Source: an optimization exercise on an open RTL-to-GDS flow (aim: small area and a short achievable clock period). Production flows keep margins and buffers that such runs may drop.
Where RTL was checked, it was by simulation tests only, not by an equivalence proof against the original.
The series may have gaps, and a smaller design here may also do less where the tests do not look.
Function not checked in runs 7, 9 to 12 and 16: the RTL went through the layout flow alone.
Power and IR-drop figures of this design are not reliable: the tool's default activity estimate is inflated in some of its runs.

==> flow/design.v <==
module FA(a, b, ci, s, co);
  input a, b, ci;
  output s, co;
  assign s = a ^ b ^ ci;
  assign co = (a & b) | (a & ci) | (b & ci);
endmodule
module HA(a, b, s, co);
  input a, b;
  output s, co;
  assign s = a ^ b;
  assign co = a & b;
endmodule
module XN2(a, b, y);
  input a, b;
  output y;
  assign y = ~(a ^ b);
endmodule
module OR2(a, b, y);
  input a, b;
  output y;
  assign y = a | b;
endmodule
module MX(s, a, b, y);
  input s, a, b;
  output y;
  assign y = s ? a : b;
endmodule
module X2(a, b, y);
  input a, b;
  output y;
  assign y = a ^ b;
endmodule
module LSTM(clk, Of, En, Ci, Cip, In, Ui, Uf, Uk, Uo, Wi, Wk, Wf, Wo, Vo, Bi, Bo, Bf, Bk, PrevH, Cout, Hout);
  input clk, En, Cip;
  input [7:0] In, Ci, Ui, Uf, Uk;
  input [7:0] Uo, Wi, Wk, Wf, Wo;
  input [7:0] Vo, Bi, Bo, Bf, Bk;
  input [7:0] PrevH;
  output [7:0] Cout, Hout;
  output Of;
  reg [8:0] u_r;    
  reg [7:0] ft_r;   
  reg [7:0] h_r;    
  wire w1 = ~Bi[0];
  wire w2 = ~Bi[1];
  wire w3 = ~Bi[2];
  wire w4 = ~Bi[3];
  wire w5 = ~Bi[4];
  wire w6 = ~Bi[5];
  wire w7 = ~Bi[6];
  wire w8 = ~Bi[7];
  wire w9 = ~Bk[0];
  wire w10 = ~Bk[1];
  wire w11 = ~Bk[2];
  wire w12 = ~Bk[3];
  wire w13 = ~Bk[4];
  wire w14 = ~Bk[5];
  wire w15 = ~Bk[6];
  wire w16 = ~Bk[7];
  wire w17 = ~Bo[0];
  wire w18 = ~Bo[1];
  wire w19 = ~Bo[2];
  wire w20 = ~Bo[3];
  wire w21 = ~Bo[4];
  wire w22 = ~Bo[5];
  wire w23 = ~Bo[6];
  wire w24 = ~Bo[7];
  wire pp25 = ~(In[0] & Wi[0]);
  wire pp26 = ~(In[0] & Wi[1]);
  wire pp27 = ~(In[0] & Wi[2]);
  wire pp28 = ~(In[0] & Wi[3]);
  wire pp29 = ~(In[0] & Wi[4]);
  wire pp30 = ~(In[0] & Wi[5]);
  wire pp31 = ~(In[0] & Wi[6]);
  wire pp32 = ~(In[0] & Wi[7]);
  wire pp33 = ~(In[1] & Wi[0]);
  wire pp34 = ~(In[1] & Wi[1]);
  wire pp35 = ~(In[1] & Wi[2]);
  wire pp36 = ~(In[1] & Wi[3]);
  wire pp37 = ~(In[1] & Wi[4]);
  wire pp38 = ~(In[1] & Wi[5]);
  wire pp39 = ~(In[1] & Wi[6]);
  wire pp40 = ~(In[1] & Wi[7]);
  wire pp41 = ~(In[2] & Wi[0]);
  wire pp42 = ~(In[2] & Wi[1]);
  wire pp43 = ~(In[2] & Wi[2]);
  wire pp44 = ~(In[2] & Wi[3]);
  wire pp45 = ~(In[2] & Wi[4]);
  wire pp46 = ~(In[2] & Wi[5]);
  wire pp47 = ~(In[2] & Wi[6]);
  wire pp48 = ~(In[2] & Wi[7]);
  wire pp49 = ~(In[3] & Wi[0]);
  wire pp50 = ~(In[3] & Wi[1]);
  wire pp51 = ~(In[3] & Wi[2]);
  wire pp52 = ~(In[3] & Wi[3]);
  wire pp53 = ~(In[3] & Wi[4]);
  wire pp54 = ~(In[3] & Wi[5]);
  wire pp55 = ~(In[3] & Wi[6]);
  wire pp56 = ~(In[3] & Wi[7]);
  wire pp57 = ~(In[4] & Wi[0]);
  wire pp58 = ~(In[4] & Wi[1]);
  wire pp59 = ~(In[4] & Wi[2]);
  wire pp60 = ~(In[4] & Wi[3]);
  wire pp61 = ~(In[4] & Wi[4]);
  wire pp62 = ~(In[4] & Wi[5]);
  wire pp63 = ~(In[4] & Wi[6]);
  wire pp64 = ~(In[4] & Wi[7]);
  wire pp65 = ~(In[5] & Wi[0]);
  wire pp66 = ~(In[5] & Wi[1]);
  wire pp67 = ~(In[5] & Wi[2]);
  wire pp68 = ~(In[5] & Wi[3]);
  wire pp69 = ~(In[5] & Wi[4]);
  wire pp70 = ~(In[5] & Wi[5]);
  wire pp71 = ~(In[5] & Wi[6]);
  wire pp72 = ~(In[6] & Wi[0]);
  wire pp73 = ~(In[6] & Wi[1]);
  wire pp74 = ~(In[6] & Wi[2]);
  wire pp75 = ~(In[6] & Wi[3]);
  wire pp76 = ~(In[6] & Wi[4]);
  wire pp77 = ~(In[6] & Wi[5]);
  wire pp78 = ~(In[7] & Wi[0]);
  wire pp79 = ~(In[7] & Wi[1]);
  wire pp80 = ~(In[7] & Wi[2]);
  wire pp81 = ~(In[7] & Wi[3]);
  wire pp82 = ~(In[7] & Wi[4]);
  wire s83, c83;
  FA fa83(.a(pp27), .b(pp34), .ci(pp41), .s(s83), .co(c83));
  wire s84, c84;
  FA fa84(.a(pp28), .b(pp35), .ci(pp42), .s(s84), .co(c84));
  wire s85, c85;
  FA fa85(.a(pp49), .b(c83), .ci(s84), .s(s85), .co(c85));
  wire s86, c86;
  FA fa86(.a(pp29), .b(pp36), .ci(pp43), .s(s86), .co(c86));
  wire s87, c87;
  FA fa87(.a(pp50), .b(pp57), .ci(c84), .s(s87), .co(c87));
  wire s88, c88;
  FA fa88(.a(s86), .b(c85), .ci(s87), .s(s88), .co(c88));
  wire s89, c89;
  FA fa89(.a(pp30), .b(pp37), .ci(pp44), .s(s89), .co(c89));
  wire s90, c90;
  FA fa90(.a(pp51), .b(pp58), .ci(pp65), .s(s90), .co(c90));
  wire s91, c91;
  FA fa91(.a(c86), .b(s89), .ci(s90), .s(s91), .co(c91));
  wire s92, c92;
  FA fa92(.a(c87), .b(s91), .ci(c88), .s(s92), .co(c92));
  wire s93, c93;
  FA fa93(.a(pp31), .b(pp38), .ci(pp45), .s(s93), .co(c93));
  wire s94, c94;
  FA fa94(.a(pp52), .b(pp59), .ci(pp66), .s(s94), .co(c94));
  wire s95, c95;
  FA fa95(.a(pp72), .b(c89), .ci(c90), .s(s95), .co(c95));
  wire s96, c96;
  FA fa96(.a(s93), .b(s94), .ci(c91), .s(s96), .co(c96));
  wire s97, c97;
  FA fa97(.a(s95), .b(s96), .ci(c92), .s(s97), .co(c97));
  wire s98, c98;
  FA fa98(.a(pp32), .b(pp39), .ci(pp46), .s(s98), .co(c98));
  wire s99, c99;
  FA fa99(.a(pp53), .b(pp60), .ci(pp67), .s(s99), .co(c99));
  wire s100, c100;
  FA fa100(.a(pp73), .b(pp78), .ci(c93), .s(s100), .co(c100));
  wire s101, c101;
  FA fa101(.a(c94), .b(s98), .ci(s99), .s(s101), .co(c101));
  wire s102, c102;
  FA fa102(.a(c95), .b(s100), .ci(s101), .s(s102), .co(c102));
  wire s103, c103;
  FA fa103(.a(c96), .b(s102), .ci(c97), .s(s103), .co(c103));
  wire s104, c104;
  FA fa104(.a(pp40), .b(pp47), .ci(pp54), .s(s104), .co(c104));
  wire s105, c105;
  FA fa105(.a(pp61), .b(pp68), .ci(pp74), .s(s105), .co(c105));
  wire s106, c106;
  FA fa106(.a(pp79), .b(c98), .ci(c99), .s(s106), .co(c106));
  wire s107, c107;
  FA fa107(.a(s104), .b(s105), .ci(c100), .s(s107), .co(c107));
  wire s108, c108;
  FA fa108(.a(c101), .b(s106), .ci(s107), .s(s108), .co(c108));
  wire s109, c109;
  FA fa109(.a(c102), .b(s108), .ci(c103), .s(s109), .co(c109));
  wire s110, c110;
  FA fa110(.a(pp48), .b(pp55), .ci(pp62), .s(s110), .co(c110));
  wire s111, c111;
  FA fa111(.a(pp69), .b(pp75), .ci(pp80), .s(s111), .co(c111));
  wire s112, c112;
  FA fa112(.a(c104), .b(c105), .ci(s110), .s(s112), .co(c112));
  wire s113, c113;
  FA fa113(.a(s111), .b(c106), .ci(s112), .s(s113), .co(c113));
  wire s114, c114;
  FA fa114(.a(c107), .b(s113), .ci(c108), .s(s114), .co(c114));
  wire s115, c115;
  FA fa115(.a(pp56), .b(pp63), .ci(pp70), .s(s115), .co(c115));
  wire s116, c116;
  FA fa116(.a(pp76), .b(pp81), .ci(c110), .s(s116), .co(c116));
  wire s117, c117;
  FA fa117(.a(c111), .b(s115), .ci(c112), .s(s117), .co(c117));
  wire s118, c118;
  FA fa118(.a(s116), .b(c113), .ci(s117), .s(s118), .co(c118));
  wire s119 = pp64 ^ pp71 ^ pp77;
  wire s120 = pp82 ^ c115 ^ s119;
  wire s121 = c116 ^ s120 ^ c117;
  wire c122;
  OR2 or122(.a(pp26), .b(pp33), .y(c122));
  wire c123;
  OR2 or123(.a(s83), .b(c122), .y(c123));
  wire c124;
  OR2 or124(.a(s85), .b(c123), .y(c124));
  wire s125;
  XN2 xn125(.a(s88), .b(c124), .y(s125));
  wire c125;
  OR2 or125(.a(s88), .b(c124), .y(c125));
  wire s126;
  XN2 xn126(.a(s92), .b(c125), .y(s126));
  wire c126;
  OR2 or126(.a(s92), .b(c125), .y(c126));
  wire s127;
  XN2 xn127(.a(s97), .b(c126), .y(s127));
  wire c127;
  OR2 or127(.a(s97), .b(c126), .y(c127));
  wire s128;
  XN2 xn128(.a(s103), .b(c127), .y(s128));
  wire c128;
  OR2 or128(.a(s103), .b(c127), .y(c128));
  wire s129;
  XN2 xn129(.a(s109), .b(c128), .y(s129));
  wire c129;
  OR2 or129(.a(s109), .b(c128), .y(c129));
  wire s130, c130;
  FA fa130(.a(s114), .b(c109), .ci(c129), .s(s130), .co(c130));
  wire s131, c131;
  FA fa131(.a(s118), .b(c114), .ci(c130), .s(s131), .co(c131));
  wire w132 = ~c118 ^ ~s121;
  wire x133;
  X2 xo133(.a(w132), .b(~c131), .y(x133));
  wire pp134 = ~(PrevH[0] & Ui[0]);
  wire pp135 = ~(PrevH[0] & Ui[1]);
  wire pp136 = ~(PrevH[0] & Ui[2]);
  wire pp137 = ~(PrevH[0] & Ui[3]);
  wire pp138 = ~(PrevH[0] & Ui[4]);
  wire pp139 = ~(PrevH[0] & Ui[5]);
  wire pp140 = ~(PrevH[0] & Ui[6]);
  wire pp141 = ~(PrevH[0] & Ui[7]);
  wire pp142 = ~(PrevH[1] & Ui[0]);
  wire pp143 = ~(PrevH[1] & Ui[1]);
  wire pp144 = ~(PrevH[1] & Ui[2]);
  wire pp145 = ~(PrevH[1] & Ui[3]);
  wire pp146 = ~(PrevH[1] & Ui[4]);
  wire pp147 = ~(PrevH[1] & Ui[5]);
  wire pp148 = ~(PrevH[1] & Ui[6]);
  wire pp149 = ~(PrevH[1] & Ui[7]);
  wire pp150 = ~(PrevH[2] & Ui[0]);
  wire pp151 = ~(PrevH[2] & Ui[1]);
  wire pp152 = ~(PrevH[2] & Ui[2]);
  wire pp153 = ~(PrevH[2] & Ui[3]);
  wire pp154 = ~(PrevH[2] & Ui[4]);
  wire pp155 = ~(PrevH[2] & Ui[5]);
  wire pp156 = ~(PrevH[2] & Ui[6]);
  wire pp157 = ~(PrevH[2] & Ui[7]);
  wire pp158 = ~(PrevH[3] & Ui[0]);
  wire pp159 = ~(PrevH[3] & Ui[1]);
  wire pp160 = ~(PrevH[3] & Ui[2]);
  wire pp161 = ~(PrevH[3] & Ui[3]);
  wire pp162 = ~(PrevH[3] & Ui[4]);
  wire pp163 = ~(PrevH[3] & Ui[5]);
  wire pp164 = ~(PrevH[3] & Ui[6]);
  wire pp165 = ~(PrevH[3] & Ui[7]);
  wire pp166 = ~(PrevH[4] & Ui[0]);
  wire pp167 = ~(PrevH[4] & Ui[1]);
  wire pp168 = ~(PrevH[4] & Ui[2]);
  wire pp169 = ~(PrevH[4] & Ui[3]);
  wire pp170 = ~(PrevH[4] & Ui[4]);
  wire pp171 = ~(PrevH[4] & Ui[5]);
  wire pp172 = ~(PrevH[4] & Ui[6]);
  wire pp173 = ~(PrevH[4] & Ui[7]);
  wire pp174 = ~(PrevH[5] & Ui[0]);
  wire pp175 = ~(PrevH[5] & Ui[1]);
  wire pp176 = ~(PrevH[5] & Ui[2]);
  wire pp177 = ~(PrevH[5] & Ui[3]);
  wire pp178 = ~(PrevH[5] & Ui[4]);
  wire pp179 = ~(PrevH[5] & Ui[5]);
  wire pp180 = ~(PrevH[5] & Ui[6]);
  wire pp181 = ~(PrevH[6] & Ui[0]);
  wire pp182 = ~(PrevH[6] & Ui[1]);
  wire pp183 = ~(PrevH[6] & Ui[2]);
  wire pp184 = ~(PrevH[6] & Ui[3]);
  wire pp185 = ~(PrevH[6] & Ui[4]);
  wire pp186 = ~(PrevH[6] & Ui[5]);
  wire pp187 = ~(PrevH[7] & Ui[0]);
  wire pp188 = ~(PrevH[7] & Ui[1]);
  wire pp189 = ~(PrevH[7] & Ui[2]);
  wire pp190 = ~(PrevH[7] & Ui[3]);
  wire pp191 = ~(PrevH[7] & Ui[4]);
  wire s192, c192;
  FA fa192(.a(pp136), .b(pp143), .ci(pp150), .s(s192), .co(c192));
  wire s193, c193;
  FA fa193(.a(pp137), .b(pp144), .ci(pp151), .s(s193), .co(c193));
  wire s194, c194;
  FA fa194(.a(pp158), .b(c192), .ci(s193), .s(s194), .co(c194));
  wire s195, c195;
  FA fa195(.a(pp138), .b(pp145), .ci(pp152), .s(s195), .co(c195));
  wire s196, c196;
  FA fa196(.a(pp159), .b(pp166), .ci(c193), .s(s196), .co(c196));
  wire s197, c197;
  FA fa197(.a(s195), .b(c194), .ci(s196), .s(s197), .co(c197));
  wire s198, c198;
  FA fa198(.a(pp139), .b(pp146), .ci(pp153), .s(s198), .co(c198));
  wire s199, c199;
  FA fa199(.a(pp160), .b(pp167), .ci(pp174), .s(s199), .co(c199));
  wire s200, c200;
  FA fa200(.a(c195), .b(s198), .ci(s199), .s(s200), .co(c200));
  wire s201, c201;
  FA fa201(.a(c196), .b(s200), .ci(c197), .s(s201), .co(c201));
  wire s202, c202;
  FA fa202(.a(pp140), .b(pp147), .ci(pp154), .s(s202), .co(c202));
  wire s203, c203;
  FA fa203(.a(pp161), .b(pp168), .ci(pp175), .s(s203), .co(c203));
  wire s204, c204;
  FA fa204(.a(pp181), .b(c198), .ci(c199), .s(s204), .co(c204));
  wire s205, c205;
  FA fa205(.a(s202), .b(s203), .ci(c200), .s(s205), .co(c205));
  wire s206, c206;
  FA fa206(.a(s204), .b(s205), .ci(c201), .s(s206), .co(c206));
  wire s207, c207;
  FA fa207(.a(pp141), .b(pp148), .ci(pp155), .s(s207), .co(c207));
  wire s208, c208;
  FA fa208(.a(pp162), .b(pp169), .ci(pp176), .s(s208), .co(c208));
  wire s209, c209;
  FA fa209(.a(pp182), .b(pp187), .ci(c202), .s(s209), .co(c209));
  wire s210, c210;
  FA fa210(.a(c203), .b(s207), .ci(s208), .s(s210), .co(c210));
  wire s211, c211;
  FA fa211(.a(c204), .b(s209), .ci(s210), .s(s211), .co(c211));
  wire s212, c212;
  FA fa212(.a(c205), .b(s211), .ci(c206), .s(s212), .co(c212));
  wire s213, c213;
  FA fa213(.a(pp149), .b(pp156), .ci(pp163), .s(s213), .co(c213));
  wire s214, c214;
  FA fa214(.a(pp170), .b(pp177), .ci(pp183), .s(s214), .co(c214));
  wire s215, c215;
  FA fa215(.a(pp188), .b(c207), .ci(c208), .s(s215), .co(c215));
  wire s216, c216;
  FA fa216(.a(s213), .b(s214), .ci(c209), .s(s216), .co(c216));
  wire s217, c217;
  FA fa217(.a(c210), .b(s215), .ci(s216), .s(s217), .co(c217));
  wire s218, c218;
  FA fa218(.a(c211), .b(s217), .ci(c212), .s(s218), .co(c218));
  wire s219, c219;
  FA fa219(.a(pp157), .b(pp164), .ci(pp171), .s(s219), .co(c219));
  wire s220, c220;
  FA fa220(.a(pp178), .b(pp184), .ci(pp189), .s(s220), .co(c220));
  wire s221, c221;
  FA fa221(.a(c213), .b(c214), .ci(s219), .s(s221), .co(c221));
  wire s222, c222;
  FA fa222(.a(s220), .b(c215), .ci(s221), .s(s222), .co(c222));
  wire s223, c223;
  FA fa223(.a(c216), .b(s222), .ci(c217), .s(s223), .co(c223));
  wire s224, c224;
  FA fa224(.a(pp165), .b(pp172), .ci(pp179), .s(s224), .co(c224));
  wire s225, c225;
  FA fa225(.a(pp185), .b(pp190), .ci(c219), .s(s225), .co(c225));
  wire s226, c226;
  FA fa226(.a(c220), .b(s224), .ci(c221), .s(s226), .co(c226));
  wire s227, c227;
  FA fa227(.a(s225), .b(c222), .ci(s226), .s(s227), .co(c227));
  wire s228 = pp173 ^ pp180 ^ pp186;
  wire s229 = pp191 ^ c224 ^ s228;
  wire s230 = c225 ^ s229 ^ c226;
  wire c231;
  OR2 or231(.a(pp135), .b(pp142), .y(c231));
  wire c232;
  OR2 or232(.a(s192), .b(c231), .y(c232));
  wire c233;
  OR2 or233(.a(s194), .b(c232), .y(c233));
  wire s234;
  XN2 xn234(.a(s197), .b(c233), .y(s234));
  wire c234;
  OR2 or234(.a(s197), .b(c233), .y(c234));
  wire s235;
  XN2 xn235(.a(s201), .b(c234), .y(s235));
  wire c235;
  OR2 or235(.a(s201), .b(c234), .y(c235));
  wire s236;
  XN2 xn236(.a(s206), .b(c235), .y(s236));
  wire c236;
  OR2 or236(.a(s206), .b(c235), .y(c236));
  wire s237;
  XN2 xn237(.a(s212), .b(c236), .y(s237));
  wire c237;
  OR2 or237(.a(s212), .b(c236), .y(c237));
  wire s238;
  XN2 xn238(.a(s218), .b(c237), .y(s238));
  wire c238;
  OR2 or238(.a(s218), .b(c237), .y(c238));
  wire s239, c239;
  FA fa239(.a(s223), .b(c218), .ci(c238), .s(s239), .co(c239));
  wire s240, c240;
  FA fa240(.a(s227), .b(c223), .ci(c239), .s(s240), .co(c240));
  wire w241 = ~c227 ^ ~s230;
  wire x242;
  X2 xo242(.a(w241), .b(~c240), .y(x242));
  wire pp243 = ~(In[0] & Wf[0]);
  wire pp244 = ~(In[0] & Wf[1]);
  wire pp245 = ~(In[0] & Wf[2]);
  wire pp246 = ~(In[0] & Wf[3]);
  wire pp247 = ~(In[0] & Wf[4]);
  wire pp248 = ~(In[0] & Wf[5]);
  wire pp249 = ~(In[0] & Wf[6]);
  wire pp250 = ~(In[0] & Wf[7]);
  wire pp251 = ~(In[1] & Wf[0]);
  wire pp252 = ~(In[1] & Wf[1]);
  wire pp253 = ~(In[1] & Wf[2]);
  wire pp254 = ~(In[1] & Wf[3]);
  wire pp255 = ~(In[1] & Wf[4]);
  wire pp256 = ~(In[1] & Wf[5]);
  wire pp257 = ~(In[1] & Wf[6]);
  wire pp258 = ~(In[1] & Wf[7]);
  wire pp259 = ~(In[2] & Wf[0]);
  wire pp260 = ~(In[2] & Wf[1]);
  wire pp261 = ~(In[2] & Wf[2]);
  wire pp262 = ~(In[2] & Wf[3]);
  wire pp263 = ~(In[2] & Wf[4]);
  wire pp264 = ~(In[2] & Wf[5]);
  wire pp265 = ~(In[2] & Wf[6]);
  wire pp266 = ~(In[2] & Wf[7]);
  wire pp267 = ~(In[3] & Wf[0]);
  wire pp268 = ~(In[3] & Wf[1]);
  wire pp269 = ~(In[3] & Wf[2]);
  wire pp270 = ~(In[3] & Wf[3]);
  wire pp271 = ~(In[3] & Wf[4]);
  wire pp272 = ~(In[3] & Wf[5]);
  wire pp273 = ~(In[3] & Wf[6]);
  wire pp274 = ~(In[3] & Wf[7]);
  wire pp275 = ~(In[4] & Wf[0]);
  wire pp276 = ~(In[4] & Wf[1]);
  wire pp277 = ~(In[4] & Wf[2]);
  wire pp278 = ~(In[4] & Wf[3]);
  wire pp279 = ~(In[4] & Wf[4]);
  wire pp280 = ~(In[4] & Wf[5]);
  wire pp281 = ~(In[4] & Wf[6]);
  wire pp282 = ~(In[4] & Wf[7]);
  wire pp283 = ~(In[5] & Wf[0]);
  wire pp284 = ~(In[5] & Wf[1]);
  wire pp285 = ~(In[5] & Wf[2]);
  wire pp286 = ~(In[5] & Wf[3]);
  wire pp287 = ~(In[5] & Wf[4]);
  wire pp288 = ~(In[5] & Wf[5]);
  wire pp289 = ~(In[5] & Wf[6]);
  wire pp290 = ~(In[6] & Wf[0]);
  wire pp291 = ~(In[6] & Wf[1]);
  wire pp292 = ~(In[6] & Wf[2]);
  wire pp293 = ~(In[6] & Wf[3]);
  wire pp294 = ~(In[6] & Wf[4]);
  wire pp295 = ~(In[6] & Wf[5]);
  wire pp296 = ~(In[7] & Wf[0]);
  wire pp297 = ~(In[7] & Wf[1]);
  wire pp298 = ~(In[7] & Wf[2]);
  wire pp299 = ~(In[7] & Wf[3]);
  wire pp300 = ~(In[7] & Wf[4]);
  wire s301, c301;
  FA fa301(.a(pp245), .b(pp252), .ci(pp259), .s(s301), .co(c301));
  wire s302, c302;
  FA fa302(.a(pp246), .b(pp253), .ci(pp260), .s(s302), .co(c302));
  wire s303, c303;
  FA fa303(.a(pp267), .b(c301), .ci(s302), .s(s303), .co(c303));
  wire s304, c304;
  FA fa304(.a(pp247), .b(pp254), .ci(pp261), .s(s304), .co(c304));
  wire s305, c305;
  FA fa305(.a(pp268), .b(pp275), .ci(c302), .s(s305), .co(c305));
  wire s306, c306;
  FA fa306(.a(s304), .b(c303), .ci(s305), .s(s306), .co(c306));
  wire s307, c307;
  FA fa307(.a(pp248), .b(pp255), .ci(pp262), .s(s307), .co(c307));
  wire s308, c308;
  FA fa308(.a(pp269), .b(pp276), .ci(pp283), .s(s308), .co(c308));
  wire s309, c309;
  FA fa309(.a(c304), .b(s307), .ci(s308), .s(s309), .co(c309));
  wire s310, c310;
  FA fa310(.a(c305), .b(s309), .ci(c306), .s(s310), .co(c310));
  wire s311, c311;
  FA fa311(.a(pp249), .b(pp256), .ci(pp263), .s(s311), .co(c311));
  wire s312, c312;
  FA fa312(.a(pp270), .b(pp277), .ci(pp284), .s(s312), .co(c312));
  wire s313, c313;
  FA fa313(.a(pp290), .b(c307), .ci(c308), .s(s313), .co(c313));
  wire s314, c314;
  FA fa314(.a(s311), .b(s312), .ci(c309), .s(s314), .co(c314));
  wire s315, c315;
  FA fa315(.a(s313), .b(s314), .ci(c310), .s(s315), .co(c315));
  wire s316, c316;
  FA fa316(.a(pp250), .b(pp257), .ci(pp264), .s(s316), .co(c316));
  wire s317, c317;
  FA fa317(.a(pp271), .b(pp278), .ci(pp285), .s(s317), .co(c317));
  wire s318, c318;
  FA fa318(.a(pp291), .b(pp296), .ci(c311), .s(s318), .co(c318));
  wire s319, c319;
  FA fa319(.a(c312), .b(s316), .ci(s317), .s(s319), .co(c319));
  wire s320, c320;
  FA fa320(.a(c313), .b(s318), .ci(s319), .s(s320), .co(c320));
  wire s321, c321;
  FA fa321(.a(c314), .b(s320), .ci(c315), .s(s321), .co(c321));
  wire s322, c322;
  FA fa322(.a(pp258), .b(pp265), .ci(pp272), .s(s322), .co(c322));
  wire s323, c323;
  FA fa323(.a(pp279), .b(pp286), .ci(pp292), .s(s323), .co(c323));
  wire s324, c324;
  FA fa324(.a(pp297), .b(c316), .ci(c317), .s(s324), .co(c324));
  wire s325, c325;
  FA fa325(.a(s322), .b(s323), .ci(c318), .s(s325), .co(c325));
  wire s326, c326;
  FA fa326(.a(c319), .b(s324), .ci(s325), .s(s326), .co(c326));
  wire s327, c327;
  FA fa327(.a(c320), .b(s326), .ci(c321), .s(s327), .co(c327));
  wire s328, c328;
  FA fa328(.a(pp266), .b(pp273), .ci(pp280), .s(s328), .co(c328));
  wire s329, c329;
  FA fa329(.a(pp287), .b(pp293), .ci(pp298), .s(s329), .co(c329));
  wire s330, c330;
  FA fa330(.a(c322), .b(c323), .ci(s328), .s(s330), .co(c330));
  wire s331, c331;
  FA fa331(.a(s329), .b(c324), .ci(s330), .s(s331), .co(c331));
  wire s332, c332;
  FA fa332(.a(c325), .b(s331), .ci(c326), .s(s332), .co(c332));
  wire s333, c333;
  FA fa333(.a(pp274), .b(pp281), .ci(pp288), .s(s333), .co(c333));
  wire s334, c334;
  FA fa334(.a(pp294), .b(pp299), .ci(c328), .s(s334), .co(c334));
  wire s335, c335;
  FA fa335(.a(c329), .b(s333), .ci(c330), .s(s335), .co(c335));
  wire s336, c336;
  FA fa336(.a(s334), .b(c331), .ci(s335), .s(s336), .co(c336));
  wire s337 = pp282 ^ pp289 ^ pp295;
  wire s338 = pp300 ^ c333 ^ s337;
  wire s339 = c334 ^ s338 ^ c335;
  wire c340;
  OR2 or340(.a(pp244), .b(pp251), .y(c340));
  wire c341;
  OR2 or341(.a(s301), .b(c340), .y(c341));
  wire c342;
  OR2 or342(.a(s303), .b(c341), .y(c342));
  wire s343;
  XN2 xn343(.a(s306), .b(c342), .y(s343));
  wire c343;
  OR2 or343(.a(s306), .b(c342), .y(c343));
  wire s344;
  XN2 xn344(.a(s310), .b(c343), .y(s344));
  wire c344;
  OR2 or344(.a(s310), .b(c343), .y(c344));
  wire s345;
  XN2 xn345(.a(s315), .b(c344), .y(s345));
  wire c345;
  OR2 or345(.a(s315), .b(c344), .y(c345));
  wire s346;
  XN2 xn346(.a(s321), .b(c345), .y(s346));
  wire c346;
  OR2 or346(.a(s321), .b(c345), .y(c346));
  wire s347;
  XN2 xn347(.a(s327), .b(c346), .y(s347));
  wire c347;
  OR2 or347(.a(s327), .b(c346), .y(c347));
  wire s348, c348;
  FA fa348(.a(s332), .b(c327), .ci(c347), .s(s348), .co(c348));
  wire s349, c349;
  FA fa349(.a(s336), .b(c332), .ci(c348), .s(s349), .co(c349));
  wire w350 = ~c336 ^ ~s339;
  wire x351;
  X2 xo351(.a(w350), .b(~c349), .y(x351));
  wire pp352 = ~(In[0] & Wk[0]);
  wire pp353 = ~(In[0] & Wk[1]);
  wire pp354 = ~(In[0] & Wk[2]);
  wire pp355 = ~(In[0] & Wk[3]);
  wire pp356 = ~(In[0] & Wk[4]);
  wire pp357 = ~(In[0] & Wk[5]);
  wire pp358 = ~(In[0] & Wk[6]);
  wire pp359 = ~(In[0] & Wk[7]);
  wire pp360 = ~(In[1] & Wk[0]);
  wire pp361 = ~(In[1] & Wk[1]);
  wire pp362 = ~(In[1] & Wk[2]);
  wire pp363 = ~(In[1] & Wk[3]);
  wire pp364 = ~(In[1] & Wk[4]);
  wire pp365 = ~(In[1] & Wk[5]);
  wire pp366 = ~(In[1] & Wk[6]);
  wire pp367 = ~(In[1] & Wk[7]);
  wire pp368 = ~(In[2] & Wk[0]);
  wire pp369 = ~(In[2] & Wk[1]);
  wire pp370 = ~(In[2] & Wk[2]);
  wire pp371 = ~(In[2] & Wk[3]);
  wire pp372 = ~(In[2] & Wk[4]);
  wire pp373 = ~(In[2] & Wk[5]);
  wire pp374 = ~(In[2] & Wk[6]);
  wire pp375 = ~(In[2] & Wk[7]);
  wire pp376 = ~(In[3] & Wk[0]);
  wire pp377 = ~(In[3] & Wk[1]);
  wire pp378 = ~(In[3] & Wk[2]);
  wire pp379 = ~(In[3] & Wk[3]);
  wire pp380 = ~(In[3] & Wk[4]);
  wire pp381 = ~(In[3] & Wk[5]);
  wire pp382 = ~(In[3] & Wk[6]);
  wire pp383 = ~(In[3] & Wk[7]);
  wire pp384 = ~(In[4] & Wk[0]);
  wire pp385 = ~(In[4] & Wk[1]);
  wire pp386 = ~(In[4] & Wk[2]);
  wire pp387 = ~(In[4] & Wk[3]);
  wire pp388 = ~(In[4] & Wk[4]);
  wire pp389 = ~(In[4] & Wk[5]);
  wire pp390 = ~(In[4] & Wk[6]);
  wire pp391 = ~(In[4] & Wk[7]);
  wire pp392 = ~(In[5] & Wk[0]);
  wire pp393 = ~(In[5] & Wk[1]);
  wire pp394 = ~(In[5] & Wk[2]);
  wire pp395 = ~(In[5] & Wk[3]);
  wire pp396 = ~(In[5] & Wk[4]);
  wire pp397 = ~(In[5] & Wk[5]);
  wire pp398 = ~(In[5] & Wk[6]);
  wire pp399 = ~(In[6] & Wk[0]);
  wire pp400 = ~(In[6] & Wk[1]);
  wire pp401 = ~(In[6] & Wk[2]);
  wire pp402 = ~(In[6] & Wk[3]);
  wire pp403 = ~(In[6] & Wk[4]);
  wire pp404 = ~(In[6] & Wk[5]);
  wire pp405 = ~(In[7] & Wk[0]);
  wire pp406 = ~(In[7] & Wk[1]);
  wire pp407 = ~(In[7] & Wk[2]);
  wire pp408 = ~(In[7] & Wk[3]);
  wire pp409 = ~(In[7] & Wk[4]);
  wire s410, c410;
  FA fa410(.a(pp354), .b(pp361), .ci(pp368), .s(s410), .co(c410));
  wire s411, c411;
  FA fa411(.a(pp355), .b(pp362), .ci(pp369), .s(s411), .co(c411));
  wire s412, c412;
  FA fa412(.a(pp376), .b(c410), .ci(s411), .s(s412), .co(c412));
  wire s413, c413;
  FA fa413(.a(pp356), .b(pp363), .ci(pp370), .s(s413), .co(c413));
  wire s414, c414;
  FA fa414(.a(pp377), .b(pp384), .ci(c411), .s(s414), .co(c414));
  wire s415, c415;
  FA fa415(.a(s413), .b(c412), .ci(s414), .s(s415), .co(c415));
  wire s416, c416;
  FA fa416(.a(pp357), .b(pp364), .ci(pp371), .s(s416), .co(c416));
  wire s417, c417;
  FA fa417(.a(pp378), .b(pp385), .ci(pp392), .s(s417), .co(c417));
  wire s418, c418;
  FA fa418(.a(c413), .b(s416), .ci(s417), .s(s418), .co(c418));
  wire s419, c419;
  FA fa419(.a(c414), .b(s418), .ci(c415), .s(s419), .co(c419));
  wire s420, c420;
  FA fa420(.a(pp358), .b(pp365), .ci(pp372), .s(s420), .co(c420));
  wire s421, c421;
  FA fa421(.a(pp379), .b(pp386), .ci(pp393), .s(s421), .co(c421));
  wire s422, c422;
  FA fa422(.a(pp399), .b(c416), .ci(c417), .s(s422), .co(c422));
  wire s423, c423;
  FA fa423(.a(s420), .b(s421), .ci(c418), .s(s423), .co(c423));
  wire s424, c424;
  FA fa424(.a(s422), .b(s423), .ci(c419), .s(s424), .co(c424));
  wire s425, c425;
  FA fa425(.a(pp359), .b(pp366), .ci(pp373), .s(s425), .co(c425));
  wire s426, c426;
  FA fa426(.a(pp380), .b(pp387), .ci(pp394), .s(s426), .co(c426));
  wire s427, c427;
  FA fa427(.a(pp400), .b(pp405), .ci(c420), .s(s427), .co(c427));
  wire s428, c428;
  FA fa428(.a(c421), .b(s425), .ci(s426), .s(s428), .co(c428));
  wire s429, c429;
  FA fa429(.a(c422), .b(s427), .ci(s428), .s(s429), .co(c429));
  wire s430, c430;
  FA fa430(.a(c423), .b(s429), .ci(c424), .s(s430), .co(c430));
  wire s431, c431;
  FA fa431(.a(pp367), .b(pp374), .ci(pp381), .s(s431), .co(c431));
  wire s432, c432;
  FA fa432(.a(pp388), .b(pp395), .ci(pp401), .s(s432), .co(c432));
  wire s433, c433;
  FA fa433(.a(pp406), .b(c425), .ci(c426), .s(s433), .co(c433));
  wire s434, c434;
  FA fa434(.a(s431), .b(s432), .ci(c427), .s(s434), .co(c434));
  wire s435, c435;
  FA fa435(.a(c428), .b(s433), .ci(s434), .s(s435), .co(c435));
  wire s436, c436;
  FA fa436(.a(c429), .b(s435), .ci(c430), .s(s436), .co(c436));
  wire s437, c437;
  FA fa437(.a(pp375), .b(pp382), .ci(pp389), .s(s437), .co(c437));
  wire s438, c438;
  FA fa438(.a(pp396), .b(pp402), .ci(pp407), .s(s438), .co(c438));
  wire s439, c439;
  FA fa439(.a(c431), .b(c432), .ci(s437), .s(s439), .co(c439));
  wire s440, c440;
  FA fa440(.a(s438), .b(c433), .ci(s439), .s(s440), .co(c440));
  wire s441, c441;
  FA fa441(.a(c434), .b(s440), .ci(c435), .s(s441), .co(c441));
  wire s442, c442;
  FA fa442(.a(pp383), .b(pp390), .ci(pp397), .s(s442), .co(c442));
  wire s443, c443;
  FA fa443(.a(pp403), .b(pp408), .ci(c437), .s(s443), .co(c443));
  wire s444, c444;
  FA fa444(.a(c438), .b(s442), .ci(c439), .s(s444), .co(c444));
  wire s445, c445;
  FA fa445(.a(s443), .b(c440), .ci(s444), .s(s445), .co(c445));
  wire s446 = pp391 ^ pp398 ^ pp404;
  wire s447 = pp409 ^ c442 ^ s446;
  wire s448 = c443 ^ s447 ^ c444;
  wire c449;
  OR2 or449(.a(pp353), .b(pp360), .y(c449));
  wire c450;
  OR2 or450(.a(s410), .b(c449), .y(c450));
  wire c451;
  OR2 or451(.a(s412), .b(c450), .y(c451));
  wire s452;
  XN2 xn452(.a(s415), .b(c451), .y(s452));
  wire c452;
  OR2 or452(.a(s415), .b(c451), .y(c452));
  wire s453;
  XN2 xn453(.a(s419), .b(c452), .y(s453));
  wire c453;
  OR2 or453(.a(s419), .b(c452), .y(c453));
  wire s454;
  XN2 xn454(.a(s424), .b(c453), .y(s454));
  wire c454;
  OR2 or454(.a(s424), .b(c453), .y(c454));
  wire s455;
  XN2 xn455(.a(s430), .b(c454), .y(s455));
  wire c455;
  OR2 or455(.a(s430), .b(c454), .y(c455));
  wire s456;
  XN2 xn456(.a(s436), .b(c455), .y(s456));
  wire c456;
  OR2 or456(.a(s436), .b(c455), .y(c456));
  wire s457, c457;
  FA fa457(.a(s441), .b(c436), .ci(c456), .s(s457), .co(c457));
  wire s458, c458;
  FA fa458(.a(s445), .b(c441), .ci(c457), .s(s458), .co(c458));
  wire w459 = ~c445 ^ ~s448;
  wire x460;
  X2 xo460(.a(w459), .b(~c458), .y(x460));
  wire pp461 = ~(PrevH[0] & Uk[0]);
  wire pp462 = ~(PrevH[0] & Uk[1]);
  wire pp463 = ~(PrevH[0] & Uk[2]);
  wire pp464 = ~(PrevH[0] & Uk[3]);
  wire pp465 = ~(PrevH[0] & Uk[4]);
  wire pp466 = ~(PrevH[0] & Uk[5]);
  wire pp467 = ~(PrevH[0] & Uk[6]);
  wire pp468 = ~(PrevH[0] & Uk[7]);
  wire pp469 = ~(PrevH[1] & Uk[0]);
  wire pp470 = ~(PrevH[1] & Uk[1]);
  wire pp471 = ~(PrevH[1] & Uk[2]);
  wire pp472 = ~(PrevH[1] & Uk[3]);
  wire pp473 = ~(PrevH[1] & Uk[4]);
  wire pp474 = ~(PrevH[1] & Uk[5]);
  wire pp475 = ~(PrevH[1] & Uk[6]);
  wire pp476 = ~(PrevH[1] & Uk[7]);
  wire pp477 = ~(PrevH[2] & Uk[0]);
  wire pp478 = ~(PrevH[2] & Uk[1]);
  wire pp479 = ~(PrevH[2] & Uk[2]);
  wire pp480 = ~(PrevH[2] & Uk[3]);
  wire pp481 = ~(PrevH[2] & Uk[4]);
  wire pp482 = ~(PrevH[2] & Uk[5]);
  wire pp483 = ~(PrevH[2] & Uk[6]);
  wire pp484 = ~(PrevH[2] & Uk[7]);
  wire pp485 = ~(PrevH[3] & Uk[0]);
  wire pp486 = ~(PrevH[3] & Uk[1]);
  wire pp487 = ~(PrevH[3] & Uk[2]);
  wire pp488 = ~(PrevH[3] & Uk[3]);
  wire pp489 = ~(PrevH[3] & Uk[4]);
  wire pp490 = ~(PrevH[3] & Uk[5]);
  wire pp491 = ~(PrevH[3] & Uk[6]);
  wire pp492 = ~(PrevH[3] & Uk[7]);
  wire pp493 = ~(PrevH[4] & Uk[0]);
  wire pp494 = ~(PrevH[4] & Uk[1]);
  wire pp495 = ~(PrevH[4] & Uk[2]);
  wire pp496 = ~(PrevH[4] & Uk[3]);
  wire pp497 = ~(PrevH[4] & Uk[4]);
  wire pp498 = ~(PrevH[4] & Uk[5]);
  wire pp499 = ~(PrevH[4] & Uk[6]);
  wire pp500 = ~(PrevH[4] & Uk[7]);
  wire pp501 = ~(PrevH[5] & Uk[0]);
  wire pp502 = ~(PrevH[5] & Uk[1]);
  wire pp503 = ~(PrevH[5] & Uk[2]);
  wire pp504 = ~(PrevH[5] & Uk[3]);
  wire pp505 = ~(PrevH[5] & Uk[4]);
  wire pp506 = ~(PrevH[5] & Uk[5]);
  wire pp507 = ~(PrevH[5] & Uk[6]);
  wire pp508 = ~(PrevH[6] & Uk[0]);
  wire pp509 = ~(PrevH[6] & Uk[1]);
  wire pp510 = ~(PrevH[6] & Uk[2]);
  wire pp511 = ~(PrevH[6] & Uk[3]);
  wire pp512 = ~(PrevH[6] & Uk[4]);
  wire pp513 = ~(PrevH[6] & Uk[5]);
  wire pp514 = ~(PrevH[7] & Uk[0]);
  wire pp515 = ~(PrevH[7] & Uk[1]);
  wire pp516 = ~(PrevH[7] & Uk[2]);
  wire pp517 = ~(PrevH[7] & Uk[3]);
  wire pp518 = ~(PrevH[7] & Uk[4]);
  wire s519, c519;
  FA fa519(.a(pp463), .b(pp470), .ci(pp477), .s(s519), .co(c519));
  wire s520, c520;
  FA fa520(.a(pp464), .b(pp471), .ci(pp478), .s(s520), .co(c520));
  wire s521, c521;
  FA fa521(.a(pp485), .b(c519), .ci(s520), .s(s521), .co(c521));
  wire s522, c522;
  FA fa522(.a(pp465), .b(pp472), .ci(pp479), .s(s522), .co(c522));
  wire s523, c523;
  FA fa523(.a(pp486), .b(pp493), .ci(c520), .s(s523), .co(c523));
  wire s524, c524;
  FA fa524(.a(s522), .b(c521), .ci(s523), .s(s524), .co(c524));
  wire s525, c525;
  FA fa525(.a(pp466), .b(pp473), .ci(pp480), .s(s525), .co(c525));
  wire s526, c526;
  FA fa526(.a(pp487), .b(pp494), .ci(pp501), .s(s526), .co(c526));
  wire s527, c527;
  FA fa527(.a(c522), .b(s525), .ci(s526), .s(s527), .co(c527));
  wire s528, c528;
  FA fa528(.a(c523), .b(s527), .ci(c524), .s(s528), .co(c528));
  wire s529, c529;
  FA fa529(.a(pp467), .b(pp474), .ci(pp481), .s(s529), .co(c529));
  wire s530, c530;
  FA fa530(.a(pp488), .b(pp495), .ci(pp502), .s(s530), .co(c530));
  wire s531, c531;
  FA fa531(.a(pp508), .b(c525), .ci(c526), .s(s531), .co(c531));
  wire s532, c532;
  FA fa532(.a(s529), .b(s530), .ci(c527), .s(s532), .co(c532));
  wire s533, c533;
  FA fa533(.a(s531), .b(s532), .ci(c528), .s(s533), .co(c533));
  wire s534, c534;
  FA fa534(.a(pp468), .b(pp475), .ci(pp482), .s(s534), .co(c534));
  wire s535, c535;
  FA fa535(.a(pp489), .b(pp496), .ci(pp503), .s(s535), .co(c535));
  wire s536, c536;
  FA fa536(.a(pp509), .b(pp514), .ci(c529), .s(s536), .co(c536));
  wire s537, c537;
  FA fa537(.a(c530), .b(s534), .ci(s535), .s(s537), .co(c537));
  wire s538, c538;
  FA fa538(.a(c531), .b(s536), .ci(s537), .s(s538), .co(c538));
  wire s539, c539;
  FA fa539(.a(c532), .b(s538), .ci(c533), .s(s539), .co(c539));
  wire s540, c540;
  FA fa540(.a(pp476), .b(pp483), .ci(pp490), .s(s540), .co(c540));
  wire s541, c541;
  FA fa541(.a(pp497), .b(pp504), .ci(pp510), .s(s541), .co(c541));
  wire s542, c542;
  FA fa542(.a(pp515), .b(c534), .ci(c535), .s(s542), .co(c542));
  wire s543, c543;
  FA fa543(.a(s540), .b(s541), .ci(c536), .s(s543), .co(c543));
  wire s544, c544;
  FA fa544(.a(c537), .b(s542), .ci(s543), .s(s544), .co(c544));
  wire s545, c545;
  FA fa545(.a(c538), .b(s544), .ci(c539), .s(s545), .co(c545));
  wire s546, c546;
  FA fa546(.a(pp484), .b(pp491), .ci(pp498), .s(s546), .co(c546));
  wire s547, c547;
  FA fa547(.a(pp505), .b(pp511), .ci(pp516), .s(s547), .co(c547));
  wire s548, c548;
  FA fa548(.a(c540), .b(c541), .ci(s546), .s(s548), .co(c548));
  wire s549, c549;
  FA fa549(.a(s547), .b(c542), .ci(s548), .s(s549), .co(c549));
  wire s550, c550;
  FA fa550(.a(c543), .b(s549), .ci(c544), .s(s550), .co(c550));
  wire s551, c551;
  FA fa551(.a(pp492), .b(pp499), .ci(pp506), .s(s551), .co(c551));
  wire s552, c552;
  FA fa552(.a(pp512), .b(pp517), .ci(c546), .s(s552), .co(c552));
  wire s553, c553;
  FA fa553(.a(c547), .b(s551), .ci(c548), .s(s553), .co(c553));
  wire s554, c554;
  FA fa554(.a(s552), .b(c549), .ci(s553), .s(s554), .co(c554));
  wire s555 = pp500 ^ pp507 ^ pp513;
  wire s556 = pp518 ^ c551 ^ s555;
  wire s557 = c552 ^ s556 ^ c553;
  wire c558;
  OR2 or558(.a(pp462), .b(pp469), .y(c558));
  wire c559;
  OR2 or559(.a(s519), .b(c558), .y(c559));
  wire c560;
  OR2 or560(.a(s521), .b(c559), .y(c560));
  wire s561;
  XN2 xn561(.a(s524), .b(c560), .y(s561));
  wire c561;
  OR2 or561(.a(s524), .b(c560), .y(c561));
  wire s562;
  XN2 xn562(.a(s528), .b(c561), .y(s562));
  wire c562;
  OR2 or562(.a(s528), .b(c561), .y(c562));
  wire s563;
  XN2 xn563(.a(s533), .b(c562), .y(s563));
  wire c563;
  OR2 or563(.a(s533), .b(c562), .y(c563));
  wire s564;
  XN2 xn564(.a(s539), .b(c563), .y(s564));
  wire c564;
  OR2 or564(.a(s539), .b(c563), .y(c564));
  wire s565;
  XN2 xn565(.a(s545), .b(c564), .y(s565));
  wire c565;
  OR2 or565(.a(s545), .b(c564), .y(c565));
  wire s566, c566;
  FA fa566(.a(s550), .b(c545), .ci(c565), .s(s566), .co(c566));
  wire s567, c567;
  FA fa567(.a(s554), .b(c550), .ci(c566), .s(s567), .co(c567));
  wire w568 = ~c554 ^ ~s557;
  wire x569;
  X2 xo569(.a(w568), .b(~c567), .y(x569));
  wire pp570 = ~(In[0] & Wo[0]);
  wire pp571 = ~(In[0] & Wo[1]);
  wire pp572 = ~(In[0] & Wo[2]);
  wire pp573 = ~(In[0] & Wo[3]);
  wire pp574 = ~(In[0] & Wo[4]);
  wire pp575 = ~(In[0] & Wo[5]);
  wire pp576 = ~(In[0] & Wo[6]);
  wire pp577 = ~(In[0] & Wo[7]);
  wire pp578 = ~(In[1] & Wo[0]);
  wire pp579 = ~(In[1] & Wo[1]);
  wire pp580 = ~(In[1] & Wo[2]);
  wire pp581 = ~(In[1] & Wo[3]);
  wire pp582 = ~(In[1] & Wo[4]);
  wire pp583 = ~(In[1] & Wo[5]);
  wire pp584 = ~(In[1] & Wo[6]);
  wire pp585 = ~(In[1] & Wo[7]);
  wire pp586 = ~(In[2] & Wo[0]);
  wire pp587 = ~(In[2] & Wo[1]);
  wire pp588 = ~(In[2] & Wo[2]);
  wire pp589 = ~(In[2] & Wo[3]);
  wire pp590 = ~(In[2] & Wo[4]);
  wire pp591 = ~(In[2] & Wo[5]);
  wire pp592 = ~(In[2] & Wo[6]);
  wire pp593 = ~(In[2] & Wo[7]);
  wire pp594 = ~(In[3] & Wo[0]);
  wire pp595 = ~(In[3] & Wo[1]);
  wire pp596 = ~(In[3] & Wo[2]);
  wire pp597 = ~(In[3] & Wo[3]);
  wire pp598 = ~(In[3] & Wo[4]);
  wire pp599 = ~(In[3] & Wo[5]);
  wire pp600 = ~(In[3] & Wo[6]);
  wire pp601 = ~(In[3] & Wo[7]);
  wire pp602 = ~(In[4] & Wo[0]);
  wire pp603 = ~(In[4] & Wo[1]);
  wire pp604 = ~(In[4] & Wo[2]);
  wire pp605 = ~(In[4] & Wo[3]);
  wire pp606 = ~(In[4] & Wo[4]);
  wire pp607 = ~(In[4] & Wo[5]);
  wire pp608 = ~(In[4] & Wo[6]);
  wire pp609 = ~(In[4] & Wo[7]);
  wire pp610 = ~(In[5] & Wo[0]);
  wire pp611 = ~(In[5] & Wo[1]);
  wire pp612 = ~(In[5] & Wo[2]);
  wire pp613 = ~(In[5] & Wo[3]);
  wire pp614 = ~(In[5] & Wo[4]);
  wire pp615 = ~(In[5] & Wo[5]);
  wire pp616 = ~(In[5] & Wo[6]);
  wire pp617 = ~(In[6] & Wo[0]);
  wire pp618 = ~(In[6] & Wo[1]);
  wire pp619 = ~(In[6] & Wo[2]);
  wire pp620 = ~(In[6] & Wo[3]);
  wire pp621 = ~(In[6] & Wo[4]);
  wire pp622 = ~(In[6] & Wo[5]);
  wire pp623 = ~(In[7] & Wo[0]);
  wire pp624 = ~(In[7] & Wo[1]);
  wire pp625 = ~(In[7] & Wo[2]);
  wire pp626 = ~(In[7] & Wo[3]);
  wire pp627 = ~(In[7] & Wo[4]);
  wire s628, c628;
  FA fa628(.a(pp572), .b(pp579), .ci(pp586), .s(s628), .co(c628));
  wire s629, c629;
  FA fa629(.a(pp573), .b(pp580), .ci(pp587), .s(s629), .co(c629));
  wire s630, c630;
  FA fa630(.a(pp594), .b(c628), .ci(s629), .s(s630), .co(c630));
  wire s631, c631;
  FA fa631(.a(pp574), .b(pp581), .ci(pp588), .s(s631), .co(c631));
  wire s632, c632;
  FA fa632(.a(pp595), .b(pp602), .ci(c629), .s(s632), .co(c632));
  wire s633, c633;
  FA fa633(.a(s631), .b(c630), .ci(s632), .s(s633), .co(c633));
  wire s634, c634;
  FA fa634(.a(pp575), .b(pp582), .ci(pp589), .s(s634), .co(c634));
  wire s635, c635;
  FA fa635(.a(pp596), .b(pp603), .ci(pp610), .s(s635), .co(c635));
  wire s636, c636;
  FA fa636(.a(c631), .b(s634), .ci(s635), .s(s636), .co(c636));
  wire s637, c637;
  FA fa637(.a(c632), .b(s636), .ci(c633), .s(s637), .co(c637));
  wire s638, c638;
  FA fa638(.a(pp576), .b(pp583), .ci(pp590), .s(s638), .co(c638));
  wire s639, c639;
  FA fa639(.a(pp597), .b(pp604), .ci(pp611), .s(s639), .co(c639));
  wire s640, c640;
  FA fa640(.a(pp617), .b(c634), .ci(c635), .s(s640), .co(c640));
  wire s641, c641;
  FA fa641(.a(s638), .b(s639), .ci(c636), .s(s641), .co(c641));
  wire s642, c642;
  FA fa642(.a(s640), .b(s641), .ci(c637), .s(s642), .co(c642));
  wire s643, c643;
  FA fa643(.a(pp577), .b(pp584), .ci(pp591), .s(s643), .co(c643));
  wire s644, c644;
  FA fa644(.a(pp598), .b(pp605), .ci(pp612), .s(s644), .co(c644));
  wire s645, c645;
  FA fa645(.a(pp618), .b(pp623), .ci(c638), .s(s645), .co(c645));
  wire s646, c646;
  FA fa646(.a(c639), .b(s643), .ci(s644), .s(s646), .co(c646));
  wire s647, c647;
  FA fa647(.a(c640), .b(s645), .ci(s646), .s(s647), .co(c647));
  wire s648, c648;
  FA fa648(.a(c641), .b(s647), .ci(c642), .s(s648), .co(c648));
  wire s649, c649;
  FA fa649(.a(pp585), .b(pp592), .ci(pp599), .s(s649), .co(c649));
  wire s650, c650;
  FA fa650(.a(pp606), .b(pp613), .ci(pp619), .s(s650), .co(c650));
  wire s651, c651;
  FA fa651(.a(pp624), .b(c643), .ci(c644), .s(s651), .co(c651));
  wire s652, c652;
  FA fa652(.a(s649), .b(s650), .ci(c645), .s(s652), .co(c652));
  wire s653, c653;
  FA fa653(.a(c646), .b(s651), .ci(s652), .s(s653), .co(c653));
  wire s654, c654;
  FA fa654(.a(c647), .b(s653), .ci(c648), .s(s654), .co(c654));
  wire s655, c655;
  FA fa655(.a(pp593), .b(pp600), .ci(pp607), .s(s655), .co(c655));
  wire s656, c656;
  FA fa656(.a(pp614), .b(pp620), .ci(pp625), .s(s656), .co(c656));
  wire s657, c657;
  FA fa657(.a(c649), .b(c650), .ci(s655), .s(s657), .co(c657));
  wire s658, c658;
  FA fa658(.a(s656), .b(c651), .ci(s657), .s(s658), .co(c658));
  wire s659, c659;
  FA fa659(.a(c652), .b(s658), .ci(c653), .s(s659), .co(c659));
  wire s660, c660;
  FA fa660(.a(pp601), .b(pp608), .ci(pp615), .s(s660), .co(c660));
  wire s661, c661;
  FA fa661(.a(pp621), .b(pp626), .ci(c655), .s(s661), .co(c661));
  wire s662, c662;
  FA fa662(.a(c656), .b(s660), .ci(c657), .s(s662), .co(c662));
  wire s663, c663;
  FA fa663(.a(s661), .b(c658), .ci(s662), .s(s663), .co(c663));
  wire s664 = pp609 ^ pp616 ^ pp622;
  wire s665 = pp627 ^ c660 ^ s664;
  wire s666 = c661 ^ s665 ^ c662;
  wire c667;
  OR2 or667(.a(pp571), .b(pp578), .y(c667));
  wire c668;
  OR2 or668(.a(s628), .b(c667), .y(c668));
  wire c669;
  OR2 or669(.a(s630), .b(c668), .y(c669));
  wire s670;
  XN2 xn670(.a(s633), .b(c669), .y(s670));
  wire c670;
  OR2 or670(.a(s633), .b(c669), .y(c670));
  wire s671;
  XN2 xn671(.a(s637), .b(c670), .y(s671));
  wire c671;
  OR2 or671(.a(s637), .b(c670), .y(c671));
  wire s672;
  XN2 xn672(.a(s642), .b(c671), .y(s672));
  wire c672;
  OR2 or672(.a(s642), .b(c671), .y(c672));
  wire s673;
  XN2 xn673(.a(s648), .b(c672), .y(s673));
  wire c673;
  OR2 or673(.a(s648), .b(c672), .y(c673));
  wire s674;
  XN2 xn674(.a(s654), .b(c673), .y(s674));
  wire c674;
  OR2 or674(.a(s654), .b(c673), .y(c674));
  wire s675, c675;
  FA fa675(.a(s659), .b(c654), .ci(c674), .s(s675), .co(c675));
  wire s676, c676;
  FA fa676(.a(s663), .b(c659), .ci(c675), .s(s676), .co(c676));
  wire w677 = ~c663 ^ ~s666;
  wire x678;
  X2 xo678(.a(w677), .b(~c676), .y(x678));
  wire pp679 = ~(PrevH[0] & Uo[0]);
  wire pp680 = ~(PrevH[0] & Uo[1]);
  wire pp681 = ~(PrevH[0] & Uo[2]);
  wire pp682 = ~(PrevH[0] & Uo[3]);
  wire pp683 = ~(PrevH[0] & Uo[4]);
  wire pp684 = ~(PrevH[0] & Uo[5]);
  wire pp685 = ~(PrevH[0] & Uo[6]);
  wire pp686 = ~(PrevH[0] & Uo[7]);
  wire pp687 = ~(PrevH[1] & Uo[0]);
  wire pp688 = ~(PrevH[1] & Uo[1]);
  wire pp689 = ~(PrevH[1] & Uo[2]);
  wire pp690 = ~(PrevH[1] & Uo[3]);
  wire pp691 = ~(PrevH[1] & Uo[4]);
  wire pp692 = ~(PrevH[1] & Uo[5]);
  wire pp693 = ~(PrevH[1] & Uo[6]);
  wire pp694 = ~(PrevH[1] & Uo[7]);
  wire pp695 = ~(PrevH[2] & Uo[0]);
  wire pp696 = ~(PrevH[2] & Uo[1]);
  wire pp697 = ~(PrevH[2] & Uo[2]);
  wire pp698 = ~(PrevH[2] & Uo[3]);
  wire pp699 = ~(PrevH[2] & Uo[4]);
  wire pp700 = ~(PrevH[2] & Uo[5]);
  wire pp701 = ~(PrevH[2] & Uo[6]);
  wire pp702 = ~(PrevH[2] & Uo[7]);
  wire pp703 = ~(PrevH[3] & Uo[0]);
  wire pp704 = ~(PrevH[3] & Uo[1]);
  wire pp705 = ~(PrevH[3] & Uo[2]);
  wire pp706 = ~(PrevH[3] & Uo[3]);
  wire pp707 = ~(PrevH[3] & Uo[4]);
  wire pp708 = ~(PrevH[3] & Uo[5]);
  wire pp709 = ~(PrevH[3] & Uo[6]);
  wire pp710 = ~(PrevH[3] & Uo[7]);
  wire pp711 = ~(PrevH[4] & Uo[0]);
  wire pp712 = ~(PrevH[4] & Uo[1]);
  wire pp713 = ~(PrevH[4] & Uo[2]);
  wire pp714 = ~(PrevH[4] & Uo[3]);
  wire pp715 = ~(PrevH[4] & Uo[4]);
  wire pp716 = ~(PrevH[4] & Uo[5]);
  wire pp717 = ~(PrevH[4] & Uo[6]);
  wire pp718 = ~(PrevH[4] & Uo[7]);
  wire pp719 = ~(PrevH[5] & Uo[0]);
  wire pp720 = ~(PrevH[5] & Uo[1]);
  wire pp721 = ~(PrevH[5] & Uo[2]);
  wire pp722 = ~(PrevH[5] & Uo[3]);
  wire pp723 = ~(PrevH[5] & Uo[4]);
  wire pp724 = ~(PrevH[5] & Uo[5]);
  wire pp725 = ~(PrevH[5] & Uo[6]);
  wire pp726 = ~(PrevH[6] & Uo[0]);
  wire pp727 = ~(PrevH[6] & Uo[1]);
  wire pp728 = ~(PrevH[6] & Uo[2]);
  wire pp729 = ~(PrevH[6] & Uo[3]);
  wire pp730 = ~(PrevH[6] & Uo[4]);
  wire pp731 = ~(PrevH[6] & Uo[5]);
  wire pp732 = ~(PrevH[7] & Uo[0]);
  wire pp733 = ~(PrevH[7] & Uo[1]);
  wire pp734 = ~(PrevH[7] & Uo[2]);
  wire pp735 = ~(PrevH[7] & Uo[3]);
  wire pp736 = ~(PrevH[7] & Uo[4]);
  wire s737, c737;
  FA fa737(.a(pp681), .b(pp688), .ci(pp695), .s(s737), .co(c737));
  wire s738, c738;
  FA fa738(.a(pp682), .b(pp689), .ci(pp696), .s(s738), .co(c738));
  wire s739, c739;
  FA fa739(.a(pp703), .b(c737), .ci(s738), .s(s739), .co(c739));
  wire s740, c740;
  FA fa740(.a(pp683), .b(pp690), .ci(pp697), .s(s740), .co(c740));
  wire s741, c741;
  FA fa741(.a(pp704), .b(pp711), .ci(c738), .s(s741), .co(c741));
  wire s742, c742;
  FA fa742(.a(s740), .b(c739), .ci(s741), .s(s742), .co(c742));
  wire s743, c743;
  FA fa743(.a(pp684), .b(pp691), .ci(pp698), .s(s743), .co(c743));
  wire s744, c744;
  FA fa744(.a(pp705), .b(pp712), .ci(pp719), .s(s744), .co(c744));
  wire s745, c745;
  FA fa745(.a(c740), .b(s743), .ci(s744), .s(s745), .co(c745));
  wire s746, c746;
  FA fa746(.a(c741), .b(s745), .ci(c742), .s(s746), .co(c746));
  wire s747, c747;
  FA fa747(.a(pp685), .b(pp692), .ci(pp699), .s(s747), .co(c747));
  wire s748, c748;
  FA fa748(.a(pp706), .b(pp713), .ci(pp720), .s(s748), .co(c748));
  wire s749, c749;
  FA fa749(.a(pp726), .b(c743), .ci(c744), .s(s749), .co(c749));
  wire s750, c750;
  FA fa750(.a(s747), .b(s748), .ci(c745), .s(s750), .co(c750));
  wire s751, c751;
  FA fa751(.a(s749), .b(s750), .ci(c746), .s(s751), .co(c751));
  wire s752, c752;
  FA fa752(.a(pp686), .b(pp693), .ci(pp700), .s(s752), .co(c752));
  wire s753, c753;
  FA fa753(.a(pp707), .b(pp714), .ci(pp721), .s(s753), .co(c753));
  wire s754, c754;
  FA fa754(.a(pp727), .b(pp732), .ci(c747), .s(s754), .co(c754));
  wire s755, c755;
  FA fa755(.a(c748), .b(s752), .ci(s753), .s(s755), .co(c755));
  wire s756, c756;
  FA fa756(.a(c749), .b(s754), .ci(s755), .s(s756), .co(c756));
  wire s757, c757;
  FA fa757(.a(c750), .b(s756), .ci(c751), .s(s757), .co(c757));
  wire s758, c758;
  FA fa758(.a(pp694), .b(pp701), .ci(pp708), .s(s758), .co(c758));
  wire s759, c759;
  FA fa759(.a(pp715), .b(pp722), .ci(pp728), .s(s759), .co(c759));
  wire s760, c760;
  FA fa760(.a(pp733), .b(c752), .ci(c753), .s(s760), .co(c760));
  wire s761, c761;
  FA fa761(.a(s758), .b(s759), .ci(c754), .s(s761), .co(c761));
  wire s762, c762;
  FA fa762(.a(c755), .b(s760), .ci(s761), .s(s762), .co(c762));
  wire s763, c763;
  FA fa763(.a(c756), .b(s762), .ci(c757), .s(s763), .co(c763));
  wire s764, c764;
  FA fa764(.a(pp702), .b(pp709), .ci(pp716), .s(s764), .co(c764));
  wire s765, c765;
  FA fa765(.a(pp723), .b(pp729), .ci(pp734), .s(s765), .co(c765));
  wire s766, c766;
  FA fa766(.a(c758), .b(c759), .ci(s764), .s(s766), .co(c766));
  wire s767, c767;
  FA fa767(.a(s765), .b(c760), .ci(s766), .s(s767), .co(c767));
  wire s768, c768;
  FA fa768(.a(c761), .b(s767), .ci(c762), .s(s768), .co(c768));
  wire s769, c769;
  FA fa769(.a(pp710), .b(pp717), .ci(pp724), .s(s769), .co(c769));
  wire s770, c770;
  FA fa770(.a(pp730), .b(pp735), .ci(c764), .s(s770), .co(c770));
  wire s771, c771;
  FA fa771(.a(c765), .b(s769), .ci(c766), .s(s771), .co(c771));
  wire s772, c772;
  FA fa772(.a(s770), .b(c767), .ci(s771), .s(s772), .co(c772));
  wire s773 = pp718 ^ pp725 ^ pp731;
  wire s774 = pp736 ^ c769 ^ s773;
  wire s775 = c770 ^ s774 ^ c771;
  wire c776;
  OR2 or776(.a(pp680), .b(pp687), .y(c776));
  wire c777;
  OR2 or777(.a(s737), .b(c776), .y(c777));
  wire c778;
  OR2 or778(.a(s739), .b(c777), .y(c778));
  wire s779;
  XN2 xn779(.a(s742), .b(c778), .y(s779));
  wire c779;
  OR2 or779(.a(s742), .b(c778), .y(c779));
  wire s780;
  XN2 xn780(.a(s746), .b(c779), .y(s780));
  wire c780;
  OR2 or780(.a(s746), .b(c779), .y(c780));
  wire s781;
  XN2 xn781(.a(s751), .b(c780), .y(s781));
  wire c781;
  OR2 or781(.a(s751), .b(c780), .y(c781));
  wire s782;
  XN2 xn782(.a(s757), .b(c781), .y(s782));
  wire c782;
  OR2 or782(.a(s757), .b(c781), .y(c782));
  wire s783;
  XN2 xn783(.a(s763), .b(c782), .y(s783));
  wire c783;
  OR2 or783(.a(s763), .b(c782), .y(c783));
  wire s784, c784;
  FA fa784(.a(s768), .b(c763), .ci(c783), .s(s784), .co(c784));
  wire s785, c785;
  FA fa785(.a(s772), .b(c768), .ci(c784), .s(s785), .co(c785));
  wire w786 = ~c772 ^ ~s775;
  wire x787;
  X2 xo787(.a(w786), .b(~c785), .y(x787));
  wire pp788 = ~(Ci[0] & Vo[0]);
  wire pp789 = ~(Ci[0] & Vo[1]);
  wire pp790 = ~(Ci[0] & Vo[2]);
  wire pp791 = ~(Ci[0] & Vo[3]);
  wire pp792 = ~(Ci[0] & Vo[4]);
  wire pp793 = ~(Ci[0] & Vo[5]);
  wire pp794 = ~(Ci[0] & Vo[6]);
  wire pp795 = ~(Ci[0] & Vo[7]);
  wire pp796 = ~(Ci[1] & Vo[0]);
  wire pp797 = ~(Ci[1] & Vo[1]);
  wire pp798 = ~(Ci[1] & Vo[2]);
  wire pp799 = ~(Ci[1] & Vo[3]);
  wire pp800 = ~(Ci[1] & Vo[4]);
  wire pp801 = ~(Ci[1] & Vo[5]);
  wire pp802 = ~(Ci[1] & Vo[6]);
  wire pp803 = ~(Ci[1] & Vo[7]);
  wire pp804 = ~(Ci[2] & Vo[0]);
  wire pp805 = ~(Ci[2] & Vo[1]);
  wire pp806 = ~(Ci[2] & Vo[2]);
  wire pp807 = ~(Ci[2] & Vo[3]);
  wire pp808 = ~(Ci[2] & Vo[4]);
  wire pp809 = ~(Ci[2] & Vo[5]);
  wire pp810 = ~(Ci[2] & Vo[6]);
  wire pp811 = ~(Ci[2] & Vo[7]);
  wire pp812 = ~(Ci[3] & Vo[0]);
  wire pp813 = ~(Ci[3] & Vo[1]);
  wire pp814 = ~(Ci[3] & Vo[2]);
  wire pp815 = ~(Ci[3] & Vo[3]);
  wire pp816 = ~(Ci[3] & Vo[4]);
  wire pp817 = ~(Ci[3] & Vo[5]);
  wire pp818 = ~(Ci[3] & Vo[6]);
  wire pp819 = ~(Ci[3] & Vo[7]);
  wire pp820 = ~(Ci[4] & Vo[0]);
  wire pp821 = ~(Ci[4] & Vo[1]);
  wire pp822 = ~(Ci[4] & Vo[2]);
  wire pp823 = ~(Ci[4] & Vo[3]);
  wire pp824 = ~(Ci[4] & Vo[4]);
  wire pp825 = ~(Ci[4] & Vo[5]);
  wire pp826 = ~(Ci[4] & Vo[6]);
  wire pp827 = ~(Ci[4] & Vo[7]);
  wire pp828 = ~(Ci[5] & Vo[0]);
  wire pp829 = ~(Ci[5] & Vo[1]);
  wire pp830 = ~(Ci[5] & Vo[2]);
  wire pp831 = ~(Ci[5] & Vo[3]);
  wire pp832 = ~(Ci[5] & Vo[4]);
  wire pp833 = ~(Ci[5] & Vo[5]);
  wire pp834 = ~(Ci[5] & Vo[6]);
  wire pp835 = ~(Ci[6] & Vo[0]);
  wire pp836 = ~(Ci[6] & Vo[1]);
  wire pp837 = ~(Ci[6] & Vo[2]);
  wire pp838 = ~(Ci[6] & Vo[3]);
  wire pp839 = ~(Ci[6] & Vo[4]);
  wire pp840 = ~(Ci[6] & Vo[5]);
  wire pp841 = ~(Ci[7] & Vo[0]);
  wire pp842 = ~(Ci[7] & Vo[1]);
  wire pp843 = ~(Ci[7] & Vo[2]);
  wire pp844 = ~(Ci[7] & Vo[3]);
  wire pp845 = ~(Ci[7] & Vo[4]);
  wire s846, c846;
  FA fa846(.a(pp790), .b(pp797), .ci(pp804), .s(s846), .co(c846));
  wire s847, c847;
  FA fa847(.a(pp791), .b(pp798), .ci(pp805), .s(s847), .co(c847));
  wire s848, c848;
  FA fa848(.a(pp812), .b(c846), .ci(s847), .s(s848), .co(c848));
  wire s849, c849;
  FA fa849(.a(pp792), .b(pp799), .ci(pp806), .s(s849), .co(c849));
  wire s850, c850;
  FA fa850(.a(pp813), .b(pp820), .ci(c847), .s(s850), .co(c850));
  wire s851, c851;
  FA fa851(.a(s849), .b(c848), .ci(s850), .s(s851), .co(c851));
  wire s852, c852;
  FA fa852(.a(pp793), .b(pp800), .ci(pp807), .s(s852), .co(c852));
  wire s853, c853;
  FA fa853(.a(pp814), .b(pp821), .ci(pp828), .s(s853), .co(c853));
  wire s854, c854;
  FA fa854(.a(c849), .b(s852), .ci(s853), .s(s854), .co(c854));
  wire s855, c855;
  FA fa855(.a(c850), .b(s854), .ci(c851), .s(s855), .co(c855));
  wire s856, c856;
  FA fa856(.a(pp794), .b(pp801), .ci(pp808), .s(s856), .co(c856));
  wire s857, c857;
  FA fa857(.a(pp815), .b(pp822), .ci(pp829), .s(s857), .co(c857));
  wire s858, c858;
  FA fa858(.a(pp835), .b(c852), .ci(c853), .s(s858), .co(c858));
  wire s859, c859;
  FA fa859(.a(s856), .b(s857), .ci(c854), .s(s859), .co(c859));
  wire s860, c860;
  FA fa860(.a(s858), .b(s859), .ci(c855), .s(s860), .co(c860));
  wire s861, c861;
  FA fa861(.a(pp795), .b(pp802), .ci(pp809), .s(s861), .co(c861));
  wire s862, c862;
  FA fa862(.a(pp816), .b(pp823), .ci(pp830), .s(s862), .co(c862));
  wire s863, c863;
  FA fa863(.a(pp836), .b(pp841), .ci(c856), .s(s863), .co(c863));
  wire s864, c864;
  FA fa864(.a(c857), .b(s861), .ci(s862), .s(s864), .co(c864));
  wire s865, c865;
  FA fa865(.a(c858), .b(s863), .ci(s864), .s(s865), .co(c865));
  wire s866, c866;
  FA fa866(.a(c859), .b(s865), .ci(c860), .s(s866), .co(c866));
  wire s867, c867;
  FA fa867(.a(pp803), .b(pp810), .ci(pp817), .s(s867), .co(c867));
  wire s868, c868;
  FA fa868(.a(pp824), .b(pp831), .ci(pp837), .s(s868), .co(c868));
  wire s869, c869;
  FA fa869(.a(pp842), .b(c861), .ci(c862), .s(s869), .co(c869));
  wire s870, c870;
  FA fa870(.a(s867), .b(s868), .ci(c863), .s(s870), .co(c870));
  wire s871, c871;
  FA fa871(.a(c864), .b(s869), .ci(s870), .s(s871), .co(c871));
  wire s872, c872;
  FA fa872(.a(c865), .b(s871), .ci(c866), .s(s872), .co(c872));
  wire s873, c873;
  FA fa873(.a(pp811), .b(pp818), .ci(pp825), .s(s873), .co(c873));
  wire s874, c874;
  FA fa874(.a(pp832), .b(pp838), .ci(pp843), .s(s874), .co(c874));
  wire s875, c875;
  FA fa875(.a(c867), .b(c868), .ci(s873), .s(s875), .co(c875));
  wire s876, c876;
  FA fa876(.a(s874), .b(c869), .ci(s875), .s(s876), .co(c876));
  wire s877, c877;
  FA fa877(.a(c870), .b(s876), .ci(c871), .s(s877), .co(c877));
  wire s878, c878;
  FA fa878(.a(pp819), .b(pp826), .ci(pp833), .s(s878), .co(c878));
  wire s879, c879;
  FA fa879(.a(pp839), .b(pp844), .ci(c873), .s(s879), .co(c879));
  wire s880, c880;
  FA fa880(.a(c874), .b(s878), .ci(c875), .s(s880), .co(c880));
  wire s881, c881;
  FA fa881(.a(s879), .b(c876), .ci(s880), .s(s881), .co(c881));
  wire s882 = pp827 ^ pp834 ^ pp840;
  wire s883 = pp845 ^ c878 ^ s882;
  wire s884 = c879 ^ s883 ^ c880;
  wire c885;
  OR2 or885(.a(pp789), .b(pp796), .y(c885));
  wire c886;
  OR2 or886(.a(s846), .b(c885), .y(c886));
  wire c887;
  OR2 or887(.a(s848), .b(c886), .y(c887));
  wire s888;
  XN2 xn888(.a(s851), .b(c887), .y(s888));
  wire c888;
  OR2 or888(.a(s851), .b(c887), .y(c888));
  wire s889;
  XN2 xn889(.a(s855), .b(c888), .y(s889));
  wire c889;
  OR2 or889(.a(s855), .b(c888), .y(c889));
  wire s890;
  XN2 xn890(.a(s860), .b(c889), .y(s890));
  wire c890;
  OR2 or890(.a(s860), .b(c889), .y(c890));
  wire s891;
  XN2 xn891(.a(s866), .b(c890), .y(s891));
  wire c891;
  OR2 or891(.a(s866), .b(c890), .y(c891));
  wire s892;
  XN2 xn892(.a(s872), .b(c891), .y(s892));
  wire c892;
  OR2 or892(.a(s872), .b(c891), .y(c892));
  wire s893, c893;
  FA fa893(.a(s877), .b(c872), .ci(c892), .s(s893), .co(c893));
  wire s894, c894;
  FA fa894(.a(s881), .b(c877), .ci(c893), .s(s894), .co(c894));
  wire w895 = ~c881 ^ ~s884;
  wire x896;
  X2 xo896(.a(w895), .b(~c894), .y(x896));
  wire s897, c897;
  FA fa897(.a(s125), .b(s234), .ci(~Cip), .s(s897), .co(c897));
  wire s898, c898;
  FA fa898(.a(s126), .b(s235), .ci(c897), .s(s898), .co(c898));
  wire s899, c899;
  FA fa899(.a(s127), .b(s236), .ci(c898), .s(s899), .co(c899));
  wire s900, c900;
  FA fa900(.a(s128), .b(s237), .ci(c899), .s(s900), .co(c900));
  wire s901, c901;
  FA fa901(.a(s129), .b(s238), .ci(c900), .s(s901), .co(c901));
  wire s902, c902;
  FA fa902(.a(s130), .b(s239), .ci(c901), .s(s902), .co(c902));
  wire s903, c903;
  FA fa903(.a(s131), .b(s240), .ci(c902), .s(s903), .co(c903));
  wire s904, c904;
  FA fa904(.a(x133), .b(x242), .ci(~c903), .s(s904), .co(c904));
  wire s905, c905;
  FA fa905(.a(s897), .b(w1), .ci(~c904), .s(s905), .co(c905));
  wire s906, c906;
  FA fa906(.a(s898), .b(w2), .ci(c905), .s(s906), .co(c906));
  wire s907, c907;
  FA fa907(.a(s899), .b(w3), .ci(c906), .s(s907), .co(c907));
  wire s908, c908;
  FA fa908(.a(s900), .b(w4), .ci(c907), .s(s908), .co(c908));
  wire s909, c909;
  FA fa909(.a(s901), .b(w5), .ci(c908), .s(s909), .co(c909));
  wire s910, c910;
  FA fa910(.a(s902), .b(w6), .ci(c909), .s(s910), .co(c910));
  wire s911, c911;
  FA fa911(.a(s903), .b(w7), .ci(c910), .s(s911), .co(c911));
  wire s912 = ~s904 ^ w8 ^ c911;
  wire s913;
  XN2 xn913(.a(s343), .b(w1), .y(s913));
  wire c913;
  OR2 or913(.a(s343), .b(w1), .y(c913));
  wire s914, c914;
  FA fa914(.a(s344), .b(w2), .ci(c913), .s(s914), .co(c914));
  wire s915, c915;
  FA fa915(.a(s345), .b(w3), .ci(c914), .s(s915), .co(c915));
  wire s916, c916;
  FA fa916(.a(s346), .b(w4), .ci(c915), .s(s916), .co(c916));
  wire s917, c917;
  FA fa917(.a(s347), .b(w5), .ci(c916), .s(s917), .co(c917));
  wire s918, c918;
  FA fa918(.a(s348), .b(w6), .ci(c917), .s(s918), .co(c918));
  wire s919, c919;
  FA fa919(.a(s349), .b(w7), .ci(c918), .s(s919), .co(c919));
  wire s920, c920;
  FA fa920(.a(~x351), .b(w8), .ci(c919), .s(s920), .co(c920));
  wire w921 = &{~s913, ~s914, ~s915, ~s916, ~s917, ~s918, ~s919, ~s920};
  wire w922 = ~c920 | (x351 & w921);
  wire s923;
  XN2 xn923(.a(s913), .b(~x351), .y(s923));
  wire c923;
  OR2 or923(.a(s913), .b(~x351), .y(c923));
  wire s924;
  XN2 xn924(.a(s914), .b(c923), .y(s924));
  wire c924;
  OR2 or924(.a(s914), .b(c923), .y(c924));
  wire s925;
  XN2 xn925(.a(s915), .b(c924), .y(s925));
  wire c925;
  OR2 or925(.a(s915), .b(c924), .y(c925));
  wire s926;
  XN2 xn926(.a(s916), .b(c925), .y(s926));
  wire c926;
  OR2 or926(.a(s916), .b(c925), .y(c926));
  wire s927;
  XN2 xn927(.a(s917), .b(c926), .y(s927));
  wire c927;
  OR2 or927(.a(s917), .b(c926), .y(c927));
  wire s928;
  XN2 xn928(.a(s918), .b(c927), .y(s928));
  wire c928;
  OR2 or928(.a(s918), .b(c927), .y(c928));
  wire s929;
  XN2 xn929(.a(s919), .b(c928), .y(s929));
  wire c929;
  OR2 or929(.a(s919), .b(c928), .y(c929));
  wire s930;
  XN2 xn930(.a(s920), .b(c929), .y(s930));
  wire s931;
  XN2 xn931(.a(s452), .b(s561), .y(s931));
  wire c931;
  OR2 or931(.a(s452), .b(s561), .y(c931));
  wire s932, c932;
  FA fa932(.a(s453), .b(s562), .ci(c931), .s(s932), .co(c932));
  wire s933, c933;
  FA fa933(.a(s454), .b(s563), .ci(c932), .s(s933), .co(c933));
  wire s934, c934;
  FA fa934(.a(s455), .b(s564), .ci(c933), .s(s934), .co(c934));
  wire s935, c935;
  FA fa935(.a(s456), .b(s565), .ci(c934), .s(s935), .co(c935));
  wire s936, c936;
  FA fa936(.a(s457), .b(s566), .ci(c935), .s(s936), .co(c936));
  wire s937, c937;
  FA fa937(.a(s458), .b(s567), .ci(c936), .s(s937), .co(c937));
  wire s938, c938;
  FA fa938(.a(x460), .b(x569), .ci(~c937), .s(s938), .co(c938));
  wire s939;
  XN2 xn939(.a(s931), .b(w9), .y(s939));
  wire c939;
  OR2 or939(.a(s931), .b(w9), .y(c939));
  wire s940, c940;
  FA fa940(.a(s932), .b(w10), .ci(c939), .s(s940), .co(c940));
  wire s941, c941;
  FA fa941(.a(s933), .b(w11), .ci(c940), .s(s941), .co(c941));
  wire s942, c942;
  FA fa942(.a(s934), .b(w12), .ci(c941), .s(s942), .co(c942));
  wire s943, c943;
  FA fa943(.a(s935), .b(w13), .ci(c942), .s(s943), .co(c943));
  wire s944, c944;
  FA fa944(.a(s936), .b(w14), .ci(c943), .s(s944), .co(c944));
  wire s945, c945;
  FA fa945(.a(s937), .b(w15), .ci(c944), .s(s945), .co(c945));
  wire s946, c946;
  FA fa946(.a(~s938), .b(w16), .ci(c945), .s(s946), .co(c946));
  wire w947 = &{~s931, ~s932, ~s933, ~s934, ~s935, ~s936, ~s937, s938};
  wire w948 = &{~s939, ~s940, ~s941, ~s942, ~s943, ~s944, ~s945, ~s946};
  wire w949 = (&{~s940, ~s941, ~s942, ~s943, ~s944, ~s945, ~s946}) & ~(~s939);
  wire w950 = &Bk;
  wire w951 = c938 | (w922 & w947);
  wire w952 = ~c946 | (c938 & w948);
  wire w953 = w947 ? w950 : (~c946 | w948 | (c938 & w949));
  wire m954;
  MX mx954(.s(w922), .a(w953), .b(w952), .y(m954));
  wire w955 = w922 ^ w951;
  wire w956 = w922 & w951;
  wire s957;
  XN2 xn957(.a(s939), .b(~w955), .y(s957));
  wire c957;
  OR2 or957(.a(s939), .b(~w955), .y(c957));
  wire s958, c958;
  FA fa958(.a(s940), .b(~w956), .ci(c957), .s(s958), .co(c958));
  wire s959;
  XN2 xn959(.a(s941), .b(c958), .y(s959));
  wire c959;
  OR2 or959(.a(s941), .b(c958), .y(c959));
  wire s960;
  XN2 xn960(.a(s942), .b(c959), .y(s960));
  wire c960;
  OR2 or960(.a(s942), .b(c959), .y(c960));
  wire s961;
  XN2 xn961(.a(s943), .b(c960), .y(s961));
  wire c961;
  OR2 or961(.a(s943), .b(c960), .y(c961));
  wire s962;
  XN2 xn962(.a(s944), .b(c961), .y(s962));
  wire c962;
  OR2 or962(.a(s944), .b(c961), .y(c962));
  wire s963;
  XN2 xn963(.a(s945), .b(c962), .y(s963));
  wire c963;
  OR2 or963(.a(s945), .b(c962), .y(c963));
  wire s964;
  XN2 xn964(.a(s946), .b(c963), .y(s964));
  wire s965, c965;
  HA ha965(.a(s905), .b(s957), .s(s965), .co(c965));
  wire s966, c966;
  FA fa966(.a(s906), .b(s958), .ci(c965), .s(s966), .co(c966));
  wire s967, c967;
  FA fa967(.a(s907), .b(s959), .ci(c966), .s(s967), .co(c967));
  wire s968, c968;
  FA fa968(.a(s908), .b(s960), .ci(c967), .s(s968), .co(c968));
  wire s969, c969;
  FA fa969(.a(s909), .b(s961), .ci(c968), .s(s969), .co(c969));
  wire s970, c970;
  FA fa970(.a(s910), .b(s962), .ci(c969), .s(s970), .co(c970));
  wire s971, c971;
  FA fa971(.a(s911), .b(s963), .ci(c970), .s(s971), .co(c971));
  wire s972, c972;
  FA fa972(.a(s912), .b(s964), .ci(c971), .s(s972), .co(c972));
  wire [8:0] u_d = {c972, s972, s971, s970, s969, s968, s967, s966, s965};
  wire [7:0] ft_d = {s930, s929, s928, s927, s926, s925, s924, s923};
  wire s973, c973;
  HA ha973(.a(ft_r[0]), .b(Ci[0]), .s(s973), .co(c973));
  wire s974, c974;
  FA fa974(.a(ft_r[1]), .b(Ci[1]), .ci(c973), .s(s974), .co(c974));
  wire s975, c975;
  FA fa975(.a(ft_r[2]), .b(Ci[2]), .ci(c974), .s(s975), .co(c975));
  wire s976, c976;
  FA fa976(.a(ft_r[3]), .b(Ci[3]), .ci(c975), .s(s976), .co(c976));
  wire s977, c977;
  FA fa977(.a(ft_r[4]), .b(Ci[4]), .ci(c976), .s(s977), .co(c977));
  wire s978, c978;
  FA fa978(.a(ft_r[5]), .b(Ci[5]), .ci(c977), .s(s978), .co(c978));
  wire s979, c979;
  FA fa979(.a(ft_r[6]), .b(Ci[6]), .ci(c978), .s(s979), .co(c979));
  wire s980, c980;
  FA fa980(.a(ft_r[7]), .b(Ci[7]), .ci(c979), .s(s980), .co(c980));
  wire s981, c981;
  HA ha981(.a(u_r[0]), .b(s973), .s(s981), .co(c981));
  wire s982, c982;
  FA fa982(.a(u_r[1]), .b(s974), .ci(c981), .s(s982), .co(c982));
  wire s983, c983;
  FA fa983(.a(u_r[2]), .b(s975), .ci(c982), .s(s983), .co(c983));
  wire s984, c984;
  FA fa984(.a(u_r[3]), .b(s976), .ci(c983), .s(s984), .co(c984));
  wire s985, c985;
  FA fa985(.a(u_r[4]), .b(s977), .ci(c984), .s(s985), .co(c985));
  wire s986, c986;
  FA fa986(.a(u_r[5]), .b(s978), .ci(c985), .s(s986), .co(c986));
  wire s987, c987;
  FA fa987(.a(u_r[6]), .b(s979), .ci(c986), .s(s987), .co(c987));
  wire s988, c988;
  FA fa988(.a(u_r[7]), .b(s980), .ci(c987), .s(s988), .co(c988));
  wire s989, c989;
  FA fa989(.a(u_r[8]), .b(c980), .ci(c988), .s(s989), .co(c989));
  wire [9:0] P989 = {c989, s989, s988, s987, s986, s985, s984, s983, s982, s981};
  wire w990 = &{u_r[0], u_r[1], u_r[2], u_r[3], u_r[4], u_r[5], u_r[6], u_r[7]};
  wire w991 = &{s973, s974, s975, s976, s977, s978, s979, s980};
  wire w992 = u_r[8] | (0 & w990);
  wire w993 = c980 | (w992 & w991);
  wire w994 = ((w992 & w993) ? ({1'b0, P989} + 11'd0 >= 11'd766) : ((w992 | w993) ? ({1'b0, P989} + 11'd0 >= 11'd511) : ({1'b0, P989} + 11'd0 >= 11'd256)));
  wire w995 = 0 ^ w992 ^ w993;
  wire w996 = (0 & w992) | (0 & w993) | (w992 & w993);
  wire w997 = u_r[8] | (1 & w990);
  wire w998 = c980 | (w997 & w991);
  wire w999 = ((w997 & w998) ? ({1'b0, P989} + 11'd1 >= 11'd766) : ((w997 | w998) ? ({1'b0, P989} + 11'd1 >= 11'd511) : ({1'b0, P989} + 11'd1 >= 11'd256)));
  wire w1000 = 1 ^ w997 ^ w998;
  wire w1001 = (1 & w997) | (1 & w998) | (w997 & w998);
  wire w1002 = m954 ? w999 : w994;
  wire s1003, c1003;
  HA ha1003(.a(s981), .b(w995), .s(s1003), .co(c1003));
  wire s1004, c1004;
  FA fa1004(.a(s982), .b(w996), .ci(c1003), .s(s1004), .co(c1004));
  wire s1005, c1005;
  HA ha1005(.a(s983), .b(c1004), .s(s1005), .co(c1005));
  wire s1006, c1006;
  HA ha1006(.a(s984), .b(c1005), .s(s1006), .co(c1006));
  wire s1007, c1007;
  HA ha1007(.a(s985), .b(c1006), .s(s1007), .co(c1007));
  wire s1008, c1008;
  HA ha1008(.a(s986), .b(c1007), .s(s1008), .co(c1008));
  wire s1009, c1009;
  HA ha1009(.a(s987), .b(c1008), .s(s1009), .co(c1009));
  wire s1010 = s988 ^ c1009;
  wire s1011, c1011;
  HA ha1011(.a(s981), .b(w1000), .s(s1011), .co(c1011));
  wire s1012, c1012;
  FA fa1012(.a(s982), .b(w1001), .ci(c1011), .s(s1012), .co(c1012));
  wire s1013, c1013;
  HA ha1013(.a(s983), .b(c1012), .s(s1013), .co(c1013));
  wire s1014, c1014;
  HA ha1014(.a(s984), .b(c1013), .s(s1014), .co(c1014));
  wire s1015, c1015;
  HA ha1015(.a(s985), .b(c1014), .s(s1015), .co(c1015));
  wire s1016, c1016;
  HA ha1016(.a(s986), .b(c1015), .s(s1016), .co(c1016));
  wire s1017, c1017;
  HA ha1017(.a(s987), .b(c1016), .s(s1017), .co(c1017));
  wire s1018 = s988 ^ c1017;
  wire m1019;
  MX mx1019(.s(m954), .a(s1011), .b(s1003), .y(m1019));
  wire m1020;
  MX mx1020(.s(m954), .a(s1012), .b(s1004), .y(m1020));
  wire m1021;
  MX mx1021(.s(m954), .a(s1013), .b(s1005), .y(m1021));
  wire m1022;
  MX mx1022(.s(m954), .a(s1014), .b(s1006), .y(m1022));
  wire m1023;
  MX mx1023(.s(m954), .a(s1015), .b(s1007), .y(m1023));
  wire m1024;
  MX mx1024(.s(m954), .a(s1016), .b(s1008), .y(m1024));
  wire m1025;
  MX mx1025(.s(m954), .a(s1017), .b(s1009), .y(m1025));
  wire m1026;
  MX mx1026(.s(m954), .a(s1018), .b(s1010), .y(m1026));
  wire [7:0] cout_w = {m1026, m1025, m1024, m1023, m1022, m1021, m1020, m1019};
  wire s1027;
  XN2 xn1027(.a(s670), .b(s779), .y(s1027));
  wire c1027;
  OR2 or1027(.a(s670), .b(s779), .y(c1027));
  wire s1028, c1028;
  FA fa1028(.a(s671), .b(s780), .ci(c1027), .s(s1028), .co(c1028));
  wire s1029, c1029;
  FA fa1029(.a(s672), .b(s781), .ci(c1028), .s(s1029), .co(c1029));
  wire s1030, c1030;
  FA fa1030(.a(s673), .b(s782), .ci(c1029), .s(s1030), .co(c1030));
  wire s1031, c1031;
  FA fa1031(.a(s674), .b(s783), .ci(c1030), .s(s1031), .co(c1031));
  wire s1032, c1032;
  FA fa1032(.a(s675), .b(s784), .ci(c1031), .s(s1032), .co(c1032));
  wire s1033, c1033;
  FA fa1033(.a(s676), .b(s785), .ci(c1032), .s(s1033), .co(c1033));
  wire s1034, c1034;
  FA fa1034(.a(x678), .b(x787), .ci(~c1033), .s(s1034), .co(c1034));
  wire s1035;
  XN2 xn1035(.a(s888), .b(w17), .y(s1035));
  wire c1035;
  OR2 or1035(.a(s888), .b(w17), .y(c1035));
  wire s1036, c1036;
  FA fa1036(.a(s889), .b(w18), .ci(c1035), .s(s1036), .co(c1036));
  wire s1037, c1037;
  FA fa1037(.a(s890), .b(w19), .ci(c1036), .s(s1037), .co(c1037));
  wire s1038, c1038;
  FA fa1038(.a(s891), .b(w20), .ci(c1037), .s(s1038), .co(c1038));
  wire s1039, c1039;
  FA fa1039(.a(s892), .b(w21), .ci(c1038), .s(s1039), .co(c1039));
  wire s1040, c1040;
  FA fa1040(.a(s893), .b(w22), .ci(c1039), .s(s1040), .co(c1040));
  wire s1041, c1041;
  FA fa1041(.a(s894), .b(w23), .ci(c1040), .s(s1041), .co(c1041));
  wire s1042, c1042;
  FA fa1042(.a(~x896), .b(w24), .ci(c1041), .s(s1042), .co(c1042));
  wire s1043;
  XN2 xn1043(.a(s1027), .b(s1035), .y(s1043));
  wire c1043;
  OR2 or1043(.a(s1027), .b(s1035), .y(c1043));
  wire s1044, c1044;
  FA fa1044(.a(s1028), .b(s1036), .ci(c1043), .s(s1044), .co(c1044));
  wire s1045, c1045;
  FA fa1045(.a(s1029), .b(s1037), .ci(c1044), .s(s1045), .co(c1045));
  wire s1046, c1046;
  FA fa1046(.a(s1030), .b(s1038), .ci(c1045), .s(s1046), .co(c1046));
  wire s1047, c1047;
  FA fa1047(.a(s1031), .b(s1039), .ci(c1046), .s(s1047), .co(c1047));
  wire s1048, c1048;
  FA fa1048(.a(s1032), .b(s1040), .ci(c1047), .s(s1048), .co(c1048));
  wire s1049, c1049;
  FA fa1049(.a(s1033), .b(s1041), .ci(c1048), .s(s1049), .co(c1049));
  wire s1050, c1050;
  FA fa1050(.a(~s1034), .b(s1042), .ci(c1049), .s(s1050), .co(c1050));
  wire s1051, c1051;
  FA fa1051(.a(~c1034), .b(c1042), .ci(c1050), .s(s1051), .co(c1051));
  wire [9:0] P1051 = {~c1051, ~s1051, ~s1050, ~s1049, ~s1048, ~s1047, ~s1046, ~s1045, ~s1044, ~s1043};
  wire w1052 = &{~s1027, ~s1028, ~s1029, ~s1030, ~s1031, ~s1032, ~s1033, s1034};
  wire w1053 = &{~s1035, ~s1036, ~s1037, ~s1038, ~s1039, ~s1040, ~s1041, ~s1042};
  wire w1054 = c1034 | (0 & w1052);
  wire w1055 = ~c1042 | (w1054 & w1053);
  wire w1056 = ((w1054 & w1055) ? ({1'b0, P1051} + 11'd0 >= 11'd766) : ((w1054 | w1055) ? ({1'b0, P1051} + 11'd0 >= 11'd511) : ({1'b0, P1051} + 11'd0 >= 11'd256)));
  wire w1057 = 0 ^ w1054 ^ w1055;
  wire w1058 = (0 & w1054) | (0 & w1055) | (w1054 & w1055);
  wire w1059 = c1034 | (1 & w1052);
  wire w1060 = ~c1042 | (w1059 & w1053);
  wire w1061 = ((w1059 & w1060) ? ({1'b0, P1051} + 11'd1 >= 11'd766) : ((w1059 | w1060) ? ({1'b0, P1051} + 11'd1 >= 11'd511) : ({1'b0, P1051} + 11'd1 >= 11'd256)));
  wire w1062 = 1 ^ w1059 ^ w1060;
  wire w1063 = (1 & w1059) | (1 & w1060) | (w1059 & w1060);
  wire w1064 = &{~s1043, ~s1044, ~s1045, ~s1046, ~s1047, ~s1048, ~s1049};
  wire w1065 = &{~s1044, ~s1045, ~s1046, ~s1047, ~s1048, ~s1049};
  wire w1066 = (&{~s1045, ~s1046, ~s1047, ~s1048, ~s1049}) & (~s1044 | ~s1043);
  wire w1067 = &{~s1027, ~s1028, ~s1029, ~s1030, ~s1031, ~s1032, ~s1033, s1034};
  wire w1068 = &{~s1035, ~s1036, ~s1037, ~s1038, ~s1039, ~s1040, ~s1041, ~s1042};
  wire w1069 = c1034 | (0 & w1067);
  wire w1070 = ~c1042 | (w1069 & w1068);
  wire w1071 = ~w1069 & ~w1070;
  wire w1072 = w1069 ^ w1070;
  wire w1073 = ~(w1069 & w1070);
  wire w1074 = w1073 | (~s1050 & w1065);
  wire w1075 = w1071 | (w1072 & ~s1050 & w1064);
  wire o1076;
  OR2 ok1076(.a(~c1051), .b(w1075), .y(o1076));
  wire m1077;
  MX mx1077(.s(~c1051), .a(w1074), .b(1'b0), .y(m1077));
  wire m1078;
  MX mx1078(.s(~s1051), .a(o1076), .b(m1077), .y(m1078));
  wire w1079 = c1034 | (1 & w1067);
  wire w1080 = ~c1042 | (w1079 & w1068);
  wire w1081 = ~w1079 & ~w1080;
  wire w1082 = w1079 ^ w1080;
  wire w1083 = ~(w1079 & w1080);
  wire w1084 = w1083 | (~s1050 & w1066);
  wire w1085 = w1081 | (w1082 & ~s1050 & w1065);
  wire w1086 = w1081 & ~s1050 & w1064;
  wire o1087;
  OR2 ok1087(.a(~c1051), .b(w1085), .y(o1087));
  wire m1088;
  MX mx1088(.s(~c1051), .a(w1084), .b(w1086), .y(m1088));
  wire m1089;
  MX mx1089(.s(~s1051), .a(o1087), .b(m1088), .y(m1089));
  wire m1090;
  MX mx1090(.s(w994), .a(m1089), .b(m1078), .y(m1090));
  wire m1091;
  MX mx1091(.s(w999), .a(m1089), .b(m1078), .y(m1091));
  wire m1092;
  MX mx1092(.s(m954), .a(m1091), .b(m1090), .y(m1092));
  wire w1093 = w1002 ? w1062 : w1057;
  wire w1094 = w1002 ? w1063 : w1058;
  wire s1095;
  XN2 xn1095(.a(s1043), .b(~w1093), .y(s1095));
  wire c1095;
  OR2 or1095(.a(s1043), .b(~w1093), .y(c1095));
  wire s1096, c1096;
  FA fa1096(.a(s1044), .b(~w1094), .ci(c1095), .s(s1096), .co(c1096));
  wire s1097;
  XN2 xn1097(.a(s1045), .b(c1096), .y(s1097));
  wire c1097;
  OR2 or1097(.a(s1045), .b(c1096), .y(c1097));
  wire s1098;
  XN2 xn1098(.a(s1046), .b(c1097), .y(s1098));
  wire c1098;
  OR2 or1098(.a(s1046), .b(c1097), .y(c1098));
  wire s1099;
  XN2 xn1099(.a(s1047), .b(c1098), .y(s1099));
  wire c1099;
  OR2 or1099(.a(s1047), .b(c1098), .y(c1099));
  wire s1100;
  XN2 xn1100(.a(s1048), .b(c1099), .y(s1100));
  wire c1100;
  OR2 or1100(.a(s1048), .b(c1099), .y(c1100));
  wire s1101;
  XN2 xn1101(.a(s1049), .b(c1100), .y(s1101));
  wire c1101;
  OR2 or1101(.a(s1049), .b(c1100), .y(c1101));
  wire s1102;
  XN2 xn1102(.a(s1050), .b(c1101), .y(s1102));
  wire [7:0] h_d = {s1102, s1101, s1100, s1099, s1098, s1097, s1096, s1095};
  always @(posedge clk) begin
    u_r  <= En ? u_d  : 9'd0;
    ft_r <= En ? ft_d : 8'd0;
    h_r  <= En ? h_d  : 8'd0;
  end
  assign Hout = h_r;
  assign Cout = cout_w;
  assign Of = m1092;
endmodule
==> flow/flow/run.sh <==
#!/bin/bash
set -euo pipefail
export BUFFER_PORTS_ARGS="-buffer_cell sky130_fd_sc_hd__buf_1"
export RECOVER_POWER=100
bash standard.sh > standard_flow.log 2>&1
==> flow/standard.sh <==
#!/bin/bash
# synth_recipe.tcl (not shown) runs the flow's synth.tcl, then flattens the netlist and writes it again
# the make line also repeats each setting of config.mk as NAME=value (left out here)
make -C /OpenROAD-flow-scripts/flow DESIGN_CONFIG=/design/flow/config.mk WORK_HOME=/design/flow/orfs CLKGATE_MAP_FILE= SYNTH_SCRIPT=/design/flow/synth_recipe.tcl "${@:-finish}"
==> flow/config.mk <==
export PLATFORM = sky130hd
export DESIGN_NAME = LSTM
export DESIGN_NICKNAME = LSTM
export VERILOG_FILES = /design/flow/design.v
export SDC_FILE = /design/flow/constraint.sdc
export NUM_CORES = 4
export LEC_CHECK = 0
export CAP_MARGIN = 20
export CORE_MARGIN = 2
export CORE_UTILIZATION = 40
export CTS_BUF_LIST = sky130_fd_sc_hd__clkbuf_8
export SLEW_MARGIN = 20
export SYNTH_HIERARCHICAL = 1
==> flow/constraint.sdc <==
create_clock -name core_clock -period 45.0 [get_ports {clk}]
set_input_delay 9.0000 -clock core_clock [delete_from_list [all_inputs] [get_ports {clk}]]
set_output_delay 9.0000 -clock core_clock [all_outputs]
set_load 0.01 [all_outputs]
==> impl_metrics.tcl, run 1 <==
set metrics [dict create \
    synth_cell_types 46 \
    check-failures "capacitance limit, slew limit" \
    clk_root_buffer_cell "clkbuf_8" \
    cts_setup_buffers 0 \
    endpoint "Of" \
    global_route.overflow_total 0 \
    critical_path.max_stage_delay_ns 1.19 \
    status "complete, but fails checks" \
    clkLatencyLatePin_ns 0.27 \
    post_dp_cell_area_um2 14500 \
    synthesis.area_um2 13600 \
    timing.final.hold_violations 0 \
    die_width_um 189 \
    antenna_found_initial 2 \
    detail_route.vias_per_cell 4.98 \
    synth.ff_latch_count 25 \
    synth_enable_flop_cells 0 \
    worst_r2r_endpoint "h_r[7]" \
    critical_path_peak_fanout 32 \
    avgRoutedWirePerCell_um 16.0 \
    timing.max_cap.violations 1 \
    endpoint_kind "output port" \
    cts_buffer_depth 2 \
    grt_first_pass_wirelength_mm 52.6 \
    detailedRoute.firstPassIterationCount 5 \
    routabilityCongestion 0.818 \
    crit_path_depth 20 \
    cts_resized 0 \
    min_path_type "register to register" \
    layout_worst_path_cycle_share 0.600 \
    timing.critical_path.required_ns 36.00 \
    worst_clock_skew_ns 0.00510 \
    place.port_buffers 131 \
    worstReg2RegStart "ft_r[0]" \
    drc_errors 0 \
    path_class "input port to output port" \
    synth_seq_area_share 0.0367 \
    worst_slew_margin_rel -0.102 \
    clock_pin_slew_on_the_worst_setup_and_hold_paths_ns 0.09 \
    slew_violations 33 \
    fraction_of_layout_cells_with_a_size_suffix_above_1 0.0217 \
    grt_start_max_net_pins 33 \
    setup-violations-final 0 \
    period_minus_slack_ns 27.01 \
    fin_nets 2017 \
    synth_top_area_frac 0.569 \
    ctsHoldBuffers 0 \
]
==> run 1: modules after synthesis (local to each module, per instance) <==
module	copies in the design	cells inside	flip-flops and latches	cell area, um2
FA	388	1	0	20.0
HA	15	1	0	12.5
LSTM	1	819	25	4210
MX	16	1	0	15.0
OR2	91	1	0	6.26
X2	8	1	0	8.76
XN2	68	1	0	8.76
==> run 1: final cells by class <==
cell class	count	area, um2	area share
tap	448	561	0.0387
sequential	25	500	0.0346
multi-input combinational	1239	12500	0.866
clock buffer	3	41.3	0.00285
clock inverter	1	8.76	0.000605
timing repair buffer	147	608	0.0420
inverter	57	214	0.0148
antenna	1	2.50	0.000173
==> run 1: sequential cells by signal, indices dropped and copies added, names as in the netlist <==
| register | count |
|---|---|
| u_r | 9 |
| ft_r | 8 |
| h_r | 8 |
==> run 1: cells in the final DEF (no fill, tap or decap), types with 3 or more instances in the layout <==
| cell | instances |
|---|---|
| nand2_1 | 469 |
| mux2_4 | 6 |
| mux2_1 | 10 |
| clkbuf_8 | 3 |
| buf_4 | 15 |
| or2_1 | 79 |
| nand3_1 | 5 |
| and2_0 | 6 |
| xnor2_1 | 122 |
| buf_1 | 131 |
| nor4_1 | 9 |
| o21a_1 | 3 |
| o21ai_0 | 5 |
| ha_1 | 25 |
| and2_1 | 21 |
| xor2_1 | 18 |
| nand4_1 | 7 |
| a21oi_1 | 3 |
| inv_1 | 57 |
| or2_0 | 12 |
| nor2_1 | 14 |
| o31ai_1 | 3 |
| fa_1 | 388 |
| dfxtp_1 | 25 |
==> run 1: worst min-delay path, stage by stage, from the launching register on <==
cell	delay [ns]
dfxtp_1	0.38
nor3_1	0.18
o21ai_0	0.11
nand4b_1	0.16
nand3_1	0.08
o21ai_0	0.08
a211o_1	0.13
xnor2_1	0.11
and2_1	0.12
==> run 1: worst min-delay path by stage <==
stage / from / endpoint / depth (start not counted)
2_1_floorplan: u_r[8] / h_r[0] / 8
3_3_place_gp: u_r[8] / h_r[0] / 8
3_5_place_dp: u_r[8] / h_r[0] / 8
4_1_cts: u_r[8] / h_r[0] / 8
5_1_grt: u_r[8] / h_r[0] / 8
6_report: u_r[8] / h_r[0] / 8
==> run 1: metal layers <==
layer / track usage / vias up / part of all wire
met5: 0 / - / 0.00042
met4: 0.0309 / 2 / 0.018
met3: 0.0160 / 32 / 0.051
met2: 0.311 / 250 / 0.49
met1: 0.259 / 4921 / 0.44
li1: - / 4364 / -
==> run 1: logic make-up (layout without fill, tap and decap cells) <==
family / count (synthesis) / count (layout) / synth area share
compound gates: 28 / 28 / 0.0147
xor+xnor: 140 / 140 / 0.0899
fa+ha+maj: 413 / 413 / 0.592
buf+inv: 141 / 208 / 0.0410
flops: 25 / 25 / 0.0367
mux: 18 / 18 / 0.0191
other cells: 1 / 2 / 0.000275
simple gates: 639 / 639 / 0.206
==> run 1: per-stage QoR <==
step	util	instances	hold slack (ns)	setup slack, ns
2_1_floorplan	-	1405	1.24	19.42
3_3_place_gp	0.431	1916	1.37	19.09
3_5_place_dp	0.431	1916	1.36	19.00
4_1_cts	0.433	1920	1.39	19.02
5_1_grt	0.432	1920	1.57	17.56
6_report	0.432	1921	1.39	17.99
Figure 1. Wires at chosen ports, followed through buffers (run 1).
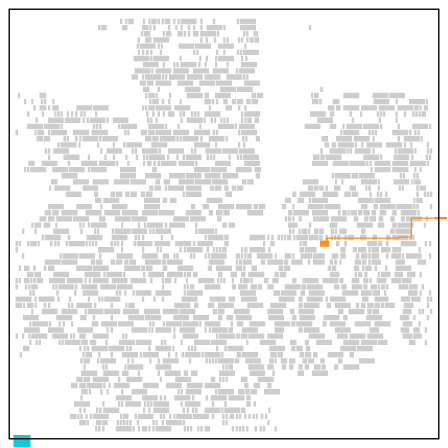
legend:
  orange:
    port: Of
    bits: 1
    direction: output
    end_cells: 1
    buffers: 1
    wire: 61.8 um
  cyan:
    port: Bf
    bits: 8
    direction: input
    end_cells: 0
    buffers: 0

Figure 2. Cell classes on the final placement (run 1).
Fill, decap, tap and diode cells in gray.
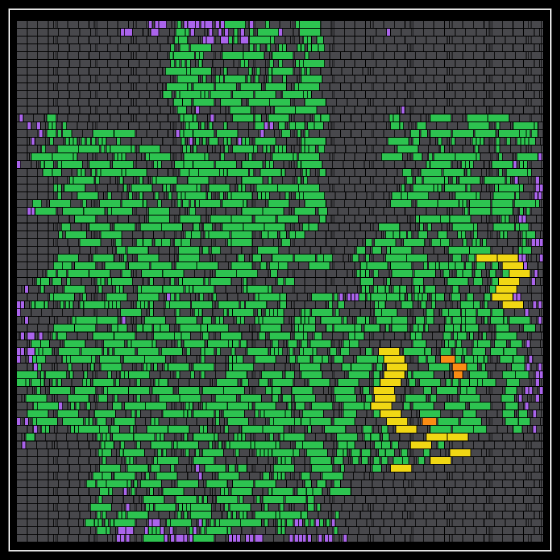
legend:
  purple:
    class: other buffers and delay cells
    cells: 147
    share_of_their_area: 4.4%
  orange:
    class: clock drivers and dummy loads
    cells: 4
    share_of_their_area: 0.36%
  green:
    class: all other logic
    cells: 1,296
    share_of_their_area: 92%
  yellow:
    class: flops
    cells: 25
    share_of_their_area: 3.6%
Final Core Density: 0.432
area inside the core boundary: 33,500 um2
share of cell area taken by flip-flops and latches: 0.0346
site row count: 67

Figure 3. Static IR drop (run 1).
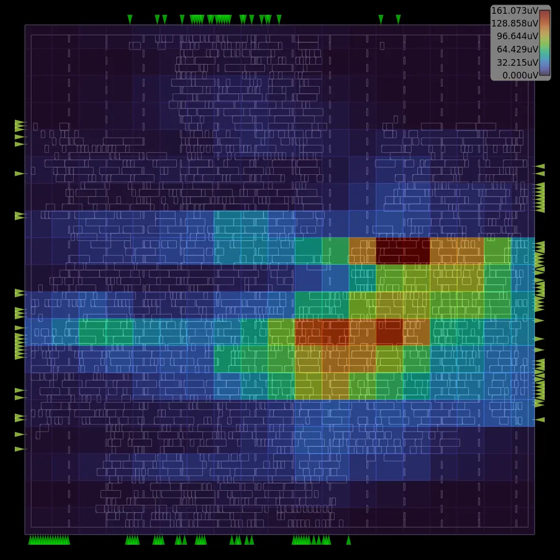

Figure 4. M1 wires (run 1).
The bar under the picture is 50 um long. Supply wires on this layer in gray.
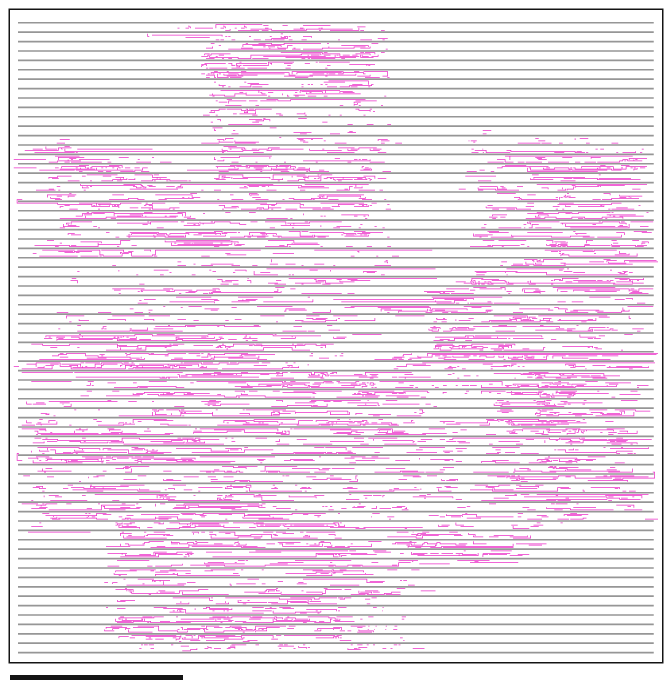
longest straight run: 67.2 um
share of all routed wire: 44%
nets with wire on the layer: 1,633
Routed Wire Length: 30.8 mm
vias post-DR: 9,569
met1 GRT Util: 0.259

Figure 5. Wires after detailed routing (run 1).
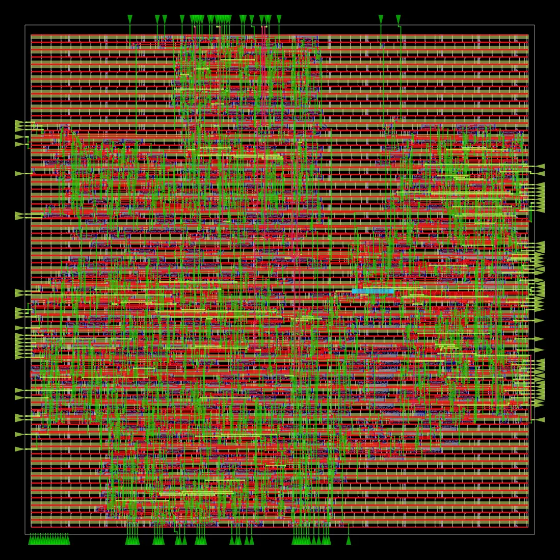

==> inputs of run 2 (changes only) <==
==> flow/flow/run.sh (replaced) <==
#!/bin/bash
set -euo pipefail
export BUFFER_PORTS_ARGS="-buffer_cell sky130_fd_sc_hd__buf_1"
bash standard.sh > standard_flow.log 2>&1
--- a/flow/config.mk
+++ b/flow/config.mk
@@ -7,7 +7,7 @@
 export LEC_CHECK = 0
 export CAP_MARGIN = 20
 export CORE_MARGIN = 2
-export CORE_UTILIZATION = 40
+export CORE_UTILIZATION = 55
 export CTS_BUF_LIST = sky130_fd_sc_hd__clkbuf_8
 export SLEW_MARGIN = 20
 export SYNTH_HIERARCHICAL = 1
Figure 6. Wires after detailed routing (run 2).
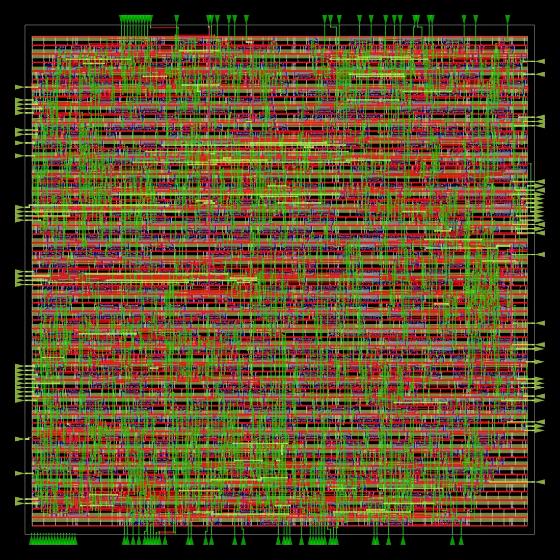
highest routing layer actually used: met4
routed wire length per instance: 16.4 um
vias post-DR: 9,602

==> impl_metrics.tcl, run 2 <==
set metrics [dict create \
    status "complete, no violations" \
    clk_root_buffer_cell "clkbuf_8" \
    timing.critical_path.required_ns 36.00 \
    fraction_of_layout_cells_with_a_size_suffix_above_1 0.0292 \
    layout_worst_path_cycle_share 0.585 \
    worst_clock_skew_ns 0.00490 \
    htree_levels 1 \
    setup-violations-final 0 \
    drc_errors 0 \
    largest_reg_flops 9 \
    period_minus_slack_ns 26.35 \
    synth.ff_latch_count 25 \
    most_frequent_standard_cell_in_the_layout_excluding_fill_and_tap_cells "nand2_1" \
    finalSetupTns_ns 0 \
    post_layout_nonfiller_instances 1796 \
    synth_seq_area_share 0.0367 \
    path_class "input port to output port" \
    routabilityCongestion 0.856 \
    largest_register "u_r" \
    post_dp_cell_area_um2 14300 \
    grt_first_pass_wirelength_mm 50.6 \
    endpoint_kind "output port" \
    fin_nets 2017 \
    detail_route.vias_per_cell 5.35 \
    synth_cell_types 46 \
    die-height_um 161 \
    core-area_um2 24300 \
    worst_slew_margin_rel 0.333 \
    dp.cells 1792 \
    antenna_found_initial 1 \
    min_path_type "register to register" \
    clock_pin_slew_on_the_worst_setup_and_hold_paths_ns 0.09 \
    cts_resized 0 \
    timing.final.hold_violations 0 \
    detailedRoute.firstPassIterationCount 4 \
    layout_common_cells "469 x nand2_1, 388 x fa_1, 131 x buf_1" \
    ctsHoldBuffers 0 \
    synthesis.area_um2 13600 \
    timing.max_cap.violations 0 \
    std_cell_rows 57 \
    clkLatencyLatePin_ns 0.27 \
    die_width_um 161 \
    slew_violations 0 \
    place.port_buffers 131 \
    cts_buffer_depth 2 \
    synth_enable_flop_cells 0 \
    grt_start_max_net_pins 33 \
    synth_top_area_frac 0.569 \
]
Figure 7. M1 wires (run 2).
The bar under the picture is 50 um long. Supply wires on this layer in gray.
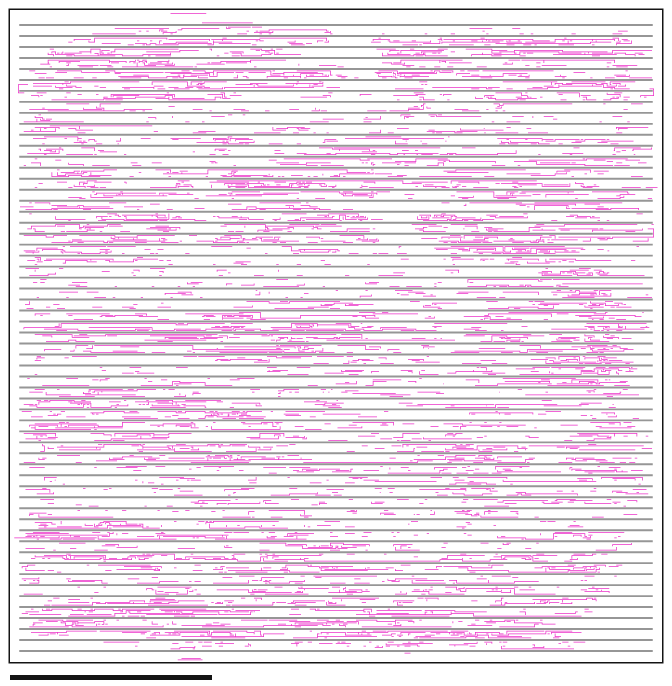
longest straight run: 46.0 um
main direction: horizontal
nets with wire on the layer: 1,622
wire length on this layer: 12,100 um
share of all routed wire: 41%
met1 GRT Util: 0.325
Routed Wire Length: 29.5 mm

==> run 2: worst paths after layout <==
kind	start	end	slack [ns]	cells past startpoint
worst max register to register	ft_r[0]	h_r[7]	36.90	25
worst max-delay path	PrevH[0]	Of	18.65	25
worst min register to register	u_r[8]	h_r[0]	1.45	8
worst min-delay path	u_r[8]	h_r[0]	1.45	8
==> run 2: per-stage QoR <==
step / hold slack [ns] / setup slack (ns)
global placement: 1.39 / 18.76
CTS: 1.46 / 18.63
floorplan: 1.24 / 19.42
finish: 1.45 / 18.65
detailed placement: 1.40 / 18.64
global route: 1.60 / 18.27
==> run 2: worst max-delay path, stage by stage <==
cell,delay [ns]
buf_1,0.72
nand2_1,0.20
fa_1,0.54
fa_1,0.41
fa_1,0.41
fa_1,0.38
fa_1,0.40
fa_1,0.40
fa_1,0.47
or2_1,0.24
fa_1,0.46
fa_1,0.59
fa_1,0.47
fa_1,0.38
fa_1,0.56
nor2_1,0.06
nand2_1,0.08
or2_2,0.14
nor2_1,0.05
and2_1,0.17
mux2_4,0.26
mux2_4,0.28
mux2_4,0.25
mux2_4,0.27
buf_1,0.13
==> run 2: kinds of logic (layout without fill, tap and decap cells) <==
| logic type | count (synthesis) | in the layout | synth area share |
|---|---|---|---|
| flip-flops | 25 | 25 | 0.0367 |
| AO/OA/AOI/OAI | 28 | 28 | 0.0147 |
| XOR/XNOR | 140 | 140 | 0.0899 |
| adder cells (fa/ha/maj) | 413 | 413 | 0.592 |
| AND/OR/NAND/NOR | 639 | 639 | 0.206 |
| other | 1 | 1 | 0.000275 |
| multiplexers | 18 | 18 | 0.0191 |
| buffers and inverters | 141 | 208 | 0.0410 |
==> run 2: layer usage <==
layer  routed length [um]  track usage  part of all wire
met1                12100        0.325              0.41
met2                15900        0.449              0.54
met3                 1360       0.0265             0.046
met4                  184       0.0207            0.0062
met5                    0            0                 0
==> run 2: modules after synthesis (local to each module, per instance) <==
module | cell area [um2] | times used
FA | 20.0 | 388
HA | 12.5 | 15
LSTM | 4210 | 1
MX | 15.0 | 16
OR2 | 6.26 | 91
X2 | 8.76 | 8
XN2 | 8.76 | 68
==> run 2: layout make-up <==
type                       instances  area (um2)
fill                            2232        9960
multi-input combinational       1239       12600
tap                              324         405
sequential                        25         500
clock inverter                     1        8.76
clock buffer                       3        41.3
timing repair buffer             147         612
inverter                          57         214
Figure 8. Wires at chosen ports, followed through buffers (run 2).
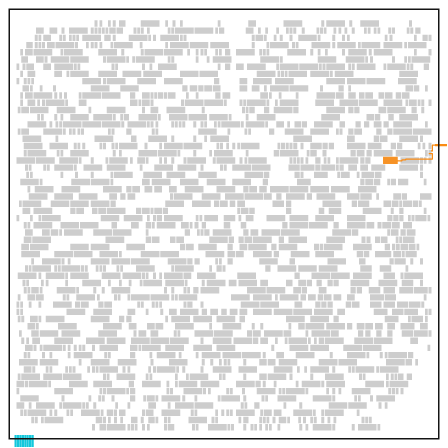

==> inputs of run 3 (changes only) <==
--- a/flow/config.mk
+++ b/flow/config.mk
@@ -7,7 +7,7 @@
 export LEC_CHECK = 0
 export CAP_MARGIN = 20
 export CORE_MARGIN = 2
-export CORE_UTILIZATION = 55
+export CORE_UTILIZATION = 70
 export CTS_BUF_LIST = sky130_fd_sc_hd__clkbuf_8
 export SLEW_MARGIN = 20
 export SYNTH_HIERARCHICAL = 1
Figure 9. Wires at chosen ports, followed through buffers (run 3).
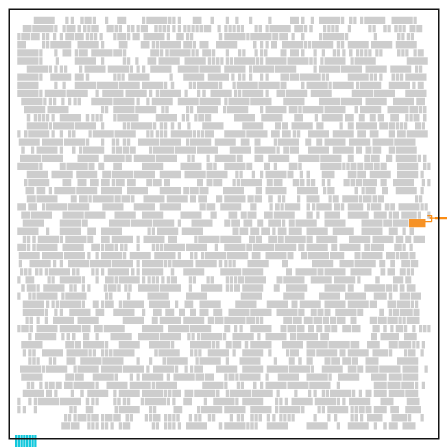
legend:
  cyan:
    port: Bf
    bits: 8
    direction: input
    end_cells: 0
    buffers: 0
  orange:
    port: Of
    bits: 1
    direction: output
    end_cells: 1
    buffers: 1
    wire: 8.00 um

Figure 10. Wires after detailed routing (run 3).
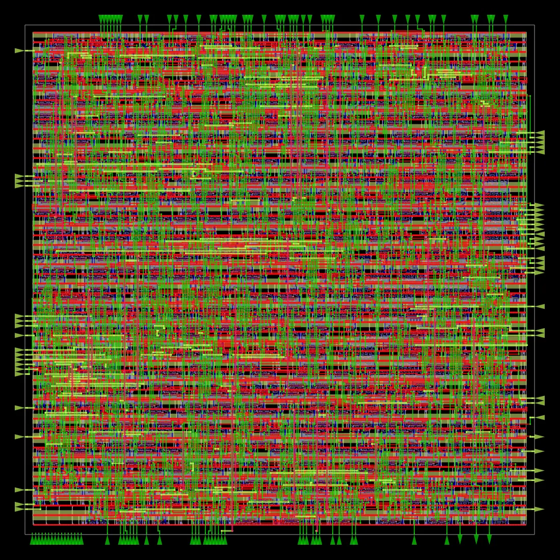
total met3 wirelength after detailed routing: 1.56 mm
vias post-DR: 9,826
GRT Overall Usage: 0.303

==> impl_metrics.tcl, run 3 <==
set metrics [dict create \
    die-height_um 144 \
    path_class "input port to output port" \
    timing_worst_slew_pin_value_ns 0.990 \
    yosysMostFrequentCell "nand2_1" \
    syn-instance-count 1405 \
    synth_seq_area_share 0.0367 \
    synth_top_area_frac 0.569 \
    ys_dominant_reg_cell "dfxtp_1" \
    worst-path-buf-inv 2 \
    detail_route.vias_per_cell 5.66 \
    synth_nets 1949 \
    critical_path_peak_fanout 21 \
    cts_setup_buffers 0 \
    clock-sinks 25 \
    fin_nets 2016 \
    clock_pin_slew_on_the_worst_setup_and_hold_paths_ns 0.09 \
    worst_slew_margin_rel 0.340 \
    layout_worst_path_cycle_share 0.582 \
    antenna_cells 0 \
    finalSetupTns_ns 0 \
    std_cell_rows 51 \
    grt_start_max_net_pins 33 \
    core-area_um2 19300 \
    fraction_of_layout_cells_with_a_size_suffix_above_1 0.0286 \
    number_of_filler_instances_in_the_final_layout 1491 \
    ant_nets 0 \
    critical-path-top-delay-family "adder cells" \
    floorplan.io_pins 148 \
    status "complete, no violations" \
    critPathLaunchType "input port" \
    routabilityCongestion 0.873 \
    slew_violations 0 \
    detailedRoute.firstPassIterationCount 7 \
    global_route.overflow_total 0 \
    largestRegisters "u_r x9, ft_r x8, h_r x8" \
    critical_path.max_stage_delay_ns 0.71 \
    worst_clock_skew_ns 0.00939 \
    synth_top_cells_by_area "fa_1 57%, nand2_1 13%, xnor2_1 7.8%, or2_1 4.2%, dfxtp_1 3.7%" \
    most_frequent_standard_cell_in_the_layout_excluding_fill_and_tap_cells "nand2_1" \
    synthesis.area_um2 13600 \
    grt_pass1_vias 10700 \
    detail_route.wirelength_mm 28.7 \
    layout_common_cells "469 x nand2_1, 388 x fa_1, 131 x buf_1" \
    floorplan.initialDensity 0.708 \
    timing.hold.ws_ns 1.48 \
    antenna_found_initial 0 \
    cts_resized 0 \
    timing.max_cap.violations 0 \
    cts_buffer_depth 2 \
    period_minus_slack_ns 26.20 \
    clk_root_buffer_cell "clkbuf_8" \
    crit_path_frequent_cell "fa_1" \
    utilization 0.741 \
    avgRoutedWirePerCell_um 16.5 \
    clock.fmax_ghz 0.0382 \
    endpoint_kind "output port" \
    clkLatencyLatePin_ns 0.27 \
    htree_levels 1 \
    place.port_buffers 131 \
    synth.ff_latch_count 25 \
    timing.critical_path.required_ns 36.00 \
    timing.final.hold_violations 0 \
    worst_hold_start "u_r[8]" \
    met1_usage 0.398 \
    min_path_type "register to register" \
    cp-startpoint "PrevH[0]" \
    groute.layer.met3.usage 0.0273 \
    synthToLayoutAreaGrowth_pct 4.70 \
    synth_cell_types 46 \
    die_area_um2 20600 \
    synth_enable_flop_cells 0 \
    cts_tree "done" \
    die_width_um 144 \
    worstReg2RegStart "ft_r[0]" \
    setup-violations-final 0 \
    ctsHoldBuffers 0 \
    grt_util_met2 0.548 \
    largest_reg_flops 9 \
    grt_first_pass_wirelength_mm 49.3 \
    drc_errors 0 \
    grt_busiest_layer "met2" \
    timing.critical_path.slowest_stage_cell "buf_1" \
    largest_register "u_r" \
    grt_setup_unrepaired "no" \
]
==> run 3: cell types whose count changed in the layout (fill, tap and decap cells not counted) <==
cell,previous run,this run
buf_4,16,15
==> run 3: worst min-delay path, delay by kind of cell (launching register included) <==
kind | cells | cell delay [ns]
AO/OA/AOI/OAI | 3 | 0.36
XOR/XNOR | 1 | 0.13
flip-flops | 1 | 0.38
AND/OR/NAND/NOR | 4 | 0.57
==> run 3: per-stage QoR <==
| step | worst slack, ns | cells | instance area [um2] |
|---|---|---|---|
| 5_1_grt | 18.45 | 1736 | 14300 |
| 4_1_cts | 18.75 | 1736 | 14300 |
| 3_5_place_dp | 18.75 | 1732 | 14200 |
| 3_3_place_gp | 18.85 | 1732 | 14200 |
| 6_report | 18.80 | 1736 | 14300 |
| 2_1_floorplan | 19.42 | 1405 | 13600 |
==> run 3: per-layer routing <==
layer	up-vias	wire length [um]
met3	60	1560
met4	0	833
met5	-	0
met2	348	15300
met1	5060	11000
li1	4358	-
==> run 3: area by class of cell <==
type	count	area, um2	share of cell area
tap	265	332	0.0232
inverter	57	214	0.0150
multi-input combinational	1239	12600	0.881
clock buffer	3	41.3	0.00289
timing repair buffer	146	604	0.0423
clock inverter	1	8.76	0.000613
sequential	25	500	0.0350
==> run 3: cell families (layout without fill, tap and decap cells) <==
logic type | Yosys count | after routing | share of synthesized area
xor gates and xnor gates | 140 | 140 | 0.0899
muxes | 18 | 18 | 0.0191
adders and majority gates | 413 | 413 | 0.592
and+or+nand+nor | 639 | 639 | 0.206
AOI/OAI and AO/OA | 28 | 28 | 0.0147
DFF | 25 | 25 | 0.0367
buffers and inverters | 141 | 207 | 0.0410
other | 1 | 1 | 0.000275
==> run 3: Yosys stat by module, one instance, submodules excluded <==
module  times used  flops+latches  cell area, um2
X2               8              0            8.76
LSTM             1             25            4210
MX              16              0            15.0
HA              15              0            12.5
OR2             91              0            6.26
XN2             68              0            8.76
FA             388              0            20.0
==> run 3: path summary, 6_finish.rpt <==
path            end  slack, ns  depth (start not counted)
max              Of      18.80                         25
min          h_r[0]       1.48                          8
max reg2reg  h_r[7]      36.87                         25
min reg2reg  h_r[0]       1.48                          8
Figure 11. Cell classes on the final placement (run 3).
Fill, decap, tap and diode cells in gray.
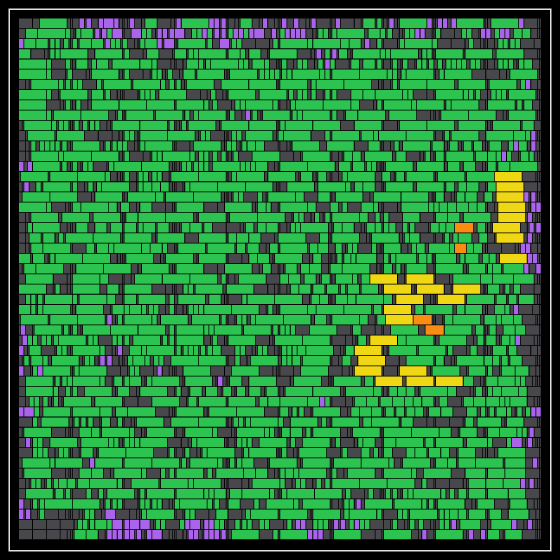

==> inputs of run 4 (changes only) <==
--- a/flow/config.mk
+++ b/flow/config.mk
@@ -7,7 +7,7 @@
 export LEC_CHECK = 0
 export CAP_MARGIN = 20
 export CORE_MARGIN = 2
-export CORE_UTILIZATION = 70
+export CORE_UTILIZATION = 40
 export CTS_BUF_LIST = sky130_fd_sc_hd__clkbuf_8
 export SLEW_MARGIN = 20
 export SYNTH_HIERARCHICAL = 1
Figure 12. Cell classes on the final placement (run 4).
Fill, decap, tap and diode cells in gray.
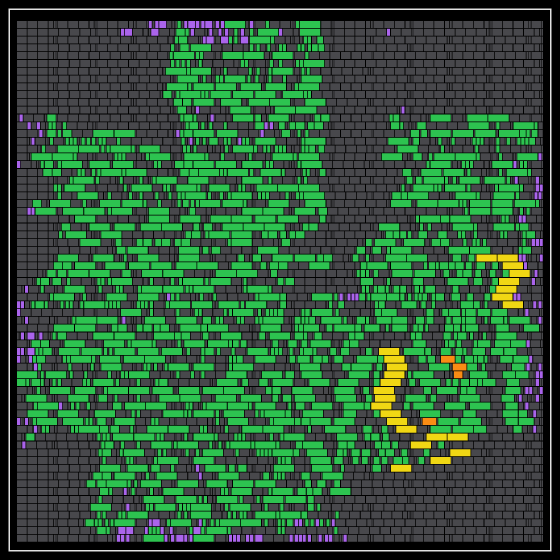
legend:
  orange:
    class: clock drivers and dummy loads
    cells: 4
    share_of_their_area: 0.36%
  yellow:
    class: flops
    cells: 25
    share_of_their_area: 3.6%
  green:
    class: all other logic
    cells: 1,296
    share_of_their_area: 92%
  purple:
    class: other buffers and delay cells
    cells: 147
    share_of_their_area: 4.4%
Final Cell Area: 14,500 um2
Final Core Density: 0.433
share of cell area taken by flip-flops and latches: 0.0345

Figure 13. Where the registers sit (run 4).
Other sequential cells in the stronger gray, the rest of the logic in the fainter gray.
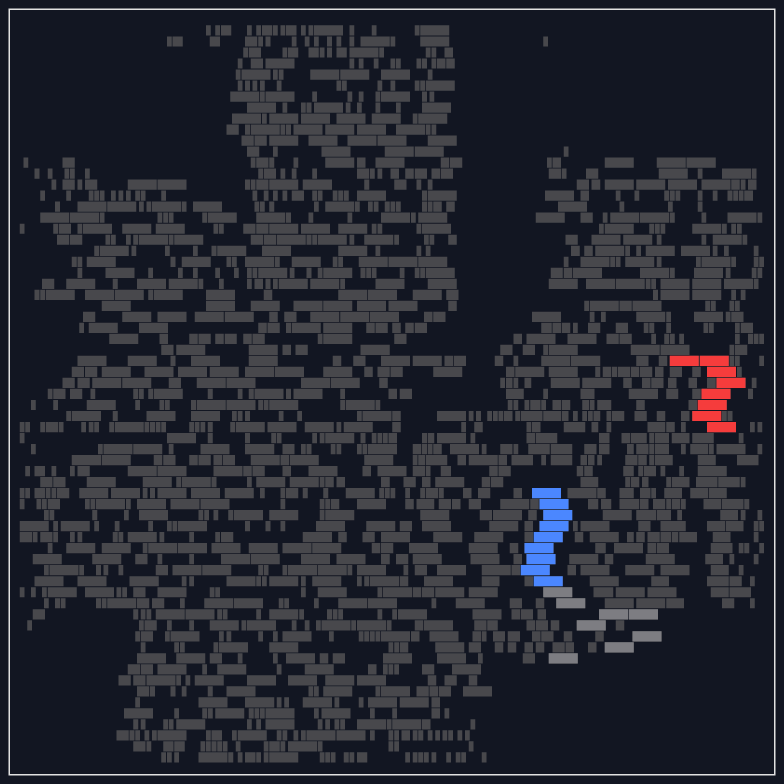
legend:
  red:
    netlist_name: h_r
    placed_flops: 8
    where: east
  blue:
    netlist_name: u_r
    placed_flops: 9
not colored: 8

==> impl_metrics.tcl, run 4 <==
set metrics [dict create \
    status "complete, no violations" \
    synth_cell_types 46 \
    dp.cells 1916 \
    layout_worst_path_cycle_share 0.576 \
    slew_violations 0 \
    floorplan.initialDensity 0.407 \
    ff_latch_area_um2 500 \
    clk_root_buffer_cell "clkbuf_8" \
    grt_setup_unrepaired "no" \
    drc_errors 0 \
    ctsHoldBuffers 0 \
    critical_path.max_stage_delay_ns 0.61 \
    post_layout_nonfiller_instances 1922 \
    avgRoutedWirePerCell_um 16.0 \
    worst_slew_margin_rel 0.406 \
    post-route-worst-setup-slack_ns 19.07 \
    die_width_um 189 \
    worst_clock_skew_ns 0.00577 \
    largest_reg_flops 9 \
    min_delay_path_depth 8 \
    synth.ff_latch_count 25 \
    worst_r2r_endpoint "h_r[7]" \
    ant_nets 0 \
    ys_dominant_reg_cell "dfxtp_1" \
    grt_pass1_vias 10400 \
    antenna_found_initial 2 \
    timing_worst_slew_pin_value_ns 0.880 \
    place.port_buffers 131 \
    crit_path_frequent_cell "fa_1" \
    floorplan.io_pins 148 \
    routed-via-count 9585 \
    largest_register "u_r" \
    setup-violations-final 0 \
    dp_slack_ns 19.00 \
    critPathLaunchType "input port" \
    critical_path_peak_fanout 32 \
    cts_buffer_depth 2 \
    detail_route.wirelength_mm 30.8 \
    syn-instance-count 1405 \
    largestRegisters "u_r x9, ft_r x8, h_r x8" \
    synth_top_cells_by_area "fa_1 57%, nand2_1 13%, xnor2_1 7.8%, or2_1 4.2%, dfxtp_1 3.7%" \
    timing.final.hold_violations 0 \
    finalSetupTns_ns 0 \
    die_area_um2 35600 \
    clkLatencyLatePin_ns 0.27 \
    timing.hold.worst_endpoint "h_r[0]" \
    path_class "input port to output port" \
    synthesis.area_um2 13600 \
    worstRegToRegCells 25 \
    synth_enable_flop_cells 0 \
    timing.critical_path.required_ns 36.00 \
    synthToLayoutAreaGrowth_pct 6.47 \
    post_dp_cell_area_um2 14500 \
    yosysMostFrequentCell "nand2_1" \
    global_route.overflow_total 0 \
    clock_pin_slew_on_the_worst_setup_and_hold_paths_ns 0.09 \
    detailedRoute.firstPassIterationCount 5 \
    area_used_by_multi_input_combinational_logic_um2 12600 \
    synth_nets 1949 \
    worst_hold_start "u_r[8]" \
    synth_seq_area_share 0.0367 \
    layout_common_cells "469 x nand2_1, 388 x fa_1, 131 x buf_1" \
    worst-r2r-setup-slack_ns 36.97 \
    synth_top_area_frac 0.569 \
    cts_tree "done" \
    die-height_um 189 \
    cts_resized 0 \
    worst-path-buf-inv 3 \
    clock-sinks 25 \
    std_cell_rows 67 \
    timing.critical_path.slowest_stage_cell "fa_1" \
    cts_setup_buffers 0 \
    clock.fmax_ghz 0.0386 \
    min_path_type "register to register" \
    timing.max_cap.violations 0 \
    routabilityCongestion 0.818 \
]
run 4: cell type report:
type / instances / share of cell area
inverter: 57 / 0.0147
antenna: 2 / 0.000345
tap: 448 / 0.0386
timing repair buffer: 147 / 0.0421
clock buffer: 3 / 0.00284
sequential: 25 / 0.0345
multi-input combinational: 1239 / 0.866
clock inverter: 1 / 0.000603
run 4: worst max-delay path by stage:
stage / startpoint / to / cells past startpoint
floorplan: In[0] / Of / 25
global placement: In[1] / Of / 26
detailed placement: Ci[1] / Of / 25
CTS: Ci[1] / Of / 25
global route: Ci[1] / Of / 25
finish: In[1] / Of / 26
run 4: stage by stage:
stage / hold slack [ns]
after global routing: 1.57
final: 1.38
after CTS: 1.39
after floorplan: 1.24
after global placement: 1.37
after detailed placement: 1.36
run 4: logic make-up after synthesis:
logic type,after synthesis,share of synthesized area
AOI/OAI and AO/OA,28,0.0147
xor gates and xnor gates,140,0.0899
adders and majority gates,413,0.592
buffers and inverters,141,0.0410
DFF,25,0.0367
muxes,18,0.0191
other,1,0.000275
and+or+nand+nor,639,0.206
run 4: per-layer routing:
| layer | up-vias | routed length, um | track usage |
|---|---|---|---|
| met5 | - | 13 | 0 |
| met3 | 32 | 1520 | 0.0160 |
| met4 | 2 | 568 | 0.0309 |
| met1 | 4955 | 13600 | 0.259 |
| met2 | 234 | 15100 | 0.311 |
| li1 | 4362 | - | - |
run 4: per-module statistics from Yosys, one instance, submodules excluded:
module	cells inside	times used	area, um2
HA	1	15	12.5
X2	1	8	8.76
LSTM	819	1	4210
XN2	1	68	8.76
MX	1	16	15.0
FA	1	388	20.0
OR2	1	91	6.26
run 4: worst min-delay path, cell delays in order, from the launching register on:
cell      delay (ns)
dfxtp_1         0.38
nor3_1          0.18
o21ai_0         0.11
nand4b_1        0.16
nand3_1         0.08
o21ai_0         0.08
a211o_1         0.13
xnor2_1         0.11
and2_1          0.12
==> inputs of run 5 (changes only) <==
--- a/flow/config.mk
+++ b/flow/config.mk
@@ -5,9 +5,9 @@
 export SDC_FILE = /design/flow/constraint.sdc
 export NUM_CORES = 4
 export LEC_CHECK = 0
-export CAP_MARGIN = 20
+export CAP_MARGIN = 0
 export CORE_MARGIN = 2
 export CORE_UTILIZATION = 40
 export CTS_BUF_LIST = sky130_fd_sc_hd__clkbuf_8
-export SLEW_MARGIN = 20
+export SLEW_MARGIN = 0
 export SYNTH_HIERARCHICAL = 1
Figure 14. Wires at chosen ports, followed through buffers (run 5).
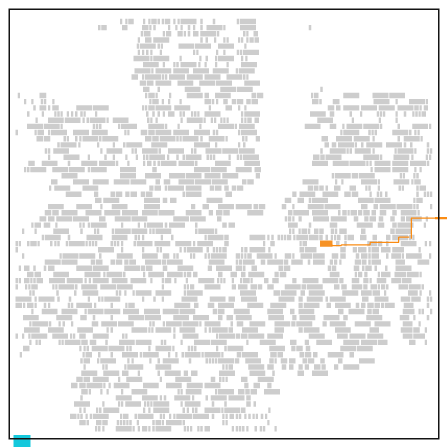
legend:
  orange:
    port: Of
    bits: 1
    direction: output
    end_cells: 1
    buffers: 1
    wire: 58.4 um
  cyan:
    port: Bf
    bits: 8
    direction: input
    end_cells: 0
    buffers: 0
boundary pin count: 148
input/output buffers: 131

Figure 15. Wires after detailed routing (run 5).
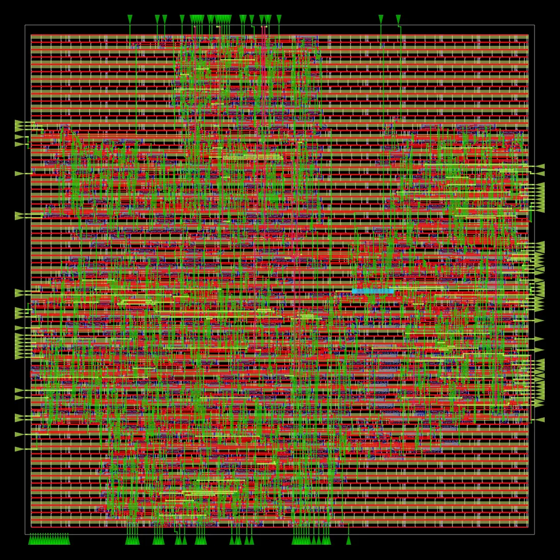
routed wire length per instance: 16.0 um
total met3 wirelength after detailed routing: 1.52 mm

==> impl_metrics.tcl, run 5 <==
set metrics [dict create \
    status "complete, no violations" \
    cts_resized 0 \
    synth_cell_types 46 \
    timing.max_cap.violations 0 \
    synth_top_cells_by_area "fa_1 57%, nand2_1 13%, xnor2_1 7.8%, or2_1 4.2%, dfxtp_1 3.7%" \
    grt_first_pass_wirelength_mm 52.6 \
    critical-path-top-delay-family "adder cells" \
    yosysMostFrequentCell "nand2_1" \
    drc_errors 0 \
    post-route-worst-setup-slack_ns 19.07 \
    grt_pass1_vias 10400 \
    grt_setup_unrepaired "no" \
    min_path_type "register to register" \
    clock-sinks 25 \
    syn-instance-count 1405 \
    routed-via-count 9585 \
    grt_start_max_net_pins 33 \
    slew_violations 0 \
    detailedRoute.firstPassIterationCount 5 \
    largestRegisters "u_r x9, ft_r x8, h_r x8" \
    critical_path_peak_fanout 32 \
    gr-usage-all-layers 0.183 \
    synth_xor_area_frac 0.0899 \
    synth_nets 1949 \
    synth_enable_flop_cells 0 \
    synthToLayoutAreaGrowth_pct 6.47 \
    synth_compound_area_frac 0.0147 \
    fraction_of_layout_cells_with_a_size_suffix_above_1 0.0292 \
    die_width_um 189 \
    post_layout_nonfiller_instances 1922 \
    die-height_um 189 \
    synth_simple_gate_area_share 0.206 \
    path_class "input port to output port" \
    clkLatencyLatePin_ns 0.27 \
    floorplan.initialDensity 0.407 \
    synthesis.area_um2 13600 \
    cts_setup_buffers 0 \
    detail_route.vias_per_cell 4.99 \
    synth_top_area_frac 0.569 \
    detail_route.wirelength_mm 30.8 \
    std_cell_rows 67 \
    dominant_combinational_cell_family_by_area_after_synthesis "adder cells" \
    synthAdderAreaFrac 0.592 \
    finalSetupTns_ns 0 \
    cts_tree "done" \
    clock_pin_slew_on_the_worst_setup_and_hold_paths_ns 0.09 \
    cts_buffer_depth 2 \
    critical_path.max_stage_delay_ns 0.61 \
    ant_nets 0 \
    timing_worst_slew_pin_value_ns 0.880 \
    worst_clock_skew_ns 0.00577 \
    clk_root_buffer_cell "clkbuf_8" \
    fin_nets 2017 \
    synth_seq_area_share 0.0367 \
    largest_register "u_r" \
    timing.critical_path.slowest_stage_cell "fa_1" \
    layout_worst_path_cycle_share 0.576 \
    layout_common_cells "469 x nand2_1, 388 x fa_1, 131 x buf_1" \
]
==> run 5: cell counts after synthesis <==
No cell type changed its count.
==> run 5: cell families (layout without fill, tap and decap cells) <==
group	Yosys count	after routing
flip-flops	25	25
other	1	3
AND/OR/NAND/NOR	639	639
adder cells (fa/ha/maj)	413	413
buffers and inverters	141	208
multiplexers	18	18
AO/OA/AOI/OAI	28	28
XOR/XNOR	140	140
==> run 5: final cells by class <==
class	instances	area [um2]
Inverter	57	214
Tap cell	448	561
Clock inverter	1	8.76
Multi-Input combinational cell	1239	12600
Antenna cell	2	5.00
Fill cell	3302	19000
Timing Repair Buffer	147	612
Sequential cell	25	500
Clock buffer	3	41.3
==> run 5: stage by stage <==
| step | area (um2) | hold WS (ns) |
|---|---|---|
| final | 14500 | 1.38 |
| after global routing | 14500 | 1.57 |
| after CTS | 14500 | 1.39 |
| after detailed placement | 14500 | 1.36 |
| after global placement | 14500 | 1.37 |
| after floorplan | 13600 | 1.24 |
==> run 5: path summary, 6_finish.rpt <==
path	depth (start not counted)	startpoint	end	slack (ns)
hold / removal	8	u_r[8]	h_r[0]	1.38
setup reg to reg	25	ft_r[0]	h_r[7]	36.97
setup / recovery	26	In[1]	Of	19.07
hold reg to reg	8	u_r[8]	h_r[0]	1.38
==> run 5: worst min-delay path: stages (launching register included) <==
cell      delay, ns
dfxtp_1        0.38
nor3_1         0.18
o21ai_0        0.11
nand4b_1       0.16
nand3_1        0.08
o21ai_0        0.08
a211o_1        0.13
xnor2_1        0.11
and2_1         0.12
==> run 5: Yosys stat by module, one instance, submodules excluded <==
module	copies in the design	flip-flops and latches	cells inside	area, um2
LSTM	1	25	819	4210
FA	388	0	1	20.0
MX	16	0	1	15.0
HA	15	0	1	12.5
X2	8	0	1	8.76
XN2	68	0	1	8.76
OR2	91	0	1	6.26
==> run 5: metal layers <==
layer | global-route usage | part of all wire | up-vias
li1 | - | - | 4362
met4 | 0.0309 | 0.018 | 2
met1 | 0.259 | 0.44 | 4955
met3 | 0.0160 | 0.049 | 32
met5 | 0 | 0.00042 | -
met2 | 0.311 | 0.49 | 234
==> inputs of run 6 (changes only) <==
--- a/flow/config.mk
+++ b/flow/config.mk
@@ -5,9 +5,11 @@
 export SDC_FILE = /design/flow/constraint.sdc
 export NUM_CORES = 4
 export LEC_CHECK = 0
-export CAP_MARGIN = 0
+export CAP_MARGIN = 20
 export CORE_MARGIN = 2
 export CORE_UTILIZATION = 40
 export CTS_BUF_LIST = sky130_fd_sc_hd__clkbuf_8
-export SLEW_MARGIN = 0
+export CTS_CLUSTER_DIAMETER = 200
+export CTS_CLUSTER_SIZE = 30
+export SLEW_MARGIN = 20
 export SYNTH_HIERARCHICAL = 1
Figure 16. M1 wires (run 6).
The bar under the picture is 50 um long. Supply wires on this layer in gray.
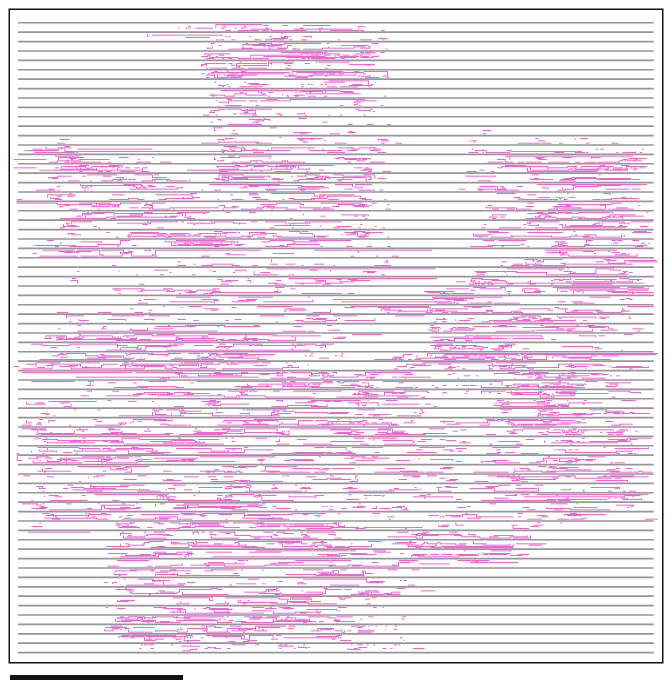
nets with wire on the layer: 1,627
main direction: horizontal
longest straight run: 66.7 um
Routed Wire Length: 30.8 mm
met1 GRT Util: 0.259
vias post-DR: 9,585

Figure 17. Static IR drop (run 6).
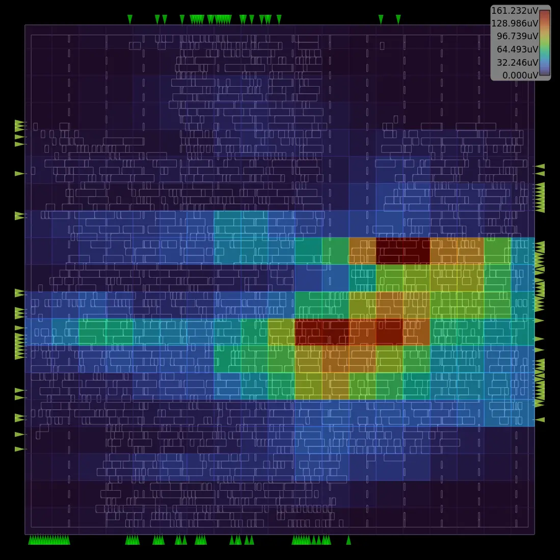

==> impl_metrics.tcl, run 6 <==
set metrics [dict create \
    min_path_type "register to register" \
    status "complete, no violations" \
    std_cell_rows 67 \
    setup-violations-final 0 \
    largestRegisters "u_r x9, ft_r x8, h_r x8" \
    most_frequent_standard_cell_in_the_layout_excluding_fill_and_tap_cells "nand2_1" \
    ctsHoldBuffers 0 \
    clock_pin_slew_on_the_worst_setup_and_hold_paths_ns 0.09 \
    layout_common_cells "469 x nand2_1, 388 x fa_1, 131 x buf_1" \
    slew_violations 0 \
    clk_root_buffer_cell "clkbuf_8" \
    synth_top_area_frac 0.569 \
    synthesis.area_um2 13600 \
    largest_reg_flops 9 \
    post_layout_nonfiller_instances 1922 \
    syn-instance-count 1405 \
    groute.layer.met3.usage 0.0160 \
    antenna_found_initial 2 \
    final_area_um2 14500 \
    endpoint_kind "output port" \
    core-area_um2 33500 \
    timing.final.hold_violations 0 \
    grt_pass1_vias 10400 \
    synth_nets 1949 \
    worstReg2RegStart "ft_r[0]" \
    die_width_um 189 \
    cts_buffer_depth 2 \
    drc_errors 0 \
    clock-sinks 25 \
    cts_setup_buffers 0 \
    post_dp_cell_area_um2 14500 \
    global_route.overflow_total 0 \
    htree_levels 1 \
    yosysMostFrequentCell "nand2_1" \
    grt_start_max_net_pins 33 \
    fin_nets 2017 \
    cp-startpoint "In[1]" \
    timing.hold.ws_ns 1.38 \
    area_used_by_multi_input_combinational_logic_um2 12600 \
    path_class "input port to output port" \
    grt_setup_unrepaired "no" \
    worst_hold_start "u_r[8]" \
    grt_util_met2 0.311 \
    layout_worst_path_cycle_share 0.576 \
    grt_first_pass_wirelength_mm 52.6 \
    ys_dominant_reg_cell "dfxtp_1" \
    worst_clock_skew_ns 0.00577 \
    timing.max_cap.violations 0 \
    place.port_buffers 131 \
    largest_register "u_r" \
    synth_enable_flop_cells 0 \
    cts_tree "done" \
    detailedRoute.firstPassIterationCount 5 \
    gr-usage-all-layers 0.183 \
    worstRegToRegCells 25 \
]
==> run 6: cell counts after synthesis <==
Identical to the previous run, type by type.
==> run 6: per-layer routing <==
metal  part of all wire  vias up  wire length [um]
met5            0.00042        -                13
met4              0.018        2               568
met1               0.44     4955             13600
met3              0.049       32              1520
met2               0.49      234             15100
li1                   -     4362                 -
==> run 6: cell families after synthesis <==
logic type      share of synthesized area
fa+ha+maj                           0.592
simple gates                        0.206
xor+xnor                           0.0899
compound gates                     0.0147
flops                              0.0367
buf+inv                            0.0410
other cells                      0.000275
mux                                0.0191
==> run 6: Yosys stat by module (local to each module, per instance) <==
module,flip-flops and latches,cells inside,times used,cell area [um2]
LSTM,25,819,1,4210
FA,0,1,388,20.0
MX,0,1,16,15.0
HA,0,1,15,12.5
X2,0,1,8,8.76
XN2,0,1,68,8.76
OR2,0,1,91,6.26
==> run 6: cell type report <==
type | count | area share
Antenna cell | 2 | 0.000345
Multi-Input combinational cell | 1239 | 0.866
Clock buffer | 3 | 0.00284
Timing Repair Buffer | 147 | 0.0421
Clock inverter | 1 | 0.000603
Inverter | 57 | 0.0147
Sequential cell | 25 | 0.0345
Tap cell | 448 | 0.0386
==> run 6: path summary, 6_finish.rpt <==
kind	endpoint	slack, ns
max reg2reg	h_r[7]	36.97
max	Of	19.07
min reg2reg	h_r[0]	1.38
min	h_r[0]	1.38
==> run 6: stage by stage <==
step	setup slack [ns]	util
floorplan	19.42	-
global placement	19.09	0.431
detailed placement	19.00	0.431
CTS	19.02	0.433
global route	18.73	0.433
finish	19.07	0.433
==> run 6: worst max-delay path, cell delays in order <==
cell and delay [ns]:
buf_1 0.07, buf_4 0.35, nand2_1 0.13, fa_1 0.48, fa_1 0.40, fa_1 0.42
fa_1 0.38, fa_1 0.38, fa_1 0.38, fa_1 0.47, or2_1 0.24, fa_1 0.49
fa_1 0.61, fa_1 0.47, fa_1 0.38, fa_1 0.55, nor2_1 0.06, nand2_1 0.07
or2_2 0.13, nor2_1 0.05, and2_1 0.18, mux2_4 0.26, mux2_4 0.27, mux2_4 0.26
mux2_4 0.28, buf_1 0.14
==> inputs of run 7 (changes only) <==
--- a/flow/design.v
+++ b/flow/design.v
@@ -198,12 +198,9 @@
   wire s119 = pp64 ^ pp71 ^ pp77;
   wire s120 = pp82 ^ c115 ^ s119;
   wire s121 = c116 ^ s120 ^ c117;
-  wire c122;
-  OR2 or122(.a(pp26), .b(pp33), .y(c122));
-  wire c123;
-  OR2 or123(.a(s83), .b(c122), .y(c123));
-  wire c124;
-  OR2 or124(.a(s85), .b(c123), .y(c124));
+  wire c122 = pp26 | pp33;
+  wire c123 = s83 | c122;
+  wire c124 = s85 | c123;
   wire s125;
   XN2 xn125(.a(s88), .b(c124), .y(s125));
   wire c125;
@@ -364,12 +361,9 @@
   wire s228 = pp173 ^ pp180 ^ pp186;
   wire s229 = pp191 ^ c224 ^ s228;
   wire s230 = c225 ^ s229 ^ c226;
-  wire c231;
-  OR2 or231(.a(pp135), .b(pp142), .y(c231));
-  wire c232;
-  OR2 or232(.a(s192), .b(c231), .y(c232));
-  wire c233;
-  OR2 or233(.a(s194), .b(c232), .y(c233));
+  wire c231 = pp135 | pp142;
+  wire c232 = s192 | c231;
+  wire c233 = s194 | c232;
   wire s234;
   XN2 xn234(.a(s197), .b(c233), .y(s234));
   wire c234;
@@ -530,12 +524,9 @@
   wire s337 = pp282 ^ pp289 ^ pp295;
   wire s338 = pp300 ^ c333 ^ s337;
   wire s339 = c334 ^ s338 ^ c335;
-  wire c340;
-  OR2 or340(.a(pp244), .b(pp251), .y(c340));
-  wire c341;
-  OR2 or341(.a(s301), .b(c340), .y(c341));
-  wire c342;
-  OR2 or342(.a(s303), .b(c341), .y(c342));
+  wire c340 = pp244 | pp251;
+  wire c341 = s301 | c340;
+  wire c342 = s303 | c341;
   wire s343;
   XN2 xn343(.a(s306), .b(c342), .y(s343));
   wire c343;
@@ -696,12 +687,9 @@
   wire s446 = pp391 ^ pp398 ^ pp404;
   wire s447 = pp409 ^ c442 ^ s446;
   wire s448 = c443 ^ s447 ^ c444;
-  wire c449;
-  OR2 or449(.a(pp353), .b(pp360), .y(c449));
-  wire c450;
-  OR2 or450(.a(s410), .b(c449), .y(c450));
-  wire c451;
-  OR2 or451(.a(s412), .b(c450), .y(c451));
+  wire c449 = pp353 | pp360;
+  wire c450 = s410 | c449;
+  wire c451 = s412 | c450;
   wire s452;
   XN2 xn452(.a(s415), .b(c451), .y(s452));
   wire c452;
@@ -862,12 +850,9 @@
   wire s555 = pp500 ^ pp507 ^ pp513;
   wire s556 = pp518 ^ c551 ^ s555;
   wire s557 = c552 ^ s556 ^ c553;
-  wire c558;
-  OR2 or558(.a(pp462), .b(pp469), .y(c558));
-  wire c559;
-  OR2 or559(.a(s519), .b(c558), .y(c559));
-  wire c560;
-  OR2 or560(.a(s521), .b(c559), .y(c560));
+  wire c558 = pp462 | pp469;
+  wire c559 = s519 | c558;
+  wire c560 = s521 | c559;
   wire s561;
   XN2 xn561(.a(s524), .b(c560), .y(s561));
   wire c561;
@@ -1028,12 +1013,9 @@
   wire s664 = pp609 ^ pp616 ^ pp622;
   wire s665 = pp627 ^ c660 ^ s664;
   wire s666 = c661 ^ s665 ^ c662;
-  wire c667;
-  OR2 or667(.a(pp571), .b(pp578), .y(c667));
-  wire c668;
-  OR2 or668(.a(s628), .b(c667), .y(c668));
-  wire c669;
-  OR2 or669(.a(s630), .b(c668), .y(c669));
+  wire c667 = pp571 | pp578;
+  wire c668 = s628 | c667;
+  wire c669 = s630 | c668;
   wire s670;
   XN2 xn670(.a(s633), .b(c669), .y(s670));
   wire c670;
@@ -1194,12 +1176,9 @@
   wire s773 = pp718 ^ pp725 ^ pp731;
   wire s774 = pp736 ^ c769 ^ s773;
   wire s775 = c770 ^ s774 ^ c771;
-  wire c776;
-  OR2 or776(.a(pp680), .b(pp687), .y(c776));
-  wire c777;
-  OR2 or777(.a(s737), .b(c776), .y(c777));
-  wire c778;
-  OR2 or778(.a(s739), .b(c777), .y(c778));
+  wire c776 = pp680 | pp687;
+  wire c777 = s737 | c776;
+  wire c778 = s739 | c777;
   wire s779;
   XN2 xn779(.a(s742), .b(c778), .y(s779));
   wire c779;
@@ -1360,12 +1339,9 @@
   wire s882 = pp827 ^ pp834 ^ pp840;
   wire s883 = pp845 ^ c878 ^ s882;
   wire s884 = c879 ^ s883 ^ c880;
-  wire c885;
-  OR2 or885(.a(pp789), .b(pp796), .y(c885));
-  wire c886;
-  OR2 or886(.a(s846), .b(c885), .y(c886));
-  wire c887;
-  OR2 or887(.a(s848), .b(c886), .y(c887));
+  wire c885 = pp789 | pp796;
+  wire c886 = s846 | c885;
+  wire c887 = s848 | c886;
   wire s888;
   XN2 xn888(.a(s851), .b(c887), .y(s888));
   wire c888;
@@ -1472,8 +1448,7 @@
   XN2 xn929(.a(s919), .b(c928), .y(s929));
   wire c929;
   OR2 or929(.a(s919), .b(c928), .y(c929));
-  wire s930;
-  XN2 xn930(.a(s920), .b(c929), .y(s930));
+  wire s930 = ~(s920 ^ c929);
   wire s931;
   XN2 xn931(.a(s452), .b(s561), .y(s931));
   wire c931;
@@ -1547,8 +1522,7 @@
   XN2 xn963(.a(s945), .b(c962), .y(s963));
   wire c963;
   OR2 or963(.a(s945), .b(c962), .y(c963));
-  wire s964;
-  XN2 xn964(.a(s946), .b(c963), .y(s964));
+  wire s964 = ~(s946 ^ c963);
   wire s965, c965;
   HA ha965(.a(s905), .b(s957), .s(s965), .co(c965));
   wire s966, c966;
@@ -1797,8 +1771,7 @@
   XN2 xn1101(.a(s1049), .b(c1100), .y(s1101));
   wire c1101;
   OR2 or1101(.a(s1049), .b(c1100), .y(c1101));
-  wire s1102;
-  XN2 xn1102(.a(s1050), .b(c1101), .y(s1102));
+  wire s1102 = ~(s1050 ^ c1101);
   wire [7:0] h_d = {s1102, s1101, s1100, s1099, s1098, s1097, s1096, s1095};
   always @(posedge clk) begin
     u_r  <= En ? u_d  : 9'd0;
--- a/flow/config.mk
+++ b/flow/config.mk
@@ -9,7 +9,5 @@
 export CORE_MARGIN = 2
 export CORE_UTILIZATION = 40
 export CTS_BUF_LIST = sky130_fd_sc_hd__clkbuf_8
-export CTS_CLUSTER_DIAMETER = 200
-export CTS_CLUSTER_SIZE = 30
 export SLEW_MARGIN = 20
 export SYNTH_HIERARCHICAL = 1
Figure 18. M1 wires (run 7).
The bar under the picture is 50 um long. Supply wires on this layer in gray.
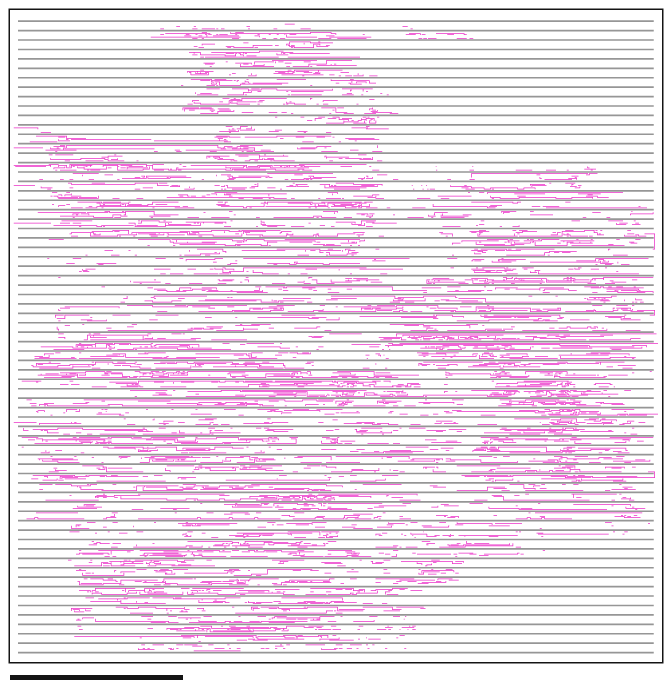
main direction: horizontal
share of all routed wire: 44%
longest straight run: 75.0 um
Routed Wire Length: 31.9 mm
vias post-DR: 9,665

Figure 19. Cell classes on the final placement (run 7).
Fill, decap, tap and diode cells in gray.
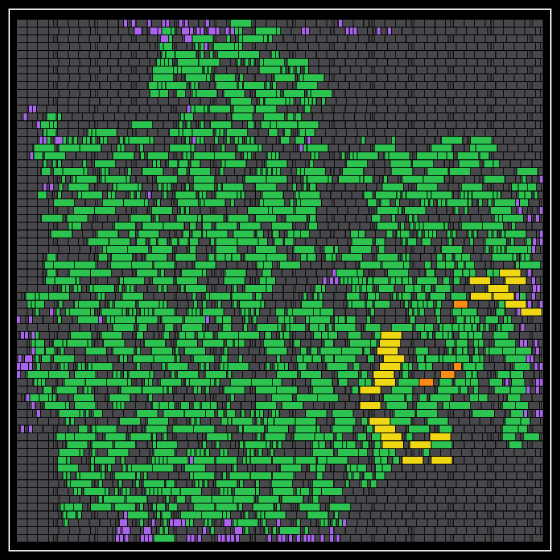
legend:
  purple:
    class: other buffers and delay cells
    cells: 146
    share_of_their_area: 4.4%
  orange:
    class: clock drivers and dummy loads
    cells: 4
    share_of_their_area: 0.35%
  green:
    class: all other logic
    cells: 1,283
    share_of_their_area: 92%
  yellow:
    class: flops
    cells: 25
    share_of_their_area: 3.6%
Final Cell Area: 14,400 um2
area inside the core boundary: 33,400 um2
Final Core Density: 0.432
share of cell area taken by flip-flops and latches: 0.0347

==> impl_metrics.tcl, run 7 <==
set metrics [dict create \
    layout_worst_path_cycle_share 0.576 \
    ant_nets 0 \
    post-route-worst-setup-slack_ns 19.06 \
    clk_root_buffer_cell "clkbuf_8" \
    synth_nets 1934 \
    syn-instance-count 1390 \
    synth_cell_types 54 \
    clock_pin_slew_on_the_worst_setup_and_hold_paths_ns 0.09 \
    clock-sinks 25 \
    dp_slack_ns 19.06 \
    detailedRoute.firstPassIterationCount 6 \
    min_path_type "register to register" \
    die-height_um 188 \
    layout_common_cells "454 x nand2_1, 388 x fa_1, 131 x buf_1" \
    grt_first_pass_wirelength_mm 53.8 \
    critical_path.max_stage_delay_ns 0.58 \
    antenna_found_initial 1 \
    critical_path_peak_fanout 8 \
    htree_levels 1 \
    ys_dominant_reg_cell "dfxtp_1" \
    synth_enable_flop_cells 0 \
    global_route.overflow_total 0 \
    std_cell_rows 67 \
    slew_violations 0 \
    cts_resized 0 \
    fin_nets 2003 \
    clock.fmax_ghz 0.0386 \
    detail_route.vias_per_cell 5.07 \
    timing.max_cap.violations 0 \
    timing.critical_path.required_ns 36.00 \
    die_area_um2 35400 \
    timing.final.hold_violations 0 \
    routabilityCongestion 0.862 \
    largestRegisters "u_r x9, ft_r x8, h_r x8" \
    drc_errors 0 \
    clkLatencyLatePin_ns 0.27 \
    synth.ff_latch_count 25 \
    synth_top_area_frac 0.572 \
    grt_pass1_vias 10700 \
    post_layout_nonfiller_instances 1907 \
    fraction_of_layout_cells_with_a_size_suffix_above_1 0.0322 \
    path_class "input port to output port" \
    worst_clock_skew_ns 0.00224 \
    critPathLaunchType "input port" \
    avgRoutedWirePerCell_um 16.7 \
    setup-violations-final 0 \
    timing.critical_path.slowest_stage_cell "fa_1" \
    synthesis.area_um2 13600 \
    floorplan.io_pins 148 \
    floorplan.initialDensity 0.406 \
    cts_buffer_depth 2 \
    most_frequent_standard_cell_in_the_layout_excluding_fill_and_tap_cells "nand2_1" \
    post_dp_cell_area_um2 14400 \
    die_width_um 188 \
    dp.cells 1902 \
    period_minus_slack_ns 25.94 \
    timing_worst_slew_pin_value_ns 0.988 \
    finalSetupTns_ns 0 \
    synthToLayoutAreaGrowth_pct 6.42 \
    gr-usage-all-layers 0.190 \
    endpoint_kind "output port" \
    grt_start_max_net_pins 33 \
    yosysMostFrequentCell "nand2_1" \
    cts_setup_buffers 0 \
    cts_tree "done" \
    synth_top_cells_by_area "fa_1 57%, nand2_1 13%, xnor2_1 7.6%, dfxtp_1 3.7%, or2_1 3.1%" \
    status "complete, no violations" \
    largest_reg_flops 9 \
    grt_setup_unrepaired "no" \
    synth_seq_area_share 0.0369 \
    worst_slew_margin_rel 0.341 \
    largest_register "u_r" \
    place.port_buffers 131 \
    ctsHoldBuffers 0 \
    crit_path_frequent_cell "fa_1" \
]
==> run 7: Yosys stat by module (local to each module, per instance), excerpt <==
module,flip-flops and latches,cells,area [um2],times used
FA,0,1,20.0,388
MX,0,1,15.0,16
HA,0,1,12.5,15
OR2,0,1,6.26,67
XN2,0,1,8.76,65
LSTM,25,831,4320,1
==> run 7: worst max-delay path: cells and delay by family <==
| kind | cells | cell delay, ns |
|---|---|---|
| simple gates | 7 | 0.96 |
| fa+ha+maj | 12 | 5.49 |
| mux | 3 | 0.80 |
| buf+inv | 2 | 0.50 |
| compound gates | 1 | 0.18 |
==> run 7: cells by family after synthesis <==
family          Yosys count  synth area share
fa+ha+maj               413             0.595
xor+xnor                136            0.0878
other cells               1          0.000276
buf+inv                 139            0.0412
compound gates           38            0.0198
simple gates            622             0.201
flops                    25            0.0369
mux                      16            0.0177
==> run 7: per-layer routing <==
layer | vias up | global-route usage | routed length, um | share of wire
met1 | 5060 | 0.262 | 14000 | 0.44
met3 | 24 | 0.0119 | 1290 | 0.040
li1 | 4348 | - | - | -
met5 | - | 0 | 0 | 0
met4 | 0 | 0.0291 | 414 | 0.013
met2 | 233 | 0.336 | 16300 | 0.51
==> run 7: final timing paths <==
kind | cells after the start | slack (ns) | end | start
max | 25 | 19.06 | Of | Wo[2]
max reg2reg | 25 | 37.02 | h_r[7] | ft_r[0]
min reg2reg | 7 | 1.36 | h_r[0] | u_r[8]
min | 7 | 1.36 | h_r[0] | u_r[8]
==> run 7: cell type report <==
type,instances,area (um2)
fillers,3260,19000
inverters,57,214
multi-input cells,1226,12500
well taps,448,561
clock inverters,1,7.51
clock buffers,3,41.3
diodes,1,2.50
repair buffers,146,604
flip-flops and latches,25,500
Figure 20. Where the registers sit (run 7).
Other sequential cells in the stronger gray, the rest of the logic in the fainter gray.
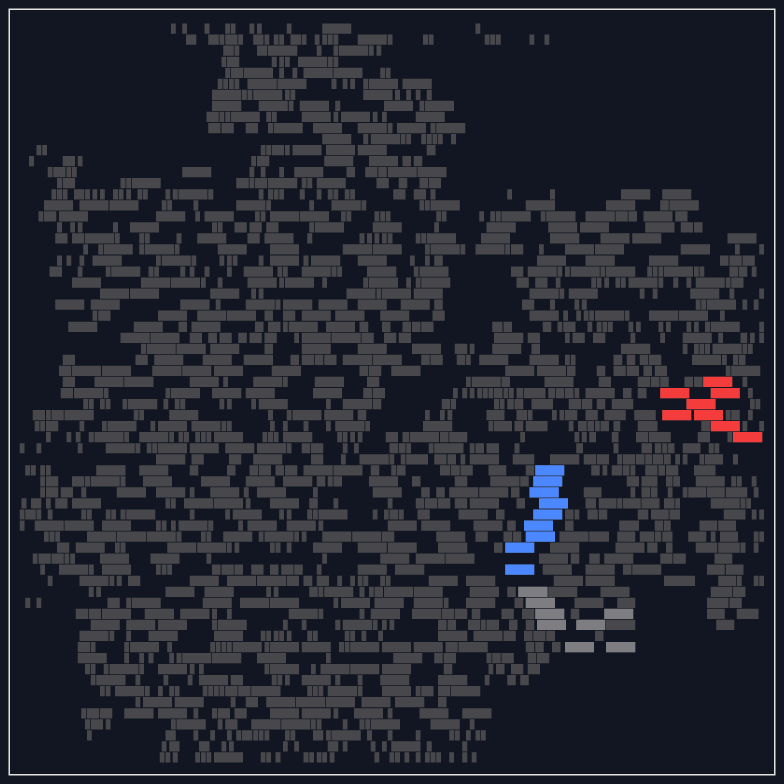

==> inputs of run 8 (changes only) <==
--- a/flow/design.v
+++ b/flow/design.v
@@ -227,7 +227,7 @@
   FA fa131(.a(s118), .b(c114), .ci(c130), .s(s131), .co(c131));
   wire w132 = ~c118 ^ ~s121;
   wire x133;
-  X2 xo133(.a(w132), .b(~c131), .y(x133));
+  X2 xo133(.a(w132), .b(c131), .y(x133));
   wire pp134 = ~(PrevH[0] & Ui[0]);
   wire pp135 = ~(PrevH[0] & Ui[1]);
   wire pp136 = ~(PrevH[0] & Ui[2]);
@@ -390,7 +390,7 @@
   FA fa240(.a(s227), .b(c223), .ci(c239), .s(s240), .co(c240));
   wire w241 = ~c227 ^ ~s230;
   wire x242;
-  X2 xo242(.a(w241), .b(~c240), .y(x242));
+  X2 xo242(.a(w241), .b(c240), .y(x242));
   wire pp243 = ~(In[0] & Wf[0]);
   wire pp244 = ~(In[0] & Wf[1]);
   wire pp245 = ~(In[0] & Wf[2]);
@@ -553,7 +553,7 @@
   FA fa349(.a(s336), .b(c332), .ci(c348), .s(s349), .co(c349));
   wire w350 = ~c336 ^ ~s339;
   wire x351;
-  X2 xo351(.a(w350), .b(~c349), .y(x351));
+  X2 xo351(.a(w350), .b(c349), .y(x351));
   wire pp352 = ~(In[0] & Wk[0]);
   wire pp353 = ~(In[0] & Wk[1]);
   wire pp354 = ~(In[0] & Wk[2]);
@@ -716,7 +716,7 @@
   FA fa458(.a(s445), .b(c441), .ci(c457), .s(s458), .co(c458));
   wire w459 = ~c445 ^ ~s448;
   wire x460;
-  X2 xo460(.a(w459), .b(~c458), .y(x460));
+  X2 xo460(.a(w459), .b(c458), .y(x460));
   wire pp461 = ~(PrevH[0] & Uk[0]);
   wire pp462 = ~(PrevH[0] & Uk[1]);
   wire pp463 = ~(PrevH[0] & Uk[2]);
@@ -879,7 +879,7 @@
   FA fa567(.a(s554), .b(c550), .ci(c566), .s(s567), .co(c567));
   wire w568 = ~c554 ^ ~s557;
   wire x569;
-  X2 xo569(.a(w568), .b(~c567), .y(x569));
+  X2 xo569(.a(w568), .b(c567), .y(x569));
   wire pp570 = ~(In[0] & Wo[0]);
   wire pp571 = ~(In[0] & Wo[1]);
   wire pp572 = ~(In[0] & Wo[2]);
@@ -1042,7 +1042,7 @@
   FA fa676(.a(s663), .b(c659), .ci(c675), .s(s676), .co(c676));
   wire w677 = ~c663 ^ ~s666;
   wire x678;
-  X2 xo678(.a(w677), .b(~c676), .y(x678));
+  X2 xo678(.a(w677), .b(c676), .y(x678));
   wire pp679 = ~(PrevH[0] & Uo[0]);
   wire pp680 = ~(PrevH[0] & Uo[1]);
   wire pp681 = ~(PrevH[0] & Uo[2]);
@@ -1205,7 +1205,7 @@
   FA fa785(.a(s772), .b(c768), .ci(c784), .s(s785), .co(c785));
   wire w786 = ~c772 ^ ~s775;
   wire x787;
-  X2 xo787(.a(w786), .b(~c785), .y(x787));
+  X2 xo787(.a(w786), .b(c785), .y(x787));
   wire pp788 = ~(Ci[0] & Vo[0]);
   wire pp789 = ~(Ci[0] & Vo[1]);
   wire pp790 = ~(Ci[0] & Vo[2]);
@@ -1368,7 +1368,7 @@
   FA fa894(.a(s881), .b(c877), .ci(c893), .s(s894), .co(c894));
   wire w895 = ~c881 ^ ~s884;
   wire x896;
-  X2 xo896(.a(w895), .b(~c894), .y(x896));
+  X2 xo896(.a(w895), .b(c894), .y(x896));
   wire s897, c897;
   FA fa897(.a(s125), .b(s234), .ci(~Cip), .s(s897), .co(c897));
   wire s898, c898;
@@ -1384,9 +1384,9 @@
   wire s903, c903;
   FA fa903(.a(s131), .b(s240), .ci(c902), .s(s903), .co(c903));
   wire s904, c904;
-  FA fa904(.a(x133), .b(x242), .ci(~c903), .s(s904), .co(c904));
+  FA fa904(.a(x133), .b(x242), .ci(c903), .s(s904), .co(c904));
   wire s905, c905;
-  FA fa905(.a(s897), .b(w1), .ci(~c904), .s(s905), .co(c905));
+  FA fa905(.a(s897), .b(w1), .ci(c904), .s(s905), .co(c905));
   wire s906, c906;
   FA fa906(.a(s898), .b(w2), .ci(c905), .s(s906), .co(c906));
   wire s907, c907;
@@ -1399,7 +1399,7 @@
   FA fa910(.a(s902), .b(w6), .ci(c909), .s(s910), .co(c910));
   wire s911, c911;
   FA fa911(.a(s903), .b(w7), .ci(c910), .s(s911), .co(c911));
-  wire s912 = ~s904 ^ w8 ^ c911;
+  wire s912 = s904 ^ w8 ^ c911;
   wire s913;
   XN2 xn913(.a(s343), .b(w1), .y(s913));
   wire c913;
@@ -1417,13 +1417,13 @@
   wire s919, c919;
   FA fa919(.a(s349), .b(w7), .ci(c918), .s(s919), .co(c919));
   wire s920, c920;
-  FA fa920(.a(~x351), .b(w8), .ci(c919), .s(s920), .co(c920));
+  FA fa920(.a(x351), .b(w8), .ci(c919), .s(s920), .co(c920));
   wire w921 = &{~s913, ~s914, ~s915, ~s916, ~s917, ~s918, ~s919, ~s920};
-  wire w922 = ~c920 | (x351 & w921);
+  wire w922 = ~c920 | (~x351 & w921);
   wire s923;
-  XN2 xn923(.a(s913), .b(~x351), .y(s923));
+  XN2 xn923(.a(s913), .b(x351), .y(s923));
   wire c923;
-  OR2 or923(.a(s913), .b(~x351), .y(c923));
+  OR2 or923(.a(s913), .b(x351), .y(c923));
   wire s924;
   XN2 xn924(.a(s914), .b(c923), .y(s924));
   wire c924;
@@ -1466,7 +1466,7 @@
   wire s937, c937;
   FA fa937(.a(s458), .b(s567), .ci(c936), .s(s937), .co(c937));
   wire s938, c938;
-  FA fa938(.a(x460), .b(x569), .ci(~c937), .s(s938), .co(c938));
+  FA fa938(.a(x460), .b(x569), .ci(c937), .s(s938), .co(c938));
   wire s939;
   XN2 xn939(.a(s931), .b(w9), .y(s939));
   wire c939;
@@ -1484,14 +1484,14 @@
   wire s945, c945;
   FA fa945(.a(s937), .b(w15), .ci(c944), .s(s945), .co(c945));
   wire s946, c946;
-  FA fa946(.a(~s938), .b(w16), .ci(c945), .s(s946), .co(c946));
-  wire w947 = &{~s931, ~s932, ~s933, ~s934, ~s935, ~s936, ~s937, s938};
+  FA fa946(.a(s938), .b(w16), .ci(c945), .s(s946), .co(c946));
+  wire w947 = &{~s931, ~s932, ~s933, ~s934, ~s935, ~s936, ~s937, ~s938};
   wire w948 = &{~s939, ~s940, ~s941, ~s942, ~s943, ~s944, ~s945, ~s946};
   wire w949 = (&{~s940, ~s941, ~s942, ~s943, ~s944, ~s945, ~s946}) & ~(~s939);
   wire w950 = &Bk;
-  wire w951 = c938 | (w922 & w947);
-  wire w952 = ~c946 | (c938 & w948);
-  wire w953 = w947 ? w950 : (~c946 | w948 | (c938 & w949));
+  wire w951 = ~c938 | (w922 & w947);
+  wire w952 = ~c946 | (~c938 & w948);
+  wire w953 = w947 ? w950 : (~c946 | w948 | (~c938 & w949));
   wire m954;
   MX mx954(.s(w922), .a(w953), .b(w952), .y(m954));
   wire w955 = w922 ^ w951;
@@ -1653,7 +1653,7 @@
   wire s1033, c1033;
   FA fa1033(.a(s676), .b(s785), .ci(c1032), .s(s1033), .co(c1033));
   wire s1034, c1034;
-  FA fa1034(.a(x678), .b(x787), .ci(~c1033), .s(s1034), .co(c1034));
+  FA fa1034(.a(x678), .b(x787), .ci(c1033), .s(s1034), .co(c1034));
   wire s1035;
   XN2 xn1035(.a(s888), .b(w17), .y(s1035));
   wire c1035;
@@ -1671,7 +1671,7 @@
   wire s1041, c1041;
   FA fa1041(.a(s894), .b(w23), .ci(c1040), .s(s1041), .co(c1041));
   wire s1042, c1042;
-  FA fa1042(.a(~x896), .b(w24), .ci(c1041), .s(s1042), .co(c1042));
+  FA fa1042(.a(x896), .b(w24), .ci(c1041), .s(s1042), .co(c1042));
   wire s1043;
   XN2 xn1043(.a(s1027), .b(s1035), .y(s1043));
   wire c1043;
@@ -1689,18 +1689,18 @@
   wire s1049, c1049;
   FA fa1049(.a(s1033), .b(s1041), .ci(c1048), .s(s1049), .co(c1049));
   wire s1050, c1050;
-  FA fa1050(.a(~s1034), .b(s1042), .ci(c1049), .s(s1050), .co(c1050));
+  FA fa1050(.a(s1034), .b(s1042), .ci(c1049), .s(s1050), .co(c1050));
   wire s1051, c1051;
-  FA fa1051(.a(~c1034), .b(c1042), .ci(c1050), .s(s1051), .co(c1051));
+  FA fa1051(.a(c1034), .b(c1042), .ci(c1050), .s(s1051), .co(c1051));
   wire [9:0] P1051 = {~c1051, ~s1051, ~s1050, ~s1049, ~s1048, ~s1047, ~s1046, ~s1045, ~s1044, ~s1043};
-  wire w1052 = &{~s1027, ~s1028, ~s1029, ~s1030, ~s1031, ~s1032, ~s1033, s1034};
+  wire w1052 = &{~s1027, ~s1028, ~s1029, ~s1030, ~s1031, ~s1032, ~s1033, ~s1034};
   wire w1053 = &{~s1035, ~s1036, ~s1037, ~s1038, ~s1039, ~s1040, ~s1041, ~s1042};
-  wire w1054 = c1034 | (0 & w1052);
+  wire w1054 = ~c1034 | (0 & w1052);
   wire w1055 = ~c1042 | (w1054 & w1053);
   wire w1056 = ((w1054 & w1055) ? ({1'b0, P1051} + 11'd0 >= 11'd766) : ((w1054 | w1055) ? ({1'b0, P1051} + 11'd0 >= 11'd511) : ({1'b0, P1051} + 11'd0 >= 11'd256)));
   wire w1057 = 0 ^ w1054 ^ w1055;
   wire w1058 = (0 & w1054) | (0 & w1055) | (w1054 & w1055);
-  wire w1059 = c1034 | (1 & w1052);
+  wire w1059 = ~c1034 | (1 & w1052);
   wire w1060 = ~c1042 | (w1059 & w1053);
   wire w1061 = ((w1059 & w1060) ? ({1'b0, P1051} + 11'd1 >= 11'd766) : ((w1059 | w1060) ? ({1'b0, P1051} + 11'd1 >= 11'd511) : ({1'b0, P1051} + 11'd1 >= 11'd256)));
   wire w1062 = 1 ^ w1059 ^ w1060;
@@ -1708,9 +1708,9 @@
   wire w1064 = &{~s1043, ~s1044, ~s1045, ~s1046, ~s1047, ~s1048, ~s1049};
   wire w1065 = &{~s1044, ~s1045, ~s1046, ~s1047, ~s1048, ~s1049};
   wire w1066 = (&{~s1045, ~s1046, ~s1047, ~s1048, ~s1049}) & (~s1044 | ~s1043);
-  wire w1067 = &{~s1027, ~s1028, ~s1029, ~s1030, ~s1031, ~s1032, ~s1033, s1034};
+  wire w1067 = &{~s1027, ~s1028, ~s1029, ~s1030, ~s1031, ~s1032, ~s1033, ~s1034};
   wire w1068 = &{~s1035, ~s1036, ~s1037, ~s1038, ~s1039, ~s1040, ~s1041, ~s1042};
-  wire w1069 = c1034 | (0 & w1067);
+  wire w1069 = ~c1034 | (0 & w1067);
   wire w1070 = ~c1042 | (w1069 & w1068);
   wire w1071 = ~w1069 & ~w1070;
   wire w1072 = w1069 ^ w1070;
@@ -1723,7 +1723,7 @@
   MX mx1077(.s(~c1051), .a(w1074), .b(1'b0), .y(m1077));
   wire m1078;
   MX mx1078(.s(~s1051), .a(o1076), .b(m1077), .y(m1078));
-  wire w1079 = c1034 | (1 & w1067);
+  wire w1079 = ~c1034 | (1 & w1067);
   wire w1080 = ~c1042 | (w1079 & w1068);
   wire w1081 = ~w1079 & ~w1080;
   wire w1082 = w1079 ^ w1080;
Figure 21. Where the registers sit (run 8).
Other sequential cells in the stronger gray, the rest of the logic in the fainter gray.
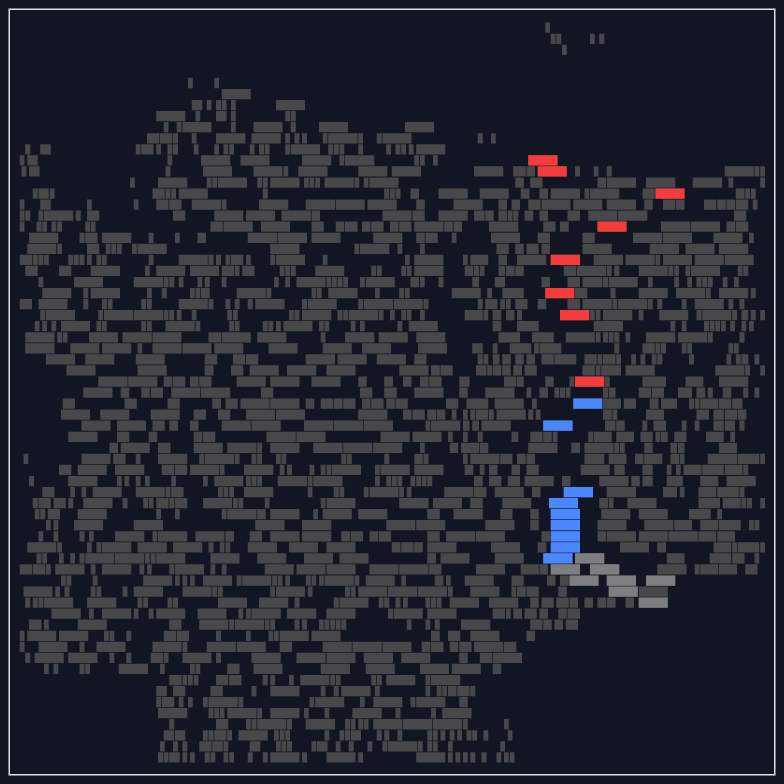
legend:
  red:
    netlist_name: h_r
    placed_flops: 8
  blue:
    netlist_name: u_r
    placed_flops: 9
area used by sequential logic in the layout: 500 um2
Final Core Density: 0.431
share of cell area taken by flip-flops and latches: 0.0348

==> impl_metrics.tcl, run 8 <==
set metrics [dict create \
    number_of_filler_instances_in_the_final_layout 3316 \
    ctsHoldBuffers 0 \
    grt_start_max_net_pins 33 \
    synth_top_area_frac 0.574 \
    die_width_um 188 \
    ant_nets 0 \
    worst-r2r-setup-slack_ns 37.09 \
    yosysMostFrequentCell "nand2_1" \
    detail_route.wirelength_mm 31.6 \
    synth_enable_flop_cells 0 \
    ys_dominant_reg_cell "dfxtp_1" \
    place.port_buffers 131 \
    synth_nets 1920 \
    cts_buffer_depth 2 \
    fin_nets 1985 \
    area_leader_netlist "fa_1" \
    worst_clock_skew_ns 0.00540 \
    synth.ff_latch_count 25 \
    grt_pass1_vias 10600 \
    floorplan.initialDensity 0.405 \
    timing_worst_slew_pin_value_ns 0.924 \
    clk_root_buffer_cell "clkbuf_8" \
    critical_path_peak_fanout 29 \
    timing.critical_path.required_ns 36.00 \
    status "complete, no violations" \
    setup-violations-final 0 \
    layout_common_cells "454 x nand2_1, 388 x fa_1, 131 x buf_1" \
    synth_seq_area_share 0.0370 \
    grt_first_pass_wirelength_mm 53.2 \
    critPathLaunchType "input port" \
    finalSetupTns_ns 0 \
    clock.fmax_ghz 0.0386 \
    clkLatencyLatePin_ns 0.28 \
    global_route.overflow_total 0 \
    post_layout_nonfiller_instances 1890 \
    cts_resized 0 \
    avgRoutedWirePerCell_um 16.7 \
    cts_made_buffers 3 \
    worst_slew_margin_rel 0.384 \
    period_minus_slack_ns 25.92 \
    timing.final.hold_violations 0 \
    clock-sinks 25 \
    routed-via-count 9667 \
    fraction_of_layout_cells_with_a_size_suffix_above_1 0.0319 \
    layout_worst_path_cycle_share 0.576 \
    die_area_um2 35300 \
    min_path_type "register to register" \
    endpoint_kind "output port" \
    floorplan.io_pins 148 \
    die-height_um 188 \
    most_frequent_standard_cell_in_the_layout_excluding_fill_and_tap_cells "nand2_1" \
    path_class "input port to output port" \
    largest_register "u_r" \
    dp.cells 1884 \
    timing.max_cap.violations 0 \
    core-area_um2 33400 \
    grt_setup_unrepaired "no" \
    routabilityCongestion 0.823 \
    gr-usage-all-layers 0.188 \
    cts_tree "done" \
    synthToLayoutAreaGrowth_pct 6.38 \
    detail_route.vias_per_cell 5.11 \
    syn-instance-count 1376 \
    drc_errors 0 \
    synth_cell_types 56 \
    cts_setup_buffers 0 \
    detailedRoute.firstPassIterationCount 5 \
    std_cell_rows 67 \
    largest_reg_flops 9 \
    largestRegisters "u_r x9, ft_r x8, h_r x8" \
    htree_levels 1 \
    slew_violations 0 \
    antenna_found_initial 5 \
    post_synth_arst_share 0 \
    syn_area_per_cell_um2 9.84 \
    clock_pin_slew_on_the_worst_setup_and_hold_paths_ns 0.10 \
    synthesis.area_um2 13500 \
    synth_top_cells_by_area "fa_1 57%, nand2_1 13%, xnor2_1 7.8%, dfxtp_1 3.7%, or2_1 3.1%" \
]
Figure 22. Static IR drop (run 8).
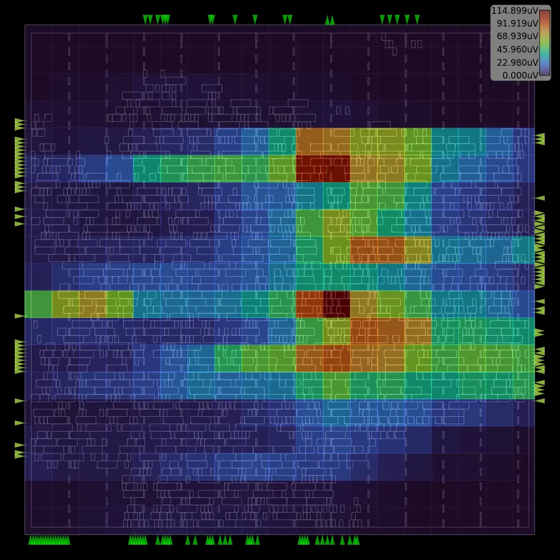

[run 8: cell types whose count changed after synthesis, moves of 3 or more]
cell,previous run,this run
inv_1,57,42
o21ai_0,8,3
clkbuf_1,57,61
nand4_1,14,18
nor3_1,6,2
nor2_1,22,19
xnor2_1,118,121
[run 8: cells by family (layout without fill, tap and decap cells)]
group           Yosys count  count (layout)  synth area share
flops                    25              25            0.0370
fa+ha+maj               413             413             0.597
compound gates           34              34            0.0199
mux                      16              16            0.0177
xor+xnor                139             139            0.0899
simple gates            620             620             0.200
other cells               1               3          0.000277
buf+inv                 128             192            0.0380
[run 8: final timing paths]
kind         cells after the start  startpoint  endpoint
max                             26       In[1]        Of
min                              7      u_r[8]    h_r[0]
max reg2reg                     25     ft_r[0]    h_r[7]
min reg2reg                      7      u_r[8]    h_r[0]
[run 8: metrics by stage]
stage	area (um2)	hold WS [ns]	util	setup WS (ns)
5_1_grt	14400	1.60	0.431	18.78
2_1_floorplan	13500	1.20	-	19.41
4_1_cts	14400	1.46	0.430	19.06
3_5_place_dp	14300	1.44	0.429	19.06
6_report	14400	1.46	0.431	19.08
3_3_place_gp	14300	1.38	0.429	19.14
[run 8: layout make-up]
type                            instances  area [um2]  area share
Antenna cell                            2        5.00    0.000348
Clock buffer                            3        41.3     0.00287
Clock inverter                          1        8.76    0.000608
Inverter                               42         158      0.0109
Multi-Input combinational cell       1223       12500       0.870
Sequential cell                        25         500      0.0348
Tap cell                              448         561      0.0389
Timing Repair Buffer                  146         604      0.0420
[run 8: routing by layer]
| metal | wire [um] | part of all wire | vias to the layer above | global-route usage |
|---|---|---|---|---|
| li1 | - | - | 4313 | - |
| met1 | 13500 | 0.43 | 5060 | 0.254 |
| met2 | 15900 | 0.50 | 252 | 0.330 |
| met3 | 1680 | 0.053 | 36 | 0.0228 |
| met4 | 453 | 0.014 | 6 | 0.0351 |
| met5 | 34 | 0.0011 | - | 0 |
[run 8: worst max-delay path, stage by stage]
cell and delay (ns):
buf_1 0.06, buf_4 0.33, nand2_1 0.14, fa_1 0.49, fa_1 0.41, fa_1 0.41, fa_1 0.38, fa_1 0.38
fa_1 0.38, fa_1 0.47, or2_1 0.24, fa_1 0.39, fa_1 0.51, fa_1 0.60, fa_1 0.48, fa_1 0.55
nor2_1 0.06, nand2_1 0.07, or2_2 0.13, nor2_1 0.05, and2_1 0.16, mux2_4 0.26, mux2_4 0.27, mux2_4 0.25
mux2_4 0.29, buf_1 0.13
[run 8: Yosys stat by module (local to each module, per instance)]
| module | cells inside | flops+latches | cell area (um2) |
|---|---|---|---|
| X2 | 1 | 0 | 8.76 |
| HA | 1 | 0 | 12.5 |
| MX | 1 | 0 | 15.0 |
| XN2 | 1 | 0 | 8.76 |
| FA | 1 | 0 | 20.0 |
| OR2 | 1 | 0 | 6.26 |
| LSTM | 817 | 25 | 4280 |
Figure 23. Wires at chosen ports, followed through buffers (run 8).
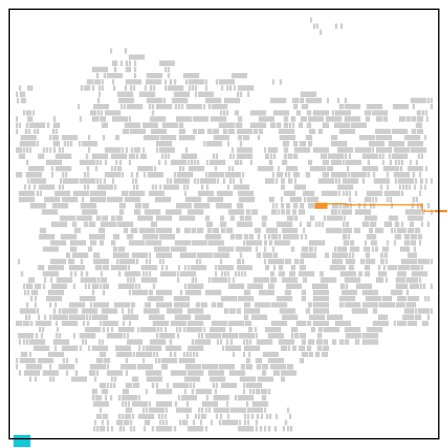

==> run 9: too many edits to list; what changed since run 8 <==
flow/design.v: 1784 -> 1817 lines; modules unchanged: 6
  LSTM: edited, 1752 -> 1785 lines
Figure 24. Wires at chosen ports, followed through buffers (run 9).
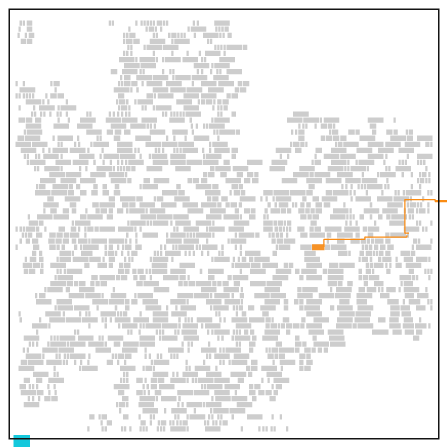
legend:
  cyan:
    port: Bf
    bits: 8
    direction: input
    end_cells: 0
    buffers: 0
  orange:
    port: Of
    bits: 1
    direction: output
    end_cells: 1
    buffers: 1
    wire: 74.5 um

==> impl_metrics.tcl, run 9 <==
set metrics [dict create \
    gr-usage-all-layers 0.185 \
    timing.critical_path.slowest_stage_cell "fa_1" \
    die_area_um2 37000 \
    cts_made_buffers 3 \
    path_class "input port to output port" \
    syn_area_per_cell_um2 9.70 \
    place.port_buffers 131 \
    htree_levels 1 \
    timing.critical_path.required_ns 36.00 \
    synth_seq_area_share 0.0353 \
    synth_top_area_frac 0.547 \
    grt_first_pass_wirelength_mm 54.3 \
    avgRoutedWirePerCell_um 16.4 \
    worst_slew_margin_rel 0.496 \
    setup-violations-final 0 \
    number_of_filler_instances_in_the_final_layout 3404 \
    timing_worst_slew_pin_value_ns 0.757 \
    yosysMostFrequentCell "nand2_1" \
    clock_pin_slew_on_the_worst_setup_and_hold_paths_ns 0.10 \
    period_minus_slack_ns 25.91 \
    grt_start_max_net_pins 33 \
    fraction_of_layout_cells_with_a_size_suffix_above_1 0.0307 \
    clk_root_buffer_cell "clkbuf_8" \
    ant_nets 0 \
    synthToLayoutAreaGrowth_pct 6.36 \
    status "complete, no violations" \
    syn-instance-count 1462 \
    critical-path-top-delay-family "adder cells" \
    slew_violations 0 \
    synth_cell_types 49 \
    critPathLaunchType "input port" \
    global_route.overflow_total 0 \
    endpoint_kind "output port" \
    worst_clock_skew_ns 0.00840 \
    floorplan.io_pins 148 \
    cts_setup_buffers 0 \
    std_cell_rows 68 \
    most_frequent_standard_cell_in_the_layout_excluding_fill_and_tap_cells "nand2_1" \
    min_path_type "register to register" \
    post-route-worst-setup-slack_ns 19.09 \
    critical_path.max_stage_delay_ns 0.52 \
    largestRegisters "u_r x9, ft_r x8, h_r x8" \
    largest_register "u_r" \
    synthesis.area_um2 14200 \
    clkLatencyLatePin_ns 0.27 \
    layout_common_cells "463 x nand2_1, 387 x fa_1, 139 x xnor2_1" \
    cts_tree "done" \
    floorplan.initialDensity 0.408 \
    detail_route.vias_per_cell 5.10 \
    timing.final.hold_violations 0 \
    post_synth_arst_share 0 \
    cts_buffer_depth 2 \
    clock.fmax_ghz 0.0386 \
    synth_enable_flop_cells 0 \
    ys_dominant_reg_cell "dfxtp_1" \
    worst-path-buf-inv 2 \
    routed-via-count 10100 \
    synth_nets 2014 \
    detailedRoute.firstPassIterationCount 5 \
    synth.ff_latch_count 25 \
    clock-sinks 25 \
    detail_route.wirelength_mm 32.7 \
    dp_slack_ns 19.10 \
    drc_errors 0 \
    layout_worst_path_cycle_share 0.576 \
]
Figure 25. Cell classes on the final placement (run 9).
Fill, decap, tap and diode cells in gray.
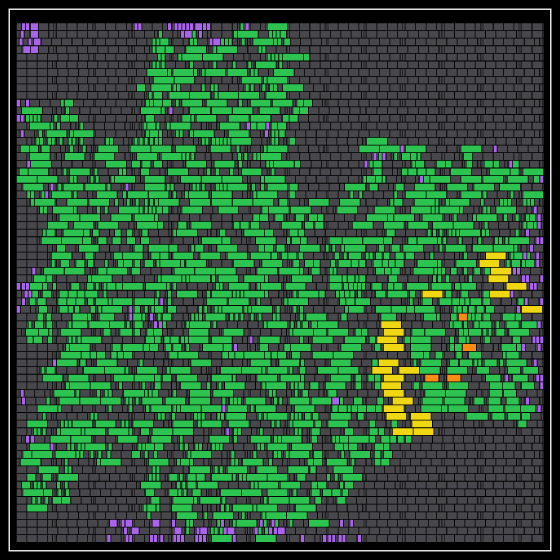
legend:
  orange:
    class: clock drivers and dummy loads
    cells: 4
    share_of_their_area: 0.35%
  green:
    class: all other logic
    cells: 1,354
    share_of_their_area: 92%
  purple:
    class: other buffers and delay cells
    cells: 148
    share_of_their_area: 4.3%
  yellow:
    class: flops
    cells: 25
    share_of_their_area: 3.5%
share of cell area taken by flip-flops and latches: 0.0332
Final Cell Area: 15,100 um2
area inside the core boundary: 34,700 um2
Final Core Density: 0.434

## run 9: cell types whose count changed in the layout (fill, tap and decap cells not counted), moves of 3 or more
cell,before,now
o21ai_0,3,11
xnor2_1,121,139
and2_1,29,26
nor4_1,10,7
inv_1,42,66
mux2i_1,0,3
nor2_1,19,8
xor2_1,18,37
nand4_1,18,9
nand2_1,454,463
or2_1,67,89
nor3_1,2,5
ha_1,25,34
## run 9: logic make-up (layout without fill, tap and decap cells)
group	Yosys count	after routing	share of synthesized area
AO/OA/AOI/OAI	42	42	0.0219
adder cells (fa/ha/maj)	422	422	0.577
AND/OR/NAND/NOR	628	628	0.195
XOR/XNOR	176	176	0.109
flip-flops	25	25	0.0353
other	0	2	0
buffers and inverters	149	218	0.0416
multiplexers	20	20	0.0201
## run 9: worst register-to-register path, stage by stage (launching register included)
cell	delay (ns)
dfxtp_1	0.31
ha_1	0.20
fa_1	0.49
fa_1	0.44
fa_1	0.41
fa_1	0.41
fa_1	0.40
fa_1	0.39
fa_1	0.39
fa_1	0.40
fa_1	0.64
inv_1	0.15
or4_4	0.56
o2111ai_2	0.11
o31ai_2	0.13
o31ai_4	0.28
mux2i_1	0.15
or2_1	0.25
fa_1	0.40
or2_1	0.26
or2_1	0.25
or2_1	0.26
or2_1	0.25
or2_1	0.24
xnor2_1	0.31
and2_1	0.17
## run 9: stage by stage
stage	hold WS, ns	cells
global placement	1.38	1982
finish	1.42	1988
global route	1.52	1987
floorplan	1.23	1462
detailed placement	1.40	1982
CTS	1.41	1986
## run 9: path summary, 6_finish.rpt
kind,slack (ns),startpoint,endpoint,depth (start not counted)
hold / removal,1.42,u_r[8],h_r[0],8
setup / recovery,19.09,Ci[1],Of,25
setup reg to reg,36.71,ft_r[0],h_r[7],25
hold reg to reg,1.42,u_r[8],h_r[0],8
## run 9: area by class of cell
| class | count | area [um2] | share of cell area |
|---|---|---|---|
| Multi-Input combinational cell | 1288 | 13100 | 0.868 |
| Timing Repair Buffer | 148 | 619 | 0.0411 |
| Tap cell | 455 | 569 | 0.0378 |
| Sequential cell | 25 | 500 | 0.0332 |
| Inverter | 66 | 248 | 0.0164 |
| Clock buffer | 3 | 41.3 | 0.00274 |
| Clock inverter | 1 | 8.76 | 0.000581 |
| Antenna cell | 2 | 5.00 | 0.000332 |
## run 9: routing by layer
metal	vias up	global-route usage	share of wire
li1	4568	-	-
met1	5273	0.247	0.42
met2	271	0.336	0.52
met5	-	0	0.00064
met3	28	0.0159	0.049
met4	4	0.0206	0.012
## run 9: per-module statistics from Yosys, one instance, submodules excluded
module / copies in the design / cells
HA: 15 / 1
MX: 17 / 1
X2: 8 / 1
XN2: 68 / 1
LSTM: 1 / 878
FA: 387 / 1
OR2: 89 / 1
Figure 26. M1 wires (run 9).
The bar under the picture is 50 um long. Supply wires on this layer in gray.
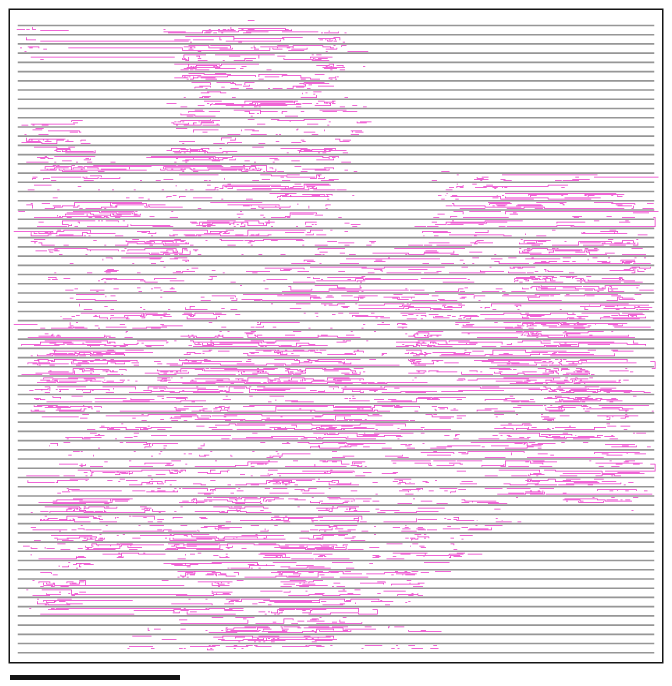

## Run 10: large edit since run 9, in outline
flow/design.v: 1817 -> 1843 lines; modules unchanged: 6
  LSTM: edited, 1785 -> 1811 lines
Figure 27. M1 wires (run 10).
The bar under the picture is 50 um long. Supply wires on this layer in gray.
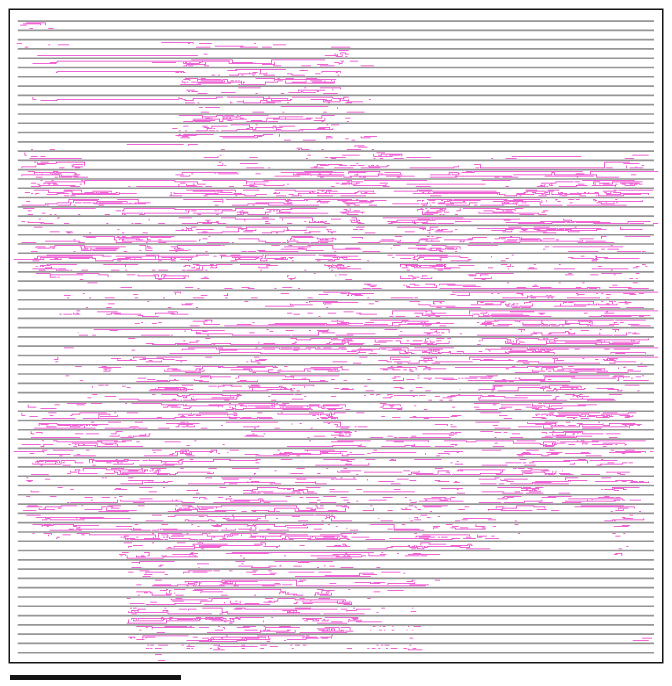
main direction: horizontal
nets with wire on the layer: 1,644

Figure 28. Where the registers sit (run 10).
Other sequential cells in the stronger gray, the rest of the logic in the fainter gray.
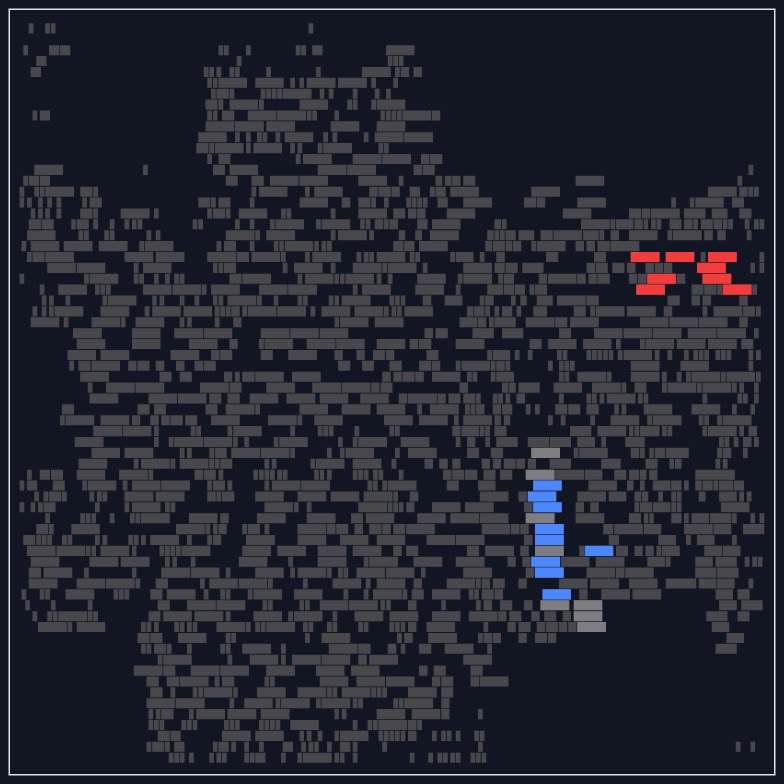
legend:
  blue:
    netlist_name: u_r
    placed_flops: 9
  red:
    netlist_name: h_r
    placed_flops: 8
not colored: 8

==> impl_metrics.tcl, run 10 <==
set metrics [dict create \
    status "complete, no violations" \
    ant_nets 0 \
    antenna_found_initial 4 \
    clkLatencyLatePin_ns 0.27 \
    min_delay_path_depth 6 \
    global_route.overflow_total 0 \
    synthToLayoutAreaGrowth_pct 6.45 \
    number_of_filler_instances_in_the_final_layout 3397 \
    slew_violations 0 \
    die_area_um2 36500 \
    die_width_um 191 \
    clock-sinks 25 \
    syn_area_per_cell_um2 9.65 \
    synth_enable_flop_cells 0 \
    critPathLaunchType "input port" \
    post_synth_arst_share 0 \
    finalSetupTns_ns 0 \
    worst_slew_margin_rel 0.433 \
    grt_pass1_vias 11200 \
    avgRoutedWirePerCell_um 16.2 \
    drc_errors 0 \
    detail_route.wirelength_mm 32.1 \
    syn-instance-count 1449 \
    endpoint_kind "output port" \
    cts_resized 0 \
    setup-violations-final 0 \
    critical-path-top-delay-family "adder cells" \
    ff_latch_area_um2 500 \
    synth_seq_area_share 0.0358 \
    fin_nets 2065 \
    ctsHoldBuffers 0 \
    timing.final.hold_violations 0 \
    routabilityCongestion 0.838 \
    worstRegToRegCells 26 \
    largest_register "u_r" \
    cp_cell_sequence "buf_1 -> buf_4 -> nand2_1 -> fa_1 -> fa_1 -> fa_1 -> fa_1 -> fa_1 -> fa_1 -> fa_1 -> or2_1 -> fa_1 -> fa_1 -> fa_1 -> fa_1 -> or4_4 -> or4_4 -> o21ai_1 -> nand3_1 -> a32oi_1 -> mux2_4 -> mux2_4 -> mux2_4 -> buf_1" \
    timing_worst_slew_pin_value_ns 0.850 \
    final_area_um2 14900 \
    synthesis.area_um2 14000 \
    cts_buffer_depth 2 \
    clock_pin_slew_on_the_worst_setup_and_hold_paths_ns 0.09 \
    layout_worst_path_cycle_share 0.579 \
    cts_made_buffers 3 \
    crit_path_depth 24 \
    synth_cell_types 54 \
    die-height_um 191 \
    synth_nets 1996 \
]
==> run 10: changes by cell type after synthesis, moves of 4 or more <==
cell	change
xor2_1	-19
a211oi_1	+4
ha_1	-5
nand2_1	+4
o211ai_1	+4
nor2_1	+13
xnor2_1	-18
nand2b_1	+4
o21ai_0	-6
==> run 10: logic make-up (layout without fill, tap and decap cells) <==
kind of cell,Yosys count,in the layout,share of synthesized area
other cells,0,5,0
xor+xnor,139,139,0.0871
simple gates,639,639,0.200
flops,25,25,0.0358
buf+inv,152,220,0.0430
mux,19,19,0.0195
compound gates,59,59,0.0342
fa+ha+maj,416,416,0.580
==> run 10: metal layers <==
| layer | GRT usage | up-vias | part of all wire | routed length, um |
|---|---|---|---|---|
| li1 | - | 4541 | - | - |
| met1 | 0.249 | 5168 | 0.42 | 13300 |
| met2 | 0.334 | 315 | 0.50 | 16000 |
| met3 | 0.0261 | 41 | 0.067 | 2160 |
| met4 | 0.0313 | 0 | 0.016 | 508 |
| met5 | 0 | - | 0 | 0 |
==> run 10: worst paths after layout <==
path                 from     end
setup / recovery    In[1]      Of
hold / removal     u_r[8]  h_r[0]
setup reg to reg  ft_r[0]  h_r[7]
hold reg to reg    u_r[8]  h_r[0]
==> run 10: worst register-to-register path: stages, from the launching register on <==
cell and delay, ns:
dfxtp_1 0.32, ha_1 0.20, fa_1 0.38, fa_1 0.41, fa_1 0.50, fa_1 0.44
fa_1 0.42, fa_1 0.39, fa_1 0.39, fa_1 0.40, fa_1 0.55, inv_1 0.08
o311ai_0 0.12, a32oi_1 0.34, o32ai_2 0.15, a31oi_1 0.36, mux2_2 0.40, or2_1 0.24
fa_1 0.40, or2_1 0.28, or2_1 0.27, or2_1 0.26, or2_1 0.25, or2_1 0.25
xnor2_1 0.14, xnor2_1 0.15, and2_1 0.16
==> run 10: layout make-up <==
cell class	count	share of cell area
sequential	25	0.0336
antenna	5	0.000841
inverter	69	0.0174
clock buffer	3	0.00278
timing repair buffer	147	0.0411
clock inverter	1	0.000589
multi-input combinational	1272	0.865
tap	455	0.0383
==> run 10: through the flow <==
step           instances  worst slack (ns)  hold WS, ns  utilization
2_1_floorplan       1449             19.43         1.28            -
3_3_place_gp        1968             19.01         1.47        0.430
3_5_place_dp        1968             18.91         1.52        0.430
4_1_cts             1972             18.89         1.53        0.431
5_1_grt             1973             18.57         1.63        0.431
6_report            1977             18.94         1.51        0.432
==> run 10: per-module statistics from Yosys (local to each module, per instance) <==
| module | flip-flops and latches | times used | cell area (um2) | cells inside |
|---|---|---|---|---|
| LSTM | 25 | 1 | 4630 | 869 |
| FA | 0 | 385 | 20.0 | 1 |
| MX | 0 | 16 | 15.0 | 1 |
| HA | 0 | 15 | 12.5 | 1 |
| X2 | 0 | 8 | 8.76 | 1 |
| XN2 | 0 | 66 | 8.76 | 1 |
| OR2 | 0 | 90 | 6.26 | 1 |
Figure 29. Wires after detailed routing (run 10).
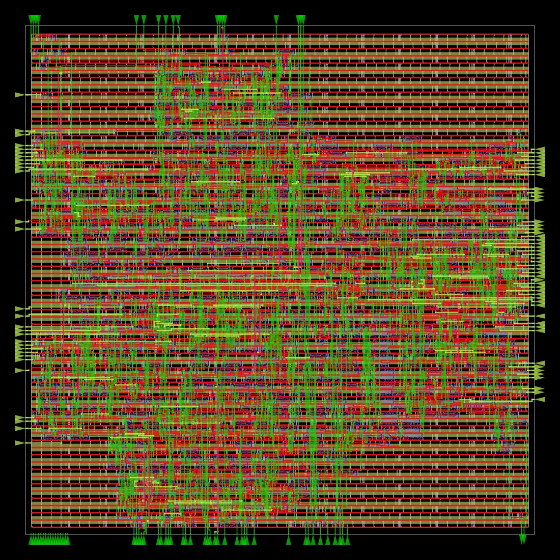

--- run 11: outline of the changes from run 10 ---
flow/design.v: 1843 -> 1818 lines; modules unchanged: 6
  LSTM: edited, 1811 -> 1786 lines
Figure 30. Wires after detailed routing (run 11).
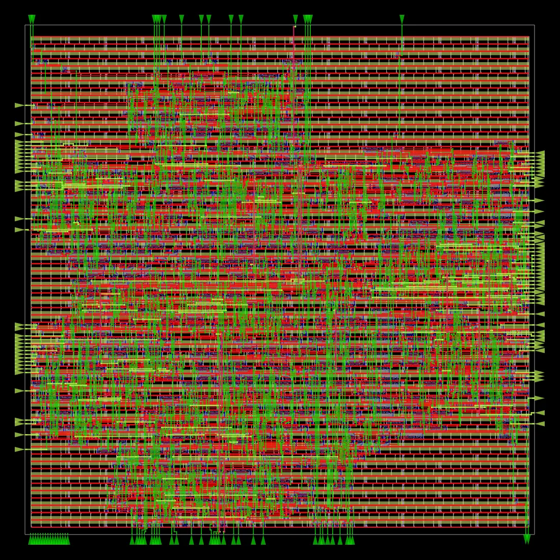
GRT Overall Usage: 0.189
vias post-DR: 9,869

==> impl_metrics.tcl, run 11 <==
set metrics [dict create \
    status "complete, no violations" \
    final_area_um2 14600 \
    worst-r2r-setup-slack_ns 36.69 \
    period_minus_slack_ns 25.93 \
    floorplan.io_pins 148 \
    setup-violations-final 0 \
    number_of_filler_instances_in_the_final_layout 3315 \
    clk_root_buffer_cell "clkbuf_8" \
    timing.hold.worst_endpoint "h_r[0]" \
    largestRegisters "u_r x9, ft_r x8, h_r x8" \
    clock-sinks 25 \
    synth_top_cells_by_area "fa_1 57%, nand2_1 13%, xnor2_1 7.6%, or2_1 4.1%, dfxtp_1 3.6%" \
    synth_enable_flop_cells 0 \
    synth-warning-count 7 \
    yosys-top-cells-count "464 x nand2_1, 388 x fa_1, 119 x xnor2_1" \
    yosysMostFrequentCell "nand2_1" \
    grt_setup_unrepaired "no" \
    endpoint_kind "output port" \
    fraction_of_layout_cells_with_a_size_suffix_above_1 0.0276 \
    worst_slew_margin_rel 0.357 \
    synth_top_area_frac 0.565 \
    cts_tree "done" \
    min_path_type "register to register" \
    grt_start_max_net_pins 33 \
    most_frequent_standard_cell_in_the_layout_excluding_fill_and_tap_cells "nand2_1" \
    syn-instance-count 1416 \
    min_delay_path_depth 7 \
    drtIter0Drc 486 \
    timing.critical_path.required_ns 36.00 \
    finalSetupTns_ns 0 \
    antenna_found_initial 2 \
    layout_worst_path_cycle_share 0.576 \
    timing.final.hold_violations 0 \
    cts_resized 0 \
    htree_levels 1 \
    layout_common_cells "464 x nand2_1, 388 x fa_1, 131 x buf_1" \
    std_cell_rows 67 \
    worst_r2r_endpoint "h_r[7]" \
    worstReg2RegStart "ft_r[0]" \
    detail_route.wirelength_mm 31.9 \
    synthToLayoutAreaGrowth_pct 6.42 \
    synth.ff_latch_count 25 \
    clock_pin_slew_on_the_worst_setup_and_hold_paths_ns 0.11 \
    clkLatencyLatePin_ns 0.29 \
    worst_hold_start "u_r[8]" \
    die_area_um2 35800 \
    cts_setup_buffers 0 \
    cts_made_buffers 3 \
    critical_path_peak_fanout 9 \
    synth_seq_area_share 0.0364 \
    synthesis.area_um2 13700 \
    syn_area_per_cell_um2 9.70 \
    global_route.overflow_total 0 \
    floorplan.initialDensity 0.408 \
    timing_worst_slew_pin_value_ns 0.964 \
    detailedRoute.firstPassIterationCount 5 \
    timing.max_cap.violations 0 \
    synth_cell_types 48 \
    die-height_um 189 \
    critPathLaunchType "input port" \
    ctsHoldBuffers 0 \
    area_leader_netlist "fa_1" \
    largest_reg_flops 9 \
    largest_register "u_r" \
    worstRegToRegCells 26 \
    drc_errors 0 \
    ys_dominant_reg_cell "dfxtp_1" \
    die_width_um 189 \
    ant_nets 0 \
    grt_first_pass_wirelength_mm 54.4 \
    routabilityCongestion 0.914 \
    avgRoutedWirePerCell_um 16.5 \
    clock.fmax_ghz 0.0386 \
    worst_clock_skew_ns 0.0184 \
    cts_buffer_depth 2 \
    dp.final_hpwl_mm 26.9 \
    grt_pass1_vias 11000 \
    critPathArrivalTime_ns 16.93 \
    post_dp_cell_area_um2 14600 \
    synth_nets 1965 \
    slew_violations 0 \
    fin_nets 2033 \
    post_synth_arst_share 0 \
    place.port_buffers 131 \
    detail_route.vias_per_cell 5.11 \
    path_class "input port to output port" \
    core-area_um2 33700 \
]
Figure 31. Where the registers sit (run 11).
Other sequential cells in the stronger gray, the rest of the logic in the fainter gray.
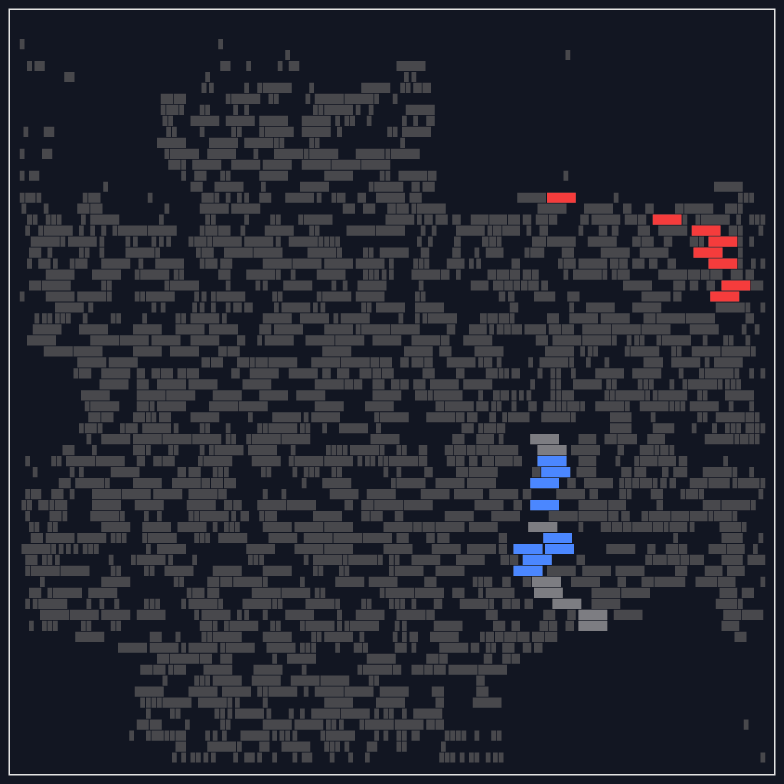
legend:
  red:
    netlist_name: h_r
    placed_flops: 8
  blue:
    netlist_name: u_r
    placed_flops: 9
Final Core Density: 0.434
share of cell area taken by flip-flops and latches: 0.0342

[run 11: worst max-delay path by stage]
stage	to	cells past startpoint	slack [ns]	startpoint
floorplan	Cout[0]	22	19.62	In[0]
global placement	Of	26	19.15	Ci[1]
detailed placement	Of	26	19.00	Ci[1]
CTS	Of	26	19.02	Ci[1]
global route	Of	26	18.60	Ci[2]
finish	Of	26	19.07	Ci[1]
[run 11: per-layer routing]
metal	share of wire	GRT usage	wire, um	up-vias
li1	-	-	-	4407
met1	0.43	0.253	13700	5151
met2	0.50	0.332	15900	283
met3	0.062	0.0248	1990	28
met4	0.013	0.0310	424	0
met5	0	0	0	-
[run 11: Yosys stat by module, one instance, submodules excluded, excerpt]
module | cell area, um2 | flops+latches | copies in the design
FA | 20.0 | 0 | 386
HA | 12.5 | 0 | 15
LSTM | 4390 | 25 | 1
MX | 15.0 | 0 | 14
OR2 | 6.26 | 0 | 90
XN2 | 8.76 | 0 | 67
[run 11: logic make-up after synthesis]
family / count (synthesis) / share of synthesized area
AOI/OAI and AO/OA: 38 / 0.0193
adders and majority gates: 418 / 0.593
buffers and inverters: 148 / 0.0426
and+or+nand+nor: 633 / 0.204
xor gates and xnor gates: 137 / 0.0873
DFF: 25 / 0.0364
muxes: 17 / 0.0175
[run 11: per-stage QoR]
step                hold slack [ns]  instances  worst slack, ns
floorplan                      1.27       1416            19.62
detailed placement             1.42       1927            19.00
CTS                            1.42       1931            19.02
global route                   1.57       1932            18.60
finish                         1.40       1933            19.07
global placement               1.41       1927            19.15
[run 11: critical path: stages]
cell and delay [ns]:
buf_1 0.36, nand2_1 0.15, fa_1 0.50, fa_1 0.43, fa_1 0.42, fa_1 0.40
fa_1 0.40, fa_1 0.39, fa_1 0.46, or2_1 0.24, fa_1 0.47, fa_1 0.45
fa_1 0.39, fa_1 0.52, nor4_1 0.25, nand2_1 0.12, o21ai_0 0.18, ha_1 0.28
nor2b_1 0.16, a21o_1 0.20, a21oi_1 0.14, nor2_1 0.07, mux2_4 0.29, mux2_4 0.27
mux2_4 0.27, buf_1 0.13
[run 11: area by class of cell]
type / instances / area, um2 / area share
Sequential cell: 25 / 500 / 0.0342
Clock inverter: 1 / 8.76 / 0.000599
Timing Repair Buffer: 147 / 612 / 0.0419
Clock buffer: 3 / 41.3 / 0.00282
Antenna cell: 2 / 5.00 / 0.000342
Inverter: 64 / 240 / 0.0164
Multi-Input combinational cell: 1243 / 12700 / 0.865
Tap cell: 448 / 561 / 0.0383
Figure 32. Wires at chosen ports, followed through buffers (run 11).
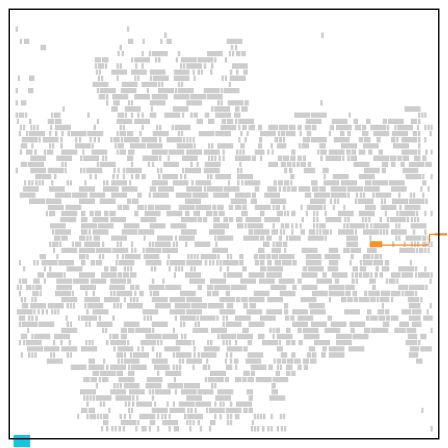

==> run 12: too many edits to list; what changed since run 11 <==
flow/design.v: 1818 -> 1789 lines; modules unchanged: 6
  LSTM: edited, 1786 -> 1757 lines
Figure 33. Wires at chosen ports, followed through buffers (run 12).
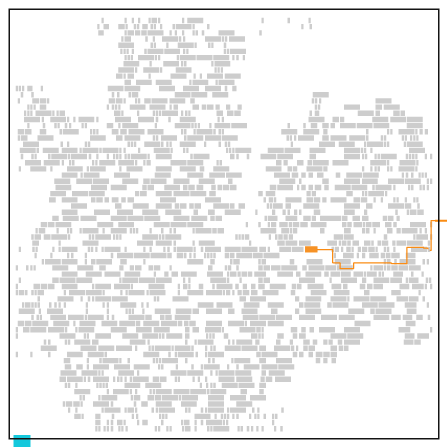
legend:
  cyan:
    port: Bf
    bits: 8
    direction: input
    end_cells: 0
    buffers: 0
  orange:
    port: Of
    bits: 1
    direction: output
    end_cells: 1
    buffers: 1
    wire: 84.0 um

==> impl_metrics.tcl, run 12 <==
set metrics [dict create \
    synth_xor_area_frac 0.0897 \
    largest_reg_flops 9 \
    period_minus_slack_ns 25.82 \
    synth_compound_area_frac 0.0207 \
    post_synth_arst_share 0 \
    floorplan.initialDensity 0.406 \
    timing.max_cap.violations 0 \
    ctsHoldBuffers 0 \
    status "complete, no violations" \
    synthToLayoutAreaGrowth_pct 6.41 \
    synth.ff_latch_count 25 \
    htree_levels 1 \
    die_width_um 188 \
    die-height_um 188 \
    grt_first_pass_wirelength_mm 54.0 \
    timing.critical_path.slowest_stage_cell "fa_1" \
    groute.layer.met3.usage 0.0210 \
    dp.final_hpwl_mm 26.8 \
    core-area_um2 33400 \
    clkLatencyLatePin_ns 0.28 \
    met1_usage 0.259 \
    setup-violations-final 0 \
    area_leader_netlist "fa_1" \
    synth_cell_types 53 \
    cts_tree "done" \
    grt_start_max_net_pins 33 \
    endpoint_kind "output port" \
    detailedRoute.firstPassIterationCount 5 \
    clock-sinks 25 \
    ant_nets 0 \
    critPathArrivalTime_ns 16.82 \
    syn-instance-count 1379 \
    fraction_of_layout_cells_with_a_size_suffix_above_1 0.0318 \
    critical_path.max_stage_delay_ns 0.49 \
    synth_seq_area_share 0.0369 \
    grt_util_met2 0.328 \
    place.port_buffers 131 \
    most_frequent_standard_cell_in_the_layout_excluding_fill_and_tap_cells "nand2_1" \
    largest_register "u_r" \
    layout_worst_path_cycle_share 0.574 \
    min_path_type "register to register" \
    std_cell_rows 67 \
    clock_pin_slew_on_the_worst_setup_and_hold_paths_ns 0.11 \
    grt_busiest_layer "met2" \
    crit_path_frequent_cell "fa_1" \
    die_area_um2 35400 \
    synth-warning-count 7 \
    critPathLaunchType "input port" \
    syn_area_per_cell_um2 9.84 \
    timing.critical_path.required_ns 36.00 \
    synth.mux.area_fraction 0.0212 \
    number_of_filler_instances_in_the_final_layout 3246 \
    synth_nets 1924 \
    synth_enable_flop_cells 0 \
    timing_worst_slew_pin_value_ns 0.765 \
    global_route.overflow_total 0 \
    routabilityCongestion 0.841 \
    cts_made_buffers 3 \
    fin_nets 1991 \
    synthesis.area_um2 13600 \
    slew_violations 0 \
    detail_route.wirelength_mm 31.6 \
    cts_resized 0 \
    utilization 0.432 \
    yosys-top-cells-count "452 x nand2_1, 388 x fa_1, 121 x xnor2_1" \
    routed-via-count 9632 \
    avgRoutedWirePerCell_um 16.7 \
    largestRegisters "u_r x9, ft_r x8, h_r x8" \
    grt_pass1_vias 10500 \
    detail_route.vias_per_cell 5.08 \
    cts_setup_buffers 0 \
]
Figure 34. M1 wires (run 12).
The bar under the picture is 50 um long. Supply wires on this layer in gray.
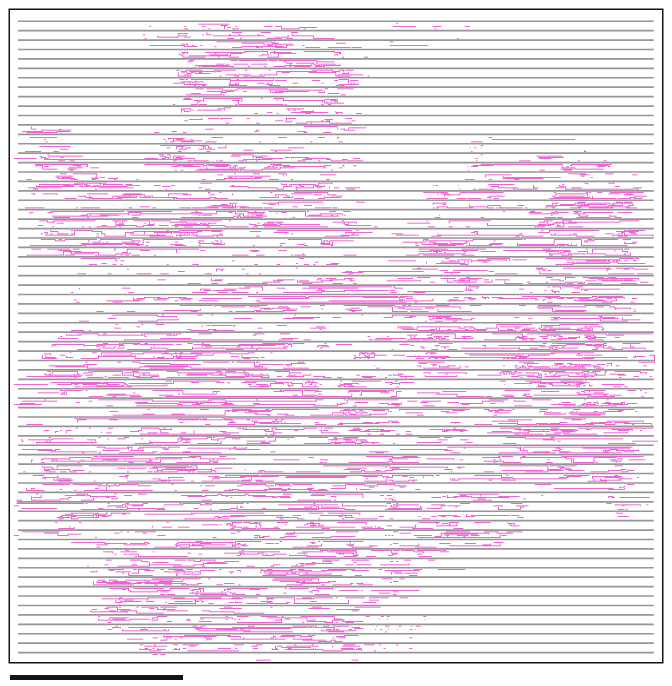
main direction: horizontal
wire length on this layer: 13,400 um
longest straight run: 69.2 um
nets with wire on the layer: 1,614
share of all routed wire: 42%

-- run 12: cell types whose count changed in the layout (fill, tap and decap cells not counted), moves of 5 or more --
cell     before  now
nand4_1       7   13
inv_1        64   44
o21ai_0       6    1
or2_1        90   68
nand2_1     464  452
nor2_1        9   21
-- run 12: critical path: cells and delay by family --
family / cells / cell delay, ns
adders and majority gates: 12 / 4.99
and+or+nand+nor: 4 / 0.89
buffers and inverters: 3 / 0.66
muxes: 3 / 0.65
AOI/OAI and AO/OA: 3 / 0.62
-- run 12: kinds of logic after synthesis --
| group | count (synthesis) |
|---|---|
| buffers and inverters | 129 |
| AND/OR/NAND/NOR | 616 |
| AO/OA/AOI/OAI | 35 |
| multiplexers | 21 |
| adder cells (fa/ha/maj) | 414 |
| XOR/XNOR | 139 |
| flip-flops | 25 |
-- run 12: modules after synthesis (local to each module, per instance) --
module / times used / area, um2 / cells
X2: 8 / 8.76 / 1
LSTM: 1 / 4340 / 821
OR2: 68 / 6.26 / 1
XN2: 65 / 8.76 / 1
HA: 15 / 12.5 / 1
FA: 388 / 20.0 / 1
MX: 14 / 15.0 / 1
-- run 12: cell type report --
class / count / area, um2 / area share
multi-input cells: 1225 / 12500 / 0.869
repair buffers: 147 / 612 / 0.0424
well taps: 448 / 561 / 0.0388
flip-flops and latches: 25 / 500 / 0.0347
inverters: 44 / 165 / 0.0114
clock buffers: 3 / 41.3 / 0.00286
clock inverters: 1 / 8.76 / 0.000606
diodes: 3 / 7.51 / 0.000520
-- run 12: path summary, 6_finish.rpt --
path | cells after the start | slack, ns | endpoint | from
max | 25 | 19.18 | Of | Ci[2]
min | 9 | 1.64 | h_r[0] | u_r[8]
max reg2reg | 26 | 36.80 | h_r[7] | ft_r[0]
min reg2reg | 9 | 1.64 | h_r[0] | u_r[8]
-- run 12: per-stage QoR --
| stage | worst slack, ns | cells | hold slack (ns) | cell area [um2] |
|---|---|---|---|---|
| after global placement | 19.26 | 1889 | 1.58 | 14400 |
| after detailed placement | 19.19 | 1889 | 1.61 | 14400 |
| after CTS | 19.17 | 1893 | 1.62 | 14400 |
| after floorplan | 19.61 | 1379 | 1.35 | 13600 |
| after global routing | 18.79 | 1894 | 1.80 | 14400 |
| final | 19.18 | 1896 | 1.64 | 14400 |
-- run 12: routing by layer --
layer | share of wire | wire, um
met5 | 0.00041 | 13
met4 | 0.012 | 382
met3 | 0.058 | 1830
met2 | 0.51 | 16000
met1 | 0.42 | 13400
Figure 35. Static IR drop (run 12).
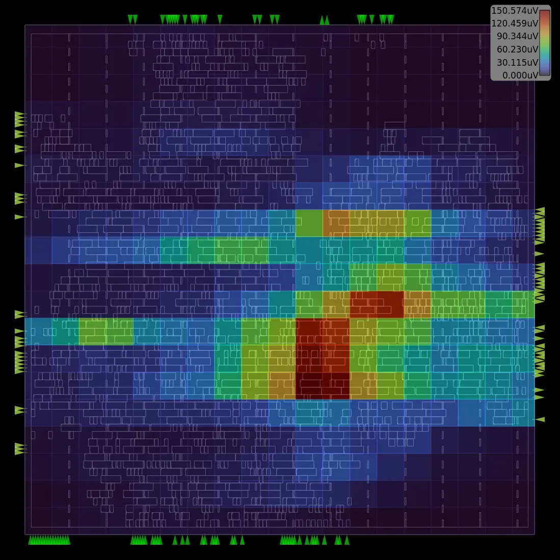

==> inputs of run 13 (changes only) <==
--- a/flow/design.v
+++ b/flow/design.v
@@ -1713,71 +1713,69 @@
   wire w1068 = (&{~s1047, ~s1048, ~s1049, ~s1050, ~s1051}) & (~s1046 | ~s1045);
   wire w1069 = &{~s1029, ~s1030, ~s1031, ~s1032, ~s1033, ~s1034, ~s1035, ~s1036};
   wire w1070 = &{~s1037, ~s1038, ~s1039, ~s1040, ~s1041, ~s1042, ~s1043, ~s1044};
-  wire w1071 = ~c1036 | (0 & w1069);
-  wire w1072 = ~c1044 | (w1071 & w1070);
-  wire w1073 = ~w1071 & ~w1072;
-  wire w1074 = w1071 ^ w1072;
-  wire w1075 = ~(w1071 & w1072);
-  wire w1076 = w1075 | (~s1052 & w1067);
-  wire w1077 = w1073 | (w1074 & ~s1052 & w1066);
-  wire w1078 = ~c1036 | (1 & w1069);
-  wire w1079 = ~c1044 | (w1078 & w1070);
-  wire w1080 = ~w1078 & ~w1079;
-  wire w1081 = w1078 ^ w1079;
-  wire w1082 = ~(w1078 & w1079);
-  wire w1083 = w1082 | (~s1052 & w1068);
-  wire w1084 = w1080 | (w1081 & ~s1052 & w1067);
-  wire w1085 = w1080 & ~s1052 & w1066;
-  wire w1086 = w996 ? w1083 : w1076;
-  wire w1087 = w996 ? w1084 : w1077;
-  wire w1088 = w996 ? w1085 : 1'b0;
-  wire o1089;
-  OR2 ok1089(.a(~c1053), .b(w1087), .y(o1089));
-  wire m1090;
-  MX mx1090(.s(~c1053), .a(w1086), .b(w1088), .y(m1090));
-  wire m1091;
-  MX mx1091(.s(~s1053), .a(o1089), .b(m1090), .y(m1091));
-  wire w1092 = w1001 ? w1083 : w1076;
-  wire w1093 = w1001 ? w1084 : w1077;
-  wire w1094 = w1001 ? w1085 : 1'b0;
-  wire o1095;
-  OR2 ok1095(.a(~c1053), .b(w1093), .y(o1095));
+  wire w1071 = ~c1044 | w1070;
+  wire w1072 = ~(~c1036) & ~(~c1044);
+  wire w1073 = ~c1036 ? ~(w1071) : ~c1044;
+  wire w1074 = ~(~c1036) | ~(w1071);
+  wire w1075 = w1074 | (~s1052 & w1067);
+  wire w1076 = w1072 | (w1073 & ~s1052 & w1066);
+  wire w1077 = ~c1036 | w1069;
+  wire w1078 = ~(w1077) & ~(~c1044);
+  wire w1079 = w1077 ? ~(w1071) : ~c1044;
+  wire w1080 = ~(w1077) | ~(w1071);
+  wire w1081 = w1080 | (~s1052 & w1068);
+  wire w1082 = w1078 | (w1079 & ~s1052 & w1067);
+  wire w1083 = w1078 & ~s1052 & w1066;
+  wire w1084 = w996 ? w1081 : w1075;
+  wire w1085 = w996 ? w1082 : w1076;
+  wire w1086 = w996 ? w1083 : 1'b0;
+  wire o1087;
+  OR2 ok1087(.a(~c1053), .b(w1085), .y(o1087));
+  wire m1088;
+  MX mx1088(.s(~c1053), .a(w1084), .b(w1086), .y(m1088));
+  wire m1089;
+  MX mx1089(.s(~s1053), .a(o1087), .b(m1088), .y(m1089));
+  wire w1090 = w1001 ? w1081 : w1075;
+  wire w1091 = w1001 ? w1082 : w1076;
+  wire w1092 = w1001 ? w1083 : 1'b0;
+  wire o1093;
+  OR2 ok1093(.a(~c1053), .b(w1091), .y(o1093));
+  wire m1094;
+  MX mx1094(.s(~c1053), .a(w1090), .b(w1092), .y(m1094));
+  wire m1095;
+  MX mx1095(.s(~s1053), .a(o1093), .b(m1094), .y(m1095));
   wire m1096;
-  MX mx1096(.s(~c1053), .a(w1092), .b(w1094), .y(m1096));
-  wire m1097;
-  MX mx1097(.s(~s1053), .a(o1095), .b(m1096), .y(m1097));
-  wire m1098;
-  MX mx1098(.s(m956), .a(m1097), .b(m1091), .y(m1098));
-  wire w1099 = w1004 ? w1064 : w1059;
-  wire w1100 = w1004 ? w1065 : w1060;
+  MX mx1096(.s(m956), .a(m1095), .b(m1089), .y(m1096));
+  wire w1097 = w1004 ? w1064 : w1059;
+  wire w1098 = w1004 ? w1065 : w1060;
+  wire s1099;
+  XN2 xn1099(.a(s1045), .b(~w1097), .y(s1099));
+  wire c1099;
+  OR2 or1099(.a(s1045), .b(~w1097), .y(c1099));
+  wire s1100, c1100;
+  FA fa1100(.a(s1046), .b(~w1098), .ci(c1099), .s(s1100), .co(c1100));
   wire s1101;
-  XN2 xn1101(.a(s1045), .b(~w1099), .y(s1101));
+  XN2 xn1101(.a(s1047), .b(c1100), .y(s1101));
   wire c1101;
-  OR2 or1101(.a(s1045), .b(~w1099), .y(c1101));
-  wire s1102, c1102;
-  FA fa1102(.a(s1046), .b(~w1100), .ci(c1101), .s(s1102), .co(c1102));
+  OR2 or1101(.a(s1047), .b(c1100), .y(c1101));
+  wire s1102;
+  XN2 xn1102(.a(s1048), .b(c1101), .y(s1102));
+  wire c1102;
+  OR2 or1102(.a(s1048), .b(c1101), .y(c1102));
   wire s1103;
-  XN2 xn1103(.a(s1047), .b(c1102), .y(s1103));
+  XN2 xn1103(.a(s1049), .b(c1102), .y(s1103));
   wire c1103;
-  OR2 or1103(.a(s1047), .b(c1102), .y(c1103));
+  OR2 or1103(.a(s1049), .b(c1102), .y(c1103));
   wire s1104;
-  XN2 xn1104(.a(s1048), .b(c1103), .y(s1104));
+  XN2 xn1104(.a(s1050), .b(c1103), .y(s1104));
   wire c1104;
-  OR2 or1104(.a(s1048), .b(c1103), .y(c1104));
+  OR2 or1104(.a(s1050), .b(c1103), .y(c1104));
   wire s1105;
-  XN2 xn1105(.a(s1049), .b(c1104), .y(s1105));
+  XN2 xn1105(.a(s1051), .b(c1104), .y(s1105));
   wire c1105;
-  OR2 or1105(.a(s1049), .b(c1104), .y(c1105));
-  wire s1106;
-  XN2 xn1106(.a(s1050), .b(c1105), .y(s1106));
-  wire c1106;
-  OR2 or1106(.a(s1050), .b(c1105), .y(c1106));
-  wire s1107;
-  XN2 xn1107(.a(s1051), .b(c1106), .y(s1107));
-  wire c1107;
-  OR2 or1107(.a(s1051), .b(c1106), .y(c1107));
-  wire s1108 = ~(s1052 ^ c1107);
-  wire [7:0] h_d = {s1108, s1107, s1106, s1105, s1104, s1103, s1102, s1101};
+  OR2 or1105(.a(s1051), .b(c1104), .y(c1105));
+  wire s1106 = ~(s1052 ^ c1105);
+  wire [7:0] h_d = {s1106, s1105, s1104, s1103, s1102, s1101, s1100, s1099};
   always @(posedge clk) begin
     u_r  <= En ? u_d  : 9'd0;
     ft_r <= En ? ft_d : 8'd0;
@@ -1785,5 +1783,5 @@
   end
   assign Hout = h_r;
   assign Cout = cout_w;
-  assign Of = m1098;
+  assign Of = m1096;
 endmodule
Figure 36. Static IR drop (run 13).
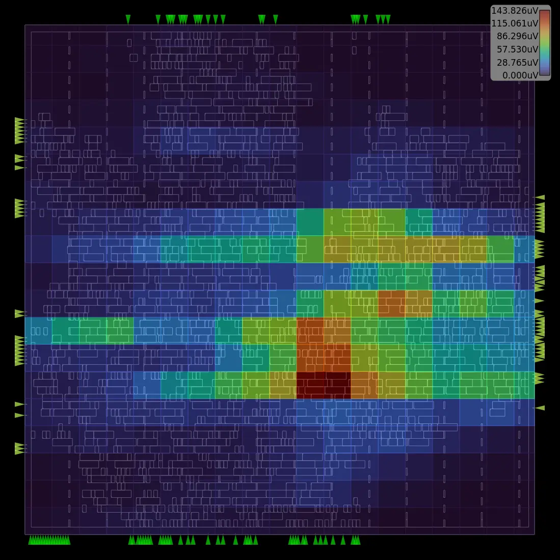

Figure 37. Wires after detailed routing (run 13).
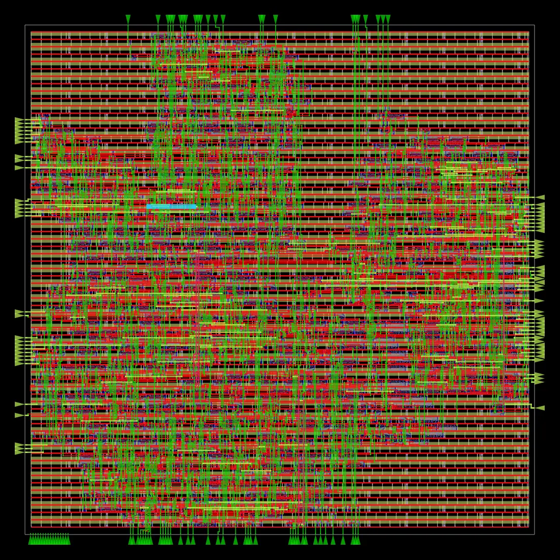
GRT Overall Usage: 0.189
routed wire length per instance: 16.6 um
met2 wire len: 15.9 mm
vias post-DR: 9,549

==> impl_metrics.tcl, run 13 <==
set metrics [dict create \
    cts_resized 0 \
    worst_slew_margin_rel 0.475 \
    die_area_um2 35200 \
    ant_nets 0 \
    syn-instance-count 1365 \
    synth_top_cells_by_area "fa_1 58%, nand2_1 13%, xnor2_1 7.7%, dfxtp_1 3.7%, or2_1 3.2%" \
    ys_dominant_reg_cell "dfxtp_1" \
    synthToLayoutAreaGrowth_pct 6.65 \
    critPathLaunchType "input port" \
    critical_path_peak_fanout 9 \
    std_cell_rows 67 \
    grt_setup_unrepaired "no" \
    antenna_found_initial 3 \
    synth_seq_area_share 0.0371 \
    die-height_um 188 \
    place.port_buffers 131 \
    cts_buffer_depth 2 \
    critical-path-top-delay-family "adder cells" \
    yosys-top-cells-count "454 x nand2_1, 388 x fa_1, 119 x xnor2_1" \
    grt_first_pass_wirelength_mm 53.7 \
    dp_slack_ns 19.02 \
    timing.critical_path.required_ns 36.00 \
    detail_route.vias_per_cell 5.06 \
    synth_cell_types 45 \
    clock_pin_slew_on_the_worst_setup_and_hold_paths_ns 0.09 \
    clock-sinks 25 \
    largest_register "u_r" \
    path_class "input port to output port" \
    timing.final.hold_violations 0 \
    critPathArrivalTime_ns 16.92 \
    worst_clock_skew_ns 0.00230 \
    post_dp_cell_area_um2 14300 \
    post_synth_arst_share 0 \
    cts_made_buffers 3 \
    clock.fmax_ghz 0.0386 \
    htree_levels 1 \
    status "complete, no violations" \
    detail_route.wirelength.met1_mm 13.3 \
    finalSetupTns_ns 0 \
    syn_area_per_cell_um2 9.87 \
    dominant_combinational_cell_family_by_area_after_synthesis "adder cells" \
    critical_path.max_stage_delay_ns 0.60 \
    synth_simple_gate_area_share 0.201 \
    die_width_um 188 \
    endpoint_kind "output port" \
    worst-path-buf-inv 2 \
    detailedRoute.firstPassIterationCount 5 \
    most_frequent_standard_cell_in_the_layout_excluding_fill_and_tap_cells "nand2_1" \
    utilization 0.431 \
    crit_path_frequent_cell "fa_1" \
    largestRegisters "u_r x9, ft_r x8, h_r x8" \
    synth.ff_latch_count 25 \
    yosysMostFrequentCell "nand2_1" \
    synthesis.area_um2 13500 \
    largest_reg_flops 9 \
    cts_setup_buffers 0 \
    fraction_of_layout_cells_with_a_size_suffix_above_1 0.0321 \
    synth_xor_area_frac 0.0891 \
    synth-warning-count 7 \
    drc_errors 0 \
    setup-violations-final 0 \
    dp.final_hpwl_mm 26.9 \
    floorplan.io_pins 148 \
    synth_top_area_frac 0.577 \
    synthAdderAreaFrac 0.600 \
    timing.max_cap.violations 0 \
]
==> run 13: changes by cell type after synthesis, moves of 3 or more <==
cell / previous run / this run
clkbuf_1: 62 / 58
nor2_1: 21 / 17
a21oi_1: 7 / 4
and3_1: 3 / 0
==> run 13: per-layer routing <==
metal | vias up | GRT usage
met5 | - | 0
met3 | 18 | 0.0208
met1 | 4985 | 0.258
li1 | 4280 | -
met4 | 2 | 0.0215
met2 | 264 | 0.335
==> run 13: cell type report <==
cell class,count,area [um2],share of cell area
diodes,3,7.51,0.000522
clock buffers,3,41.3,0.00287
clock inverters,1,8.76,0.000610
inverters,45,169,0.0118
multi-input cells,1214,12500,0.868
flip-flops and latches,25,500,0.0348
well taps,448,561,0.0390
repair buffers,147,612,0.0426
==> run 13: worst min-delay path, delay by kind of cell, from the launching register on <==
kind                      cells  cell delay, ns
AOI/OAI and AO/OA             3            0.46
xor gates and xnor gates      1            0.17
and+or+nand+nor               2            0.36
muxes                         1            0.16
DFF                           1            0.39
==> run 13: Yosys stat by module (local to each module, per instance) <==
module	flip-flops and latches	cells inside	copies in the design
X2	0	1	8
LSTM	25	807	1
XN2	0	1	65
OR2	0	1	68
MX	0	1	14
FA	0	1	388
HA	0	1	15
==> run 13: kinds of logic (layout without fill, tap and decap cells) <==
family                   Yosys count  in the layout
AO/OA/AOI/OAI                     26             26
AND/OR/NAND/NOR                  617            617
flip-flops                        25             25
other                              0              3
XOR/XNOR                         137            137
adder cells (fa/ha/maj)          413            413
buffers and inverters            126            196
multiplexers                      21             21
==> run 13: through the flow <==
stage,cells
3_3_place_gp,1879
2_1_floorplan,1365
5_1_grt,1883
4_1_cts,1883
6_report,1886
3_5_place_dp,1879
==> run 13: final timing paths <==
check        cells past startpoint  slack (ns)      to  startpoint
min                              7        1.58  h_r[0]      u_r[8]
max reg2reg                     25       36.74  h_r[7]     ft_r[0]
max                             24       19.08      Of       Ci[2]
min reg2reg                      7        1.58  h_r[0]      u_r[8]
Figure 38. Where the registers sit (run 13).
Other sequential cells in the stronger gray, the rest of the logic in the fainter gray.
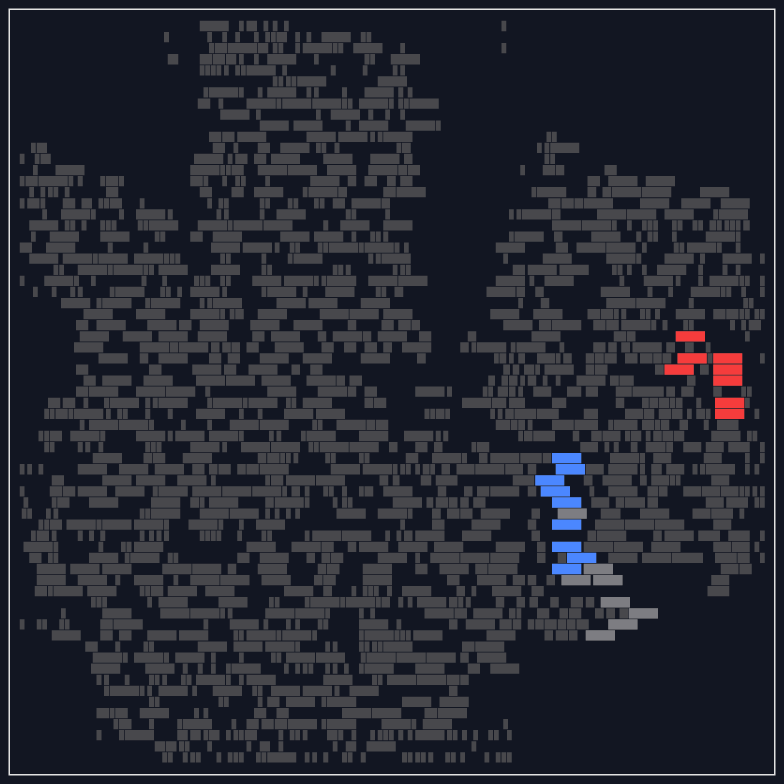

==> run 14: too many edits to list; what changed since run 13 <==
flow/design.v: 1787 -> 1787 lines; modules unchanged: 6
  LSTM: edited, 1755 -> 1755 lines
--- a/flow/config.mk
+++ b/flow/config.mk
@@ -10,4 +10,5 @@
 export CORE_UTILIZATION = 40
 export CTS_BUF_LIST = sky130_fd_sc_hd__clkbuf_8
+export PLACE_DENSITY = 0.85
 export SLEW_MARGIN = 20
 export SYNTH_HIERARCHICAL = 1
Figure 39. Where the registers sit (run 14).
Other sequential cells in the stronger gray, the rest of the logic in the fainter gray.
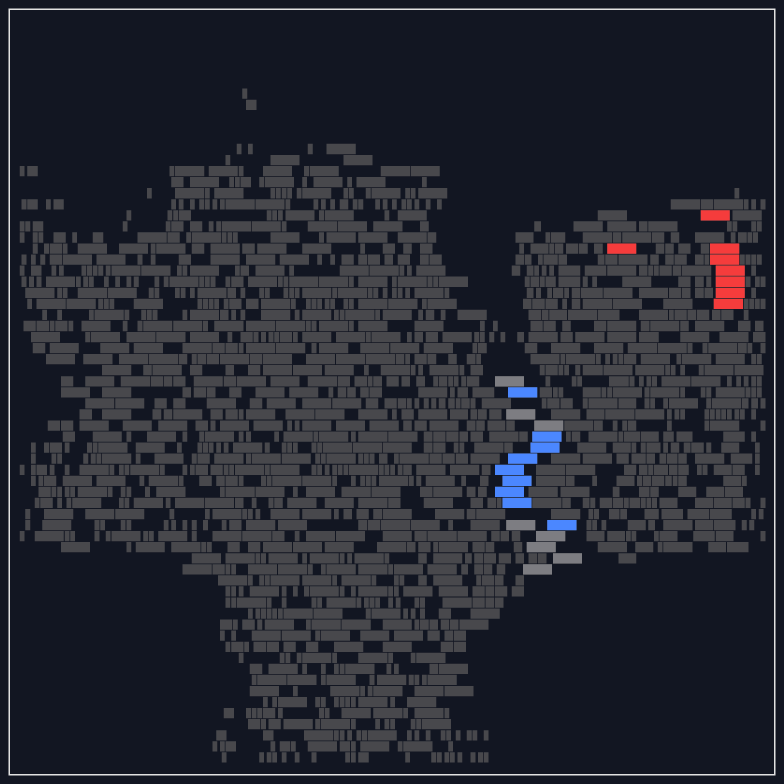
legend:
  red:
    netlist_name: h_r
    placed_flops: 8
  blue:
    netlist_name: u_r
    placed_flops: 9
not colored: 8

Figure 40. Wires after detailed routing (run 14).
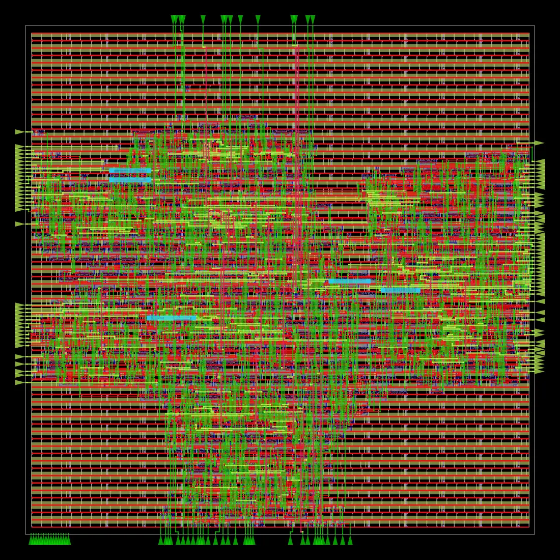
Routed Wire Length: 32.5 mm
routed wire length per instance: 17.1 um
vias post-DR: 10,200
total met3 wirelength after detailed routing: 3.12 mm

==> impl_metrics.tcl, run 14 <==
set metrics [dict create \
    status "complete, no violations" \
    place.port_buffers 131 \
    htree_levels 1 \
    grt_first_pass_wirelength_mm 54.3 \
    largest_reg_flops 9 \
    core-area_um2 33400 \
    timing.max_cap.violations 0 \
    synth_top_cells_by_area "fa_1 57%, nand2_1 13%, xnor2_1 7.8%, dfxtp_1 3.7%, or2_1 3.1%" \
    critPathArrivalTime_ns 16.87 \
    post-route-worst-setup-slack_ns 19.13 \
    cts_tree "done" \
    timing.critical_path.required_ns 36.00 \
    synthToLayoutAreaGrowth_pct 6.57 \
    cts_buffer_depth 2 \
    worst_slew_margin_rel 0.394 \
    synth.ff_latch_count 25 \
    largest_register "u_r" \
    detail_route.vias_per_cell 5.36 \
    cts_resized 0 \
    floorplan.initialDensity 0.404 \
    area_leader_netlist "fa_1" \
    gr-usage-all-layers 0.191 \
    most_frequent_standard_cell_in_the_layout_excluding_fill_and_tap_cells "nand2_1" \
    min_path_type "register to register" \
    clk_root_buffer_cell "clkbuf_8" \
    clock.fmax_ghz 0.0386 \
    fraction_of_layout_cells_with_a_size_suffix_above_1 0.0290 \
    dp_slack_ns 19.19 \
    layout_worst_path_cycle_share 0.575 \
    die-height_um 188 \
    slew_violations 0 \
    finalSetupTns_ns 0 \
    syn_area_per_cell_um2 9.79 \
    synth_seq_area_share 0.0370 \
    synthesis.area_um2 13500 \
    period_minus_slack_ns 25.87 \
    drtIter0Drc 851 \
    yosysMostFrequentCell "nand2_1" \
    grt_start_max_net_pins 33 \
    worst_clock_skew_ns 0.00429 \
    layout_common_cells "460 x nand2_1, 388 x fa_1, 131 x buf_1" \
    critical_path_peak_fanout 29 \
    timing_worst_slew_pin_value_ns 0.903 \
    cts_setup_buffers 0 \
    yosys-top-cells-count "460 x nand2_1, 388 x fa_1, 120 x xnor2_1" \
    post_synth_arst_share 0 \
    critPathLaunchType "input port" \
    routabilityCongestion 0.903 \
    synth_top_area_frac 0.574 \
    largestRegisters "u_r x9, ft_r x8, h_r x8" \
    die_width_um 188 \
    dp.final_hpwl_mm 27.5 \
    clkLatencyLatePin_ns 0.27 \
    global_route.overflow_total 0 \
    fin_nets 1995 \
    synth_nets 1927 \
    ys_dominant_reg_cell "dfxtp_1" \
    path_class "input port to output port" \
]
==> run 14: path summary, 6_finish.rpt <==
kind,start,cells after the start,endpoint,slack (ns)
setup / recovery,In[1],25,Of,19.13
hold / removal,u_r[8],8,h_r[0],1.69
setup reg to reg,ft_r[0],25,h_r[7],36.67
hold reg to reg,u_r[8],8,h_r[0],1.69
==> run 14: layout make-up <==
class / instances / area (um2)
Timing Repair Buffer: 147 / 612
Inverter: 47 / 176
Clock buffer: 3 / 41.3
Antenna cell: 6 / 15.0
Tap cell: 448 / 561
Multi-Input combinational cell: 1225 / 12500
Sequential cell: 25 / 500
Clock inverter: 1 / 8.76
Fill cell: 3140 / 19000
==> run 14: per-stage QoR <==
| step | cell area, um2 | util | hold slack [ns] | std cells |
|---|---|---|---|---|
| CTS | 14400 | 0.430 | 1.67 | 1896 |
| global route | 14400 | 0.431 | 1.77 | 1902 |
| global placement | 14300 | 0.429 | 1.63 | 1892 |
| finish | 14400 | 0.431 | 1.69 | 1902 |
| detailed placement | 14300 | 0.429 | 1.64 | 1892 |
| floorplan | 13500 | - | 1.35 | 1381 |
==> run 14: critical path, cell delays in order <==
cell,delay (ns)
buf_1,0.07
buf_4,0.31
nand2_1,0.14
fa_1,0.50
fa_1,0.40
fa_1,0.41
fa_1,0.38
fa_1,0.38
fa_1,0.38
fa_1,0.47
or2_1,0.24
fa_1,0.49
fa_1,0.47
fa_1,0.58
fa_1,0.48
fa_1,0.50
nor2_1,0.12
nand2_1,0.09
or2_2,0.31
or3_1,0.37
nor2_1,0.13
mux2_4,0.15
mux2_4,0.13
mux2_4,0.15
buf_1,0.15
==> run 14: logic make-up after synthesis <==
family / synth area share
AND/OR/NAND/NOR: 0.199
adder cells (fa/ha/maj): 0.599
XOR/XNOR: 0.0894
buffers and inverters: 0.0389
AO/OA/AOI/OAI: 0.0181
flip-flops: 0.0370
multiplexers: 0.0179
==> run 14: modules after synthesis, one instance, submodules excluded <==
module,flip-flops and latches,area [um2]
LSTM,25,4370
HA,0,12.5
X2,0,8.76
FA,0,20.0
MX,0,15.0
XN2,0,8.76
OR2,0,6.26
==> run 14: layer usage <==
| metal | share of wire | up-vias | global-route usage | routed length [um] |
|---|---|---|---|---|
| li1 | - | 4339 | - | - |
| met1 | 0.36 | 5219 | 0.237 | 11800 |
| met2 | 0.50 | 540 | 0.335 | 16400 |
| met3 | 0.096 | 96 | 0.0367 | 3120 |
| met4 | 0.033 | 10 | 0.0642 | 1070 |
| met5 | 0.0022 | - | 0 | 70 |
Figure 41. M1 wires (run 14).
The bar under the picture is 50 um long. Supply wires on this layer in gray.
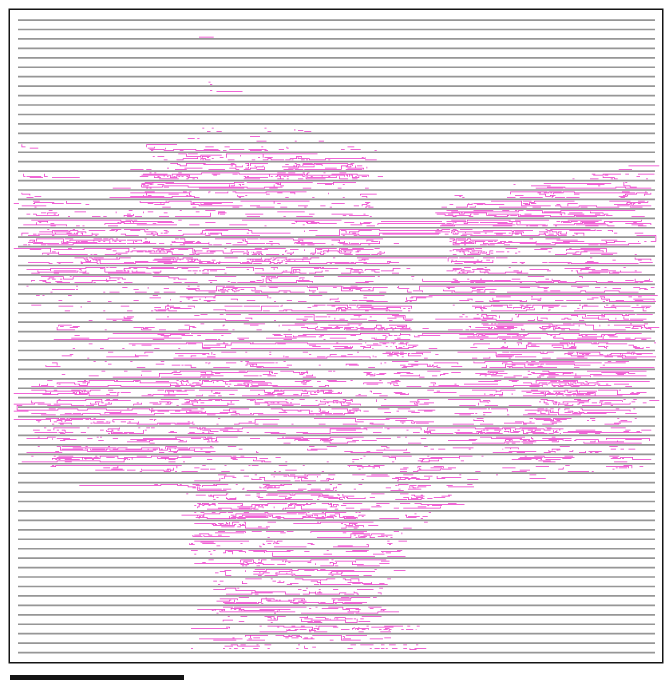

==> inputs of run 15 (changes only) <==
--- a/flow/config.mk
+++ b/flow/config.mk
@@ -9,6 +9,5 @@
 export CORE_MARGIN = 2
 export CORE_UTILIZATION = 40
 export CTS_BUF_LIST = sky130_fd_sc_hd__clkbuf_8
-export PLACE_DENSITY = 0.85
 export SLEW_MARGIN = 20
 export SYNTH_HIERARCHICAL = 1
Figure 42. M1 wires (run 15).
The bar under the picture is 50 um long. Supply wires on this layer in gray.
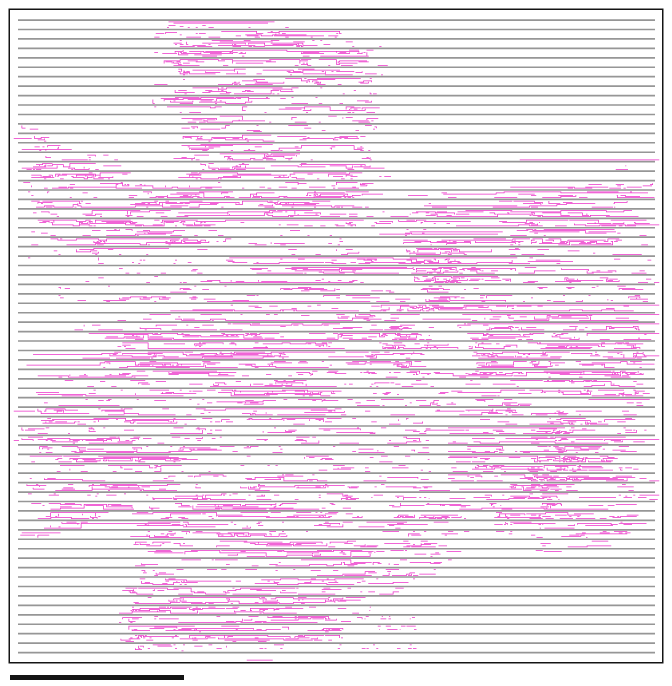
share of all routed wire: 43%
longest straight run: 56.6 um
wire length on this layer: 13,000 um
nets with wire on the layer: 1,582
main direction: horizontal

==> impl_metrics.tcl, run 15 <==
set metrics [dict create \
    worst-r2r-setup-slack_ns 36.84 \
    floorplan.initialDensity 0.404 \
    die_area_um2 35300 \
    synth-warning-count 7 \
    cts_made_buffers 3 \
    most_frequent_standard_cell_in_the_layout_excluding_fill_and_tap_cells "nand2_1" \
    synth_cell_types 50 \
    period_minus_slack_ns 25.78 \
    cts_resized 0 \
    yosys-top-cells-count "460 x nand2_1, 388 x fa_1, 120 x xnor2_1" \
    synthesis.area_um2 13500 \
    routabilityCongestion 0.896 \
    number_of_filler_instances_in_the_final_layout 3268 \
    clk_root_buffer_cell "clkbuf_8" \
    ant_nets 0 \
    clock.fmax_ghz 0.0388 \
    std_cell_rows 67 \
    critPathLaunchType "input port" \
    ys_dominant_reg_cell "dfxtp_1" \
    critPathArrivalTime_ns 16.78 \
    clock-sinks 25 \
    area_used_by_multi_input_combinational_logic_um2 12500 \
    timing.hold.worst_endpoint "h_r[0]" \
    grt_start_max_net_pins 33 \
    detailedRoute.firstPassIterationCount 5 \
    grt_setup_unrepaired "no" \
    worstRegToRegCells 25 \
    syn-instance-count 1381 \
    antenna_found_initial 4 \
    ctsHoldBuffers 0 \
    synthToLayoutAreaGrowth_pct 6.50 \
    synth_nets 1927 \
    yosysMostFrequentCell "nand2_1" \
    path_class "input port to output port" \
    core-area_um2 33400 \
    timing.critical_path.required_ns 36.00 \
    largest_reg_flops 9 \
    min_delay_path_depth 8 \
    grt_first_pass_wirelength_mm 53.3 \
    post_synth_arst_share 0 \
    critical_path_peak_fanout 8 \
    synth_top_cells_by_area "fa_1 57%, nand2_1 13%, xnor2_1 7.8%, dfxtp_1 3.7%, or2_1 3.1%" \
    synth_top_area_frac 0.574 \
    cts_setup_buffers 0 \
    die_width_um 188 \
    worst_r2r_endpoint "h_r[7]" \
    largestRegisters "u_r x9, ft_r x8, h_r x8" \
    drtIter0Drc 414 \
    endpoint_kind "output port" \
    synth_seq_area_share 0.0370 \
    syn_area_per_cell_um2 9.79 \
    clkLatencyLatePin_ns 0.28 \
    avgRoutedWirePerCell_um 16.1 \
    global_route.overflow_total 0 \
    final_area_um2 14400 \
    worst_hold_start "u_r[8]" \
    die-height_um 188 \
    detail_route.vias_per_cell 5.10 \
    synth.ff_latch_count 25 \
    fin_nets 1995 \
    worst_clock_skew_ns 0.0115 \
    cts_buffer_depth 2 \
    min_path_type "register to register" \
    clock_pin_slew_on_the_worst_setup_and_hold_paths_ns 0.10 \
    ff_latch_area_um2 500 \
    timing.max_cap.violations 0 \
    dp.final_hpwl_mm 26.3 \
    drc_errors 0 \
    setup-violations-final 0 \
    timing.final.hold_violations 0 \
    cts_tree "done" \
    htree_levels 1 \
    layout_worst_path_cycle_share 0.573 \
    floorplan.io_pins 148 \
    area_leader_netlist "fa_1" \
    place.port_buffers 131 \
    timing_worst_slew_pin_value_ns 0.884 \
    largest_register "u_r" \
    worstReg2RegStart "ft_r[0]" \
    slew_violations 0 \
    grt_pass1_vias 10900 \
    post_dp_cell_area_um2 14300 \
    worst_slew_margin_rel 0.411 \
    status "complete, no violations" \
    fraction_of_layout_cells_with_a_size_suffix_above_1 0.0290 \
    synth_enable_flop_cells 0 \
    layout_common_cells "460 x nand2_1, 388 x fa_1, 131 x buf_1" \
    finalSetupTns_ns 0 \
]
Figure 43. Wires after detailed routing (run 15).
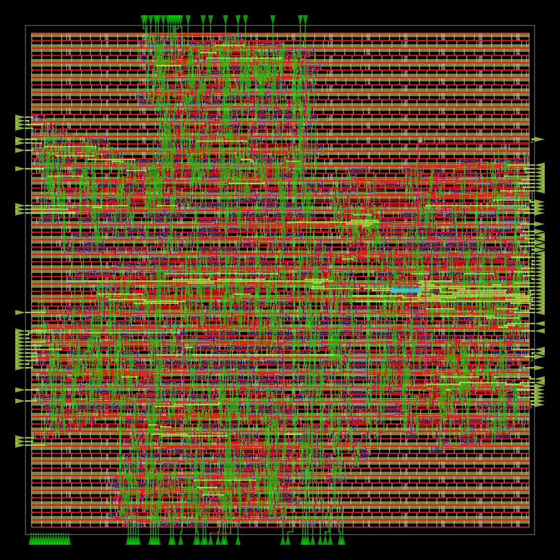
vias post-DR: 9,674
GRT Overall Usage: 0.186
Routed Wire Length: 30.6 mm

## run 15: cell counts after synthesis
Identical to the previous run, type by type.
## run 15: kinds of logic (layout without fill, tap and decap cells)
kind of cell / after synthesis / in the layout / synth area share
compound gates: 34 / 34 / 0.0181
buf+inv: 131 / 198 / 0.0389
other cells: 0 / 2 / 0
fa+ha+maj: 415 / 415 / 0.599
mux: 17 / 17 / 0.0179
xor+xnor: 138 / 138 / 0.0894
flops: 25 / 25 / 0.0370
simple gates: 621 / 621 / 0.199
## run 15: per-stage QoR
stage,hold slack (ns),utilization,instances,worst slack (ns)
after CTS,1.71,0.430,1896,19.19
after global routing,1.81,0.430,1897,18.83
after floorplan,1.35,-,1381,19.64
after detailed placement,1.71,0.429,1892,19.19
after global placement,1.70,0.429,1892,19.25
final,1.71,0.431,1898,19.22
## run 15: worst max-delay path: stages
cell and delay [ns]:
buf_1 0.34, nand2_1 0.15, fa_1 0.47, fa_1 0.47, fa_1 0.39, fa_1 0.39, fa_1 0.39, fa_1 0.39
fa_1 0.47, or2_1 0.24, fa_1 0.38, fa_1 0.50, fa_1 0.60, fa_1 0.47, fa_1 0.49, nor2_1 0.12
nand2_1 0.08, or2_2 0.31, or3_1 0.37, nor2_1 0.12, mux2_4 0.14, mux2_4 0.13, mux2_4 0.14, buf_1 0.19
## run 15: layout make-up
cell class | count | share of cell area
Tap cell | 448 | 0.0389
Clock inverter | 1 | 0.000608
Inverter | 47 | 0.0123
Timing Repair Buffer | 147 | 0.0425
Sequential cell | 25 | 0.0348
Clock buffer | 3 | 0.00287
Antenna cell | 2 | 0.000348
Multi-Input combinational cell | 1225 | 0.868
## run 15: how the worst max path moves through the flow
stage	start	end	slack (ns)
6_report	Uo[3]	Of	19.22
5_1_grt	Uo[3]	Of	18.83
4_1_cts	Uo[3]	Of	19.19
3_5_place_dp	Uo[3]	Of	19.19
3_3_place_gp	Wo[2]	Of	19.25
2_1_floorplan	In[1]	Of	19.64
## run 15: Yosys stat by module (local to each module, per instance)
module,cells inside,cell area [um2],copies in the design,flops+latches
X2,1,8.76,8,0
MX,1,15.0,14,0
HA,1,12.5,15,0
LSTM,827,4370,1,25
XN2,1,8.76,65,0
OR2,1,6.26,68,0
FA,1,20.0,384,0
## run 15: routing by layer
layer / track usage / share of wire / vias up
met1: 0.251 / 0.43 / 5055
li1: - / - / 4338
met5: 0 / 0.00029 / -
met4: 0.0206 / 0.0074 / 2
met2: 0.330 / 0.51 / 259
met3: 0.0226 / 0.054 / 20
Figure 44. Where the registers sit (run 15).
Other sequential cells in the stronger gray, the rest of the logic in the fainter gray.
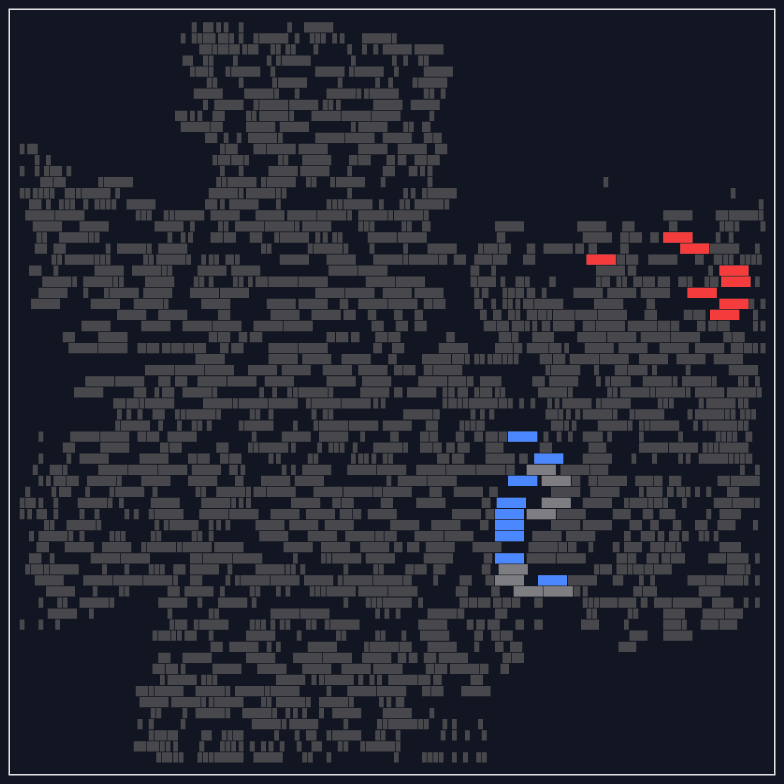

--- run 16: outline of the changes from run 15 ---
flow/design.v: 1787 -> 1774 lines; modules unchanged: 6
  LSTM: edited, 1755 -> 1742 lines
Figure 45. Where the registers sit (run 16).
Other sequential cells in the stronger gray, the rest of the logic in the fainter gray.
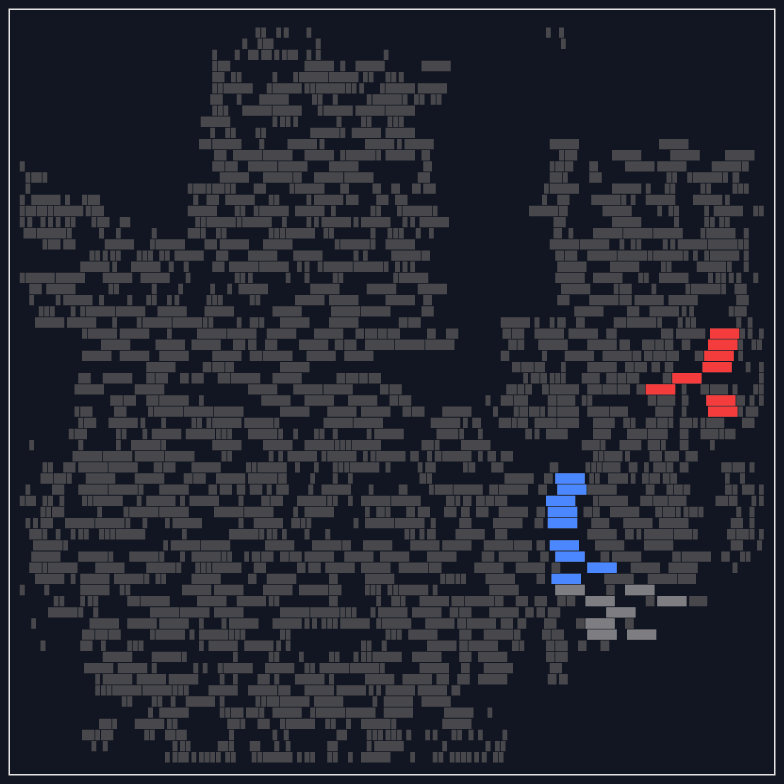
legend:
  red:
    netlist_name: h_r
    placed_flops: 8
    where: east
  blue:
    netlist_name: u_r
    placed_flops: 9

==> impl_metrics.tcl, run 16 <==
set metrics [dict create \
    synthToLayoutAreaGrowth_pct 6.54 \
    global_route.overflow_total 0 \
    timing.max_cap.violations 0 \
    grt_first_pass_wirelength_mm 53.2 \
    clock.fmax_ghz 0.0377 \
    syn-instance-count 1367 \
    worst-path-buf-inv 6 \
    post_layout_nonfiller_instances 1879 \
    layout_common_cells "456 x nand2_1, 386 x fa_1, 131 x buf_1" \
    dp.cells 1873 \
    dp.final_hpwl_mm 26.4 \
    finalSetupTns_ns 0 \
    synth-warning-count 7 \
    synth_nets 1901 \
    critical_path.max_stage_delay_ns 0.57 \
    cts_tree "done" \
    area_leader_netlist "fa_1" \
    path_class "input port to output port" \
    std_cell_rows 66 \
    synth_top_area_frac 0.581 \
    cts_made_buffers 3 \
    slew_violations 0 \
    post_synth_arst_share 0 \
    fraction_of_layout_cells_with_a_size_suffix_above_1 0.0237 \
    routabilityCongestion 0.848 \
    syn_area_per_cell_um2 9.73 \
    number_of_filler_instances_in_the_final_layout 3193 \
    avgRoutedWirePerCell_um 16.6 \
    detail_route.wirelength_mm 31.2 \
    critical_path_peak_fanout 32 \
    fin_nets 1970 \
    endpoint_kind "output port" \
    synth_top_cells_by_area "fa_1 58%, nand2_1 13%, xnor2_1 7.8%, dfxtp_1 3.8%, or2_1 3.2%" \
    clk_root_buffer_cell "clkbuf_8" \
    yosysMostFrequentCell "nand2_1" \
    place.port_buffers 131 \
    ctsHoldBuffers 0 \
    clkLatencyLatePin_ns 0.27 \
    timing.critical_path.slowest_stage_cell "fa_1" \
    largestRegisters "u_r x9, ft_r x8, h_r x8" \
    gr-usage-all-layers 0.189 \
    ant_nets 0 \
    timing_worst_slew_pin_value_ns 0.815 \
    critical-path-top-delay-family "adder cells" \
    setup-violations-final 0 \
    ys_dominant_reg_cell "dfxtp_1" \
    detail_route.vias_per_cell 5.13 \
    worst_clock_skew_ns 0.00564 \
    drc_errors 0 \
    grt_start_max_net_pins 33 \
    detailedRoute.firstPassIterationCount 5 \
    critPathArrivalTime_ns 17.55 \
    grt_setup_unrepaired "no" \
    cts_buffer_depth 2 \
    synth_cell_types 45 \
    largest_register "u_r" \
    die_area_um2 34700 \
    routed-via-count 9632 \
    clock_pin_slew_on_the_worst_setup_and_hold_paths_ns 0.09 \
    crit_path_frequent_cell "fa_1" \
    cts_setup_buffers 0 \
    floorplan.initialDensity 0.408 \
    antenna_found_initial 3 \
    critPathLaunchType "input port" \
    htree_levels 1 \
    worst_slew_margin_rel 0.457 \
    timing.final.hold_violations 0 \
    core-area_um2 32600 \
    synth_seq_area_share 0.0376 \
    layout_worst_path_cycle_share 0.590 \
    synthesis.area_um2 13300 \
    clock-sinks 25 \
    grt_pass1_vias 10600 \
    die-height_um 186 \
    synth_enable_flop_cells 0 \
    largest_reg_flops 9 \
    period_minus_slack_ns 26.55 \
    timing.critical_path.required_ns 36.00 \
    synth.ff_latch_count 25 \
    drtIter0Drc 425 \
    status "complete, no violations" \
    floorplan.io_pins 148 \
    most_frequent_standard_cell_in_the_layout_excluding_fill_and_tap_cells "nand2_1" \
    yosys-top-cells-count "456 x nand2_1, 386 x fa_1, 119 x xnor2_1" \
    die_width_um 186 \
    min_path_type "register to register" \
    cts_resized 0 \
]
Figure 46. Wires at chosen ports, followed through buffers (run 16).
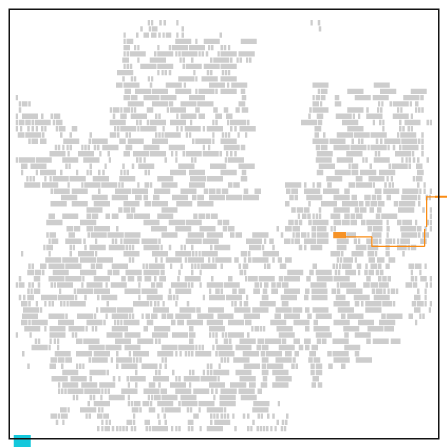
legend:
  cyan:
    port: Bf
    bits: 8
    direction: input
    end_cells: 0
    buffers: 0
  orange:
    port: Of
    bits: 1
    direction: output
    end_cells: 1
    buffers: 1
    wire: 64.3 um

run 16: area by class of cell:
type	instances	area [um2]	area share
antenna	2	5.00	0.000353
timing repair buffer	147	612	0.0432
multi-input combinational	1210	12300	0.866
clock inverter	1	8.76	0.000618
clock buffer	3	41.3	0.00291
sequential	25	500	0.0353
inverter	49	184	0.0130
tap	442	553	0.0390
run 16: metal layers:
| layer | track usage | share of wire | vias up |
|---|---|---|---|
| li1 | - | - | 4277 |
| met1 | 0.258 | 0.43 | 5022 |
| met2 | 0.329 | 0.50 | 297 |
| met3 | 0.0216 | 0.055 | 34 |
| met4 | 0.0323 | 0.015 | 2 |
| met5 | 0 | 0.00042 | - |
run 16: kinds of logic (layout without fill, tap and decap cells):
| family | Yosys count | after routing | synth area share |
|---|---|---|---|
| AOI/OAI and AO/OA | 36 | 36 | 0.0191 |
| xor gates and xnor gates | 143 | 143 | 0.0941 |
| adders and majority gates | 403 | 403 | 0.597 |
| buffers and inverters | 132 | 200 | 0.0401 |
| DFF | 25 | 25 | 0.0376 |
| muxes | 10 | 10 | 0.0105 |
| other | 0 | 2 | 0 |
| and+or+nand+nor | 618 | 618 | 0.202 |
run 16: worst paths after layout:
kind         startpoint  endpoint  slack, ns  cells after the start
max reg2reg     ft_r[0]    h_r[7]      37.02                     25
min              u_r[8]    h_r[0]       1.40                      7
min reg2reg      u_r[8]    h_r[0]       1.40                      7
max               In[2]   Cout[7]      18.45                     32
run 16: worst reg2reg max path, stage by stage (launching register included):
cell and delay [ns]:
dfxtp_1 0.31, ha_1 0.20, fa_1 0.48, fa_1 0.43, fa_1 0.39, fa_1 0.39, fa_1 0.38, fa_1 0.39
fa_1 0.38, fa_1 0.39, fa_1 0.50, inv_1 0.20, a211o_1 0.13, o32ai_1 0.07, a211oi_1 0.65, a31oi_2 0.21
mux2i_1 0.18, or2_1 0.25, fa_1 0.40, or2_1 0.26, or2_1 0.25, or2_1 0.25, or2_1 0.25, or2_1 0.24
xnor2_1 0.13, and2_1 0.15
run 16: stage by stage:
stage / utilization / instance area (um2) / hold slack [ns] / setup WS, ns
final: 0.435 / 14200 / 1.40 / 18.45
after global routing: 0.435 / 14200 / 1.52 / 18.01
after CTS: 0.434 / 14200 / 1.42 / 18.42
after detailed placement: 0.433 / 14100 / 1.40 / 18.43
after global placement: 0.433 / 14100 / 1.39 / 18.55
after floorplan: - / 13300 / 1.28 / 18.80
run 16: modules after synthesis (local to each module, per instance):
module / times used / cells / flops+latches
LSTM: 1 / 825 / 25
FA: 382 / 1 / 0
HA: 3 / 1 / 0
XN2: 65 / 1 / 0
X2: 16 / 1 / 0
MX: 8 / 1 / 0
OR2: 68 / 1 / 0

## re-timing with driven ports
How much do the figures lean on ideal ports? The routed layouts below were timed once more, with nothing changed but the port constraints.
Step 1 (the two cells are an assumption about what drives the block):
set clk [get_ports {clk}]
set_driving_cell -lib_cell sky130_fd_sc_hd__clkbuf_16 $clk
set_driving_cell -lib_cell sky130_fd_sc_hd__buf_2 [delete_from_list [all_inputs] $clk]
Step 2, shift: input delay + t, output delay - t, t = (earliest + latest rising clock arrival at the registers) / 2. This alone moves slack from input paths to output paths.
Three values: ideal ports, drivers, drivers and shift; two values: the first two.
run | shift t [ns] | setup WS [ns] | worst setup path at the end | latest minus earliest clock arrival (ns) | worst slew at a driven data input, ns
run 1 | 0.298 | 17.989 / 17.967 / 17.967 | input to output | 0.005 / 0.005 | 0.10
run 2 | 0.296 | 18.655 / 18.623 / 18.623 | input to output | 0.005 / 0.005 | 0.06
run 3 | 0.289 | 18.796 / 18.770 / 18.770 | input to output | 0.009 / 0.009 | 0.07
run 4 | 0.298 | 19.071 / 19.044 / 19.044 | input to output | 0.006 / 0.006 | 0.10
run 5 | 0.298 | 19.071 / 19.044 / 19.044 | input to output | 0.006 / 0.006 | 0.10
run 6 | 0.298 | 19.071 / 19.044 / 19.044 | input to output | 0.006 / 0.006 | 0.10
run 7 | 0.297 | 19.062 / 19.035 / 19.035 | input to output | 0.003 / 0.002 | 0.10
run 8 | 0.311 | 19.080 / 19.055 / 19.055 | input to output | 0.005 / 0.005 | 0.08
run 9 | 0.290 | 19.086 / 19.060 / 19.060 | input to output | 0.009 / 0.009 | 0.08
run 10 | 0.293 | 18.935 / 18.912 / 18.912 | input to output | 0.007 / 0.007 | 0.09
run 11 | 0.311 | 19.071 / 19.048 / 19.048 | input to output | 0.018 / 0.018 | 0.08
run 12 | 0.309 | 19.178 / 19.153 / 19.153 | input to output | 0.014 / 0.014 | 0.11
run 13 | 0.293 | 19.081 / 19.054 / 19.054 | input to output | 0.002 / 0.002 | 0.10
run 14 | 0.303 | 19.126 / 19.104 / 19.104 | input to output | 0.005 / 0.004 | 0.12
run 15 | 0.302 | 19.219 / 19.195 / 19.195 | input to output | 0.011 / 0.011 | 0.09
run 16 | 0.295 | 18.453 / 18.430 / 18.430 | input to output | 0.006 / 0.005 | 0.09
For run 2, which loses most, drivers alone change the setup slack by -0.032 ns; drivers and shift together by -0.032 ns.
